Context: an optimization exercise on an open-source flow, tuned for small area and few clock cycles. The choices shown serve that exercise and are no tape-out recipe. Where RTL was checked, it was by simulation tests only, not by an equivalence proof against the original. Some runs may be left out. An edit can pass the tests and still lose a function that they never use. Function not checked in runs 2 and 6: the RTL went through the layout flow alone.

[flow/run.sh]
#!/bin/bash
# synth_recipe.tcl (not shown) runs the flow's synth.tcl, then flattens the netlist and writes it again
# the make line also repeats each setting of config.mk as NAME=value (left out here)
make -C /OpenROAD-flow-scripts/flow DESIGN_CONFIG=/design/flow/config.mk WORK_HOME=/design/flow/orfs CLKGATE_MAP_FILE= SYNTH_SCRIPT=/design/flow/synth_recipe.tcl finish
[flow/constraint.sdc]
create_clock -name core_clock -period 10.0 [get_ports {clk}]
set_input_delay 2.0000 -clock core_clock [delete_from_list [all_inputs] [get_ports {clk}]]
set_output_delay 2.0000 -clock core_clock [all_outputs]
set_load 0.01 [all_outputs]
[flow/config.mk]
export PLATFORM = sky130hd
export DESIGN_NAME = connect4_engine
export DESIGN_NICKNAME = connect4_engine
export VERILOG_FILES = /design/flow/design.v
export SDC_FILE = /design/flow/constraint.sdc
export NUM_CORES = 4
export LEC_CHECK = 0
export CAP_MARGIN = 20
export CORE_MARGIN = 2
export CORE_UTILIZATION = 30
export PLACE_DENSITY = 0.42
export SLEW_MARGIN = 20
[flow/design.v]
module main_control(reset,       
					response,    
					coluna_in,   
					player_in,   
					active,      
					addr,        
					q,           
					rden,        
					wren,        
					ready,        
					data_in,
					clk   
					); 
input               reset, active, ready, clk;
input [1:0]         player_in;
input [2:0]         coluna_in;
input [13:0]        data_in;
output reg [1:0]    response, q;
output reg [5:0]    addr;
output reg          rden, wren;
reg [3:0]           state, next_state;
reg [2:0]           coluna_atual;
reg [1:0]           player;
reg [1:0]           vetor[41:0];
reg                 player1_won, player2_won;
reg					fix;
integer             k;  
integer             h;
parameter           IDLE = 0,
					RECEIVE = 1,
					CONFIG_RD = 2,
					WAIT_RD = 3,
					CHECK = 4,
					CONFIG_WR = 5,
					WAIT_WR= 6,
					GEN_RESP = 7,
					CHECK_VICTORY = 8,
					WON = 9,
					CONFIG_WR_W = 10,
					WAIT_WR_W = 11,
					CLEAR_M = 12,
					CONFIG_WR_C =  13,
					WAIT_WR_C = 14;
always @(*)
begin
	next_state = state;
	case(state)
		IDLE:
		begin
			if(active == 1)
				next_state = RECEIVE;    
			else
				next_state = IDLE;
		end
		RECEIVE: next_state = CONFIG_RD;
		CLEAR_M:
		begin
			if(h < 42)
				next_state = CONFIG_WR_C;    
			else
				next_state = IDLE;           
		end
		CONFIG_RD: next_state = WAIT_RD;
		WAIT_RD:
		begin
			if(ready == 1)
				next_state = CHECK;          
			else
				next_state = WAIT_RD;        
		end
		CHECK:
		begin
			if(vetor[coluna_atual + k] != 00)  
			begin
				if(k > 0)
					next_state = CONFIG_RD;   
				else
					next_state = GEN_RESP;
			end
			else  
			begin
				next_state = CONFIG_WR;
			end
		end
		CONFIG_WR: next_state = WAIT_WR;
		WAIT_WR:
		begin
			if(ready == 1)
				next_state = GEN_RESP;
			else
				next_state = WAIT_WR;
		end
		WAIT_WR_C:
		begin
			if(ready == 1)
				next_state = CLEAR_M;
			else
				next_state = WAIT_WR_C;
		end
		CONFIG_WR_C: next_state = WAIT_WR_C;
		GEN_RESP: next_state = CHECK_VICTORY;
		CHECK_VICTORY:
		begin
			if(player1_won == 1 || player2_won == 1)
				next_state = WON;
			else
				next_state = IDLE;
		end
		WON:
		begin
			if(!reset) 
				next_state = CLEAR_M;
			else
			begin
				if(h < 42)
					next_state = CONFIG_WR_W;
				else
					next_state = WON;
			end
		end
		CONFIG_WR_W: next_state = WAIT_WR_W;
		WAIT_WR_W:
		begin
			if(ready == 1)
				next_state = WON;
			else
				next_state = WAIT_WR_W;
		end
	endcase
end
always@(posedge clk)
begin
	if (!reset)
	begin
		player <= 1;
		coluna_atual <= 0;
		state <= CLEAR_M;
		k <= 0;
		h <= 0;
		fix <= 0;
		player1_won <= 0;
		player2_won <= 0;
		vetor[0] <= 0;
		vetor[1] <= 0;
		vetor[2] <= 0;
		vetor[3] <= 0;
		vetor[4] <= 0;
		vetor[5] <= 0;
		vetor[6] <= 0;
		vetor[7] <= 0;
		vetor[8] <= 0;
		vetor[9] <= 0;
		vetor[10] <= 0;
		vetor[11] <= 0;
		vetor[12] <= 0;
		vetor[13] <= 0;
		vetor[14] <= 0;
		vetor[15] <= 0;
		vetor[16] <= 0;
		vetor[17] <= 0;
		vetor[18] <= 0;
		vetor[19] <= 0;
		vetor[20] <= 0;
		vetor[21] <= 0;
		vetor[22] <= 0;
		vetor[23] <= 0;
		vetor[24] <= 0;
		vetor[25] <= 0; 
		vetor[26] <= 0;
		vetor[27] <= 0;
		vetor[28] <= 0;
		vetor[29] <= 0;
		vetor[30] <= 0;
		vetor[31] <= 0;
		vetor[32] <= 0;
		vetor[33] <= 0;
		vetor[34] <= 0;
		vetor[35] <= 0;
		vetor[36] <= 0;
		vetor[37] <= 0;
		vetor[38] <= 0;
		vetor[39] <= 0; 
		vetor[40] <= 0; 
		vetor[41] <= 0;
	end
	else
	begin
		state <= next_state;
		player <= player;
		coluna_atual <= coluna_atual;
		player1_won <= player1_won;
		player2_won <= player2_won;
		fix <= fix;
		if(state == RECEIVE)
		begin
			coluna_atual <= coluna_in;
			player <= player_in;
			h <= 0;
			k <= 35;
		end
		else if(state == CONFIG_WR)
		begin
			vetor[coluna_atual + k] <= player;
			fix <= 1;
		end
		else if(state == GEN_RESP)
		begin
			player1_won <= ((vetor[0] == 2'b01 && vetor[1] == 2'b01 && vetor[2] == 2'b01 && vetor[3] == 2'b01) ||  
						(vetor[1] == 2'b01 && vetor[2] == 2'b01 && vetor[3] == 2'b01 && vetor[4] == 2'b01) ||
						(vetor[2] == 2'b01 && vetor[3] == 2'b01 && vetor[4] == 2'b01 && vetor[5] == 2'b01) ||
						(vetor[3] == 2'b01 && vetor[4] == 2'b01 && vetor[5] == 2'b01 && vetor[6] == 2'b01) ||  
						(vetor[7] == 2'b01 && vetor[8] == 2'b01 && vetor[9] == 2'b01 && vetor[10] == 2'b01) ||
						(vetor[8] == 2'b01 && vetor[9] == 2'b01 && vetor[10] == 2'b01 && vetor[11] == 2'b01) || 
						(vetor[9] == 2'b01 && vetor[10] == 2'b01 && vetor[11] == 2'b01 && vetor[12] == 2'b01) ||
						(vetor[10] == 2'b01 && vetor[11] == 2'b01 && vetor[12] == 2'b01 && vetor[13] == 2'b01) ||  
						(vetor[14] == 2'b01 && vetor[15] == 2'b01 && vetor[16] == 2'b01 && vetor[17] == 2'b01) ||   
						(vetor[15] == 2'b01 && vetor[16] == 2'b01 && vetor[17] == 2'b01 && vetor[18] == 2'b01) ||
						(vetor[16] == 2'b01 && vetor[17] == 2'b01 && vetor[18] == 2'b01 && vetor[19] == 2'b01) ||
						(vetor[17] == 2'b01 && vetor[18] == 2'b01 && vetor[19] == 2'b01 && vetor[20] == 2'b01) ||  
						(vetor[21] == 2'b01 && vetor[22] == 2'b01 && vetor[23] == 2'b01 && vetor[24] == 2'b01) ||
						(vetor[22] == 2'b01 && vetor[23] == 2'b01 && vetor[24] == 2'b01 && vetor[25] == 2'b01) ||
						(vetor[23] == 2'b01 && vetor[24] == 2'b01 && vetor[25] == 2'b01 && vetor[26] == 2'b01) ||
						(vetor[24] == 2'b01 && vetor[25] == 2'b01 && vetor[26] == 2'b01 && vetor[27] == 2'b01) ||  
						(vetor[28] == 2'b01 && vetor[29] == 2'b01 && vetor[30] == 2'b01 && vetor[31] == 2'b01) ||
						(vetor[29] == 2'b01 && vetor[30] == 2'b01 && vetor[31] == 2'b01 && vetor[32] == 2'b01) ||
						(vetor[30] == 2'b01 && vetor[31] == 2'b01 && vetor[32] == 2'b01 && vetor[33] == 2'b01) ||
						(vetor[31] == 2'b01 && vetor[32] == 2'b01 && vetor[33] == 2'b01 && vetor[34] == 2'b01) ||  
						(vetor[35] == 2'b01 && vetor[36] == 2'b01 && vetor[37] == 2'b01 && vetor[38] == 2'b01) ||
						(vetor[36] == 2'b01 && vetor[37] == 2'b01 && vetor[38] == 2'b01 && vetor[39] == 2'b01) ||
						(vetor[37] == 2'b01 && vetor[38] == 2'b01 && vetor[39] == 2'b01 && vetor[40] == 2'b01) ||
						(vetor[38] == 2'b01 && vetor[39] == 2'b01 && vetor[40] == 2'b01 && vetor[41] == 2'b01) ||  
						(vetor[0] == 2'b01 && vetor[7] == 2'b01 && vetor[14] == 2'b01 && vetor[21] == 2'b01)   ||  
						(vetor[7] == 2'b01 && vetor[14] == 2'b01 && vetor[21] == 2'b01 && vetor[28] == 2'b01)  ||
						(vetor[14] == 2'b01 && vetor[21] == 2'b01 && vetor[28] == 2'b01 && vetor[35] == 2'b01) ||
						(vetor[1] == 2'b01 && vetor[8] == 2'b01 && vetor[15] == 2'b01 && vetor[22] == 2'b01)   ||  
						(vetor[8] == 2'b01 && vetor[15] == 2'b01 && vetor[22] == 2'b01 && vetor[29] == 2'b01)  || 
						(vetor[15] == 2'b01 && vetor[22] == 2'b01 && vetor[29] == 2'b01 && vetor[36] == 2'b01) || 
						(vetor[2] == 2'b01 && vetor[9] == 2'b01 && vetor[16] == 2'b01 && vetor[23] == 2'b01)   ||  
						(vetor[9] == 2'b01 && vetor[16] == 2'b01 && vetor[23] == 2'b01 && vetor[30] == 2'b01)  ||
						(vetor[16] == 2'b01 && vetor[23] == 2'b01 && vetor[30] == 2'b01 && vetor[37] == 2'b01) ||   
						(vetor[3] == 2'b01 && vetor[10] == 2'b01 && vetor[17] == 2'b01 && vetor[24] == 2'b01)  ||  
						(vetor[10] == 2'b01 && vetor[17] == 2'b01 && vetor[24] == 2'b01 && vetor[31] == 2'b01) || 
						(vetor[17] == 2'b01 && vetor[24] == 2'b01 && vetor[31] == 2'b01 && vetor[38] == 2'b01) ||
						(vetor[4] == 2'b01 && vetor[11] == 2'b01 && vetor[18] == 2'b01 && vetor[25] == 2'b01)  ||  
						(vetor[11] == 2'b01 && vetor[18] == 2'b01 && vetor[25] == 2'b01 && vetor[32] == 2'b01) ||
						(vetor[18] == 2'b01 && vetor[25] == 2'b01 && vetor[32] == 2'b01 && vetor[39] == 2'b01) ||
						(vetor[5] == 2'b01 && vetor[12] == 2'b01 && vetor[19] == 2'b01 && vetor[26] == 2'b01)  ||  
						(vetor[12] == 2'b01 && vetor[19] == 2'b01 && vetor[26] == 2'b01 && vetor[33] == 2'b01) ||
						(vetor[19] == 2'b01 && vetor[26] == 2'b01 && vetor[33] == 2'b01 && vetor[40] == 2'b01) || 
						(vetor[6] == 2'b01 && vetor[13] == 2'b01 && vetor[20] == 2'b01 && vetor[27] == 2'b01)  ||  
						(vetor[13] == 2'b01 && vetor[20] == 2'b01 && vetor[27] == 2'b01 && vetor[34] == 2'b01) ||
						(vetor[20] == 2'b01 && vetor[27] == 2'b01 && vetor[34] == 2'b01 && vetor[41] == 2'b01) ||  
						(vetor[21] == 2'b01 && vetor[15] == 2'b01 && vetor[9] == 2'b01 && vetor[3] == 2'b01)   ||  
						(vetor[28] == 2'b01 && vetor[22] == 2'b01 && vetor[16] == 2'b01 && vetor[10] == 2'b01) ||
						(vetor[22] == 2'b01 && vetor[16] == 2'b01 && vetor[10] == 2'b01 && vetor[4] == 2'b01)  || 
						(vetor[35] == 2'b01 && vetor[29] == 2'b01 && vetor[23] == 2'b01 && vetor[17] == 2'b01) ||
						(vetor[29] == 2'b01 && vetor[23] == 2'b01 && vetor[17] == 2'b01 && vetor[11] == 2'b01) ||
						(vetor[23] == 2'b01 && vetor[17] == 2'b01 && vetor[11] == 2'b01 && vetor[5] == 2'b01)  || 
						(vetor[36] == 2'b01 && vetor[30] == 2'b01 && vetor[24] == 2'b01 && vetor[18] == 2'b01) ||
						(vetor[30] == 2'b01 && vetor[24] == 2'b01 && vetor[18] == 2'b01 && vetor[12] == 2'b01) ||
						(vetor[24] == 2'b01 && vetor[18] == 2'b01 && vetor[12] == 2'b01 && vetor[6] == 2'b01)  || 
						(vetor[37] == 2'b01 && vetor[31] == 2'b01 && vetor[25] == 2'b01 && vetor[19] == 2'b01) ||
						(vetor[31] == 2'b01 && vetor[25] == 2'b01 && vetor[19] == 2'b01 && vetor[13] == 2'b01) || 
						(vetor[38] == 2'b01 && vetor[32] == 2'b01 && vetor[26] == 2'b01 && vetor[20] == 2'b01) ||  
						(vetor[14] == 2'b01 && vetor[22] == 2'b01 && vetor[30] == 2'b01 && vetor[38] == 2'b01) ||  
						(vetor[7] == 2'b01 && vetor[15] == 2'b01 && vetor[23] == 2'b01 && vetor[31] == 2'b01)  || 
						(vetor[15] == 2'b01 && vetor[23] == 2'b01 && vetor[31] == 2'b01 && vetor[39] == 2'b01) ||
						(vetor[0] == 2'b01 && vetor[8] == 2'b01 && vetor[16] == 2'b01 && vetor[24] == 2'b01)   || 
						(vetor[8] == 2'b01 && vetor[16] == 2'b01 && vetor[24] == 2'b01 && vetor[32] == 2'b01)  ||
						(vetor[16] == 2'b01 && vetor[24] == 2'b01 && vetor[32] == 2'b01 && vetor[40] == 2'b01) || 
						(vetor[1] == 2'b01 && vetor[9] == 2'b01 && vetor[17] == 2'b01 && vetor[25] == 2'b01)   ||
						(vetor[9] == 2'b01 && vetor[17] == 2'b01 && vetor[25] == 2'b01 && vetor[33] == 2'b01)  ||
						(vetor[17] == 2'b01 && vetor[25] == 2'b01 && vetor[33] == 2'b01 && vetor[41] == 2'b01) ||   
						(vetor[2] == 2'b01 && vetor[10] == 2'b01 && vetor[18] == 2'b01 && vetor[26] == 2'b01)  ||
						(vetor[10] == 2'b01 && vetor[18] == 2'b01 && vetor[26] == 2'b01 && vetor[34] == 2'b01) || 
						(vetor[3] == 2'b01 && vetor[11] == 2'b01 && vetor[19] == 2'b01 && vetor[27] == 2'b01)  
						);
		player2_won <= ((vetor[0] == 2'b10 && vetor[1] == 2'b10 && vetor[2] == 2'b10 && vetor[3] == 2'b10) ||  
						(vetor[1] == 2'b10 && vetor[2] == 2'b10 && vetor[3] == 2'b10 && vetor[4] == 2'b10) ||
						(vetor[2] == 2'b10 && vetor[3] == 2'b10 && vetor[4] == 2'b10 && vetor[5] == 2'b10) ||
						(vetor[3] == 2'b10 && vetor[4] == 2'b10 && vetor[5] == 2'b10 && vetor[6] == 2'b10) ||  
						(vetor[7] == 2'b10 && vetor[8] == 2'b10 && vetor[9] == 2'b10 && vetor[10] == 2'b10) ||
						(vetor[8] == 2'b10 && vetor[9] == 2'b10 && vetor[10] == 2'b10 && vetor[11] == 2'b10) || 
						(vetor[9] == 2'b10 && vetor[10] == 2'b10 && vetor[11] == 2'b10 && vetor[12] == 2'b10) ||
						(vetor[10] == 2'b10 && vetor[11] == 2'b10 && vetor[12] == 2'b10 && vetor[13] == 2'b10) ||  
						(vetor[14] == 2'b10 && vetor[15] == 2'b10 && vetor[16] == 2'b10 && vetor[17] == 2'b10) ||   
						(vetor[15] == 2'b10 && vetor[16] == 2'b10 && vetor[17] == 2'b10 && vetor[18] == 2'b10) ||
						(vetor[16] == 2'b10 && vetor[17] == 2'b10 && vetor[18] == 2'b10 && vetor[19] == 2'b10) ||
						(vetor[17] == 2'b10 && vetor[18] == 2'b10 && vetor[19] == 2'b10 && vetor[20] == 2'b10) ||  
						(vetor[21] == 2'b10 && vetor[22] == 2'b10 && vetor[23] == 2'b10 && vetor[24] == 2'b10) ||
						(vetor[22] == 2'b10 && vetor[23] == 2'b10 && vetor[24] == 2'b10 && vetor[25] == 2'b10) ||
						(vetor[23] == 2'b10 && vetor[24] == 2'b10 && vetor[25] == 2'b10 && vetor[26] == 2'b10) ||
						(vetor[24] == 2'b10 && vetor[25] == 2'b10 && vetor[26] == 2'b10 && vetor[27] == 2'b10) ||  
						(vetor[28] == 2'b10 && vetor[29] == 2'b10 && vetor[30] == 2'b10 && vetor[31] == 2'b10) ||
						(vetor[29] == 2'b10 && vetor[30] == 2'b10 && vetor[31] == 2'b10 && vetor[32] == 2'b10) ||
						(vetor[30] == 2'b10 && vetor[31] == 2'b10 && vetor[32] == 2'b10 && vetor[33] == 2'b10) ||
						(vetor[31] == 2'b10 && vetor[32] == 2'b10 && vetor[33] == 2'b10 && vetor[34] == 2'b10) ||  
						(vetor[35] == 2'b10 && vetor[36] == 2'b10 && vetor[37] == 2'b10 && vetor[38] == 2'b10) ||
						(vetor[36] == 2'b10 && vetor[37] == 2'b10 && vetor[38] == 2'b10 && vetor[39] == 2'b10) ||
						(vetor[37] == 2'b10 && vetor[38] == 2'b10 && vetor[39] == 2'b10 && vetor[40] == 2'b10) ||
						(vetor[38] == 2'b10 && vetor[39] == 2'b10 && vetor[40] == 2'b10 && vetor[41] == 2'b10) ||  
						(vetor[0] == 2'b10 && vetor[7] == 2'b10 && vetor[14] == 2'b10 && vetor[21] == 2'b10)   ||  
						(vetor[7] == 2'b10 && vetor[14] == 2'b10 && vetor[21] == 2'b10 && vetor[28] == 2'b10)  ||
						(vetor[14] == 2'b10 && vetor[21] == 2'b10 && vetor[28] == 2'b10 && vetor[35] == 2'b10) ||
						(vetor[1] == 2'b10 && vetor[8] == 2'b10 && vetor[15] == 2'b10 && vetor[22] == 2'b10)   ||  
						(vetor[8] == 2'b10 && vetor[15] == 2'b10 && vetor[22] == 2'b10 && vetor[29] == 2'b10)  || 
						(vetor[15] == 2'b10 && vetor[22] == 2'b10 && vetor[29] == 2'b10 && vetor[36] == 2'b10) || 
						(vetor[2] == 2'b10 && vetor[9] == 2'b10 && vetor[16] == 2'b10 && vetor[23] == 2'b10)   ||  
						(vetor[9] == 2'b10 && vetor[16] == 2'b10 && vetor[23] == 2'b10 && vetor[30] == 2'b10)  ||
						(vetor[16] == 2'b10 && vetor[23] == 2'b10 && vetor[30] == 2'b10 && vetor[37] == 2'b10) ||   
						(vetor[3] == 2'b10 && vetor[10] == 2'b10 && vetor[17] == 2'b10 && vetor[24] == 2'b10)  ||  
						(vetor[10] == 2'b10 && vetor[17] == 2'b10 && vetor[24] == 2'b10 && vetor[31] == 2'b10) || 
						(vetor[17] == 2'b10 && vetor[24] == 2'b10 && vetor[31] == 2'b10 && vetor[38] == 2'b10) ||
						(vetor[4] == 2'b10 && vetor[11] == 2'b10 && vetor[18] == 2'b10 && vetor[25] == 2'b10)  ||  
						(vetor[11] == 2'b10 && vetor[18] == 2'b10 && vetor[25] == 2'b10 && vetor[32] == 2'b10) ||
						(vetor[18] == 2'b10 && vetor[25] == 2'b10 && vetor[32] == 2'b10 && vetor[39] == 2'b10) ||
						(vetor[5] == 2'b10 && vetor[12] == 2'b10 && vetor[19] == 2'b10 && vetor[26] == 2'b10)  ||  
						(vetor[12] == 2'b10 && vetor[19] == 2'b10 && vetor[26] == 2'b10 && vetor[33] == 2'b10) ||
						(vetor[19] == 2'b10 && vetor[26] == 2'b10 && vetor[33] == 2'b10 && vetor[40] == 2'b10) || 
						(vetor[6] == 2'b10 && vetor[13] == 2'b10 && vetor[20] == 2'b10 && vetor[27] == 2'b10)  ||  
						(vetor[13] == 2'b10 && vetor[20] == 2'b10 && vetor[27] == 2'b10 && vetor[34] == 2'b10) ||
						(vetor[20] == 2'b10 && vetor[27] == 2'b10 && vetor[34] == 2'b10 && vetor[41] == 2'b10) ||  
						(vetor[21] == 2'b10 && vetor[15] == 2'b10 && vetor[9] == 2'b10 && vetor[3] == 2'b10)   ||  
						(vetor[28] == 2'b10 && vetor[22] == 2'b10 && vetor[16] == 2'b10 && vetor[10] == 2'b10) ||
						(vetor[22] == 2'b10 && vetor[16] == 2'b10 && vetor[10] == 2'b10 && vetor[4] == 2'b10)  || 
						(vetor[35] == 2'b10 && vetor[29] == 2'b10 && vetor[23] == 2'b10 && vetor[17] == 2'b10) ||
						(vetor[29] == 2'b10 && vetor[23] == 2'b10 && vetor[17] == 2'b10 && vetor[11] == 2'b10) ||
						(vetor[23] == 2'b10 && vetor[17] == 2'b10 && vetor[11] == 2'b10 && vetor[5] == 2'b10)  || 
						(vetor[36] == 2'b10 && vetor[30] == 2'b10 && vetor[24] == 2'b10 && vetor[18] == 2'b10) ||
						(vetor[30] == 2'b10 && vetor[24] == 2'b10 && vetor[18] == 2'b10 && vetor[12] == 2'b10) ||
						(vetor[24] == 2'b10 && vetor[18] == 2'b10 && vetor[12] == 2'b10 && vetor[6] == 2'b10)  || 
						(vetor[37] == 2'b10 && vetor[31] == 2'b10 && vetor[25] == 2'b10 && vetor[19] == 2'b10) ||
						(vetor[31] == 2'b10 && vetor[25] == 2'b10 && vetor[19] == 2'b10 && vetor[13] == 2'b10) || 
						(vetor[38] == 2'b10 && vetor[32] == 2'b10 && vetor[26] == 2'b10 && vetor[20] == 2'b10) ||  
						(vetor[14] == 2'b10 && vetor[22] == 2'b10 && vetor[30] == 2'b10 && vetor[38] == 2'b10) ||  
						(vetor[7] == 2'b10 && vetor[15] == 2'b10 && vetor[23] == 2'b10 && vetor[31] == 2'b10)  || 
						(vetor[15] == 2'b10 && vetor[23] == 2'b10 && vetor[31] == 2'b10 && vetor[39] == 2'b10) ||
						(vetor[0] == 2'b10 && vetor[8] == 2'b10 && vetor[16] == 2'b10 && vetor[24] == 2'b10)   || 
						(vetor[8] == 2'b10 && vetor[16] == 2'b10 && vetor[24] == 2'b10 && vetor[32] == 2'b10)  ||
						(vetor[16] == 2'b10 && vetor[24] == 2'b10 && vetor[32] == 2'b10 && vetor[40] == 2'b10) || 
						(vetor[1] == 2'b10 && vetor[9] == 2'b10 && vetor[17] == 2'b10 && vetor[25] == 2'b10)   ||
						(vetor[9] == 2'b10 && vetor[17] == 2'b10 && vetor[25] == 2'b10 && vetor[33] == 2'b10)  ||
						(vetor[17] == 2'b10 && vetor[25] == 2'b10 && vetor[33] == 2'b10 && vetor[41] == 2'b10) ||   
						(vetor[2] == 2'b10 && vetor[10] == 2'b10 && vetor[18] == 2'b10 && vetor[26] == 2'b10)  ||
						(vetor[10] == 2'b10 && vetor[18] == 2'b10 && vetor[26] == 2'b10 && vetor[34] == 2'b10) || 
						(vetor[3] == 2'b10 && vetor[11] == 2'b10 && vetor[19] == 2'b10 && vetor[27] == 2'b10)      
						);
		end
		else if(state == IDLE)
		begin
			k <= 35;
			fix <= 0;
		end
		else if(state == WAIT_RD)
		begin 
			if(ready == 1)  
			begin
				vetor[k] <= {data_in[1], data_in[0]};
				vetor[k+1] <= {data_in[3], data_in[2]};
				vetor[k+2] <= {data_in[5], data_in[4]};
				vetor[k+3] <= {data_in[7], data_in[6]};
				vetor[k+4] <= {data_in[9], data_in[8]};
				vetor[k+5] <= {data_in[11], data_in[10]};
				vetor[k+6] <= {data_in[13], data_in[12]};                
			end
		end
		else if(state == CHECK)
		begin
			if(k > 0 && vetor[coluna_atual + k] != 00)  
				k <= k - 7;
		end
		else if(state == CLEAR_M)
		begin
			vetor[h] <= 0;
			if(h < 42)
				h <= h + 1;
		end
		else if(state == WON)
		begin
			if(!reset)
				h <= 0;
			else if(h < 42)
				h <= h + 1;
			else
				h <= h;
		end
		else if(state == CONFIG_WR_W)
		begin
			h <= h;
		end
		else if(state == WAIT_WR_W)
		begin
			h <= h;
		end
		else if(state == CONFIG_WR_C)
		begin
			h <= h;
		end
		else if(state == WAIT_WR_C)
		begin
			h <= h;
		end
		else
		begin
			h <= h;
			k <= k;     
			vetor[0] <= vetor[0];
			vetor[1] <= vetor[1];
			vetor[2] <= vetor[2];
			vetor[3] <= vetor[3];
			vetor[4] <= vetor[4];
			vetor[5] <= vetor[5];
			vetor[6] <= vetor[6];
			vetor[7] <= vetor[7];
			vetor[8] <= vetor[8];
			vetor[9] <= vetor[9];
			vetor[10] <= vetor[10];
			vetor[11] <= vetor[11];
			vetor[12] <= vetor[12];
			vetor[13] <= vetor[13];
			vetor[14] <= vetor[14];
			vetor[15] <= vetor[15]; 
			vetor[16] <= vetor[16]; 
			vetor[17] <= vetor[17]; 
			vetor[18] <= vetor[18];
			vetor[19] <= vetor[19];
			vetor[20] <= vetor[20];
			vetor[21] <= vetor[21];
			vetor[22] <= vetor[22];
			vetor[23] <= vetor[23];
			vetor[24] <= vetor[24];
			vetor[25] <= vetor[25]; 
			vetor[26] <= vetor[26]; 
			vetor[27] <= vetor[27]; 
			vetor[28] <= vetor[28];
			vetor[29] <= vetor[29];
			vetor[30] <= vetor[30];
			vetor[31] <= vetor[31];
			vetor[32] <= vetor[32];
			vetor[33] <= vetor[33];
			vetor[34] <= vetor[34];
			vetor[35] <= vetor[35];
			vetor[36] <= vetor[36];
			vetor[37] <= vetor[37];
			vetor[38] <= vetor[38];
			vetor[39] <= vetor[39]; 
			vetor[40] <= vetor[40]; 
			vetor[41] <= vetor[41]; 
		end
	end
end 
always@(*)
begin
	case(state)
		IDLE:
		begin
			q = 0;
			response = 0;
			addr = 0;
			rden = 0;
			wren = 0;
		end
		RECEIVE: 
		begin
			q = 0;
			response = 0;
			addr = 0;
			rden = 0;
			wren = 0;
		end
		CONFIG_RD:
		begin
			q = 0;
			response = 0;
			addr = k;
			rden = 0;
			wren = 0;
		end
		WAIT_RD:
		begin
			q = 0;
			response = 0;
			addr = k;   
			rden = 1;
			wren = 0;
		end
		CHECK: 
		begin
			q = 0;
			response = 0;
			addr = 0;
			rden = 0;
			wren = 0;
		end
		CONFIG_WR:
		begin 
			q = player; 
			response = 0;
			addr = coluna_atual + k;
			rden = 0;
			wren = 0;
		end
		WAIT_WR:
		begin
			q = player;
			response = 0;
			addr = coluna_atual + k;
			rden = 0;
			wren = 1;
		end
		GEN_RESP:
		begin
			q = 0;
			if(fix == 1)
				response = 2;  
			else
				response = 1;  
			addr = 0;
			rden = 0;
			wren = 0;
		end
		CHECK_VICTORY:
		begin
			q = 0;
			response = 0;
			addr = 0;
			rden = 0;
			wren = 0;
		end
		WON:
		begin
			q = 0;
			response = 0;
			addr = 0;
			rden = 0;
			wren = 0;
		end
		CONFIG_WR_W:
		begin
			q = player;
			response = 0;
			addr = h - 1;
			rden = 0;
			wren = 0;
		end
		WAIT_WR_W:
		begin
			q = player;
			response = 0;
			addr = h - 1;
			rden = 0;
			wren = 1;
		end
		CLEAR_M:
		begin
			q = 0;
			response = 0;
			addr = 0;
			rden = 0;
			wren = 0;
		end
		CONFIG_WR_C:
		begin
			q = 0;
			response = 0;
			addr = h - 1;
			rden = 0;
			wren = 0;
		end
		WAIT_WR_C:
		begin
			q = 0;
			response = 0;
			addr = h - 1;
			rden = 0;
			wren = 1;
		end
		default:
		begin
			q = 0;
			response = 0;
			addr = 0;
			rden = 0;
			wren = 0;
		end
	endcase     
end
endmodule
module mem_control( reset,
					wren_ctl,
					rden_ctl,
					rden_vga,
					addr_vga,
					addr_ctl,
					ready_vga,
					ready_ctl,
					data_c_m,
					q,
					q_in,
					q_out,
					w_en,
					addr,
					r_en,
					clk_m,
					clk
					);
input				reset, clk, rden_vga, rden_ctl, wren_ctl;
input [1:0]			q, q_in;
input [5:0] 		addr_vga, addr_ctl;
output reg 			ready_vga, ready_ctl, clk_m, r_en, w_en;
output reg [1:0]	q_out;
output reg [13:0]	data_c_m;
output reg [5:0] 	addr;
reg					who_rd_from;
reg [2:0]			k;
reg [1:0] 			vetor[6:0];
parameter			IDLE			= 0,
					CONFIG_RD 		= 1,
					READ			= 2,
					TRANSFER		= 3,
					READY			= 4,
					CONFIG_WR		= 5,
					WRITE			= 6,
					SEND_DATA		= 7,
					CONFIG_DEST		= 8,
					WRITE_D			= 10,
					FADE			= 11,
					CHECK			= 12;
reg [3:0]			state;
reg	[3:0]			next_state;
always @ (*)
begin
	case(state)
		IDLE:
		begin
			if (rden_vga == 1)
				next_state = CONFIG_DEST;
			else if(rden_ctl == 1)
				next_state = CONFIG_DEST;
			else if (wren_ctl == 1)
				next_state = CONFIG_WR;
			else 
				next_state = IDLE;
		end
		CONFIG_DEST : next_state = CONFIG_RD;
		CONFIG_RD : next_state = READ;
		READ : next_state = TRANSFER;
		TRANSFER: next_state = CHECK;
		CHECK:
		begin
			if (k == 7)
				next_state = SEND_DATA;
			else
				next_state = CONFIG_RD;
		end
		SEND_DATA : next_state = READY;
		CONFIG_WR : next_state = WRITE;
		WRITE : next_state = WRITE_D;
		WRITE_D : next_state = FADE;
		FADE : next_state = IDLE;
		READY : next_state = IDLE;
		default: next_state = IDLE;
	endcase
end
always @ (posedge clk)
begin
	if (!reset)
	begin
		state <= IDLE;
		vetor[0] <= 0;
		vetor[1] <= 0;
		vetor[2] <= 0;
		vetor[3] <= 0;
		vetor[4] <= 0;
		vetor[5] <= 0;
		vetor[6] <= 0;
		k <= 0;
		who_rd_from <= 0;
	end
	else
	begin
		state <= next_state;
		vetor[0] <= vetor[0];
		vetor[1] <= vetor[1];
		vetor[2] <= vetor[2];
		vetor[3] <= vetor[3];
		vetor[4] <= vetor[4];
		vetor[5] <= vetor[5];
		vetor[6] <= vetor[6];
		k <= k;
		who_rd_from <= who_rd_from;
		if(state == IDLE)
		begin
			k <= 0;
		end
		else if(state == TRANSFER)  
		begin
			vetor[k-1] <= q;
		end
		else if(state == CONFIG_DEST)
		begin
			if(rden_vga == 1)
				who_rd_from <= 1;
			else
				who_rd_from <= 0;
		end
		else if(state == CHECK)
		begin
			if(k != 7)
				k <= k + 1;
		end
	end
end
always @ (*)
begin
	r_en = 0;
	w_en = 0;
	addr = 0;
	clk_m = 0;
	ready_vga = 0;
	ready_ctl = 0;
	data_c_m = 0;
	q_out = 0;
	case(state)
		CONFIG_RD:
		begin
			if(who_rd_from == 1)
				addr = addr_vga + k;
			else
				addr = addr_ctl + k;
			r_en = 1;
			w_en = 0;
			clk_m = 0;
		end
		READ:
		begin
			if(who_rd_from == 1)
				addr = addr_vga + k;
			else
				addr = addr_ctl + k;
			r_en = 1;
			w_en = 0;
			clk_m = 1;
		end
		TRANSFER:
		begin
			if(who_rd_from == 1)
				addr = addr_vga + k;
			else
				addr = addr_ctl + k;
			r_en = 1;
			w_en = 0;
			clk_m = 0;
		end
		SEND_DATA:
		begin
			{data_c_m[1], data_c_m[0]} = vetor[0];
			{data_c_m[3], data_c_m[2]} = vetor[1];
			{data_c_m[5], data_c_m[4]} = vetor[2];
			{data_c_m[7], data_c_m[6]} = vetor[3];
			{data_c_m[9], data_c_m[8]} = vetor[4];
			{data_c_m[11], data_c_m[10]} = vetor[5];
			{data_c_m[13], data_c_m[12]} = vetor[6];
		end
		READY:
		begin
			{data_c_m[1], data_c_m[0]} = vetor[0];
			{data_c_m[3], data_c_m[2]} = vetor[1];
			{data_c_m[5], data_c_m[4]} = vetor[2];
			{data_c_m[7], data_c_m[6]} = vetor[3];
			{data_c_m[9], data_c_m[8]} = vetor[4];
			{data_c_m[11], data_c_m[10]} = vetor[5];
			{data_c_m[13], data_c_m[12]} = vetor[6];
			if(who_rd_from == 1)
				ready_vga = 1;
			else
				ready_ctl = 1;
		end
		CONFIG_WR:
		begin
			addr =  addr_ctl;
			r_en =  1'b0;
			w_en =  1'b1;
			clk_m = 1'b0;
			q_out = q_in;
		end
		WRITE:
		begin
			addr =  addr_ctl;
			r_en =  1'b0;
			w_en =  1'b1;
			clk_m = 1'b1;
			q_out = q_in;
		end
		WRITE_D:  
		begin
			addr =  addr_ctl;
			r_en =  1'b0;
			w_en =  1'b1;
			clk_m = 1'b1;
			q_out = q_in;
		end
		FADE:	 
		begin
			addr =  addr_ctl;
			r_en =  1'b0;
			w_en =  1'b1;
			clk_m = 1'b0;
			q_out = q_in;
			ready_ctl = 1'b1;
		end
		CONFIG_DEST:
		begin
			clk_m = 1;
		end
		default:
		begin
			r_en = 0;
			w_en = 0;
			addr = 0;
			clk_m = 0;
			ready_vga = 0;
			ready_ctl = 0;
			data_c_m = 0;
		end
	endcase
end
endmodule
module ram (
	address,
	clock,
	clk_m,
	data,
	rden,
	wren,
	q);
	input	[5:0]  address;
	input	  clock;
	input	  clk_m;
	input	[1:0]  data;
	input	  rden;
	input	  wren;
	output	reg [1:0]  q;
	reg [1:0] mem [0:63];
	reg [1:0] q_int;
	reg       clk_m_q;
	wire      en = clk_m & ~clk_m_q;
	always @(posedge clock)
	begin
		clk_m_q <= clk_m;
		if (en)
		begin
			if (wren)
			begin
				mem[address] <= data;
				q_int <= data;
			end
			else if (rden)
				q_int <= mem[address];
			q <= q_int;
		end
	end
endmodule
module connect4_engine (
	input         clk,
	input         reset,         
	input         active,        
	input  [2:0]  coluna_in,     
	input  [1:0]  player_in,     
	output [1:0]  response,      
	input         rden_vga,      
	input  [5:0]  addr_vga,      
	output        ready_vga,
	output [13:0] data_vga
);
	wire [5:0]  addr_ctl, addr_m;
	wire [1:0]  q_ctl, q_ram, q_out;
	wire        rden_ctl, wren_ctl, ready_ctl;
	wire        clk_m, r_en, w_en;
	wire [13:0] data_c_m;
	main_control inst_ctl (
		.reset    (reset),
		.response (response),
		.coluna_in(coluna_in),
		.player_in(player_in),
		.active   (active),
		.addr     (addr_ctl),
		.q        (q_ctl),
		.rden     (rden_ctl),
		.wren     (wren_ctl),
		.ready    (ready_ctl),
		.data_in  (data_c_m),
		.clk      (clk)
	);
	mem_control inst_mem (
		.reset    (reset),
		.wren_ctl (wren_ctl),
		.rden_ctl (rden_ctl),
		.rden_vga (rden_vga),
		.addr_vga (addr_vga),
		.addr_ctl (addr_ctl),
		.ready_vga(ready_vga),
		.ready_ctl(ready_ctl),
		.data_c_m (data_c_m),
		.q        (q_ram),
		.q_in     (q_ctl),
		.q_out    (q_out),
		.w_en     (w_en),
		.addr     (addr_m),
		.r_en     (r_en),
		.clk_m    (clk_m),
		.clk      (clk)
	);
	ram inst_ram (
		.address(addr_m),
		.clock  (clk),
		.clk_m  (clk_m),
		.data   (q_out),
		.rden   (r_en),
		.wren   (w_en),
		.q      (q_ram)
	);
	assign data_vga = data_c_m;
endmodule
run_1/registers.png
Drawn at 2 px/um.
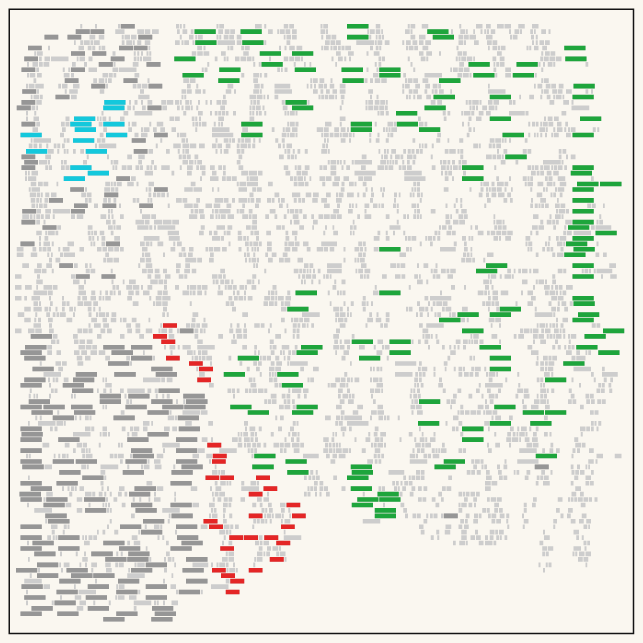
| colour | signal | sequential cells |
|---|---|---|
| cyan | inst_mem.vetor | 14 |
| green | inst_ctl.vetor | 128 |
| red | inst_ctl.h | 32 |
not coloured: 185

run_1/met3.png
Drawn at 1.5 px/um. Cells faint in the background.
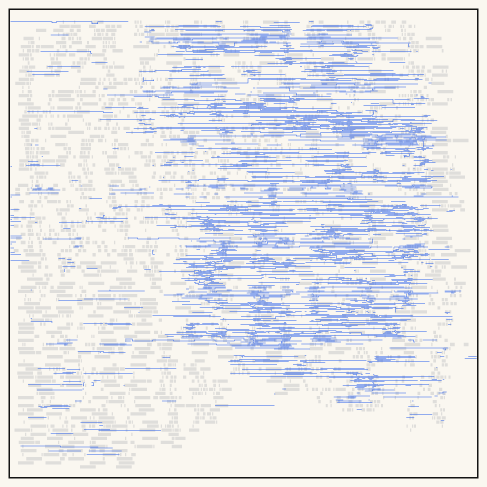
wire length on this layer: 21.2 mm
nets with wire on the layer: 548
main direction: horizontal
share of all routed wire: 13%
via count of the routed design: 32.5k
final wirelength: 166 mm
grt met3 use: 10.5%

run_1/wire_density.png
Drawn at 1 px/um. 31 x 31 tiles, from dark blue (low) to red (high), scaled to the fullest tile. Values are wire area over tile area, all layers added.
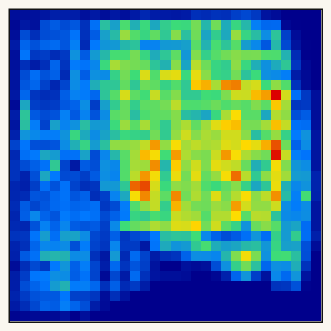
tiles over half the peak: 27%
mean over tiles: 0.30
fullest tile: 0.96
densest ninth of the die: centre
nearly empty tiles: 11%
Total GRT Usage: 32.8%
WL/cell: 34.6 um

==> run 1: kinds of logic after synthesis <==
group | share of synthesized area (%)
muxes | 2.69
and+or+nand+nor | 26.2
AOI/OAI and AO/OA | 27.9
buffers and inverters | 4.10
DFF | 35.0
adders and majority gates | 0.936
xor gates and xnor gates | 3.11
==> run 1: worst max-delay path, delay by kind of cell <==
kind                   cells  cell delay [ns]
AND/OR/NAND/NOR            3             1.71
AO/OA/AOI/OAI              6             1.47
buffers and inverters      3             1.51
==> run 1: layout make-up <==
class / instances / area share (%)
antenna: 5 / 0.0391
clock buffer: 63 / 4.04
clock inverter: 27 / 0.978
inverter: 40 / 0.470
multi-input combinational: 2898 / 54.5
sequential: 359 / 31.1
tap: 1254 / 4.91
timing repair buffer: 159 / 3.97
==> results.cfg, run 1 <==
[worst_setup_path]
regToRegSetupSlack_ns = 3.75
crit_required_ns = 10.45
reg2regPathDepth = 17
path_cells = buf_2 > buf_4 > nand2_1 > or3_1 > o221ai_1 > o211ai_1 > buf_4 > nor2_1 > a21oi_1 > o21ai_1 > o21ai_0 > a222oi_1
critPathMaxStageDelay_ns = 0.97
startpoint_type = input pin
end_kind = flip-flop
crit_start = reset
cp.arrival_ns = 6.73
crit_end = inst_ctl.vetor[32][1]
r2r-start = inst_ctl.k[0]
cp_max_fo = 48
critPathKind = in -> reg
path_common_cell = buf_4
r2r-end = inst_ram.q_int[1]

[yosys]
yosys-top-cells-count = nand2_1 (497), nor2_1 (451), edfxtp_1 (274)
synth_area_per_cell_sq_um = 7.96
yosysSeqAreaShare_pct = 35.0
postSynth.asyncResetShare_pct = 0
ys.flop_type = edfxtp_1
synth-seq-cells = 359
syn_nets = 3597
synth_area_leaders = edfxtp_1 (29%), nand2_1 (6.6%), dfxtp_1 (6.0%), nor2_1 (6.0%), o211ai_1 (4.9%)
synth.most_common_cell = nand2_1
synth_area_leader_cell = edfxtp_1
netlist_area_sq_um = 28300
synthCells = 3562
synth.top_cell.area_share_pct = 29.0

[clock_tree]
cts.sinks = 359
ctsResizeCount = 0
cts-root-buf = clkbuf_16
postCtsHoldBufs = 0
cts_tree = yes
numCtsBuffers = 48
clockBufferDepth = 3
cts-htree-levels = 2
postCtsSetupBuffers = 0
clk_latency_ns = 0.66

[routing]
drc = 0
routed-wl-met3_mm = 21.2
highest_layer = met5
detailedRoute.firstPassIterationCount = 10
vias_per_cell = 6.76
drt-met1-wl_mm = 63.9
postRouteAntennaNets = 0
dr_wl_met2_mm = 69.9
drt-initial-drc-count = 5223

[floorplanning]
die_w_um = 311
fp.dieH_um = 311
dieArea_sq_um = 97000
start_util_pct = 30.3
core_area_sq_um = 93500

[global_routing]
grtUsageMet1_pct = 41.8
grt_pass1_wl_mm = 232
use_met2_pct = 48.8
grt_max_degree = 67
grt_busiest_layer = met2

[finish]
largestRegisters = inst_ctl.vetor (128), inst_ram.mem (128)
final_cell_area_sq_um = 32000
final_net_count = 3541
seqCellArea_sq_um = 9930
final_common_cell = nand2_1
area_growth_pct = 12.8
final_cells = 4805
multi_input_area_sq_um = 17400
fill_cells = 9820
layout_common_cells = nand2_1 (495), nor2_1 (448), edfxtp_1 (274)
layout-drive-gt1-share_pct = 8.01
final_util_pct = 34.2

[job]
maxCapViolations = 0

[sta]
setup_tns_ns = 0
holdWs_ns = 0.435
fmax_mhz = 159
slew_headroom_pct = 11.2
setup_ws_ns = 3.72
hold_viol_final = 0
rsz0062_at_grt = false
worst_pin_slew_ns = 1.33
period_needed_ns = 6.28
final_max_slew_viol_count = 0
skew_ns = 0.0404

[hold_path]
hold_end = inst_ram.q[1]
min_path_type = reg -> reg
hold_start = inst_ram.q_int[1]
whs_path_depth = 0

[placement]
placed_area_sq_um = 30300
dp_cells = 4708
gp_congestion = 1.01
preCtsSetupSlack_ns = 3.36
port-buffer-count = 31
dpl.hpwl_mm = 112

[status]
status = finished clean
Testbench counts for the RTL of run 1, summed over its fixed seeds: cycles 848,014.
## Run 2: files that changed since run 1, shown whole
==> flow/design.v <==
module main_control (
	input             clk,
	input             reset,
	input             active,
	input      [2:0]  coluna_in,
	input      [1:0]  player_in,
	output reg [1:0]  response,
	output     [48:0] board,      
	output            won,
	output reg        lp          
);
	reg  [6:0] col [0:6];
	wire [6:0] above [0:6];      
	wire       p = player_in[1];
	wire       mv = active & ~won;
	genvar j, i;
	generate
		for (j = 0; j < 7; j = j + 1) begin : g_col
			assign board[7*j +: 7] = col[j];
			assign above[j][6] = 1'b0;
			for (i = 0; i < 6; i = i + 1) begin : g_above
				assign above[j][i] = above[j][i+1] | col[j][i+1];
			end
			wire wr = mv & (coluna_in == j) & ~col[j][6];
			always @(posedge clk) begin
				if (!reset)
					col[j] <= 7'b0000001;
				else if (wr)
					col[j] <= (col[j] & ~(~above[j] & {7{~p}})) | ({col[j][5:0] & ~above[j][5:0], 1'b0});
			end
		end
	endgenerate
	wire [41:0] mm;
	generate
		for (i = 0; i < 6; i = i + 1) begin : g_mr
			for (j = 0; j < 7; j = j + 1) begin : g_mc
				assign mm[i*7+j] = above[j][i] & (col[j][i] == lp);
			end
		end
	endgenerate
	wire [68:0] lines;
	generate
		for (i = 0; i < 6; i = i + 1) begin : g_h
			for (j = 0; j < 4; j = j + 1) begin : g_hc
				assign lines[i*4+j] = mm[(i)*7+j] & mm[(i)*7+j+1] & mm[(i)*7+j+2] & mm[(i)*7+j+3];
			end
		end
		for (j = 0; j < 7; j = j + 1) begin : g_v
			for (i = 0; i < 3; i = i + 1) begin : g_vr
				assign lines[24+j*3+i] = mm[(i)*7+j] & mm[(i+1)*7+j] & mm[(i+2)*7+j] & mm[(i+3)*7+j];
			end
		end
		for (i = 0; i < 3; i = i + 1) begin : g_d
			for (j = 0; j < 4; j = j + 1) begin : g_dc
				assign lines[45+i*4+j] = mm[(i)*7+j] & mm[(i+1)*7+j+1] & mm[(i+2)*7+j+2] & mm[(i+3)*7+j+3];
				assign lines[57+i*4+j] = mm[(i)*7+j+3] & mm[(i+1)*7+j+2] & mm[(i+2)*7+j+1] & mm[(i+3)*7+j];
			end
		end
	endgenerate
	assign won = |lines;
	wire full = col[coluna_in][6];
	always @(posedge clk) begin
		response <= mv ? (full ? 2'd1 : 2'd2) : 2'd0;
		if (mv)
			lp <= p;
	end
endmodule
module mem_control (
	input             clk,
	input             rden_vga,
	input      [5:0]  addr_vga,
	output reg        ready_vga,
	output     [13:0] data_vga,
	input      [48:0] board,
	input             won,
	input             lp
);
	wire [5:0] sel;
	assign sel[5] = (addr_vga[5:3] == 3'd0) & ~addr_vga[0];   
	assign sel[4] = (addr_vga[5:3] == 3'd0) &  addr_vga[0];   
	assign sel[3] = (addr_vga[5:3] == 3'd1);                  
	assign sel[2] = (addr_vga[5:3] == 3'd2);                  
	assign sel[1] = (addr_vga[5:3] == 3'd3);                  
	assign sel[0] = addr_vga[5];                              
	genvar j;
	generate
		for (j = 0; j < 7; j = j + 1) begin : g_cell
			wire [6:0] c = board[7*j +: 7];
			wire [5:0] above = {c[6], c[6] | c[5], |c[6:4], |c[6:3], |c[6:2], |c[6:1]};
			wire occ = |(sel & above);
			wire pl  = |(sel & c[5:0]);
			assign data_vga[2*j +: 2] = won ? {lp, ~lp} : {occ & pl, occ & ~pl};
		end
	endgenerate
	always @(posedge clk)
		ready_vga <= rden_vga & ~ready_vga;
endmodule
module connect4_engine (
	input         clk,
	input         reset,         
	input         active,        
	input  [2:0]  coluna_in,     
	input  [1:0]  player_in,     
	output [1:0]  response,      
	input         rden_vga,      
	input  [5:0]  addr_vga,      
	output        ready_vga,
	output [13:0] data_vga
);
	wire [48:0] board;
	wire        won;
	wire        lp;
	main_control inst_ctl (
		.clk      (clk),
		.reset    (reset),
		.active   (active),
		.coluna_in(coluna_in),
		.player_in(player_in),
		.response (response),
		.board    (board),
		.won      (won),
		.lp       (lp)
	);
	mem_control inst_mem (
		.clk      (clk),
		.rden_vga (rden_vga),
		.addr_vga (addr_vga),
		.ready_vga(ready_vga),
		.data_vga (data_vga),
		.board    (board),
		.won      (won),
		.lp       (lp)
	);
endmodule
==> flow/config.mk <==
export PLATFORM = sky130hd
export DESIGN_NAME = connect4_engine
export DESIGN_NICKNAME = connect4_engine
export VERILOG_FILES = /design/flow/design.v
export SDC_FILE = /design/flow/constraint.sdc
export NUM_CORES = 4
export LEC_CHECK = 0
export ABC_AREA = 1
export CAP_MARGIN = 20
export CORE_MARGIN = 2
export CORE_UTILIZATION = 30
export PLACE_DENSITY = 0.42
export SLEW_MARGIN = 20
run_2/final_routing.png
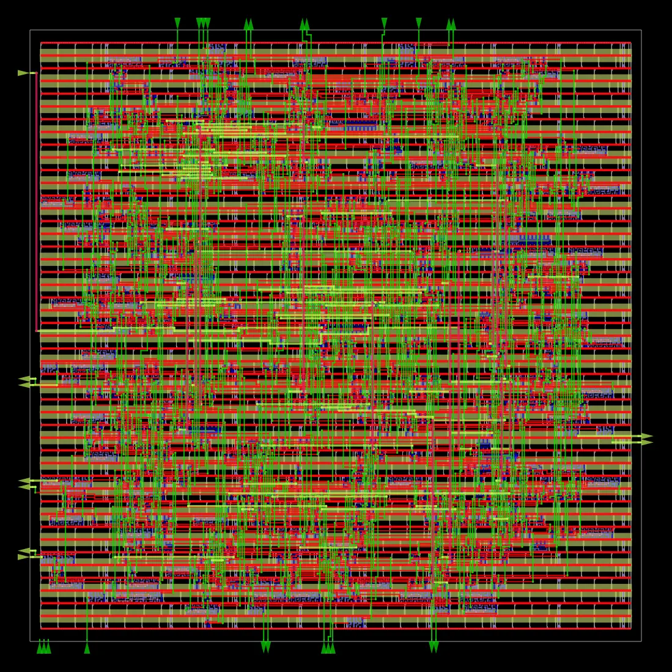
WL/cell: 18.0 um
top sig layer: met4
DR WL met3: 1.09 mm
via count of the routed design: 5689

run_2/registers.png
Drawn at 4 px/um.
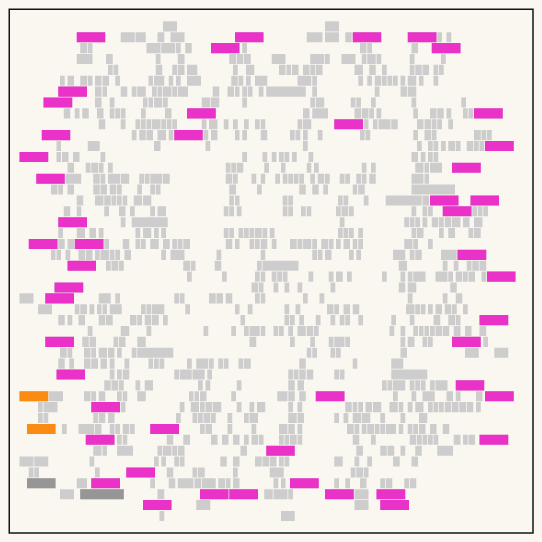
| colour | signal | sequential cells |
|---|---|---|
| orange | inst_ctl.response | 2 |
| magenta | inst_ctl.col | 49 |
Reg area: 1070 sq um
sequential share of cell area: 19.8%
final core utilization: 34.4%

==> run 2 against run 1 <==
Via count fell by 82%. Flip-flop and latch count fell by 306. Worst hold slack got worse by 0.012 ns. Still clean. Cell area fell by 83%. Setup slack got worse by 0.92 ns. Die area fell by 82%. Synthesized area fell by 83%. Critical path type is now in -> out. Sequential share of layout area fell by 11 points.
==> results.cfg, run 2 <==
[finish]
area_growth_pct = 12.7
n_antenna_cell = 0
largestRegisters = inst_ctl.col (49), inst_ctl.response (2)
regMostFlops = inst_ctl.col
final_net_count = 899
final_common_cell = nand2_1
layout_common_cells = nand2_1 (263), nor2_1 (107), inv_1 (103)
layout-drive-gt1-share_pct = 4.41
final_cell_area_sq_um = 5420
final_cells = 1101

[routing]
detailedRoute.firstPassIterationCount = 5
postRouteAntennaNets = 0
drc = 0
wl_mm = 19.8
drt-initial-drc-count = 486
vias_per_cell = 5.17
dr_wl_met2_mm = 9.06
drt-met1-wl_mm = 9.11

[global_routing]
grt_util_met3_pct = 4.23
antenna_found_initial = 0
grt_busiest_layer = met2
grt_pass1_vias = 5449
grtUsageMet1_pct = 31.6
track_usage_pct = 23.9
grt_max_degree = 32
grt_pass1_wl_mm = 30.9
use_met2_pct = 39.1

[status]
status = finished clean

[placement]
dp_cells = 1093
dpl.hpwl_mm = 14.6
preCtsSetupSlack_ns = 2.86
port-buffer-count = 28
gp_congestion = 0.949
placed_area_sq_um = 5250

[sta]
setup_ws_ns = 2.80
setup_tns_ns = 0
holdWs_ns = 0.423
rsz0062_at_grt = false
final_max_slew_viol_count = 0
period_needed_ns = 7.20
worst_pin_slew_ns = 1.09
hold_viol_final = 0
fmax_mhz = 139
skew_ns = 0.0113
slew_headroom_pct = 27.3

[worst_setup_path]
cp_max_fo = 14
startpoint_type = input pin
cp.arrival_ns = 5.20
critPathSlowestCell = clkdlybuf4s50_1
path_cells = clkdlybuf4s50_1 > nor2_1 > nand3b_1 > o22ai_1 > nor4_1 > inv_1 > o21ai_0 > clkdlybuf4s50_1
end_kind = primary output
critPathMaxStageDelay_ns = 0.83
path_buf_inv = 3
path_delay_family = buffers and inverters
crit_required_ns = 8.00
path_common_cell = clkdlybuf4s50_1
critPathKind = in -> out

[clock_tree]
postCtsHoldBufs = 0
cts-htree-levels = 2
clk_latency_ns = 0.31
postCtsSetupBuffers = 0
clockBufferDepth = 2
cts_tree = yes
ctsResizeCount = 0
cts.sinks = 53
numCtsBuffers = 5
cts-root-buf = clkbuf_16

[floorplanning]
dieArea_sq_um = 17000
core_area_sq_um = 15800
die_w_um = 131
start_util_pct = 30.5
fp.dieH_um = 131

[yosys]
synth-seq-cells = 53
synth_top_family_by_area = simple AND/OR/NAND/NOR gates
synth.most_common_cell = nand2_1
synth_area_leaders = dfxtp_1 (22%), nand2_1 (21%), nand3_1 (8.4%), nor2_1 (8.4%), o21ai_0 (8.3%)
synthCells = 867
postSynth.asyncResetShare_pct = 0
ys_types = 33
synth_compound_area_share_pct = 18.5
yosysWarnings = 3
syn_nets = 882
synth_edf_count = 1
synth.top_cell.area_share_pct = 21.7
yosys-top-cells-count = nand2_1 (263), nor2_1 (107), inv_1 (103)
synth_xor_area_share_pct = 2.37
synthMuxAreaShare_pct = 0
yosys.area_share.adder_pct = 0
netlist_area_sq_um = 4810
synth_simple_gate_area_share_pct = 44.6
yosysSeqAreaShare_pct = 22.3
ys.flop_type = dfxtp_1
synth_area_per_cell_sq_um = 5.54
synth_area_leader_cell = dfxtp_1

[hold_path]
min_path_type = reg -> reg

[job]
maxCapViolations = 0
run_2/wire_density.png
Drawn at 3 px/um. 26 x 26 tiles, from dark blue (low) to red (high), scaled to the fullest tile. Values are wire area over tile area, all layers added.
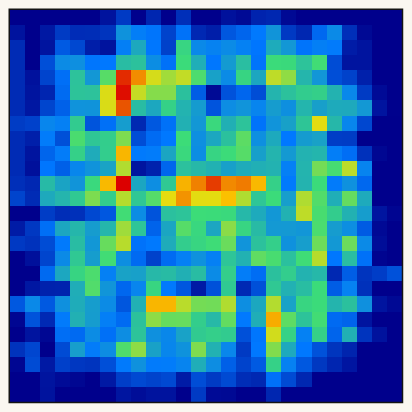
fullest tile: 0.67
mean over tiles: 0.19
densest ninth of the die: centre
nearly empty tiles: 15%
tiles over half the peak: 13%

## run 2: final timing paths
check / startpoint / end / slack [ns] / depth (start not counted)
worst min register to register: inst_mem.ready_vga / inst_mem.ready_vga / 0.42 / 1
worst min-delay path: inst_mem.ready_vga / inst_mem.ready_vga / 0.42 / 1
worst max register to register: inst_ctl.lp / inst_ctl.col[3][0] / 5.64 / 19
worst max-delay path: addr_vga[5] / data_vga[0] / 2.80 / 8
## run 2: area by class of cell
class / count / area (sq um)
inverters: 110 / 413
fillers: 1812 / 10400
flip-flops and latches: 53 / 1070
repair buffers: 34 / 345
multi-input cells: 680 / 3150
clock inverters: 2 / 38.8
well taps: 216 / 270
clock buffers: 6 / 129
## run 2: worst register-to-register path: stages (launching register included)
cell and delay [ns]:
edfxtp_1 1.07, buf_4 0.46, inv_2 0.33, nand2_1 0.18
nand2_1 0.11, nand2_1 0.16, nand2_1 0.08, nand3_1 0.08
nor2_1 0.05, nand2_1 0.05, nand2_1 0.04, nor2_1 0.13
nand3_1 0.22, inv_2 0.10, nand2_2 0.08, nor2_4 0.50
buf_16 0.25, nand2_4 0.11, o21ai_1 0.17, nand2_1 0.06
==> run 3, diff against run 2 <==
==> flow/design.v (replaced) <==
module main_control (
	input             clk,
	input             active,
	input      [2:0]  coluna_in,
	input             p,
	input      [41:0] occ,
	input      [41:0] clr,
	input      [6:0]  full,
	output     [6:0]  wr,
	output reg [1:0]  response,
	output            won,
	output reg        lp          
);
	wire mv = active & ~won;
	genvar j, i;
	generate
		for (j = 0; j < 7; j = j + 1) begin : g_wr
			assign wr[j] = mv & (coluna_in == j) & ~full[j];
		end
	endgenerate
	wire [41:0] m = occ & ~(clr ^ {42{lp}});
	wire [68:0] lines;
	generate
		for (i = 0; i < 6; i = i + 1) begin : g_h
			for (j = 0; j < 4; j = j + 1) begin : g_hc
				assign lines[i*4+j] = m[i*7+j] & m[i*7+j+1] & m[i*7+j+2] & m[i*7+j+3];
			end
		end
		for (j = 0; j < 7; j = j + 1) begin : g_v
			for (i = 0; i < 3; i = i + 1) begin : g_vr
				assign lines[24+j*3+i] = m[i*7+j] & m[(i+1)*7+j] & m[(i+2)*7+j] & m[(i+3)*7+j];
			end
		end
		for (i = 0; i < 3; i = i + 1) begin : g_d
			for (j = 0; j < 4; j = j + 1) begin : g_dc
				assign lines[45+i*4+j] = m[i*7+j] & m[(i+1)*7+j+1] & m[(i+2)*7+j+2] & m[(i+3)*7+j+3];
				assign lines[57+i*4+j] = m[i*7+j+3] & m[(i+1)*7+j+2] & m[(i+2)*7+j+1] & m[(i+3)*7+j];
			end
		end
	endgenerate
	assign won = |lines;
	wire fullc = |(full & (7'd1 << coluna_in));
	always @(posedge clk) begin
		response <= mv ? (fullc ? 2'd1 : 2'd2) : 2'd0;
		if (mv)
			lp <= p;
	end
endmodule
module mem_control (
	input             clk,
	input             rden_vga,
	input      [5:0]  addr_vga,
	output reg        ready_vga,
	output     [13:0] data_vga,
	input      [41:0] occ,
	input      [41:0] clr,
	input             won,
	input             lp
);
	wire [5:0] sel;
	assign sel[5] = (addr_vga[5:3] == 3'd0) & ~addr_vga[0];   
	assign sel[4] = (addr_vga[5:3] == 3'd0) &  addr_vga[0];   
	assign sel[3] = (addr_vga[5:3] == 3'd1);                  
	assign sel[2] = (addr_vga[5:3] == 3'd2);                  
	assign sel[1] = (addr_vga[5:3] == 3'd3);                  
	assign sel[0] = addr_vga[5];                              
	genvar j, h;
	generate
		for (j = 0; j < 7; j = j + 1) begin : g_cell
			wire [5:0] o, c;
			for (h = 0; h < 6; h = h + 1) begin : g_h
				assign o[h] = occ[h*7+j];
				assign c[h] = clr[h*7+j];
			end
			wire oc = |(sel & o);
			wire pl = |(sel & c);
			assign data_vga[2*j +: 2] = won ? {lp, ~lp} : {oc & pl, oc & ~pl};
		end
	endgenerate
	always @(posedge clk)
		ready_vga <= rden_vga & ~ready_vga;
endmodule
module ram (
	input             clk,
	input             reset,
	input      [6:0]  wr,        
	input             p,
	output     [41:0] occ,
	output     [41:0] clr,
	output     [6:0]  full
);
	genvar j, i;
	generate
		for (j = 0; j < 7; j = j + 1) begin : g_col
			reg  [6:0] col;
			wire [6:0] above;    
			assign above[6] = 1'b0;
			for (i = 0; i < 6; i = i + 1) begin : g_cell
				assign above[i] = above[i+1] | col[i+1];
				assign occ[i*7+j] = above[i];
				assign clr[i*7+j] = col[i];
			end
			assign full[j] = col[6];
			wire [6:0] k  = {7{wr[j]}} & ~above;
			wire [6:0] sh = {col[5:0], 1'b0};
			always @(posedge clk) begin
				if (!reset)
					col <= 7'b0000001;
				else
					col <= (col & (~k | {7{p}})) | (~col & k & sh);
			end
		end
	endgenerate
endmodule
module connect4_engine (
	input         clk,
	input         reset,         
	input         active,        
	input  [2:0]  coluna_in,     
	input  [1:0]  player_in,     
	output [1:0]  response,      
	input         rden_vga,      
	input  [5:0]  addr_vga,      
	output        ready_vga,
	output [13:0] data_vga
);
	wire [41:0] occ, clr;        
	wire [6:0]  full;
	wire [6:0]  wr;
	wire        p = player_in[1];
	wire        won, lp;
	main_control inst_ctl (
		.clk      (clk),
		.active   (active),
		.coluna_in(coluna_in),
		.p        (p),
		.occ      (occ),
		.clr      (clr),
		.full     (full),
		.wr       (wr),
		.response (response),
		.won      (won),
		.lp       (lp)
	);
	ram inst_ram (
		.clk  (clk),
		.reset(reset),
		.wr   (wr),
		.p    (p),
		.occ  (occ),
		.clr  (clr),
		.full (full)
	);
	mem_control inst_mem (
		.clk      (clk),
		.rden_vga (rden_vga),
		.addr_vga (addr_vga),
		.ready_vga(ready_vga),
		.data_vga (data_vga),
		.occ      (occ),
		.clr      (clr),
		.won      (won),
		.lp       (lp)
	);
endmodule
run_3/wire_density.png
Drawn at 3 px/um. 26 x 26 tiles, from dark blue (low) to red (high), scaled to the fullest tile. Values are wire area over tile area, all layers added.
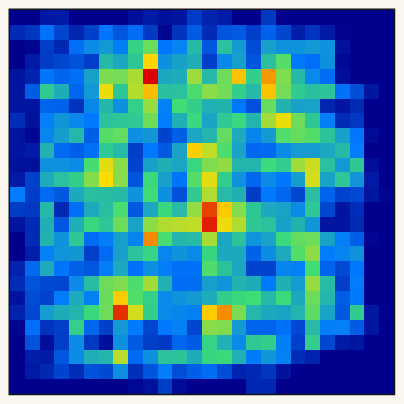
densest ninth of the die: centre
nearly empty tiles: 15%
mean over tiles: 0.18
emptiest ninth of the die: south-east
fullest tile: 0.66
Total GRT Usage: 23.3%
final wirelength: 18.7 mm
via count of the routed design: 5353
WL/cell: 18.4 um

run_3/met3.png
Drawn at 4 px/um. Cells faint in the background.
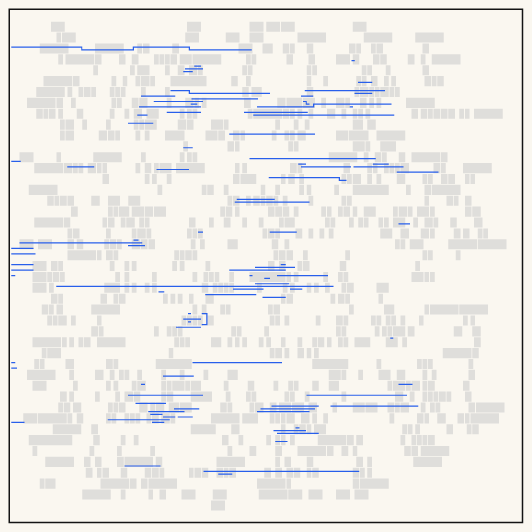
nets with wire on the layer: 69
longest straight run: 69.0 um
grt met3 use: 3.55%

==> run 3 against run 2 <==
Register-to-register slack gained 0.26 ns. Via count shrank 5.9%. Final cell count decreased by 8.0%. Fmax is 5.1% lower. Critical path type unchanged. First-iteration DRC count decreased by 38%. Clock skew decreased by 0.0045 ns. Wire length fell by 5.5%.
==> results.cfg, run 3 <==
[status]
status = finished clean

[finish]
n_antenna_cell = 0
area_growth_pct = 11.8
seqCellArea_sq_um = 1070
final_cell_area_sq_um = 5150
final_net_count = 839
layout-drive-gt1-share_pct = 4.97
layout_common_cells = nand2_1 (222), inv_1 (113), nor2_1 (102)
largestRegisters = inst_ram.g_col.col (49), inst_ctl.response (2)
multi_input_area_sq_um = 2900
fill_cells = 1738
final_common_cell = nand2_1
final_cells = 1013

[floorplanning]
die_w_um = 128
ios = 32
fp.dieH_um = 128
core_area_sq_um = 15100
dieArea_sq_um = 16400

[placement]
port-buffer-count = 28
dp_cells = 1004
preCtsSetupSlack_ns = 2.43
dpl.hpwl_mm = 13.8

[worst_setup_path]
reg2regPathDepth = 16
crit_cells = 12
startpoint_type = input pin
critPathKind = in -> out
regToRegSetupSlack_ns = 5.90
path_cells = clkdlybuf4s50_1 > buf_4 > nor2_1 > nand2_1 > nor2_1 > clkinv_1 > o22ai_1 > a21oi_1 > o21ai_0 > o211ai_1 > o21ai_0 > clkdlybuf4s50_1
path_buf_inv = 4
r2r-end = inst_ram.g_col[3].col[5]
crit_end = data_vga[4]
cp_max_fo = 11
crit_required_ns = 8.00
critPathSlowestCell = clkinv_1
path_delay_family = buffers and inverters

[job]
maxCapViolations = 0

[sta]
skew_ns = 0.00678
worst_pin_slew_ns = 1.01
fmax_mhz = 132
holdWs_ns = 0.413
period_needed_ns = 7.59
rsz0062_at_grt = false
hold_viol_final = 0
setup_tns_ns = 0
setup_ws_ns = 2.41
setup_violations = 0
final_max_slew_viol_count = 0
slew_headroom_pct = 32.2

[clock_tree]
cts_tree = yes
numCtsBuffers = 5
cts-root-buf = clkbuf_16
cts-htree-levels = 2
clk_latency_ns = 0.31
postCtsSetupBuffers = 0
ctsResizeCount = 0
postCtsHoldBufs = 0
clockBufferDepth = 2

[yosys]
yosysWarnings = 3
synth-seq-cells = 53
synth_area_leaders = dfxtp_1 (23%), nand2_1 (18%), nand3_1 (9.2%), inv_1 (9.2%), nor2_1 (8.3%)
synth_area_leader_cell = dfxtp_1
synth.most_common_cell = nand2_1
synth.top_cell.area_share_pct = 22.6
postSynth.asyncResetShare_pct = 0
syn_nets = 827
netlist_area_sq_um = 4610
synth_area_per_cell_sq_um = 5.68
synthCells = 812
synth_edf_count = 1
ys.flop_type = dfxtp_1
ys_types = 35

[hold_path]
min_path_type = reg -> reg
whs_path_depth = 1

[global_routing]
grt_pass1_wl_mm = 28.8
antenna_found_initial = 0
grt_max_degree = 35
grt_pass1_vias = 4930

[routing]
vias_per_cell = 5.28
postRouteAntennaNets = 0
drc = 0
detailedRoute.firstPassIterationCount = 5
Testbench counts for the RTL of run 3, summed over its fixed seeds: cycles 11,028.
run_3/registers.png
Drawn at 4 px/um.
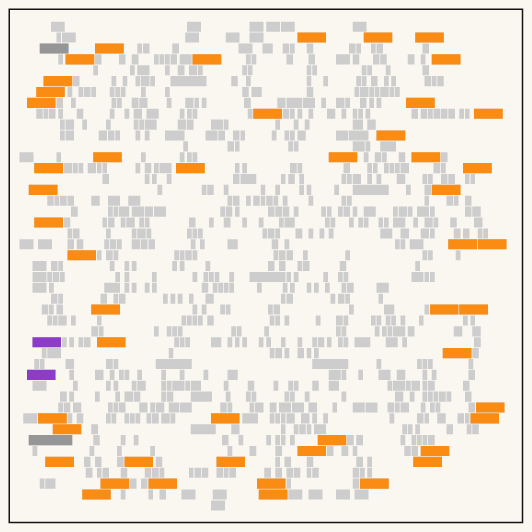
| colour | signal | sequential cells |
|---|---|---|
| purple | inst_ctl.response | 2 |
| orange | inst_ram.g_col.col | 49 |
not coloured: 2
sequential share of cell area: 20.8%
final core utilization: 34.2%

run 3: kinds of logic (layout without fill, tap and decap cells):
group	Yosys count	in the layout	share of synthesized area [%]
AND/OR/NAND/NOR	461	461	43.4
AO/OA/AOI/OAI	128	128	16.1
XOR/XNOR	18	18	3.42
flip-flops	53	53	23.2
buffers and inverters	152	165	13.9
run 3: cell type report:
class | instances | area share, %
Sequential cell | 53 | 20.8
Timing Repair Buffer | 33 | 6.31
Clock inverter | 1 | 0.0971
Multi-Input combinational cell | 607 | 56.2
Tap cell | 188 | 4.56
Clock buffer | 7 | 2.96
Inverter | 124 | 9.06
run 3: per-layer routing:
metal,up-vias,global-route usage [%],share of wire [%]
met5,-,0,0
met4,0,8.08,2.9
met3,29,3.55,5.0
met2,169,38.1,46
met1,2505,31.4,47
li1,2650,-,-
==> run 4, diff against run 3 <==
==> flow/design.v (replaced) <==
module connect4_engine (
	input         clk,
	input         reset,         
	input         active,        
	input  [2:0]  coluna_in,     
	input  [1:0]  player_in,     
	output reg [1:0] response,   
	input         rden_vga,      
	input  [5:0]  addr_vga,      
	output reg    ready_vga,
	output [13:0] data_vga
);
	wire       p = player_in[1];
	reg        lp;               
	wire       won;
	wire       mv = active & ~won;
	wire [41:0] occ, clr;        
	wire [6:0]  full;
	genvar j, i;
	generate
		for (j = 0; j < 7; j = j + 1) begin : g_col
			reg  [6:0] col;
			wire [6:0] above;    
			assign above[6] = 1'b0;
			for (i = 0; i < 6; i = i + 1) begin : g_cell
				assign above[i] = above[i+1] | col[i+1];
				assign occ[i*7+j] = above[i];
				assign clr[i*7+j] = col[i];
			end
			assign full[j] = col[6];
			wire wr = mv & (coluna_in == j) & ~col[6];
			wire [6:0] k  = {7{wr}} & ~above;
			wire [6:0] sh = {col[5:0], 1'b0};
			always @(posedge clk) begin
				if (!reset)
					col <= 7'b0000001;
				else
					col <= (col & (~k | {7{p}})) | (~col & k & sh);
			end
		end
	endgenerate
	wire fullc = |(full & (7'd1 << coluna_in));
	always @(posedge clk) begin
		response <= mv ? (fullc ? 2'd1 : 2'd2) : 2'd0;
		if (mv)
			lp <= p;
	end
	wire [41:0] m = occ & ~(clr ^ {42{lp}});
	wire [68:0] lines;
	generate
		for (i = 0; i < 6; i = i + 1) begin : g_h
			for (j = 0; j < 4; j = j + 1) begin : g_hc
				assign lines[i*4+j] = m[i*7+j] & m[i*7+j+1] & m[i*7+j+2] & m[i*7+j+3];
			end
		end
		for (j = 0; j < 7; j = j + 1) begin : g_v
			for (i = 0; i < 3; i = i + 1) begin : g_vr
				assign lines[24+j*3+i] = m[i*7+j] & m[(i+1)*7+j] & m[(i+2)*7+j] & m[(i+3)*7+j];
			end
		end
		for (i = 0; i < 3; i = i + 1) begin : g_d
			for (j = 0; j < 4; j = j + 1) begin : g_dc
				assign lines[45+i*4+j] = m[i*7+j] & m[(i+1)*7+j+1] & m[(i+2)*7+j+2] & m[(i+3)*7+j+3];
				assign lines[57+i*4+j] = m[i*7+j+3] & m[(i+1)*7+j+2] & m[(i+2)*7+j+1] & m[(i+3)*7+j];
			end
		end
	endgenerate
	assign won = |lines;
	wire [5:0] sel;
	assign sel[5] = (addr_vga[5:3] == 3'd0) & ~addr_vga[0];   
	assign sel[4] = (addr_vga[5:3] == 3'd0) &  addr_vga[0];   
	assign sel[3] = (addr_vga[5:3] == 3'd1);                  
	assign sel[2] = (addr_vga[5:3] == 3'd2);                  
	assign sel[1] = (addr_vga[5:3] == 3'd3);                  
	assign sel[0] = addr_vga[5];                              
	generate
		for (j = 0; j < 7; j = j + 1) begin : g_rd
			wire [5:0] o, c;
			for (i = 0; i < 6; i = i + 1) begin : g_h
				assign o[i] = occ[i*7+j];
				assign c[i] = clr[i*7+j];
			end
			wire oc = |(sel & o);
			wire pl = |(sel & c);
			assign data_vga[2*j +: 2] = won ? {lp, ~lp} : {oc & pl, oc & ~pl};
		end
	endgenerate
	always @(posedge clk)
		ready_vga <= rden_vga & ~ready_vga;
endmodule
==> flow/flow/run.sh (new file) <==
#!/bin/bash
# Layout: the standard flow (standard.sh), with synthesis mapped by the
# ABC script in abc_own.script (synth_own.tcl is synth_recipe.tcl with only the
# ABC script replaced) and the ports buffered with the smallest buffer.
# Each tool's log is in orfs/logs/; make's output is in standard.log.
set -euo pipefail
work=$(pwd)
bash standard.sh \
	"SYNTH_SCRIPT=$work/flow/synth_own.tcl" \
	"BUFFER_PORTS_ARGS=-buffer_cell sky130_fd_sc_hd__buf_1" \
	finish > "$work/standard.log" 2>&1
==> flow/flow/abc_own.script (new file) <==
strash
dch -f
amap
==> flow/flow/synth_own.tcl (new file) <==
# The standard synthesis (synth_recipe.tcl), with ABC's mapping script
# replaced by flow/abc_own.script: the steps before and after ABC, and so the
# registers and their names, are the standard synthesis's.
proc synth {args} { yosys synth -nofsm -noshare {*}$args }
set own_abc [file join [file dirname [file normalize [info script]]] abc_own.script]
set f [open $::env(SCRIPTS_DIR)/synth.tcl]
set synth_text [read $f]
close $f
set from {log_cmd abc {*}$abc_args}
if { [string first $from $synth_text] < 0 } { error "synth.tcl has no ABC call to replace" }
set synth_text [string map [list $from {log_cmd abc {*}[lreplace $abc_args 1 1 $own_abc]}] $synth_text]
eval $synth_text
# left out here: clear keep_hierarchy, flatten, clean up, hide names made inside functions, write 1_2_yosys.v
==> flow/standard.sh (new file) <==
#!/bin/bash
# synth_recipe.tcl (not shown) runs the flow's synth.tcl, then flattens the netlist and writes it again
# the make line also repeats each setting of config.mk as NAME=value (left out here)
make -C /OpenROAD-flow-scripts/flow DESIGN_CONFIG=/design/flow/config.mk WORK_HOME=/design/flow/orfs CLKGATE_MAP_FILE= SYNTH_SCRIPT=/design/flow/synth_recipe.tcl "${@:-finish}"
removed: flow/run.sh
run_4/final_routing.png
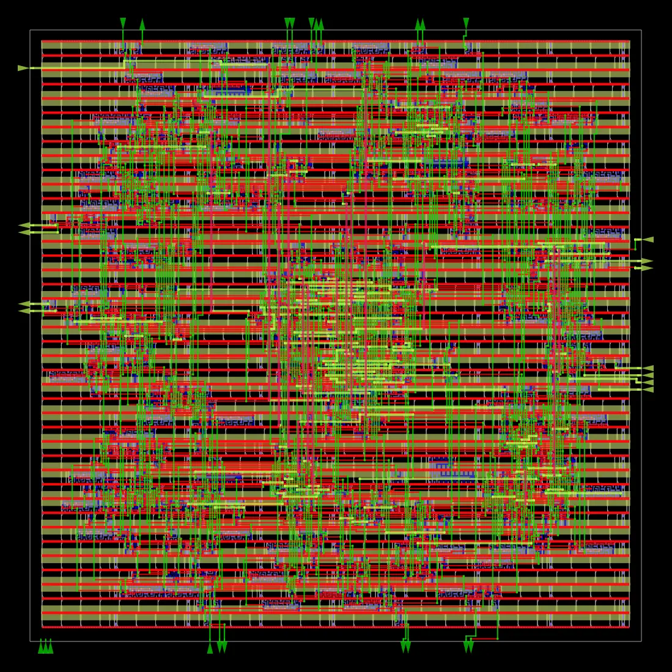
WL/cell: 19.4 um
final wirelength: 15.1 mm

run_4/registers.png
Drawn at 6 px/um.
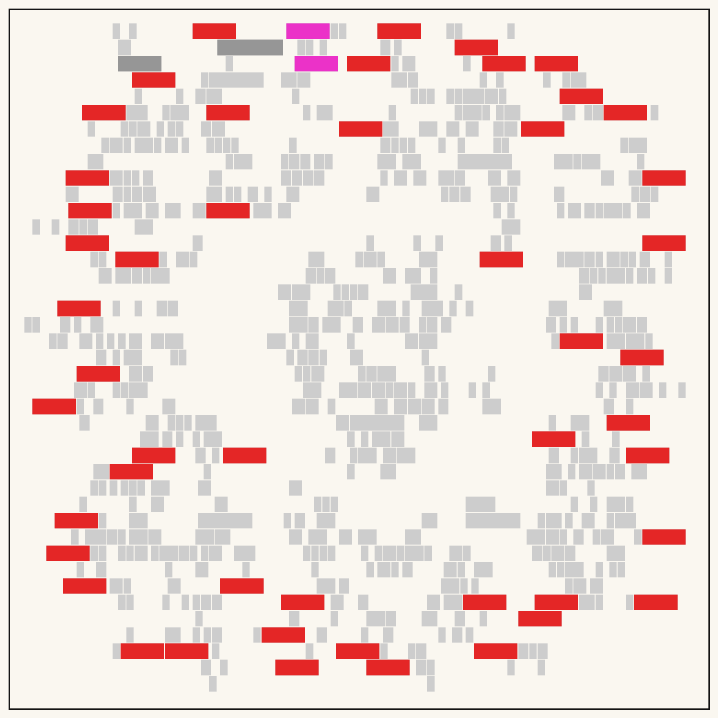
| colour | signal | sequential cells |
|---|---|---|
| red | g_col.col | 49 |
| magenta | response | 2 |
not coloured: 2
final core utilization: 34.5%
sequential share of cell area: 24.9%

==> run 4 against run 3 <==
Sequential share of layout area up 4.1 points. Worst hold slack better by 0.0040 ns. Fmax down 1.6%. Cell area down 17%. Critical path type is now reg -> out. Clock skew up 0.0015 ns. Global-route usage down 0.41 points.
==> results.cfg, run 4 <==
[status]
status = finished clean

[clock_tree]
clk_latency_ns = 0.31
clkTransAtPathRegs_ns = 0.07
clockBufferDepth = 2
postCtsSetupBuffers = 0
cts-root-buf = clkbuf_16
ctsResizeCount = 0
cts_tree = yes
numCtsBuffers = 5
postCtsHoldBufs = 0
cts-htree-levels = 2
cts.sinks = 53

[worst_setup_path]
cp.arrival_ns = 5.71
critPathSlowestCell = clkinv_1
crit_end = data_vga[3]
end_kind = primary output
path_buf_inv = 7
crit_cells = 17
path_delay_family = buffers and inverters
path_cells = buf_4 > clkinv_1 > buf_4 > o221ai_1 > clkinv_1 > nand3_1 > nor2_1 > nor4_1 > o311ai_0 > nor3_1 > nand4_1 > nor4_2 > buf_4 > clkinv_1 > nand2_1 > o21ai_0 > buf_1
cp_max_fo = 42
crit_start = lp
regToRegSetupSlack_ns = 3.46
r2r-start = lp
crit_required_ns = 8.00
r2r-end = g_col[1].col[3]
critPathKind = reg -> out
reg2regPathDepth = 21
critPathMaxStageDelay_ns = 0.72
startpoint_type = flip-flop

[global_routing]
antenna_found_initial = 0
grt_max_degree = 43
grt_pass1_vias = 4150
grt_overflow = 0
grt_pass1_wl_mm = 23.2

[yosys]
synth_edf_count = 1
synthMuxAreaShare_pct = 0
syn_nets = 581
synthCells = 566
synth_area_leader_cell = dfxtp_1
yosysWarnings = 1
synth_top_family_by_area = compound AO/OA/AOI/OAI gates
ys.flop_type = dfxtp_1
yosys-top-cells-count = clkinv_1 (111), nor2_1 (109), dfxtp_1 (52)
postSynth.asyncResetShare_pct = 0
synth_area_leaders = dfxtp_1 (27%), clkinv_1 (11%), nor2_1 (11%), o221ai_1 (8.1%), o22ai_1 (7.3%)
synth_xor_area_share_pct = 0
synth.top_cell.area_share_pct = 27.5
yosysSeqAreaShare_pct = 28.3
ys_types = 34
synth_compound_area_share_pct = 35.6
synth.most_common_cell = clkinv_1
synth-seq-cells = 53
netlist_area_sq_um = 3790
yosys.area_share.adder_pct = 0
synth_area_per_cell_sq_um = 6.70
synth_simple_gate_area_share_pct = 25.2

[sta]
setup_ws_ns = 2.29
final_max_slew_viol_count = 0
min_period_over_period_pct = 77.1
hold_viol_final = 0
period_needed_ns = 7.71
worst_pin_slew_ns = 0.996
fmax_mhz = 130
setup_violations = 0
rsz0062_at_grt = false
setup_tns_ns = 0
slew_headroom_pct = 33.1
skew_ns = 0.00825
holdWs_ns = 0.417

[routing]
drc = 0
detailedRoute.firstPassIterationCount = 5
drt-initial-drc-count = 445
vias_per_cell = 5.95
postRouteAntennaNets = 0

[floorplanning]
start_util_pct = 30.4
fp.dieH_um = 116
row_count = 41
core_area_sq_um = 12500
ios = 32
die_w_um = 116
dieArea_sq_um = 13500

[placement]
gp_congestion = 0.957
dpl.hpwl_mm = 11.0
dp_cells = 771
preCtsSetupSlack_ns = 2.72
port-buffer-count = 28
placed_area_sq_um = 4150

[finish]
largestRegisters = g_col.col (49), response (2)
final_net_count = 621
final_common_cell = clkinv_1
regMostFlops = g_col.col
n_antenna_cell = 0
final_cell_area_sq_um = 4300
layout_common_cells = clkinv_1 (111), nor2_1 (109), dfxtp_1 (52)
largest_register_ffs = 49
layout-drive-gt1-share_pct = 1.98
final_cells = 779
area_growth_pct = 13.5

[hold_path]
min_path_type = reg -> reg
hold_start = ready_vga

[job]
maxCapViolations = 0
Testbench counts for the RTL of run 4, summed over its fixed seeds: cycles 11,028.
run_4/wire_density.png
Drawn at 3 px/um. 23 x 23 tiles, from dark blue (low) to red (high), scaled to the fullest tile. Values are wire area over tile area, all layers added.
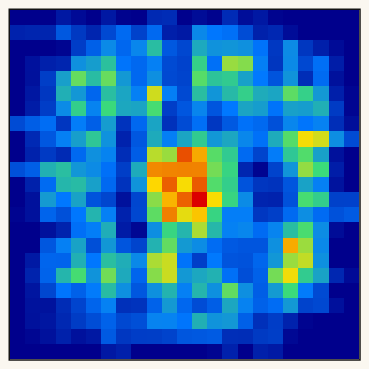
fullest tile: 0.78
nearly empty tiles: 16%
mean over tiles: 0.18
via count of the routed design: 4637
Total GRT Usage: 22.9%

run 4: cell count changes in the layout (fill, tap and decap cells not counted), moves of 12 or more:
cell             delta
nand2_1           -205
inv_1             -113
clkinv_1          +109
nand3_1            -62
o221ai_1           +30
buf_1              +28
clkdlybuf4s50_1    -28
a21oi_1            -25
o22ai_1            +24
a211oi_1           +15
xnor2_1            -14
a2111oi_0          +12
run 4: worst min-delay path by stage:
| stage | slack (ns) | cells past startpoint | to |
|---|---|---|---|
| global route | 0.44 | 1 | ready_vga |
| CTS | 0.42 | 1 | ready_vga |
| detailed placement | 0.41 | 1 | ready_vga |
| global placement | 0.40 | 1 | ready_vga |
| finish | 0.42 | 1 | ready_vga |
| floorplan | 0.45 | 1 | ready_vga |
run 4: layout make-up:
| type | count | area (sq um) |
|---|---|---|
| inverter | 111 | 417 |
| sequential | 53 | 1070 |
| clock buffer | 8 | 146 |
| tap | 172 | 215 |
| timing repair buffer | 33 | 143 |
| fill | 1406 | 8170 |
| multi-input combinational | 402 | 2310 |
run 4: routing by layer:
metal	up-vias	global-route usage [%]	share of wire, %
li1	2222	-	-
met1	2182	30.8	46
met2	197	35.2	44
met3	36	5.19	6.3
met4	0	9.92	3.5
met5	-	0	0
==> run 5, diff against run 4 <==
--- a/flow/config.mk
+++ b/flow/config.mk
@@ -9,5 +9,6 @@
 export CAP_MARGIN = 20
 export CORE_MARGIN = 2
-export CORE_UTILIZATION = 30
-export PLACE_DENSITY = 0.42
+export CORE_UTILIZATION = 60
+export CTS_BUF_LIST = sky130_fd_sc_hd__clkbuf_4 sky130_fd_sc_hd__clkbuf_8
+export PLACE_DENSITY = 0.7
 export SLEW_MARGIN = 20
run_5/met4.png
Drawn at 6 px/um. Supply wires on this layer in grey.
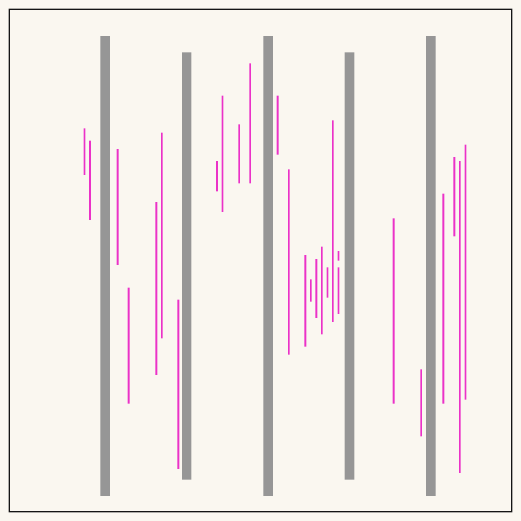
share of all routed wire: 3.9%
wire length on this layer: 514 um
longest straight run: 51.7 um
main direction: vertical
via count of the routed design: 4769
final wirelength: 13.2 mm

run_5/wire_density.png
Drawn at 4 px/um. 17 x 17 tiles, from dark blue (low) to red (high), scaled to the fullest tile. Values are wire area over tile area, all layers added.
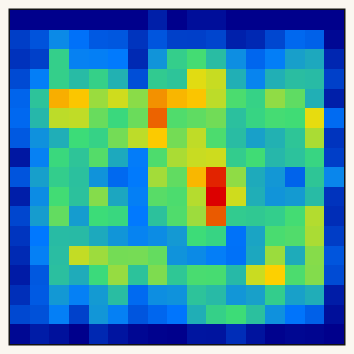
densest ninth of the die: centre
mean over tiles: 0.33
nearly empty tiles: 8.3%
tiles over half the peak: 27%
fullest tile: 0.94
Total GRT Usage: 37.5%
WL/cell: 19.4 um

==> run 5 against run 4 <==
Worst hold slack better by 0.015 ns. Wire length decreased by 13%. Sequential share of layout area up 1.0 points. Fmax increased by 16%. Via count increased by 2.8%. Non-clock buffer count is the same.
==> results.cfg, run 5 <==
[global_routing]
grt_pass1_wl_mm = 21.3
grt_busiest_layer = met2
grt_max_degree = 46
grt_pass1_vias = 4326
antenna_found_initial = 0
grt_overflow = 0
use_met2_pct = 59.0
grtUsageMet1_pct = 49.6

[routing]
vias_per_cell = 6.99
dr_wl_met2_mm = 5.88
postRouteAntennaNets = 0
highest_layer = met4
detailedRoute.firstPassIterationCount = 6
drt-met1-wl_mm = 5.22
routed-wl-met3_mm = 1.62
drt-initial-drc-count = 670
drc = 0

[placement]
port-buffer-count = 28
dpl.hpwl_mm = 9.52
gp_congestion = 1.07
dp_cells = 674
preCtsSetupSlack_ns = 3.59
placed_area_sq_um = 4030

[worst_setup_path]
path_delay_family = simple AND/OR/NAND/NOR gates
critPathSlowestCell = o221ai_1
r2r-start = lp
crit_start = lp
path_buf_inv = 6
startpoint_type = flip-flop
critPathKind = reg -> out
path_common_cell = clkinv_1
critPathMaxStageDelay_ns = 0.50
regToRegSetupSlack_ns = 4.19
end_kind = primary output
cp.arrival_ns = 4.66
crit_required_ns = 8.00
path_cells = buf_4 > clkinv_1 > buf_4 > o221ai_1 > clkinv_1 > nand3_1 > nor2_1 > nor4_1 > o311ai_0 > nor3_1 > nand4_1 > nor4_2 > clkinv_1 > nand2_1 > o21ai_0 > buf_1
cp_max_fo = 45

[floorplanning]
die_w_um = 83.5
dieArea_sq_um = 6970
row_count = 28
fp.dieH_um = 83.5
core_area_sq_um = 6030
ios = 32
start_util_pct = 62.9

[yosys]
synth_edf_count = 1
yosys-top-cells-count = clkinv_1 (111), nor2_1 (109), dfxtp_1 (52)
synth.most_common_cell = clkinv_1
synth_area_leaders = dfxtp_1 (27%), clkinv_1 (11%), nor2_1 (11%), o221ai_1 (8.1%), o22ai_1 (7.3%)
yosysWarnings = 1
synthCells = 566
ys.flop_type = dfxtp_1
synth_area_per_cell_sq_um = 6.70
ys_types = 34
synth-seq-cells = 53
synth_area_leader_cell = dfxtp_1
yosysSeqAreaShare_pct = 28.3
syn_nets = 581
netlist_area_sq_um = 3790
postSynth.asyncResetShare_pct = 0
synth.top_cell.area_share_pct = 27.5

[sta]
setup_tns_ns = 0
period_needed_ns = 6.66
holdWs_ns = 0.432
hold_viol_final = 0
worst_pin_slew_ns = 1.12
skew_ns = 0.00732
rsz0062_at_grt = false
fmax_mhz = 150
setup_ws_ns = 3.34
min_period_over_period_pct = 66.6
setup_violations = 0
slew_headroom_pct = 25.2
final_max_slew_viol_count = 0

[clock_tree]
postCtsSetupBuffers = 0
clkTransAtPathRegs_ns = 0.10
cts-htree-levels = 2
numCtsBuffers = 5
ctsResizeCount = 0
postCtsHoldBufs = 0
cts-root-buf = clkbuf_8
cts_tree = yes
cts.sinks = 53
clockBufferDepth = 2
clk_latency_ns = 0.32

[finish]
final_common_cell = clkinv_1
final_util_pct = 68.6
layout-drive-gt1-share_pct = 2.31
final_cell_area_sq_um = 4130
n_antenna_cell = 0
largestRegisters = g_col.col (49), response (2)
final_net_count = 621
largest_register_ffs = 49
layout_common_cells = clkinv_1 (111), nor2_1 (109), dfxtp_1 (52)
area_growth_pct = 9.05
final_cells = 682
regMostFlops = g_col.col

[status]
status = finished clean

[hold_path]
min_path_type = reg -> reg
hold_start = ready_vga

[job]
maxCapViolations = 0
run_5/met3.png
Drawn at 6 px/um. Cells faint in the background.
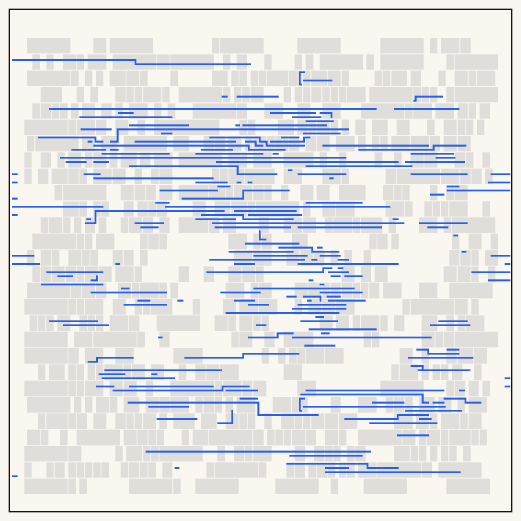
longest straight run: 54.3 um
main direction: horizontal
share of all routed wire: 12%
nets with wire on the layer: 115
grt met3 use: 9.40%

run 5: changes by cell type in the layout (fill, tap and decap cells not counted):
cell | previous run | this run
inv_6 | 0 | 1
clkbuf_8 | 1 | 6
or2_0 | 1 | 2
clkinv_4 | 0 | 1
clkbuf_1 | 2 | 0
clkbuf_16 | 5 | 0
or2_1 | 1 | 0
run 5: cells by family (layout without fill, tap and decap cells):
family	after synthesis	after routing	synth area share [%]
flip-flops	53	53	28.3
buffers and inverters	111	152	11.0
AO/OA/AOI/OAI	190	190	35.6
AND/OR/NAND/NOR	212	212	25.2
run 5: worst paths after layout:
kind	to	cells past startpoint
min reg2reg	ready_vga	1
max	data_vga[3]	16
min	ready_vga	1
max reg2reg	g_col[1].col[3]	21
run 5: cell type report:
class	count	area [sq um]
clock inverters	2	17.5
fillers	572	1890
clock buffers	6	82.6
well taps	75	93.8
repair buffers	33	143
flip-flops and latches	53	1070
inverters	111	417
multi-input cells	402	2310
==> run 6, diff against run 5 <==
--- a/flow/design.v
+++ b/flow/design.v
@@ -67,21 +67,25 @@
 	endgenerate
 	assign won = |lines;
+	wire [5:0] a = addr_vga;
 	wire [5:0] sel;
-	assign sel[5] = (addr_vga[5:3] == 3'd0) & ~addr_vga[0];   
-	assign sel[4] = (addr_vga[5:3] == 3'd0) &  addr_vga[0];   
-	assign sel[3] = (addr_vga[5:3] == 3'd1);                  
-	assign sel[2] = (addr_vga[5:3] == 3'd2);                  
-	assign sel[1] = (addr_vga[5:3] == 3'd3);                  
-	assign sel[0] = addr_vga[5];                              
+	wire [6:1] thr;
+	assign sel[0] = a[5];
+	assign sel[1] = a[4] & a[3];
+	assign sel[2] = a[4] & ~a[3];
+	assign sel[3] = a[3] & ~a[4];
+	assign sel[4] = a[0] & ~(a[5] | a[4] | a[3]);
+	assign sel[5] = ~(a[5] | a[4] | a[3] | a[0]);
+	assign thr[1] = a[5];
+	assign thr[2] = a[5] | (a[4] & a[3]);
+	assign thr[3] = a[5] | a[4];
+	assign thr[4] = a[5] | a[4] | a[3];
+	assign thr[5] = a[5] | a[4] | a[3] | a[0];
+	assign thr[6] = 1'b1;
 	generate
 		for (j = 0; j < 7; j = j + 1) begin : g_rd
-			wire [5:0] o, c;
-			for (i = 0; i < 6; i = i + 1) begin : g_h
-				assign o[i] = occ[i*7+j];
-				assign c[i] = clr[i*7+j];
-			end
-			wire oc = |(sel & o);
-			wire pl = |(sel & c);
-			assign data_vga[2*j +: 2] = won ? {lp, ~lp} : {oc & pl, oc & ~pl};
+			wire [6:0] w = g_col[j].col;
+			wire oc = won | |(thr & w[6:1]);
+			wire pl = (won & lp) | (|(sel & w[5:0]) & ~won);
+			assign data_vga[2*j +: 2] = {oc & pl, oc & ~pl};
 		end
 	endgenerate
==> flow/flow/run.sh (replaced) <==
#!/bin/bash
# Layout: the standard flow (standard.sh), with
#  - synthesis mapped by the ABC script in abc_own.script (synth_own.tcl is
#    synth_recipe.tcl with only the ABC script replaced),
#  - the ports buffered with the smallest buffer,
#  - a clock tree of few sink clusters and no dummy loads.
# Each tool's log is in orfs/logs/; make's output is in standard.log.
set -euo pipefail
work=$(pwd)
bash standard.sh \
	"SYNTH_SCRIPT=$work/flow/synth_own.tcl" \
	"BUFFER_PORTS_ARGS=-buffer_cell sky130_fd_sc_hd__buf_1" \
	"CTS_ARGS=-sink_clustering_enable -sink_clustering_size 30 -sink_clustering_max_diameter 200 -buf_list sky130_fd_sc_hd__clkbuf_8 -root_buf sky130_fd_sc_hd__clkbuf_8 -repair_clock_nets -dont_use_dummy_load" \
	finish > "$work/standard.log" 2>&1
==> flow/flow/abc_own.script (replaced) <==
strash
&get -n
&deepsyn -T 20
&put
dch -f
amap
--- a/flow/config.mk
+++ b/flow/config.mk
@@ -10,5 +10,4 @@
 export CORE_MARGIN = 2
 export CORE_UTILIZATION = 60
-export CTS_BUF_LIST = sky130_fd_sc_hd__clkbuf_4 sky130_fd_sc_hd__clkbuf_8
 export PLACE_DENSITY = 0.7
 export SLEW_MARGIN = 20
run_6/registers.png
Drawn at 8 px/um.
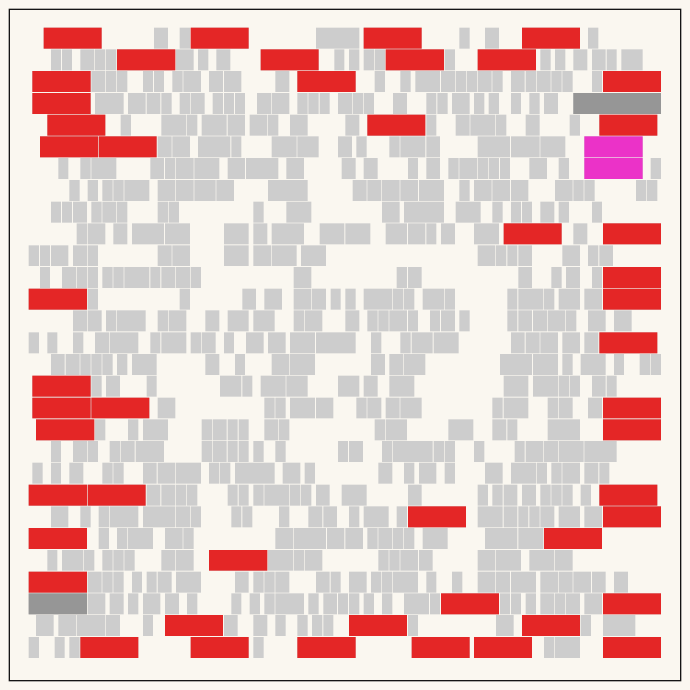
| colour | signal | sequential cells |
|---|---|---|
| magenta | response | 2 |
| red | g_col.col | 49 |
not coloured: 2

run_6/met3.png
Drawn at 6 px/um. Cells faint in the background.
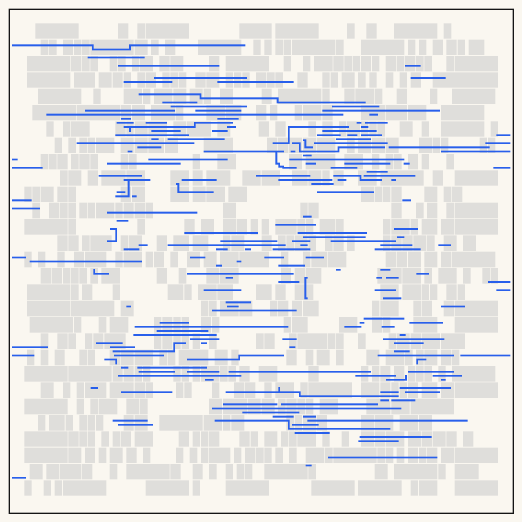
nets with wire on the layer: 114
share of all routed wire: 10%
wire length on this layer: 1390 um
longest straight run: 49.2 um

==> run 6 against run 5 <==
Core utilization is 2.4 points lower. Global-route usage rose by 0.13 points. Wire length increased by 0.61%. Highest routed layer unchanged. Largest cell class unchanged. Register-to-register slack got worse by 0.70 ns. Final cell count rose by 0.15%. Cell area hardly changed. Flip-flop and latch count stayed put. Synthesized cell count increased by 0.35%. Clock skew increased by 0.010 ns.
==> results.cfg, run 6 <==
[status]
status = finished clean

[global_routing]
track_usage_pct = 37.6
grt_pass1_vias = 4373
grt_max_degree = 45
grt_overflow = 0
grt_pass1_wl_mm = 21.4
antenna_found_initial = 0

[sta]
worst_pin_slew_ns = 1.03
setup_violations = 0
period_needed_ns = 7.71
holdWs_ns = 0.420
slew_headroom_pct = 31.6
min_period_over_period_pct = 77.1
final_max_slew_viol_count = 0
fmax_mhz = 130
skew_ns = 0.0175
setup_tns_ns = 0
rsz0062_at_grt = false
hold_viol_final = 0

[worst_setup_path]
critPathSlowestCell = clkinv_1
crit_cells = 16
critPathKind = reg -> out
crit_required_ns = 8.00
path_buf_inv = 5
path_delay_family = buffers and inverters
path_cells = buf_4 > clkinv_1 > buf_4 > o221ai_1 > nor2_1 > a32o_1 > nor4_1 > o221ai_1 > or4_1 > a2111oi_0 > o21ai_0 > clkinv_1 > nor2_1 > a31oi_1 > nor2b_1 > buf_1
cp_max_fo = 44
startpoint_type = flip-flop
cp.arrival_ns = 5.71
reg2regPathDepth = 18
critPathMaxStageDelay_ns = 0.63
end_kind = primary output

[yosys]
synth_top_family_by_area = compound AO/OA/AOI/OAI gates
synth_area_leaders = dfxtp_1 (27%), nor2_1 (12%), clkinv_1 (8.0%), o221ai_1 (7.3%), nor3_1 (5.0%)
ys_types = 34
syn_nets = 583
synth_area_leader_cell = dfxtp_1
synth.top_cell.area_share_pct = 27.3
ys.flop_type = dfxtp_1
yosys-top-cells-count = nor2_1 (121), clkinv_1 (81), dfxtp_1 (52)
synthCells = 568
synth_area_per_cell_sq_um = 6.72
synth_simple_gate_area_share_pct = 31.3
synth_xor_area_share_pct = 0
synth-seq-cells = 53
netlist_area_sq_um = 3820
yosysSeqAreaShare_pct = 28.1
yosys.area_share.adder_pct = 0
postSynth.asyncResetShare_pct = 0
yosysWarnings = 1
synth_edf_count = 1
synth_compound_area_share_pct = 32.6
synth.most_common_cell = nor2_1

[clock_tree]
postCtsHoldBufs = 0
cts.sinks = 53
postCtsSetupBuffers = 0
numCtsBuffers = 5
clk_latency_ns = 0.31
ctsResizeCount = 0
cts_tree = yes
clkTransAtPathRegs_ns = 0.10
cts-root-buf = clkbuf_8
clockBufferDepth = 2
cts-htree-levels = 2

[finish]
regMostFlops = g_col.col
n_antenna_cell = 0
final_net_count = 623
final_util_pct = 66.2
final_cell_area_sq_um = 4130
area_growth_pct = 8.26
layout_common_cells = nor2_1 (121), clkinv_1 (81), dfxtp_1 (52)
largestRegisters = g_col.col (49), response (2)
largest_register_ffs = 49
final_common_cell = nor2_1
final_cells = 683
layout-drive-gt1-share_pct = 1.65

[floorplanning]
start_util_pct = 61.1
fp.dieH_um = 83.8
ios = 32
core_area_sq_um = 6240
die_w_um = 83.8
dieArea_sq_um = 7010

[routing]
postRouteAntennaNets = 0
drc = 0
drt-initial-drc-count = 581
vias_per_cell = 7.09
routedWlPerCell_um = 19.5
detailedRoute.firstPassIterationCount = 6

[hold_path]
whs_path_depth = 1
min_path_type = reg -> reg

[placement]
preCtsSetupSlack_ns = 2.93
port-buffer-count = 28
dpl.hpwl_mm = 9.61
placed_area_sq_um = 4050

[job]
maxCapViolations = 0
run_6/met4.png
Drawn at 6 px/um. Supply wires on this layer in grey.
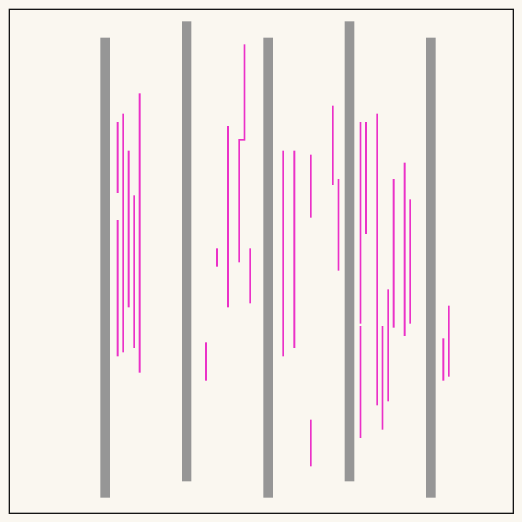
share of all routed wire: 4.6%
nets with wire on the layer: 26
main direction: vertical
final wirelength: 13.3 mm
via count of the routed design: 4840

## run 6: cell count changes after synthesis, sizes merged, moves of 5 or more
cell    before  now
a221oi       7    2
nor4        14    9
nor2       109  121
nand2       17   30
or3          9   17
o22ai       44   23
o31ai        5    0
nor3        23   38
o221a        0   11
a211oi      15    4
and3         6    1
clkinv     111   81
a21oi       19   32
## run 6: layer usage
metal	GRT usage (%)	vias up	wire, um
li1	-	2207	-
met1	49.2	2226	5420
met2	58.3	345	5890
met3	6.53	62	1390
met4	21.7	0	612
met5	0	-	0
## run 6: cell type report
class / count / area [sq um]
multi-input combinational: 434 / 2440
fill: 575 / 2110
sequential: 53 / 1070
inverter: 81 / 304
timing repair buffer: 33 / 150
tap: 77 / 96.3
clock buffer: 5 / 68.8
## run 6: path summary, 6_finish.rpt
kind | from | endpoint | slack, ns
worst min register to register | ready_vga | ready_vga | 0.42
worst max-delay path | lp | data_vga[7] | 2.29
worst max register to register | lp | g_col[5].col[1] | 3.49
worst min-delay path | ready_vga | ready_vga | 0.42
## run 6: cells by family after synthesis
logic type | count (synthesis)
AOI/OAI and AO/OA | 170
DFF | 53
buffers and inverters | 81
and+or+nand+nor | 264
==> run 7, diff against run 6 <==
--- a/flow/design.v
+++ b/flow/design.v
@@ -47,24 +47,40 @@
 	end
 	wire [41:0] m = occ & ~(clr ^ {42{lp}});
-	wire [68:0] lines;
+	function f7;
+		input [6:0] x;
+		f7 = x[3] & ((x[1] & x[2] & (x[0] | x[4])) | (x[4] & x[5] & (x[2] | x[6])));
+	endfunction
+	function f6;
+		input [5:0] x;
+		f6 = x[2] & x[3] & ((x[0] & x[1]) | (x[1] & x[4]) | (x[4] & x[5]));
+	endfunction
+	function f5;
+		input [4:0] x;
+		f5 = x[1] & x[2] & x[3] & (x[0] | x[4]);
+	endfunction
+	wire [5:0] hz;
+	wire [6:0] vt;
+	wire [5:0] du, dd;
 	generate
 		for (i = 0; i < 6; i = i + 1) begin : g_h
-			for (j = 0; j < 4; j = j + 1) begin : g_hc
-				assign lines[i*4+j] = m[i*7+j] & m[i*7+j+1] & m[i*7+j+2] & m[i*7+j+3];
-			end
+			assign hz[i] = f7(m[i*7 +: 7]);
 		end
 		for (j = 0; j < 7; j = j + 1) begin : g_v
-			for (i = 0; i < 3; i = i + 1) begin : g_vr
-				assign lines[24+j*3+i] = m[i*7+j] & m[(i+1)*7+j] & m[(i+2)*7+j] & m[(i+3)*7+j];
-			end
-		end
-		for (i = 0; i < 3; i = i + 1) begin : g_d
-			for (j = 0; j < 4; j = j + 1) begin : g_dc
-				assign lines[45+i*4+j] = m[i*7+j] & m[(i+1)*7+j+1] & m[(i+2)*7+j+2] & m[(i+3)*7+j+3];
-				assign lines[57+i*4+j] = m[i*7+j+3] & m[(i+1)*7+j+2] & m[(i+2)*7+j+1] & m[(i+3)*7+j];
-			end
+			assign vt[j] = f6({m[35+j], m[28+j], m[21+j], m[14+j], m[7+j], m[j]});
 		end
 	endgenerate
-	assign won = |lines;
+	assign du[0] = m[0*7+3] & m[1*7+4] & m[2*7+5] & m[3*7+6];
+	assign du[1] = f5({m[4*7+6], m[3*7+5], m[2*7+4], m[1*7+3], m[0*7+2]});
+	assign du[2] = f6({m[5*7+6], m[4*7+5], m[3*7+4], m[2*7+3], m[1*7+2], m[0*7+1]});
+	assign du[3] = f6({m[5*7+5], m[4*7+4], m[3*7+3], m[2*7+2], m[1*7+1], m[0*7+0]});
+	assign du[4] = f5({m[5*7+4], m[4*7+3], m[3*7+2], m[2*7+1], m[1*7+0]});
+	assign du[5] = m[2*7+0] & m[3*7+1] & m[4*7+2] & m[5*7+3];
+	assign dd[0] = m[0*7+3] & m[1*7+2] & m[2*7+1] & m[3*7+0];
+	assign dd[1] = f5({m[4*7+0], m[3*7+1], m[2*7+2], m[1*7+3], m[0*7+4]});
+	assign dd[2] = f6({m[5*7+0], m[4*7+1], m[3*7+2], m[2*7+3], m[1*7+4], m[0*7+5]});
+	assign dd[3] = f6({m[5*7+1], m[4*7+2], m[3*7+3], m[2*7+4], m[1*7+5], m[0*7+6]});
+	assign dd[4] = f5({m[5*7+2], m[4*7+3], m[3*7+4], m[2*7+5], m[1*7+6]});
+	assign dd[5] = m[2*7+6] & m[3*7+5] & m[4*7+4] & m[5*7+3];
+	assign won = |{hz, vt, du, dd};
 	wire [5:0] a = addr_vga;
 	wire [5:0] sel;
==> flow/flow/abc_own.script (replaced) <==
strash
balance -l
 resub -K 6 -l
 rewrite -l
 resub -K 6 -N 2 -l
 refactor -l
 resub -K 8 -l
 balance -l
 resub -K 8 -N 2 -l
 rewrite -l
 resub -K 10 -l
 rewrite -z -l
 resub -K 10 -N 2 -l
 balance -l
 resub -K 12 -l
 refactor -z -l
 resub -K 12 -N 2 -l
 rewrite -z -l
 balance -l
balance -l
 resub -K 6 -l
 rewrite -l
 resub -K 6 -N 2 -l
 refactor -l
 resub -K 8 -l
 balance -l
 resub -K 8 -N 2 -l
 rewrite -l
 resub -K 10 -l
 rewrite -z -l
 resub -K 10 -N 2 -l
 balance -l
 resub -K 12 -l
 refactor -z -l
 resub -K 12 -N 2 -l
 rewrite -z -l
 balance -l
balance -l
 resub -K 6 -l
 rewrite -l
 resub -K 6 -N 2 -l
 refactor -l
 resub -K 8 -l
 balance -l
 resub -K 8 -N 2 -l
 rewrite -l
 resub -K 10 -l
 rewrite -z -l
 resub -K 10 -N 2 -l
 balance -l
 resub -K 12 -l
 refactor -z -l
 resub -K 12 -N 2 -l
 rewrite -z -l
 balance -l
&get -n
&dch -f
&put
amap
run_7/met3.png
Drawn at 6 px/um. Cells faint in the background.
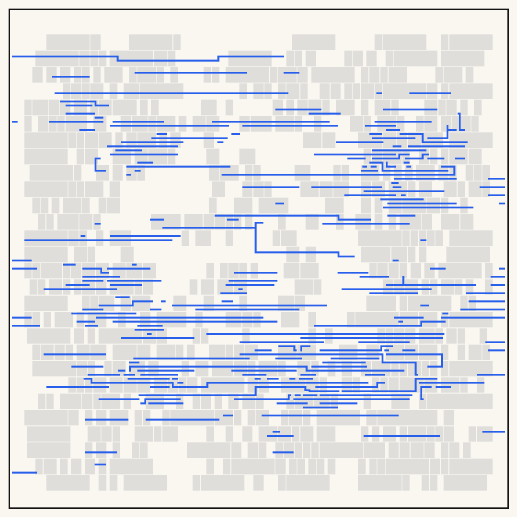
wire length on this layer: 1690 um
longest straight run: 39.3 um
via count of the routed design: 4729
grt met3 use: 7.65%
final wirelength: 13.5 mm

run_7/wire_density.png
Drawn at 4 px/um. 17 x 17 tiles, from dark blue (low) to red (high), scaled to the fullest tile. Values are wire area over tile area, all layers added.
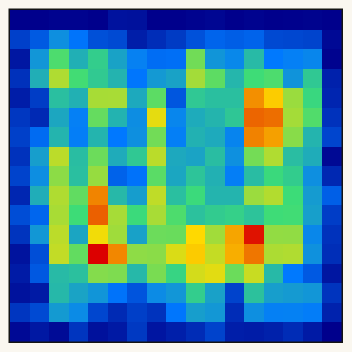
mean over tiles: 0.35
tiles over half the peak: 27%
fullest tile: 0.99
nearly empty tiles: 6.9%
Total GRT Usage: 38.0%
WL/cell: 20.3 um

==> run 7 against run 6 <==
Synthesized area fell by 2.1%. Sequential share of layout area up 0.46 points. Highest routed layer unchanged. Wire length up 1.7%. Still clean on timing, DRC and antenna. Critical endpoint is now data_vga[3]. Largest cell class unchanged.
==> results.cfg, run 7 <==
[routing]
drt-met1-wl_mm = 5.17
drc = 0
routed-wl-met3_mm = 1.69
detailedRoute.firstPassIterationCount = 8
vias_per_cell = 7.09
drt-initial-drc-count = 736

[status]
status = finished clean

[clock_tree]
clkTransAtPathRegs_ns = 0.09
postCtsHoldBufs = 0
ctsResizeCount = 0
clk_latency_ns = 0.30
postCtsSetupBuffers = 0
numCtsBuffers = 5
cts-root-buf = clkbuf_8
cts.sinks = 53

[global_routing]
grt_max_degree = 45
antenna_found_initial = 0
grtUsageMet1_pct = 50.0
grt_pass1_wl_mm = 21.3
grt_overflow = 0
grt_busiest_layer = met2
grt_pass1_vias = 4248

[worst_setup_path]
crit_start = lp
critPathKind = reg -> out
reg2regPathDepth = 20
r2r-end = g_col[6].col[2]
startpoint_type = flip-flop
cp.arrival_ns = 5.54
cp_max_fo = 44
regToRegSetupSlack_ns = 3.72
crit_required_ns = 8.00
end_kind = primary output
crit_end = data_vga[3]
r2r-start = lp

[floorplanning]
core_area_sq_um = 5960
fp.dieH_um = 82.9
die_w_um = 82.9
dieArea_sq_um = 6870
ios = 32

[sta]
rsz0062_at_grt = false
skew_ns = 0.0118
hold_viol_final = 0
setup_ws_ns = 2.46
setup_violations = 0
period_needed_ns = 7.54
setup_tns_ns = 0
slew_headroom_pct = 39.7
min_period_over_period_pct = 75.4

[yosys]
yosys-top-cells-count = nor2_1 (127), clkinv_1 (83), dfxtp_1 (52)
synth_xor_area_share_pct = 0
yosysSeqAreaShare_pct = 28.7
synth_simple_gate_area_share_pct = 27.3
synth_area_leaders = dfxtp_1 (28%), nor2_1 (13%), clkinv_1 (8.3%), o22ai_1 (6.0%), o221ai_1 (5.2%)
netlist_area_sq_um = 3730
synth_area_leader_cell = dfxtp_1
postSynth.asyncResetShare_pct = 0
synth-seq-cells = 53
synth_area_per_cell_sq_um = 6.74
yosys.area_share.adder_pct = 0
synth_edf_count = 1
ys.flop_type = dfxtp_1
synth_top_family_by_area = compound AO/OA/AOI/OAI gates
synth_compound_area_share_pct = 35.7

[finish]
multi_input_area_sq_um = 2350
largest_register_ffs = 49
inverters = 83
area_growth_pct = 8.71
sh_seq_area_pct = 26.4
fill_cells = 522
layout-drive-gt1-share_pct = 1.69
multi_input_gates = 418
multi_input_area_share_pct = 57.9
n_antenna_cell = 0
n_sequential_cell = 53
final_net_count = 609
clk_share_pct = 1.69
layout_common_cells = nor2_1 (127), clkinv_1 (83), dfxtp_1 (52)
final_cell_area_sq_um = 4060
final_common_cell = nor2_1
buffers_excl_clock = 33

[hold_path]
whs_path_depth = 1
min_path_type = reg -> reg
hold_start = ready_vga

[job]
maxCapViolations = 0

[placement]
port-buffer-count = 28
preCtsSetupSlack_ns = 2.90
placed_area_sq_um = 3990
dpl.hpwl_mm = 9.99
gp_congestion = 1.02

[power]
Testbench counts for the RTL of run 7, summed over its fixed seeds: cycles 11,028.
run_7/met4.png
Drawn at 6 px/um. Supply wires on this layer in grey.
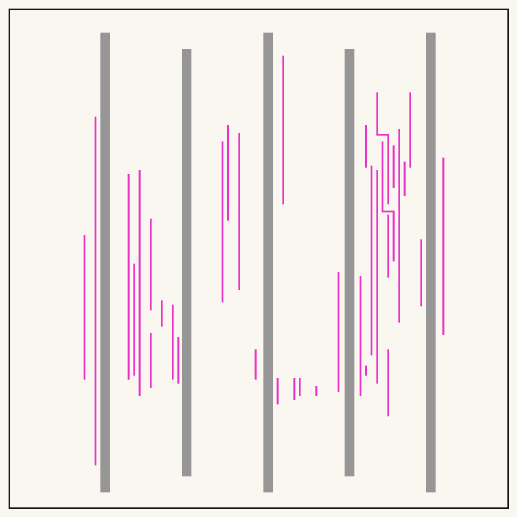
nets with wire on the layer: 30
main direction: vertical
share of all routed wire: 4.4%
wire length on this layer: 601 um
longest straight run: 57.8 um

## run 7: cell types whose count changed in the layout (fill, tap and decap cells not counted), sizes merged, moves of 7 or more
cell	change
o22ai	+13
nor3	-10
or3	-16
o221ai	-10
nand2	-8
a32oi	+7
## run 7: per-stage QoR
stage / util [%] / std cells / hold WS (ns)
floorplan: - / 554 / 0.450
global placement: 66.6 / 661 / 0.398
detailed placement: 67.0 / 662 / 0.403
CTS: 68.2 / 667 / 0.417
global route: 68.2 / 667 / 0.457
finish: 68.2 / 667 / 0.415
## run 7: worst max-delay path, stage by stage, from the launching register on
cell and delay (ns):
edfxtp_1 0.34, buf_4 0.42, clkinv_1 0.65, buf_16 0.38, o221ai_1 0.58, o22a_1 0.26, nor3_1 0.05, nor4_1 0.47
o311ai_0 0.22, nor4_1 0.37, clkinv_1 0.47, a2111oi_0 0.76, nor2b_1 0.10, buf_1 0.15
==> run 8, diff against run 7 <==
--- a/flow/config.mk
+++ b/flow/config.mk
@@ -7,7 +7,7 @@
 export LEC_CHECK = 0
 export ABC_AREA = 1
-export CAP_MARGIN = 20
+export CAP_MARGIN = 5
 export CORE_MARGIN = 2
 export CORE_UTILIZATION = 60
 export PLACE_DENSITY = 0.7
-export SLEW_MARGIN = 20
+export SLEW_MARGIN = 5
run_8/final_routing.png
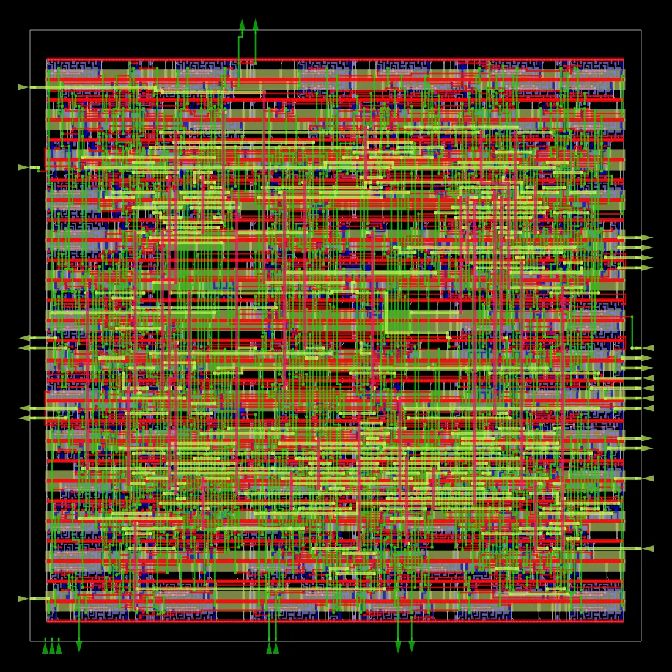
Total GRT Usage: 37.9%
Detail Route met2 WL: 5.79 mm
WL/cell: 20.0 um
via count of the routed design: 4793
final wirelength: 13.3 mm

run_8/wire_density.png
Drawn at 4 px/um. 17 x 17 tiles, from dark blue (low) to red (high), scaled to the fullest tile. Values are wire area over tile area, all layers added.
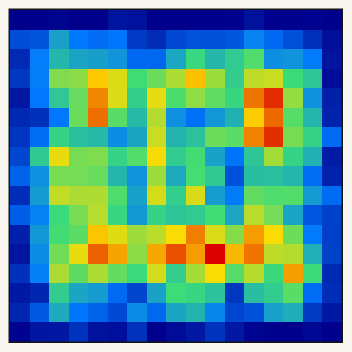
tiles over half the peak: 34%
mean over tiles: 0.35
fullest tile: 0.91

==> run 8 against run 7 <==
Synthesized cell count did not move. Largest cell class unchanged. Core utilization is 0.46 points lower. Via count grew 1.4%. Critical endpoint is now data_vga[13].
==> results.cfg, run 8 <==
[sta]
setup_ws_ns = 1.94
period_needed_ns = 8.06
min_period_over_period_pct = 80.6
skew_ns = 0.0113
slew_headroom_pct = 19.4
hold_viol_final = 0
setup_violations = 0
setup_tns_ns = 0
rsz0062_at_grt = false
final_max_slew_viol_count = 0
worst_pin_slew_ns = 1.20
holdWs_ns = 0.416
fmax_mhz = 124

[clock_tree]
postCtsHoldBufs = 0
cts-htree-levels = 2
cts-root-buf = clkbuf_8
cts.sinks = 53
ctsResizeCount = 0
clockBufferDepth = 2
clkTransAtPathRegs_ns = 0.09
cts_tree = yes
postCtsSetupBuffers = 0
numCtsBuffers = 5
clk_latency_ns = 0.31

[yosys]
syn_nets = 569
ys.flop_type = dfxtp_1
synth_simple_gate_area_share_pct = 27.3
synth_xor_area_share_pct = 0
synth_edf_count = 1
synth_top_family_by_area = compound AO/OA/AOI/OAI gates
synthMuxAreaShare_pct = 0
synth_area_leader_cell = dfxtp_1
yosysSeqAreaShare_pct = 28.7
yosys-top-cells-count = nor2_1 (127), clkinv_1 (83), dfxtp_1 (52)
netlist_area_sq_um = 3730
synth_area_leaders = dfxtp_1 (28%), nor2_1 (13%), clkinv_1 (8.3%), o22ai_1 (6.0%), o221ai_1 (5.2%)
synth_compound_area_share_pct = 35.7
synthCells = 554
ys_types = 37
synth.most_common_cell = nor2_1
synth.top_cell.area_share_pct = 27.9
synth-seq-cells = 53
synth_area_per_cell_sq_um = 6.74
postSynth.asyncResetShare_pct = 0
yosysWarnings = 1
yosys.area_share.adder_pct = 0

[routing]
detailedRoute.firstPassIterationCount = 6
drt-initial-drc-count = 550
postRouteAntennaNets = 0
drc = 0
vias_per_cell = 7.20

[finish]
final_net_count = 608
layout-drive-gt1-share_pct = 1.52
final_cell_area_sq_um = 4030
largest_register_ffs = 49
largestRegisters = g_col.col (49), response (2)
area_growth_pct = 7.97
final_util_pct = 67.7
final_common_cell = nor2_1
fill_cells = 531
final_cells = 666
n_antenna_cell = 0
layout_common_cells = nor2_1 (127), clkinv_1 (83), dfxtp_1 (52)
regMostFlops = g_col.col

[global_routing]
antenna_found_initial = 0
grt_pass1_vias = 4231
grt_max_degree = 45
grt_overflow = 0
grt_pass1_wl_mm = 21.2

[worst_setup_path]
startpoint_type = flip-flop
reg2regPathDepth = 17
critPathKind = reg -> out
cp.arrival_ns = 6.06
cp_max_fo = 44
crit_required_ns = 8.00
end_kind = primary output

[placement]
preCtsSetupSlack_ns = 2.66
dp_cells = 661
port-buffer-count = 28
dpl.hpwl_mm = 9.92
placed_area_sq_um = 3960
gp_congestion = 1.02

[hold_path]
whs_path_depth = 1
min_path_type = reg -> reg

[floorplanning]
row_count = 28
ios = 32
die_w_um = 82.9
start_util_pct = 62.7
core_area_sq_um = 5960
fp.dieH_um = 82.9
dieArea_sq_um = 6870

[job]
maxCapViolations = 0

[status]
status = finished clean
run_8/met3.png
Drawn at 6 px/um. Cells faint in the background.
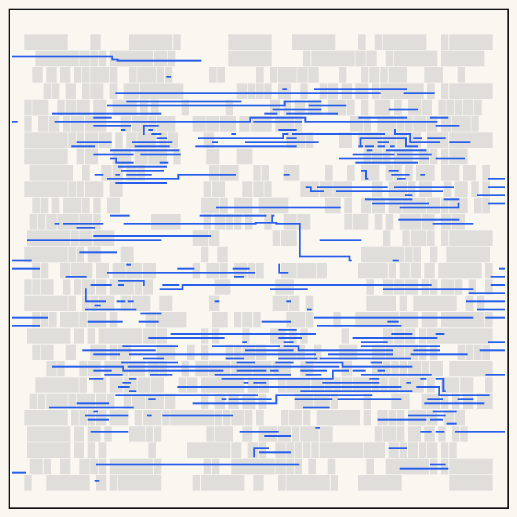
longest straight run: 43.9 um
main direction: horizontal
share of all routed wire: 13%
wire length on this layer: 1770 um

## run 8: area by class of cell
| type | count | area (sq um) | area share (%) |
|---|---|---|---|
| sequential | 53 | 1070 | 26.6 |
| multi-input combinational | 418 | 2350 | 58.3 |
| timing repair buffer | 32 | 135 | 3.35 |
| tap | 75 | 93.8 | 2.33 |
| clock buffer | 5 | 68.8 | 1.71 |
| inverter | 83 | 312 | 7.73 |
## run 8: final timing paths
kind | end | startpoint | slack (ns)
worst min register to register | ready_vga | ready_vga | 0.42
worst max register to register | g_col[3].col[2] | lp | 3.20
worst min-delay path | ready_vga | ready_vga | 0.42
worst max-delay path | data_vga[13] | lp | 1.94
## run 8: critical path, cell delays in order, from the launching register on
cell and delay [ns]:
edfxtp_1 0.34, buf_4 0.42, clkinv_1 1.07, o221ai_1 1.03
o22a_1 0.26, nor3_1 0.05, nor4_1 0.52, o311ai_0 0.24
nor4_1 0.38, clkinv_1 0.47, a2111oi_0 0.69, nor2b_1 0.10
buf_1 0.15
## run 8: routing by layer
metal / global-route usage (%) / wire length, um / vias up
li1: - / - / 2163
met1: 51.0 / 5120 / 2135
met2: 59.2 / 5790 / 412
met5: 0 / 0 / -
met4: 17.0 / 651 / 0
met3: 6.96 / 1770 / 83
==> run 9, diff against run 8 <==
--- a/flow/flow/abc_own.script
+++ b/flow/flow/abc_own.script
@@ -57,3 +57,3 @@
 &dch -f
 &put
-amap
+amap -A 1000 -F 1000
run_9/met3.png
Drawn at 6 px/um. Cells faint in the background.
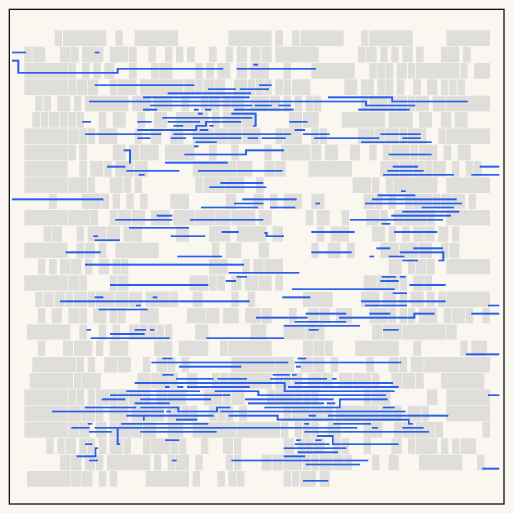
wire length on this layer: 1600 um
longest straight run: 46.0 um
nets with wire on the layer: 108
main direction: horizontal
share of all routed wire: 12%

run_9/registers.png
Drawn at 8 px/um.
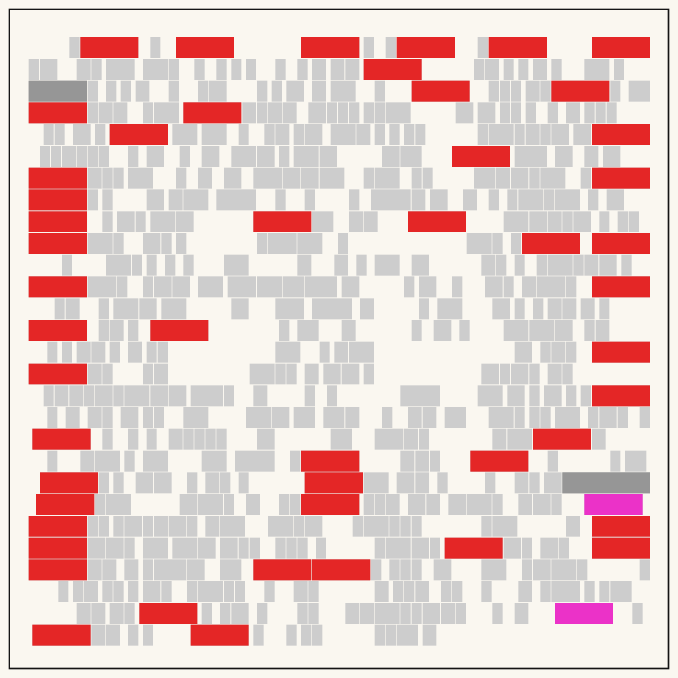
| colour | signal | sequential cells |
|---|---|---|
| magenta | response | 2 |
| red | g_col.col | 49 |
not coloured: 2
sequential share of cell area: 27.0%
final core utilization: 66.9%

==> run 9 against run 8 <==
Final cell count shrank 1.5%. Synthesized area shrank 1.7%. Critical path type is now in -> out. Clock skew grew 0.0021 ns. First-iteration DRC count grew 10%.
==> results.cfg, run 9 <==
[worst_setup_path]
cp.arrival_ns = 5.56
reg2regPathDepth = 20
crit_required_ns = 8.00
path_delay_family = simple AND/OR/NAND/NOR gates
critPathSlowestCell = nor2_1
path_buf_inv = 3
path_cells = buf_1 > nor2_1 > nand2_1 > nor2_1 > clkinv_1 > a2111oi_0 > nor2b_1 > buf_1
critPathMaxStageDelay_ns = 0.77
startpoint_type = input pin

[status]
status = finished clean

[routing]
routed-wl-met3_mm = 1.60
dr_wl_met2_mm = 5.67
vias_per_cell = 7.07
drt-met1-wl_mm = 5.16
drt-initial-drc-count = 607

[clock_tree]
cts_tree = yes
clockBufferDepth = 2
ctsResizeCount = 0
cts-root-buf = clkbuf_8
postCtsSetupBuffers = 0
numCtsBuffers = 5
clk_latency_ns = 0.31

[floorplanning]
ios = 32
core_area_sq_um = 5920
die_w_um = 82.2

[global_routing]
grt_overflow = 0
grt_pass1_vias = 3933
grt_max_degree = 44

[finish]
final_common_cell = nor2_1
largest_register_ffs = 49
regMostFlops = g_col.col
final_cell_area_sq_um = 3960
area_growth_pct = 7.91
multi_input_area_sq_um = 2290
n_antenna_cell = 0
fill_cells = 558
seqCellArea_sq_um = 1070
largestRegisters = g_col.col (49), response (2)

[yosys]
synth_xor_area_share_pct = 0
synth-seq-cells = 53
postSynth.asyncResetShare_pct = 0
synth.most_common_cell = nor2_1
synth_top_family_by_area = compound AO/OA/AOI/OAI gates
yosys-top-cells-count = nor2_1 (124), clkinv_1 (82), dfxtp_1 (52)
synthCells = 545
synth_simple_gate_area_share_pct = 24.8
ys.flop_type = dfxtp_1
yosysSeqAreaShare_pct = 29.2
syn_nets = 560
synthMuxAreaShare_pct = 0

[hold_path]
min_path_type = reg -> reg

[sta]
setup_tns_ns = 0
slew_headroom_pct = 32.9
setup_violations = 0
worst_pin_slew_ns = 1.00

[placement]
placed_area_sq_um = 3890
gp_congestion = 1.04
run_9/wire_density.png
Drawn at 4 px/um. 16 x 16 tiles, from dark blue (low) to red (high), scaled to the fullest tile. Values are wire area over tile area, all layers added.
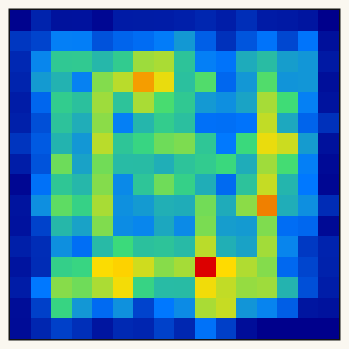
densest ninth of the die: south
mean over tiles: 0.34
fullest tile: 1.0
tiles over half the peak: 22%
WL/cell: 20.0 um
final wirelength: 13.1 mm
via count of the routed design: 4640
Total GRT Usage: 38.9%

==> run 9: final cells by class <==
class / instances / area share [%]
inverter: 82 / 7.77
tap: 75 / 2.37
timing repair buffer: 31 / 3.22
sequential: 53 / 27.0
clock buffer: 5 / 1.74
multi-input combinational: 410 / 57.9
==> run 9: through the flow <==
| step | hold slack (ns) | cells | worst slack (ns) |
|---|---|---|---|
| 2_1_floorplan | 0.450 | 545 | 3.45 |
| 6_report | 0.425 | 656 | 2.44 |
| 4_1_cts | 0.422 | 656 | 2.76 |
| 3_3_place_gp | 0.397 | 651 | 2.88 |
| 5_1_grt | 0.440 | 656 | 2.48 |
| 3_5_place_dp | 0.409 | 651 | 2.76 |
==> run 9: final timing paths <==
kind | startpoint | end | slack, ns
worst max register to register | lp | g_col[3].col[1] | 4.60
worst min register to register | ready_vga | ready_vga | 0.42
worst max-delay path | addr_vga[4] | data_vga[12] | 2.44
worst min-delay path | ready_vga | ready_vga | 0.42
==> run 9: cell families after synthesis <==
kind of cell    count (synthesis)
simple gates                  212
buf+inv                        82
compound gates                198
flops                          53
==> run 9: per-layer routing <==
metal	vias to the layer above	track usage [%]
li1	2142	-
met1	2066	50.1
met2	347	60.8
met3	85	10.1
met4	0	17.8
met5	-	0
==> run 10, diff against run 9 <==
--- a/flow/design.v
+++ b/flow/design.v
@@ -20,5 +20,6 @@
 	generate
 		for (j = 0; j < 7; j = j + 1) begin : g_col
-			reg  [6:0] col;
+			reg  [6:0] ncol;     
+			wire [6:0] col = ~ncol;
 			wire [6:0] above;    
 			assign above[6] = 1'b0;
@@ -34,7 +35,7 @@
 			always @(posedge clk) begin
 				if (!reset)
-					col <= 7'b0000001;
+					ncol <= 7'b1111110;
 				else
-					col <= (col & (~k | {7{p}})) | (~col & k & sh);
+					ncol <= ~((col & (~k | {7{p}})) | (~col & k & sh));
 			end
 		end
run_10/wire_density.png
Drawn at 4 px/um. 16 x 16 tiles, from dark blue (low) to red (high), scaled to the fullest tile. Values are wire area over tile area, all layers added.
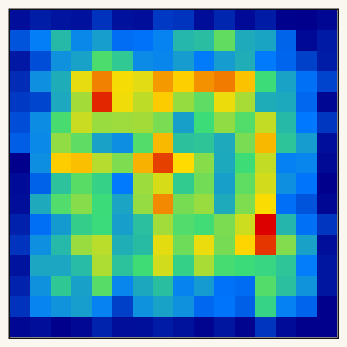
densest ninth of the die: centre
tiles over half the peak: 32%
mean over tiles: 0.34
nearly empty tiles: 6.2%

run_10/met4.png
Drawn at 6 px/um. Supply wires on this layer in grey.
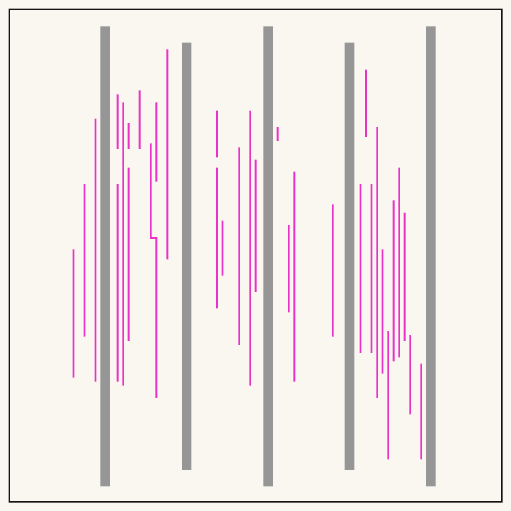
nets with wire on the layer: 24
longest straight run: 46.9 um
via count of the routed design: 4593
final wirelength: 12.6 mm

==> run 10 against run 9 <==
Sequential share of layout area is 0.18 points higher. Clock skew is 0.0020 ns lower. Still clean on timing, DRC and antenna. First-iteration DRC count is 23% higher. Setup slack worse by 0.57 ns. Flip-flop and latch count stayed put.
==> results.cfg, run 10 <==
[routing]
drc = 0
dr_wl_met2_mm = 5.48
drt-met1-wl_mm = 4.86
routed-wl-met3_mm = 1.51
routedWlPerCell_um = 19.2
vias_per_cell = 6.98
postRouteAntennaNets = 0
drt-initial-drc-count = 749

[worst_setup_path]
crit_required_ns = 8.00
path_common_cell = clkinv_1
cp.arrival_ns = 6.13
critPathSlowestCell = clkinv_1
path_delay_family = buffers and inverters
r2r-start = lp
crit_start = lp
cp_max_fo = 46
critPathMaxStageDelay_ns = 0.68
end_kind = primary output
regToRegSetupSlack_ns = 4.12
startpoint_type = flip-flop
crit_cells = 16
crit_end = data_vga[8]
path_cells = buf_4 > clkinv_1 > buf_4 > o221ai_1 > clkinv_1 > a22oi_1 > a2111oi_0 > a221oi_1 > o2111ai_1 > a2111o_1 > a221oi_1 > clkinv_1 > nand2_1 > o21ai_0 > nor2b_1 > buf_1
reg2regPathDepth = 17

[finish]
layout_common_cells = nor2_1 (106), clkinv_1 (71), o21ai_0 (69)
final_common_cell = nor2_1
largestRegisters = g_col.ncol (49), response (2)
multi_input_area_sq_um = 2300
final_cells = 658
n_antenna_cell = 0
seqCellArea_sq_um = 1070
final_net_count = 600
layout-drive-gt1-share_pct = 1.54
final_util_pct = 66.9
area_growth_pct = 8.19

[global_routing]
grt_pass1_vias = 4060
use_met2_pct = 61.0
grt_pass1_wl_mm = 19.9
antenna_found_initial = 0
track_usage_pct = 38.8
grt_overflow = 0
grt_busiest_layer = met2
grt_max_degree = 47

[hold_path]
min_path_type = reg -> reg
hold_start = ready_vga

[sta]
setup_violations = 0
worst_pin_slew_ns = 1.09
setup_tns_ns = 0
final_max_slew_viol_count = 0
rsz0062_at_grt = false
setup_ws_ns = 1.87
hold_viol_final = 0
period_needed_ns = 8.13
fmax_mhz = 123

[clock_tree]
postCtsHoldBufs = 0
postCtsSetupBuffers = 0
clkTransAtPathRegs_ns = 0.09
cts-root-buf = clkbuf_8
clockBufferDepth = 2
numCtsBuffers = 5

[yosys]
synthMuxAreaShare_pct = 0
synth_xor_area_share_pct = 0
ys_types = 32
synth_area_leader_cell = dfxtp_1
ys.flop_type = dfxtp_1
yosysWarnings = 1
synth.top_cell.area_share_pct = 28.6
synth_area_per_cell_sq_um = 6.66
synth_edf_count = 1
synth_top_family_by_area = compound AO/OA/AOI/OAI gates
synth-seq-cells = 53
synth_area_leaders = dfxtp_1 (29%), nor2_1 (11%), o21ai_0 (9.5%), clkinv_1 (7.3%), o221ai_1 (6.3%)
yosys.area_share.adder_pct = 0
synth_simple_gate_area_share_pct = 24.9

[floorplanning]
ios = 32
row_count = 28
start_util_pct = 61.8
dieArea_sq_um = 6700
core_area_sq_um = 5890

[placement]
port-buffer-count = 28
preCtsSetupSlack_ns = 2.42
dp_cells = 653
gp_congestion = 1.01
dpl.hpwl_mm = 9.10

[job]
maxCapViolations = 0

[status]
status = finished clean
Testbench counts for the RTL of run 10, summed over its fixed seeds: cycles 11,028.
run_10/met3.png
Drawn at 6 px/um. Cells faint in the background.
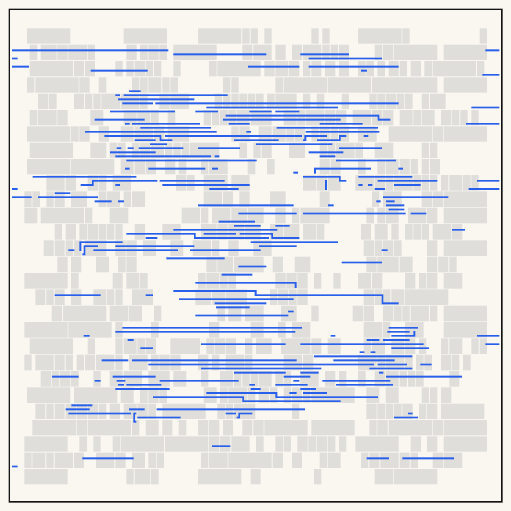
longest straight run: 40.2 um
wire length on this layer: 1510 um
share of all routed wire: 12%
nets with wire on the layer: 107
grt met3 use: 9.01%

[run 10: cell types whose count changed in the layout (fill, tap and decap cells not counted), sizes merged, moves of 7 or more]
cell	before	now
o221ai	34	26
a32oi	8	1
o211ai	0	7
o311ai	2	14
nand3	14	26
o22ai	49	30
o21ai	26	69
clkinv	82	71
nor2	124	106
[run 10: metrics by stage]
step,hold slack [ns],cell area (sq um)
floorplan,0.450,3640
global placement,0.397,3870
detailed placement,0.404,3870
CTS,0.418,3940
global route,0.448,3940
finish,0.417,3940
[run 10: layout make-up]
cell class	instances	area share [%]
Multi-Input combinational cell	422	58.4
Inverter	71	6.77
Clock buffer	5	1.75
Tap cell	75	2.38
Sequential cell	53	27.2
Timing Repair Buffer	32	3.43
[run 10: how the worst min path moves through the flow]
stage / to / slack (ns) / depth (start not counted)
after floorplan: ready_vga / 0.45 / 1
after global placement: ready_vga / 0.40 / 1
after detailed placement: ready_vga / 0.40 / 1
after CTS: ready_vga / 0.42 / 1
after global routing: ready_vga / 0.45 / 1
final: ready_vga / 0.42 / 1
==> run 11, diff against run 10 <==
--- a/flow/design.v
+++ b/flow/design.v
@@ -14,5 +14,5 @@
 	reg        lp;               
 	wire       won;
-	wire       mv = active & ~won;
+	wire       mv = active & ~won & ~|response;
 	wire [41:0] occ, clr;        
 	wire [6:0]  full;
run_11/met3.png
Drawn at 6 px/um. Cells faint in the background.
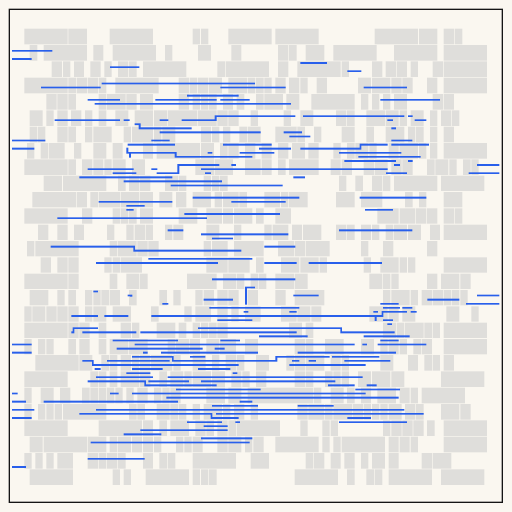
longest straight run: 51.1 um
share of all routed wire: 12%
nets with wire on the layer: 100

run_11/registers.png
Drawn at 8 px/um.
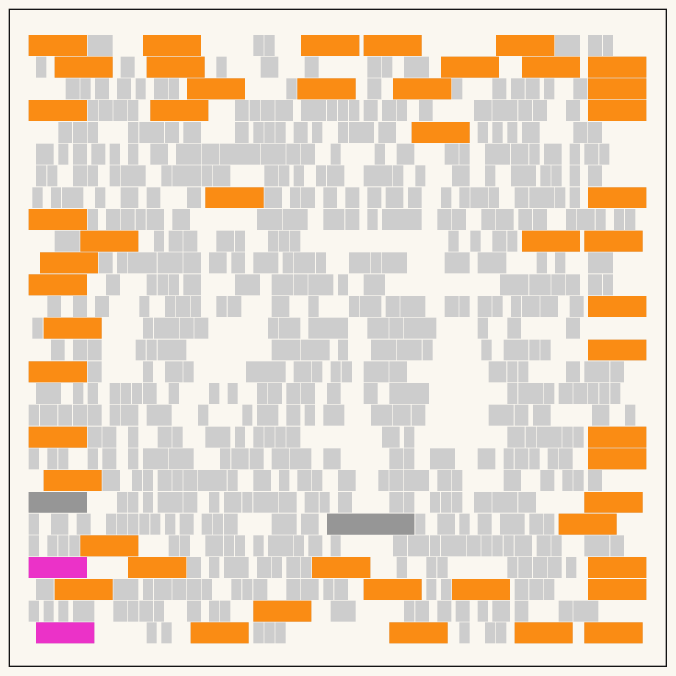
| colour | signal | sequential cells |
|---|---|---|
| magenta | response | 2 |
| orange | g_col.ncol | 49 |
final core utilization: 66.9%
sequential share of cell area: 27.2%

==> run 11 against run 10 <==
Still clean. Clock skew is 0.0015 ns higher. Core utilization is the same. Global-route usage fell by 0.48 points. Die area up 0.20%. Final cell count grew 0.15%. First-iteration DRC count fell by 38%. Critical path type unchanged. Highest routed layer unchanged.
==> results.cfg, run 11 <==
[yosys]
ys_types = 32
postSynth.asyncResetShare_pct = 0
yosys-top-cells-count = nor2_1 (109), o21ai_0 (72), clkinv_1 (71)
synth_area_leaders = dfxtp_1 (29%), nor2_1 (11%), o21ai_0 (9.9%), clkinv_1 (7.3%), o221ai_1 (6.0%)
synth.top_cell.area_share_pct = 28.6
synth_area_per_cell_sq_um = 6.65
synth.most_common_cell = nor2_1
netlist_area_sq_um = 3640
synth_edf_count = 1
ys.flop_type = dfxtp_1

[status]
status = finished clean

[hold_path]
min_path_type = reg -> reg
hold_end = ready_vga

[floorplanning]
core_area_sq_um = 5890
ios = 32
dieArea_sq_um = 6710
die_w_um = 81.9

[finish]
layout_common_cells = nor2_1 (109), o21ai_0 (72), clkinv_1 (71)
final_net_count = 601
layout-drive-gt1-share_pct = 1.37
area_growth_pct = 7.96
regMostFlops = g_col.ncol
final_common_cell = nor2_1
largestRegisters = g_col.ncol (49), response (2)
largest_register_ffs = 49

[global_routing]
track_usage_pct = 38.3
grt_overflow = 0
grt_pass1_vias = 4066
grt_pass1_wl_mm = 19.6

[worst_setup_path]
crit_end = data_vga[8]
crit_cells = 16
r2r-end = g_col[6].ncol[4]
cp_max_fo = 46
path_delay_family = compound AO/OA/AOI/OAI gates
end_kind = primary output
critPathKind = reg -> out
r2r-start = lp
crit_start = lp
path_buf_inv = 6
critPathSlowestCell = clkinv_1

[sta]
rsz0062_at_grt = false
final_max_slew_viol_count = 0
hold_viol_final = 0
setup_violations = 0
slew_headroom_pct = 22.8
worst_pin_slew_ns = 1.16
min_period_over_period_pct = 83.4
setup_ws_ns = 1.66

[routing]
vias_per_cell = 6.93
highest_layer = met4
drt-met1-wl_mm = 4.98
drt-initial-drc-count = 465
vias = 4564
postRouteAntennaNets = 0
detailedRoute.firstPassIterationCount = 8
routed-wl-met3_mm = 1.56

[clock_tree]
clkTransAtPathRegs_ns = 0.09
clockBufferDepth = 2
postCtsSetupBuffers = 0
clk_latency_ns = 0.31
cts-root-buf = clkbuf_8
cts_tree = yes
postCtsHoldBufs = 0
numCtsBuffers = 5
ctsResizeCount = 0
cts.sinks = 53
cts-htree-levels = 2

[placement]
port-buffer-count = 28
placed_area_sq_um = 3870
dp_cells = 654
gp_congestion = 1.09
dpl.hpwl_mm = 8.99

[job]
maxCapViolations = 0
Testbench counts for the RTL of run 11, summed over its fixed seeds: cycles 11,028.
run_11/met4.png
Drawn at 6 px/um. Supply wires on this layer in grey.
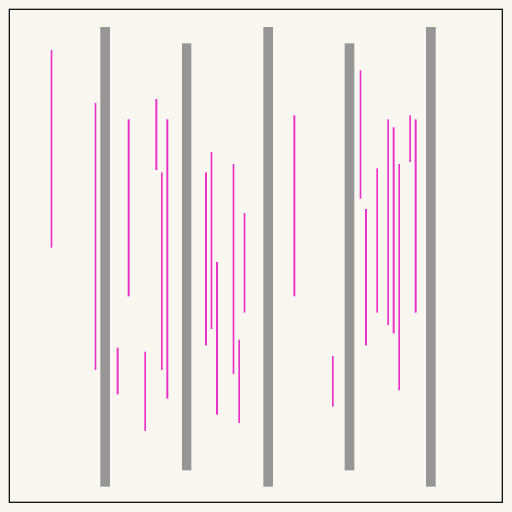
longest straight run: 46.2 um
wire length on this layer: 615 um

==> run 11: changes by cell type after synthesis, moves of 2 or more <==
cell	previous run	this run
or2_0	1	3
or3_1	0	3
nand3_1	26	20
and3_1	6	4
o21ai_0	69	72
nor2_1	106	109
o22ai_1	30	32
==> run 11: area by class of cell <==
| type | instances | area [sq um] | area share, % |
|---|---|---|---|
| Inverter | 71 | 267 | 6.77 |
| Timing Repair Buffer | 31 | 128 | 3.24 |
| Tap cell | 75 | 93.8 | 2.38 |
| Sequential cell | 53 | 1070 | 27.2 |
| Multi-Input combinational cell | 424 | 2310 | 58.6 |
| Clock buffer | 5 | 68.8 | 1.75 |
==> run 11: cells by family after synthesis <==
| family | after synthesis | share of synthesized area, % |
|---|---|---|
| buf+inv | 71 | 7.31 |
| simple gates | 209 | 25.0 |
| compound gates | 215 | 38.3 |
| flops | 53 | 29.4 |
==> run 12, diff against run 11 <==
--- a/flow/config.mk
+++ b/flow/config.mk
@@ -7,7 +7,7 @@
 export LEC_CHECK = 0
 export ABC_AREA = 1
-export CAP_MARGIN = 5
+export CAP_MARGIN = 0
 export CORE_MARGIN = 2
 export CORE_UTILIZATION = 60
 export PLACE_DENSITY = 0.7
-export SLEW_MARGIN = 5
+export SLEW_MARGIN = 0
run_12/final_routing.png
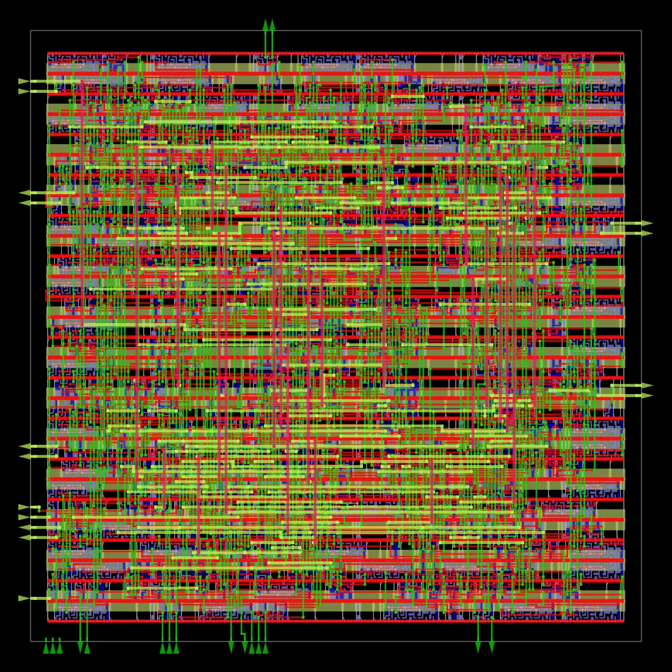
Total GRT Usage: 38.3%
Detail Route met2 WL: 5.43 mm
final wirelength: 12.6 mm
WL/cell: 19.1 um

==> run 12 against run 11 <==
Still clean. Core utilization did not move. Register-to-register slack about the same. Final cell count did not move. Setup slack unchanged. First-iteration DRC count is the same. Count of clock-buffer cells in the layout is the same. Sequential share of layout area unchanged. Wire length is the same. Non-clock buffer count unchanged. Die area unchanged. Critical path type unchanged. Highest routed layer unchanged.
==> results.cfg, run 12 <==
[global_routing]
grt_overflow = 0
antenna_found_initial = 0
grt_pass1_vias = 4066
grt_pass1_wl_mm = 19.6
grt_max_degree = 47

[worst_setup_path]
path_common_cell = clkinv_1
cp_max_fo = 46
path_cells = buf_4 > clkinv_1 > buf_4 > o221ai_1 > clkinv_1 > a22oi_1 > a2111oi_0 > a221oi_1 > o2111ai_1 > a2111o_1 > a221oi_1 > clkinv_1 > nand2_1 > o21ai_0 > nor2b_1 > buf_1
crit_start = lp
r2r-start = lp
regToRegSetupSlack_ns = 3.77
critPathSlowestCell = clkinv_1
crit_cells = 16
reg2regPathDepth = 17
path_delay_family = compound AO/OA/AOI/OAI gates
startpoint_type = flip-flop
critPathKind = reg -> out
r2r-end = g_col[6].ncol[4]
critPathMaxStageDelay_ns = 0.72
crit_end = data_vga[8]
crit_required_ns = 8.00
end_kind = primary output
path_buf_inv = 6
cp.arrival_ns = 6.34

[yosys]
yosys-top-cells-count = nor2_1 (109), o21ai_0 (72), clkinv_1 (71)
synth.top_cell.area_share_pct = 28.6
synth_area_per_cell_sq_um = 6.65
syn_nets = 563
postSynth.asyncResetShare_pct = 0
netlist_area_sq_um = 3640
synthCells = 548
ys_types = 32
synth_area_leaders = dfxtp_1 (29%), nor2_1 (11%), o21ai_0 (9.9%), clkinv_1 (7.3%), o221ai_1 (6.0%)
yosysSeqAreaShare_pct = 29.4
ys.flop_type = dfxtp_1
synth_area_leader_cell = dfxtp_1
synth_edf_count = 1
yosysWarnings = 1
synth.most_common_cell = nor2_1
synth-seq-cells = 53

[finish]
final_common_cell = nor2_1
layout-drive-gt1-share_pct = 1.37
final_cell_area_sq_um = 3940
regMostFlops = g_col.ncol
layout_common_cells = nor2_1 (109), o21ai_0 (72), clkinv_1 (71)
final_net_count = 601
area_growth_pct = 7.96
largest_register_ffs = 49
n_antenna_cell = 0
largestRegisters = g_col.ncol (49), response (2)
fill_cells = 570
final_cells = 659

[floorplanning]
dieArea_sq_um = 6710
ios = 32
start_util_pct = 61.9
row_count = 28
core_area_sq_um = 5890
die_w_um = 81.9
fp.dieH_um = 81.9

[sta]
fmax_mhz = 120
rsz0062_at_grt = false
min_period_over_period_pct = 83.4
worst_pin_slew_ns = 1.16
setup_violations = 0
holdWs_ns = 0.438
final_max_slew_viol_count = 0
period_needed_ns = 8.34
slew_headroom_pct = 22.8
setup_tns_ns = 0
hold_viol_final = 0
skew_ns = 0.0129

[hold_path]
min_path_type = reg -> reg
hold_start = ready_vga
hold_end = ready_vga
whs_path_depth = 1

[placement]
gp_congestion = 1.09
dpl.hpwl_mm = 8.99
dp_cells = 654
port-buffer-count = 28
placed_area_sq_um = 3870

[clock_tree]
cts_tree = yes
cts-root-buf = clkbuf_8
ctsResizeCount = 0
clk_latency_ns = 0.31
clockBufferDepth = 2
cts.sinks = 53
postCtsHoldBufs = 0
numCtsBuffers = 5
cts-htree-levels = 2
clkTransAtPathRegs_ns = 0.09
postCtsSetupBuffers = 0

[routing]
drc = 0
detailedRoute.firstPassIterationCount = 8
postRouteAntennaNets = 0
vias_per_cell = 6.93
drt-initial-drc-count = 465

[job]
maxCapViolations = 0

[status]
status = finished clean
run_12/wire_density.png
Drawn at 4 px/um. 16 x 16 tiles, from dark blue (low) to red (high), scaled to the fullest tile. Values are wire area over tile area, all layers added.
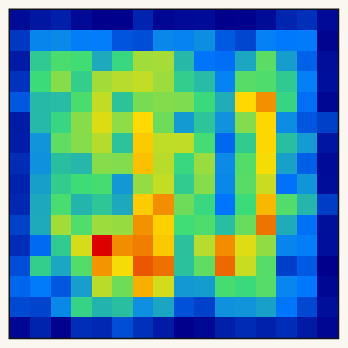
tiles over half the peak: 34%
mean over tiles: 0.33
nearly empty tiles: 5.5%
via count of the routed design: 4564

## run 12: cell counts after synthesis
No cell type changed its count.
## run 12: cell families (layout without fill, tap and decap cells)
kind of cell,Yosys count,in the layout,share of synthesized area [%]
AO/OA/AOI/OAI,215,215,38.3
AND/OR/NAND/NOR,209,209,25.0
buffers and inverters,71,107,7.31
flip-flops,53,53,29.4
## run 12: layout make-up
cell class                      count  area [sq um]  area share (%)
Timing Repair Buffer               31           128            3.24
Sequential cell                    53          1070            27.2
Tap cell                           75          93.8            2.38
Multi-Input combinational cell    424          2310            58.6
Clock buffer                        5          68.8            1.75
Inverter                           71           267            6.77
## run 12: per-stage QoR
| step | utilization [%] | setup WS, ns |
|---|---|---|
| 6_report | 66.9 | 1.66 |
| 4_1_cts | 66.9 | 1.98 |
| 2_1_floorplan | - | 3.21 |
| 5_1_grt | 66.9 | 1.49 |
| 3_3_place_gp | 65.7 | 2.31 |
| 3_5_place_dp | 65.7 | 2.33 |
## run 12: layer usage
layer	global-route usage (%)	part of all wire (%)	vias to the layer above
met4	20.0	4.9	0
met2	60.4	43	303
li1	-	-	2136
met3	9.45	12	57
met1	48.2	40	2068
met5	0	0	-
==> run 13, diff against run 12 <==
--- a/flow/flow/run.sh
+++ b/flow/flow/run.sh
@@ -11,4 +11,4 @@
 	"SYNTH_SCRIPT=$work/flow/synth_own.tcl" \
 	"BUFFER_PORTS_ARGS=-buffer_cell sky130_fd_sc_hd__buf_1" \
-	"CTS_ARGS=-sink_clustering_enable -sink_clustering_size 30 -sink_clustering_max_diameter 200 -buf_list sky130_fd_sc_hd__clkbuf_8 -root_buf sky130_fd_sc_hd__clkbuf_8 -repair_clock_nets -dont_use_dummy_load" \
+	"CTS_ARGS=-buf_list sky130_fd_sc_hd__clkbuf_8 -root_buf sky130_fd_sc_hd__clkbuf_8 -repair_clock_nets -dont_use_dummy_load" \
 	finish > "$work/standard.log" 2>&1
--- a/flow/config.mk
+++ b/flow/config.mk
@@ -7,7 +7,7 @@
 export LEC_CHECK = 0
 export ABC_AREA = 1
-export CAP_MARGIN = 0
+export CAP_MARGIN = 5
 export CORE_MARGIN = 2
 export CORE_UTILIZATION = 60
 export PLACE_DENSITY = 0.7
-export SLEW_MARGIN = 0
+export SLEW_MARGIN = 5
==> run 13 against run 12 <==
Critical path type unchanged. Still clean on timing, DRC and antenna. Wire length did not move. Synthesized area did not move. Fmax did not move. Worst hold slack did not move. Non-clock buffer count did not move. Final cell count did not move. Global-route usage did not move. Register-to-register slack barely moved.
==> results.cfg, run 13 <==
[worst_setup_path]
path_cells = buf_4 > clkinv_1 > buf_4 > o221ai_1 > clkinv_1 > a22oi_1 > a2111oi_0 > a221oi_1 > o2111ai_1 > a2111o_1 > a221oi_1 > clkinv_1 > nand2_1 > o21ai_0 > nor2b_1 > buf_1
crit_required_ns = 8.00
path_common_cell = clkinv_1
path_delay_family = compound AO/OA/AOI/OAI gates
end_kind = primary output
cp_max_fo = 46
cp.arrival_ns = 6.34
critPathSlowestCell = clkinv_1
startpoint_type = flip-flop
path_buf_inv = 6
critPathKind = reg -> out
critPathMaxStageDelay_ns = 0.72

[clock_tree]
cts-htree-levels = 2
numCtsBuffers = 5
clkTransAtPathRegs_ns = 0.09
ctsResizeCount = 0
postCtsSetupBuffers = 0
postCtsHoldBufs = 0
cts_tree = yes
clk_latency_ns = 0.31
cts-root-buf = clkbuf_8
clockBufferDepth = 2
cts.sinks = 53

[job]
maxCapViolations = 0

[global_routing]
antenna_found_initial = 0
grt_pass1_vias = 4066
grt_max_degree = 47
track_usage_pct = 38.3
grt_pass1_wl_mm = 19.6
grt_overflow = 0

[yosys]
synth_edf_count = 1
yosysSeqAreaShare_pct = 29.4
syn_nets = 563
yosys-top-cells-count = nor2_1 (109), o21ai_0 (72), clkinv_1 (71)
synth-seq-cells = 53
yosysWarnings = 1
ys.flop_type = dfxtp_1
postSynth.asyncResetShare_pct = 0
synth.top_cell.area_share_pct = 28.6
synth_area_leaders = dfxtp_1 (29%), nor2_1 (11%), o21ai_0 (9.9%), clkinv_1 (7.3%), o221ai_1 (6.0%)
synth_area_leader_cell = dfxtp_1
synthCells = 548
netlist_area_sq_um = 3640
synth.most_common_cell = nor2_1
ys_types = 32
synth_area_per_cell_sq_um = 6.65

[floorplanning]
ios = 32
dieArea_sq_um = 6710
core_area_sq_um = 5890
start_util_pct = 61.9
die_w_um = 81.9
row_count = 28
fp.dieH_um = 81.9

[finish]
final_net_count = 601
fill_cells = 570
layout_common_cells = nor2_1 (109), o21ai_0 (72), clkinv_1 (71)
area_growth_pct = 7.96
final_common_cell = nor2_1
final_util_pct = 66.9
n_antenna_cell = 0
largestRegisters = g_col.ncol (49), response (2)
regMostFlops = g_col.ncol
largest_register_ffs = 49
final_cells = 659
layout-drive-gt1-share_pct = 1.37

[hold_path]
min_path_type = reg -> reg

[sta]
holdWs_ns = 0.438
worst_pin_slew_ns = 1.16
period_needed_ns = 8.34
skew_ns = 0.0129
hold_viol_final = 0
setup_violations = 0
min_period_over_period_pct = 83.4
slew_headroom_pct = 22.8
rsz0062_at_grt = false
setup_tns_ns = 0
final_max_slew_viol_count = 0

[routing]
drt-initial-drc-count = 465
wl_mm = 12.6
drc = 0
detailedRoute.firstPassIterationCount = 8
vias_per_cell = 6.93
routedWlPerCell_um = 19.1
vias = 4564
postRouteAntennaNets = 0

[placement]
dpl.hpwl_mm = 8.99
port-buffer-count = 28
dp_cells = 654

[status]
status = finished clean
## run 13: area by class of cell
cell class / instances / area, sq um / area share [%]
multi-input cells: 424 / 2310 / 58.6
clock buffers: 5 / 68.8 / 1.75
flip-flops and latches: 53 / 1070 / 27.2
repair buffers: 31 / 128 / 3.24
inverters: 71 / 267 / 6.77
well taps: 75 / 93.8 / 2.38
## run 13: path summary, 6_finish.rpt
path | end | slack, ns | startpoint | depth (start not counted)
worst max-delay path | data_vga[8] | 1.66 | lp | 16
worst min-delay path | ready_vga | 0.44 | ready_vga | 1
worst max register to register | g_col[6].ncol[4] | 3.77 | lp | 17
worst min register to register | ready_vga | 0.44 | ready_vga | 1
## run 13: metal layers
layer	routed length (um)	GRT usage [%]	up-vias
met1	4980	48.2	2068
met4	614	20.0	0
li1	-	-	2136
met5	0	0	-
met3	1560	9.45	57
met2	5430	60.4	303
## run 13: kinds of logic after synthesis
family / synth area share (%)
flops: 29.4
simple gates: 25.0
compound gates: 38.3
buf+inv: 7.31
## run 13: through the flow
step	instance area (sq um)	worst slack, ns
3_3_place_gp	3870	2.31
2_1_floorplan	3640	3.21
4_1_cts	3940	1.98
5_1_grt	3940	1.49
3_5_place_dp	3870	2.33
6_report	3940	1.66
==> run 14, diff against run 13 <==
==> flow/run.sh (new file) <==
#!/bin/bash
# synth_recipe.tcl (not shown) runs the flow's synth.tcl, then flattens the netlist and writes it again
# the make line also repeats each setting of config.mk as NAME=value (left out here)
make -C /OpenROAD-flow-scripts/flow DESIGN_CONFIG=/design/flow/config.mk WORK_HOME=/design/flow/orfs CLKGATE_MAP_FILE= SYNTH_SCRIPT=/design/flow/synth_recipe.tcl finish
--- a/flow/config.mk
+++ b/flow/config.mk
@@ -10,4 +10,5 @@
 export CORE_MARGIN = 2
 export CORE_UTILIZATION = 60
+export CTS_BUF_LIST = sky130_fd_sc_hd__clkbuf_8
 export PLACE_DENSITY = 0.7
 export SLEW_MARGIN = 5
removed: flow/flow/run.sh
removed: flow/flow/abc_own.script
removed: flow/flow/synth_own.tcl
removed: flow/standard.sh
run_14/wire_density.png
Drawn at 4 px/um. 18 x 18 tiles, from dark blue (low) to red (high), scaled to the fullest tile. Values are wire area over tile area, all layers added.
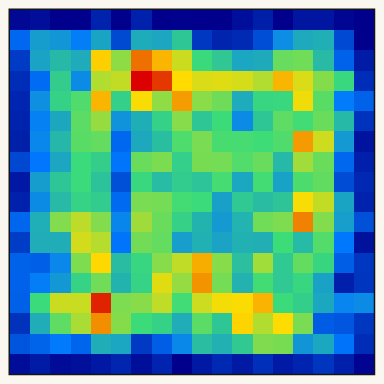
tiles over half the peak: 34%
fullest tile: 0.85
nearly empty tiles: 4.3%
mean over tiles: 0.34
WL/cell: 18.0 um
final wirelength: 16.0 mm
Total GRT Usage: 38.5%
via count of the routed design: 5459

run_14/met4.png
Drawn at 6 px/um. Supply wires on this layer in grey.
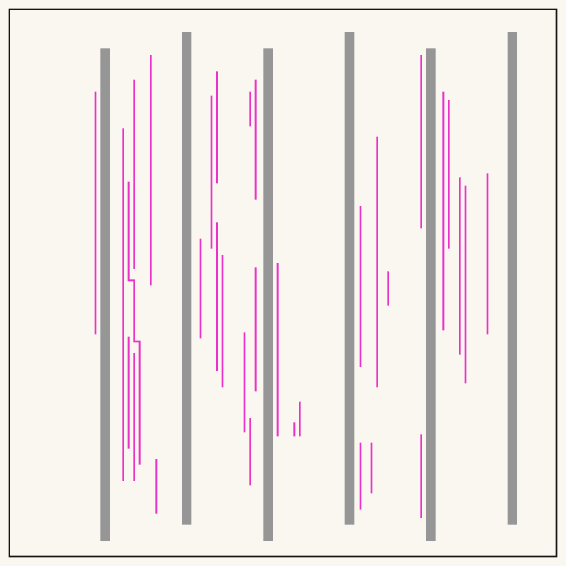
longest straight run: 58.5 um
main direction: vertical
share of all routed wire: 4.8%
wire length on this layer: 767 um
nets with wire on the layer: 29

==> run 14 against run 13 <==
Register-to-register slack improved by 1.9 ns. Fmax grew 5.6%. First-iteration DRC count is 27% higher. Count of clock-buffer cells in the layout up 1. Wire length rose by 27%. Die area grew 23%. Sequential share of layout area is 5.6 points lower. Via count increased by 20%. Cell area is 26% higher. Highest routed layer unchanged.
==> results.cfg, run 14 <==
[finish]
area_growth_pct = 9.35
final_util_pct = 68.0
largest_register_ffs = 49
largestRegisters = g_col.ncol (49), response (2)
n_antenna_cell = 0
final_cell_area_sq_um = 4960
regMostFlops = g_col.ncol
layout-drive-gt1-share_pct = 6.47
final_common_cell = nand2_1
layout_common_cells = nand2_1 (243), nand3_1 (103), inv_1 (89)
final_net_count = 802

[sta]
hold_viol_final = 0
setup_violations = 0
rsz0062_at_grt = false
period_needed_ns = 7.90
skew_ns = 0.00714
worst_pin_slew_ns = 1.16
holdWs_ns = 0.415
min_period_over_period_pct = 79.0
final_max_slew_viol_count = 0
slew_headroom_pct = 22.7
fmax_mhz = 127
setup_tns_ns = 0

[routing]
vias_per_cell = 6.15
detailedRoute.firstPassIterationCount = 6
drc = 0
postRouteAntennaNets = 0
drt-initial-drc-count = 590

[clock_tree]
postCtsHoldBufs = 0
cts_tree = yes
ctsResizeCount = 0
postCtsSetupBuffers = 0
clockBufferDepth = 2
clk_latency_ns = 0.32
cts.sinks = 53
numCtsBuffers = 5
clkTransAtPathRegs_ns = 0.11
cts-htree-levels = 2
cts-root-buf = clkbuf_8

[yosys]
synth_simple_gate_area_share_pct = 50.7
yosysWarnings = 1
synth_area_per_cell_sq_um = 5.87
netlist_area_sq_um = 4540
synth_edf_count = 1
yosys-top-cells-count = nand2_1 (243), nand3_1 (103), inv_1 (88)
synth.top_cell.area_share_pct = 22.9
synth_area_leaders = dfxtp_1 (23%), nand2_1 (20%), nand3_1 (11%), inv_1 (7.3%), nor2_1 (6.6%)
synth_top_family_by_area = simple AND/OR/NAND/NOR gates
synth_area_leader_cell = dfxtp_1
ys_types = 40
synth_compound_area_share_pct = 11.9
synth_xor_area_share_pct = 3.28
synthMuxAreaShare_pct = 0
ys.flop_type = dfxtp_1
yosysSeqAreaShare_pct = 23.6
syn_nets = 788
postSynth.asyncResetShare_pct = 0
yosys.area_share.adder_pct = 0

[worst_setup_path]
cp_max_fo = 12
regToRegSetupSlack_ns = 5.71
cp.arrival_ns = 5.90
path_cells = clkdlybuf4s50_1 > nor2_1 > nand2_1 > nor2_1 > inv_1 > o211ai_1 > a21oi_1 > o211ai_1 > nand2_1 > nor2_1 > clkdlybuf4s50_1
end_kind = primary output
crit_required_ns = 8.00
startpoint_type = input pin
path_common_cell = nor2_1
critPathMaxStageDelay_ns = 0.90
path_delay_family = simple AND/OR/NAND/NOR gates
critPathKind = in -> out
critPathSlowestCell = nor2_1

[global_routing]
grt_overflow = 0
antenna_found_initial = 0
grt_pass1_vias = 5041
grt_pass1_wl_mm = 25.3

[floorplanning]
die_w_um = 91.0
start_util_pct = 62.2
core_area_sq_um = 7290
fp.dieH_um = 91.0
ios = 32
row_count = 31
dieArea_sq_um = 8270

[placement]
dpl.hpwl_mm = 11.6
port-buffer-count = 28
gp_congestion = 1.05

[status]
status = finished clean

[hold_path]
min_path_type = reg -> reg

[job]
maxCapViolations = 0
run_14/final_routing.png
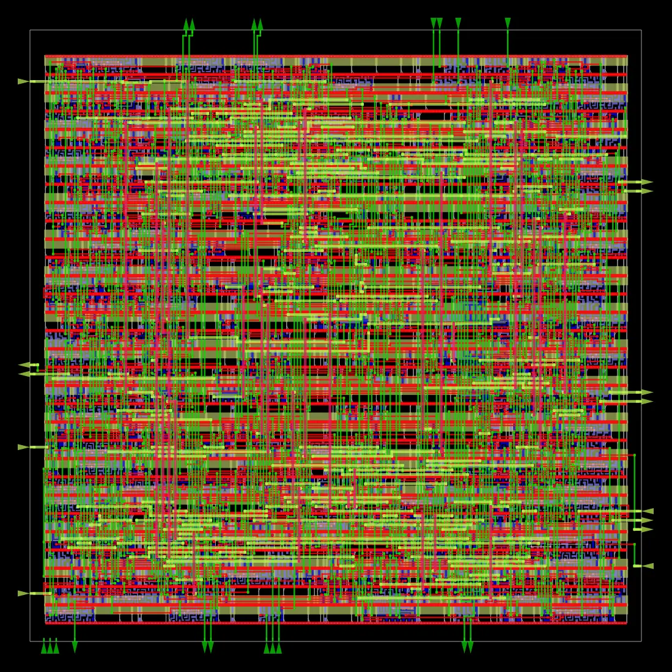
Detail Route met2 WL: 7.27 mm
DR WL met3: 1.76 mm
met1 WL: 6.17 mm

==> run 14: per-layer routing <==
metal  up-vias  part of all wire [%]  track usage (%)
li1       2569                     -                -
met3        73                    11             8.13
met4         0                   4.8             17.8
met1      2442                    39             47.8
met5         -                     0                0
met2       375                    45             63.8
==> run 14: path summary, 6_finish.rpt <==
path          startpoint          endpoint  depth (start not counted)
max          addr_vga[5]      data_vga[13]                         11
min reg2reg    ready_vga         ready_vga                          1
max reg2reg           lp  g_col[3].ncol[4]                         16
min            ready_vga         ready_vga                          1
==> run 14: through the flow <==
step / instances / worst slack [ns]
6_report: 887 / 2.10
5_1_grt: 887 / 2.01
4_1_cts: 887 / 2.25
3_5_place_dp: 879 / 2.26
3_3_place_gp: 879 / 2.33
2_1_floorplan: 773 / 4.68
==> run 14: cell type report <==
cell class	instances	area, sq um
clock buffer	6	82.6
timing repair buffer	31	303
clock inverter	2	33.8
fill	657	2330
multi-input combinational	602	2990
tap	99	124
inverter	94	355
sequential	53	1070

==> notes/layouts.md <==
Pictures saved along the way, in no particular order.

Sequential cells coloured by netlist name.
Drawn at 8 px/um.
image #1
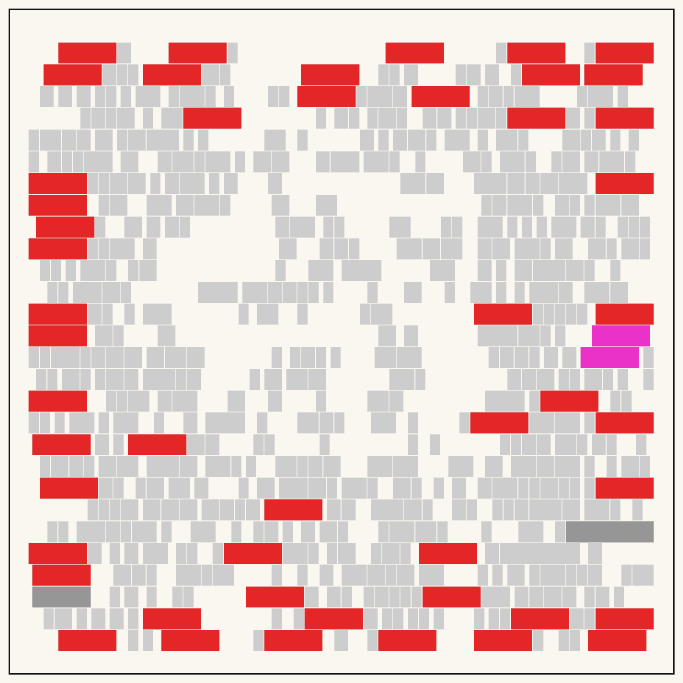
image #2
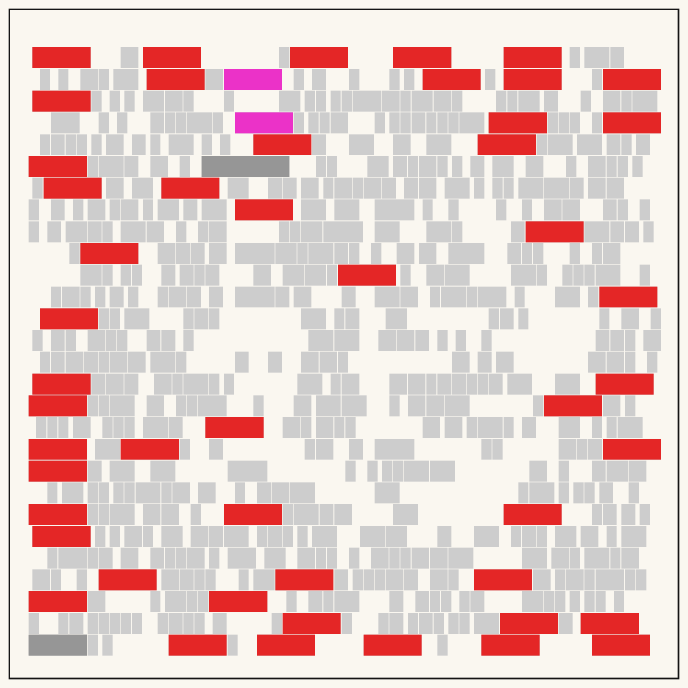
image #3
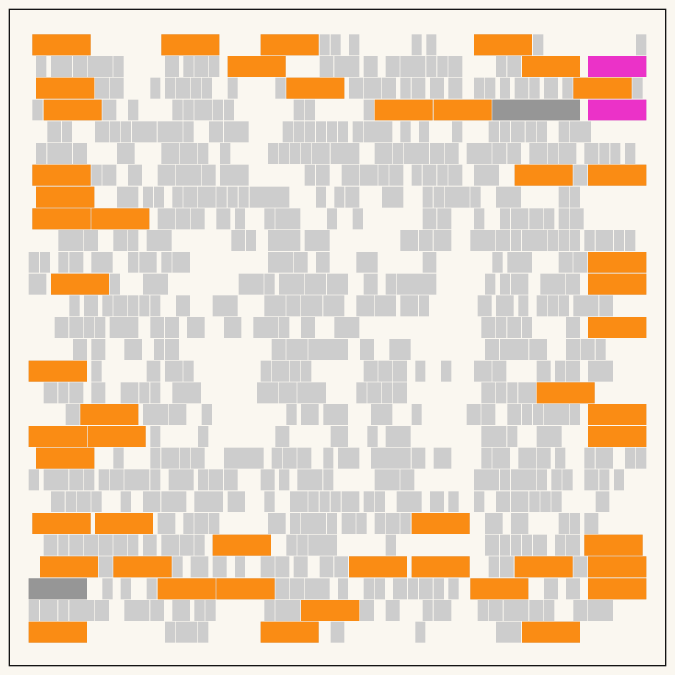
image #4
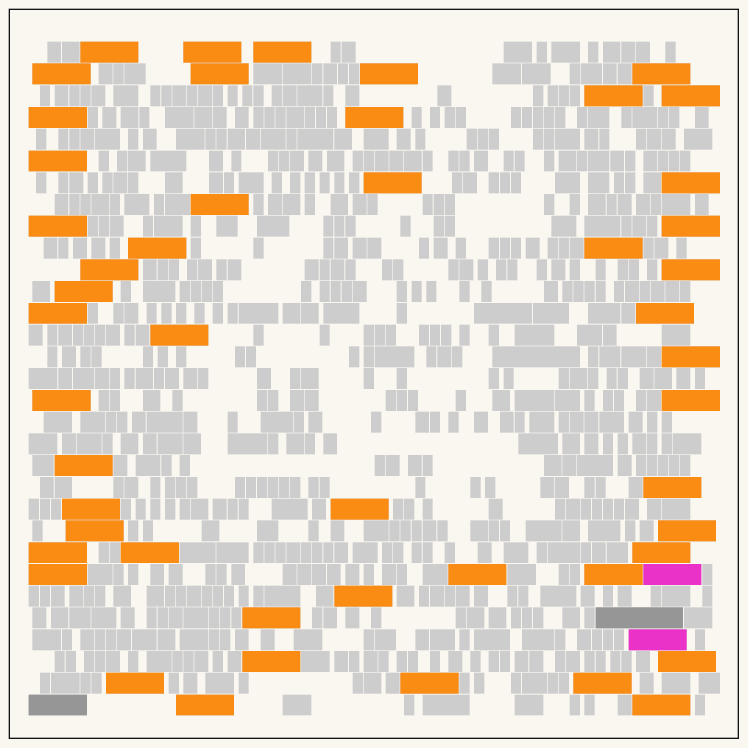
image #1: run 7
image #2: run 5
image #3: run 10
image #4: run 14
The one with the largest die is image #4.


==> layout pictures side by side <==
Signal routing as the flow saved it.
picture 1
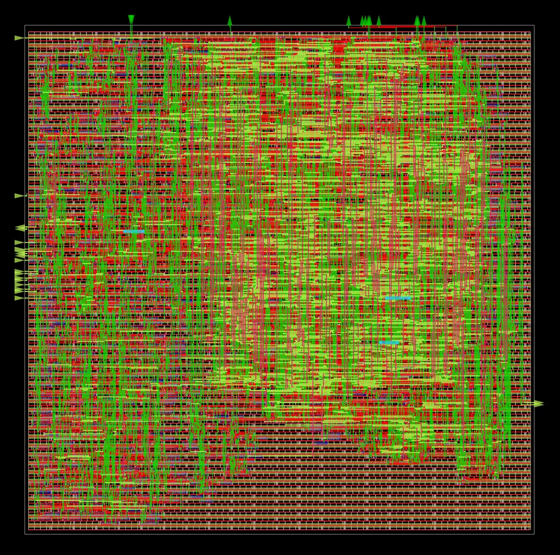
picture 2
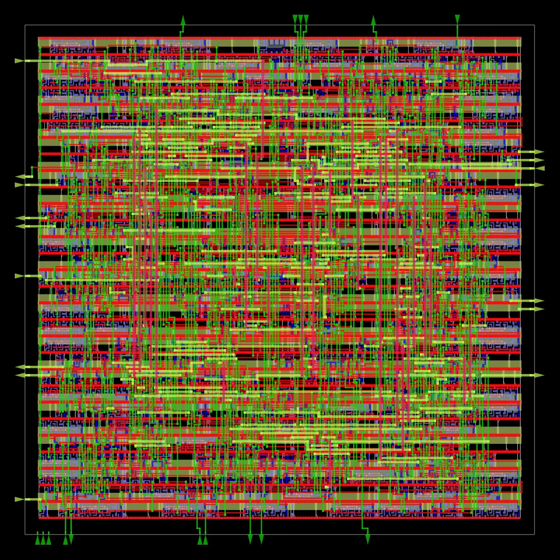
picture 3
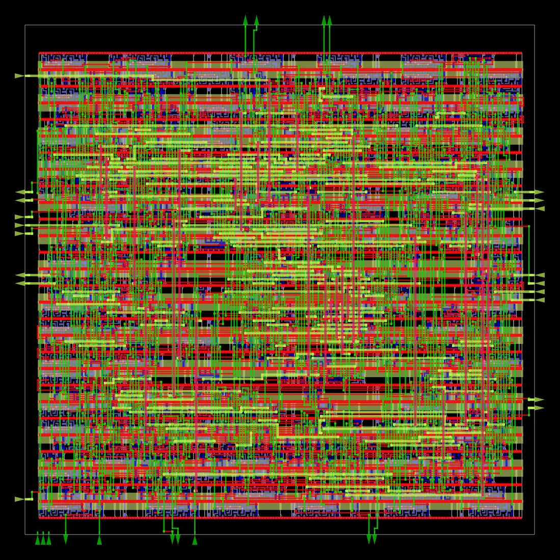
picture 4
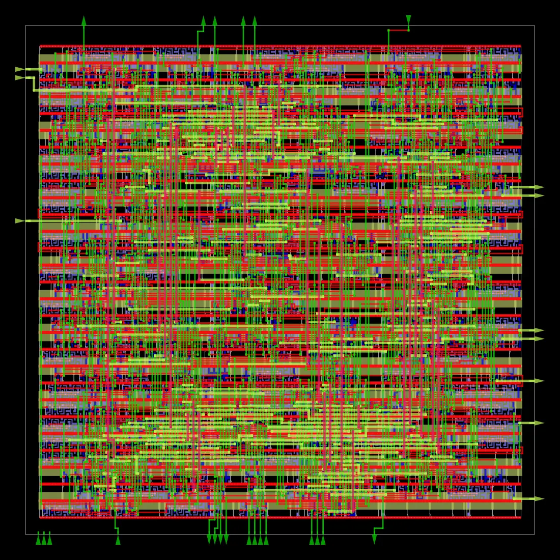
picture 5
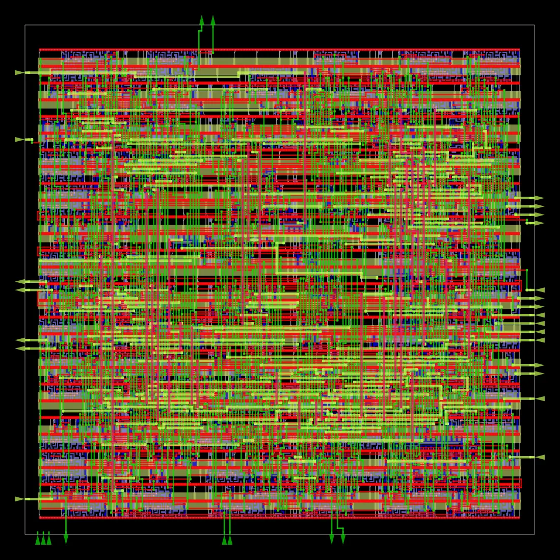
picture 6
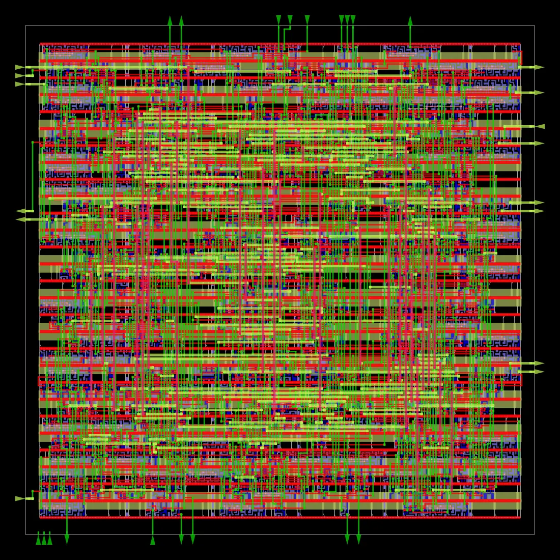
| picture | from |
|---|---|
| picture 5 | run 7 |
| picture 6 | run 10 |
| picture 1 | run 1 |
| picture 2 | run 6 |
| picture 3 | run 5 |
| picture 4 | run 9 |

## port drivers added, routing unchanged
How much do the figures lean on ideal ports? The routed layouts below were timed once more, with nothing changed but the port constraints. Step 1 sets driving cells, clkbuf_16 on the clock port and buf_2 on the other inputs (assumed; they add their load-dependent delay and slew). Step 2, shift: input delay + t, output delay - t, t = (earliest + latest rising clock arrival at the registers) / 2. This alone moves slack from input paths to output paths. a / b / c = ideal ports / drivers / drivers and shift; a / b = the first two.
| run | shift t [ns] | slack for setup (ns) | latest minus earliest clock arrival (ns) | worst slew at a driven data input, ns |
|---|---|---|---|---|
| run 1 | 0.710 | 3.721 / 3.702 / 3.051 | 0.042 / 0.043 | 0.03 |
| run 2 | 0.344 | 2.800 / 2.772 / 2.772 | 0.011 / 0.011 | 0.03 |
| run 3 | 0.348 | 2.410 / 2.388 / 2.388 | 0.007 / 0.007 | 0.03 |
| run 4 | 0.350 | 2.288 / 2.243 / 2.593 | 0.008 / 0.008 | 0.04 |
| run 5 | 0.340 | 3.337 / 3.309 / 3.351 | 0.008 / 0.008 | 0.03 |
| run 6 | 0.331 | 2.294 / 2.262 / 2.593 | 0.017 / 0.018 | 0.03 |
| run 7 | 0.330 | 2.457 / 2.426 / 2.487 | 0.012 / 0.012 | 0.04 |
| run 8 | 0.332 | 1.945 / 1.914 / 2.245 | 0.011 / 0.011 | 0.03 |
| run 9 | 0.331 | 2.439 / 2.419 / 2.419 | 0.013 / 0.013 | 0.03 |
| run 10 | 0.328 | 1.873 / 1.843 / 2.171 | 0.011 / 0.012 | 0.03 |
| run 11 | 0.337 | 1.658 / 1.626 / 1.963 | 0.013 / 0.013 | 0.03 |
| run 12 | 0.337 | 1.658 / 1.626 / 1.963 | 0.013 / 0.013 | 0.03 |
| run 13 | 0.337 | 1.658 / 1.626 / 1.963 | 0.013 / 0.013 | 0.03 |
| run 14 | 0.349 | 2.099 / 2.076 / 2.076 | 0.007 / 0.007 | 0.04 |
After both steps setup and hold are still met in every run listed. For run 1, which loses most, drivers alone change the setup slack by -0.019 ns; drivers and shift together by -0.670 ns.
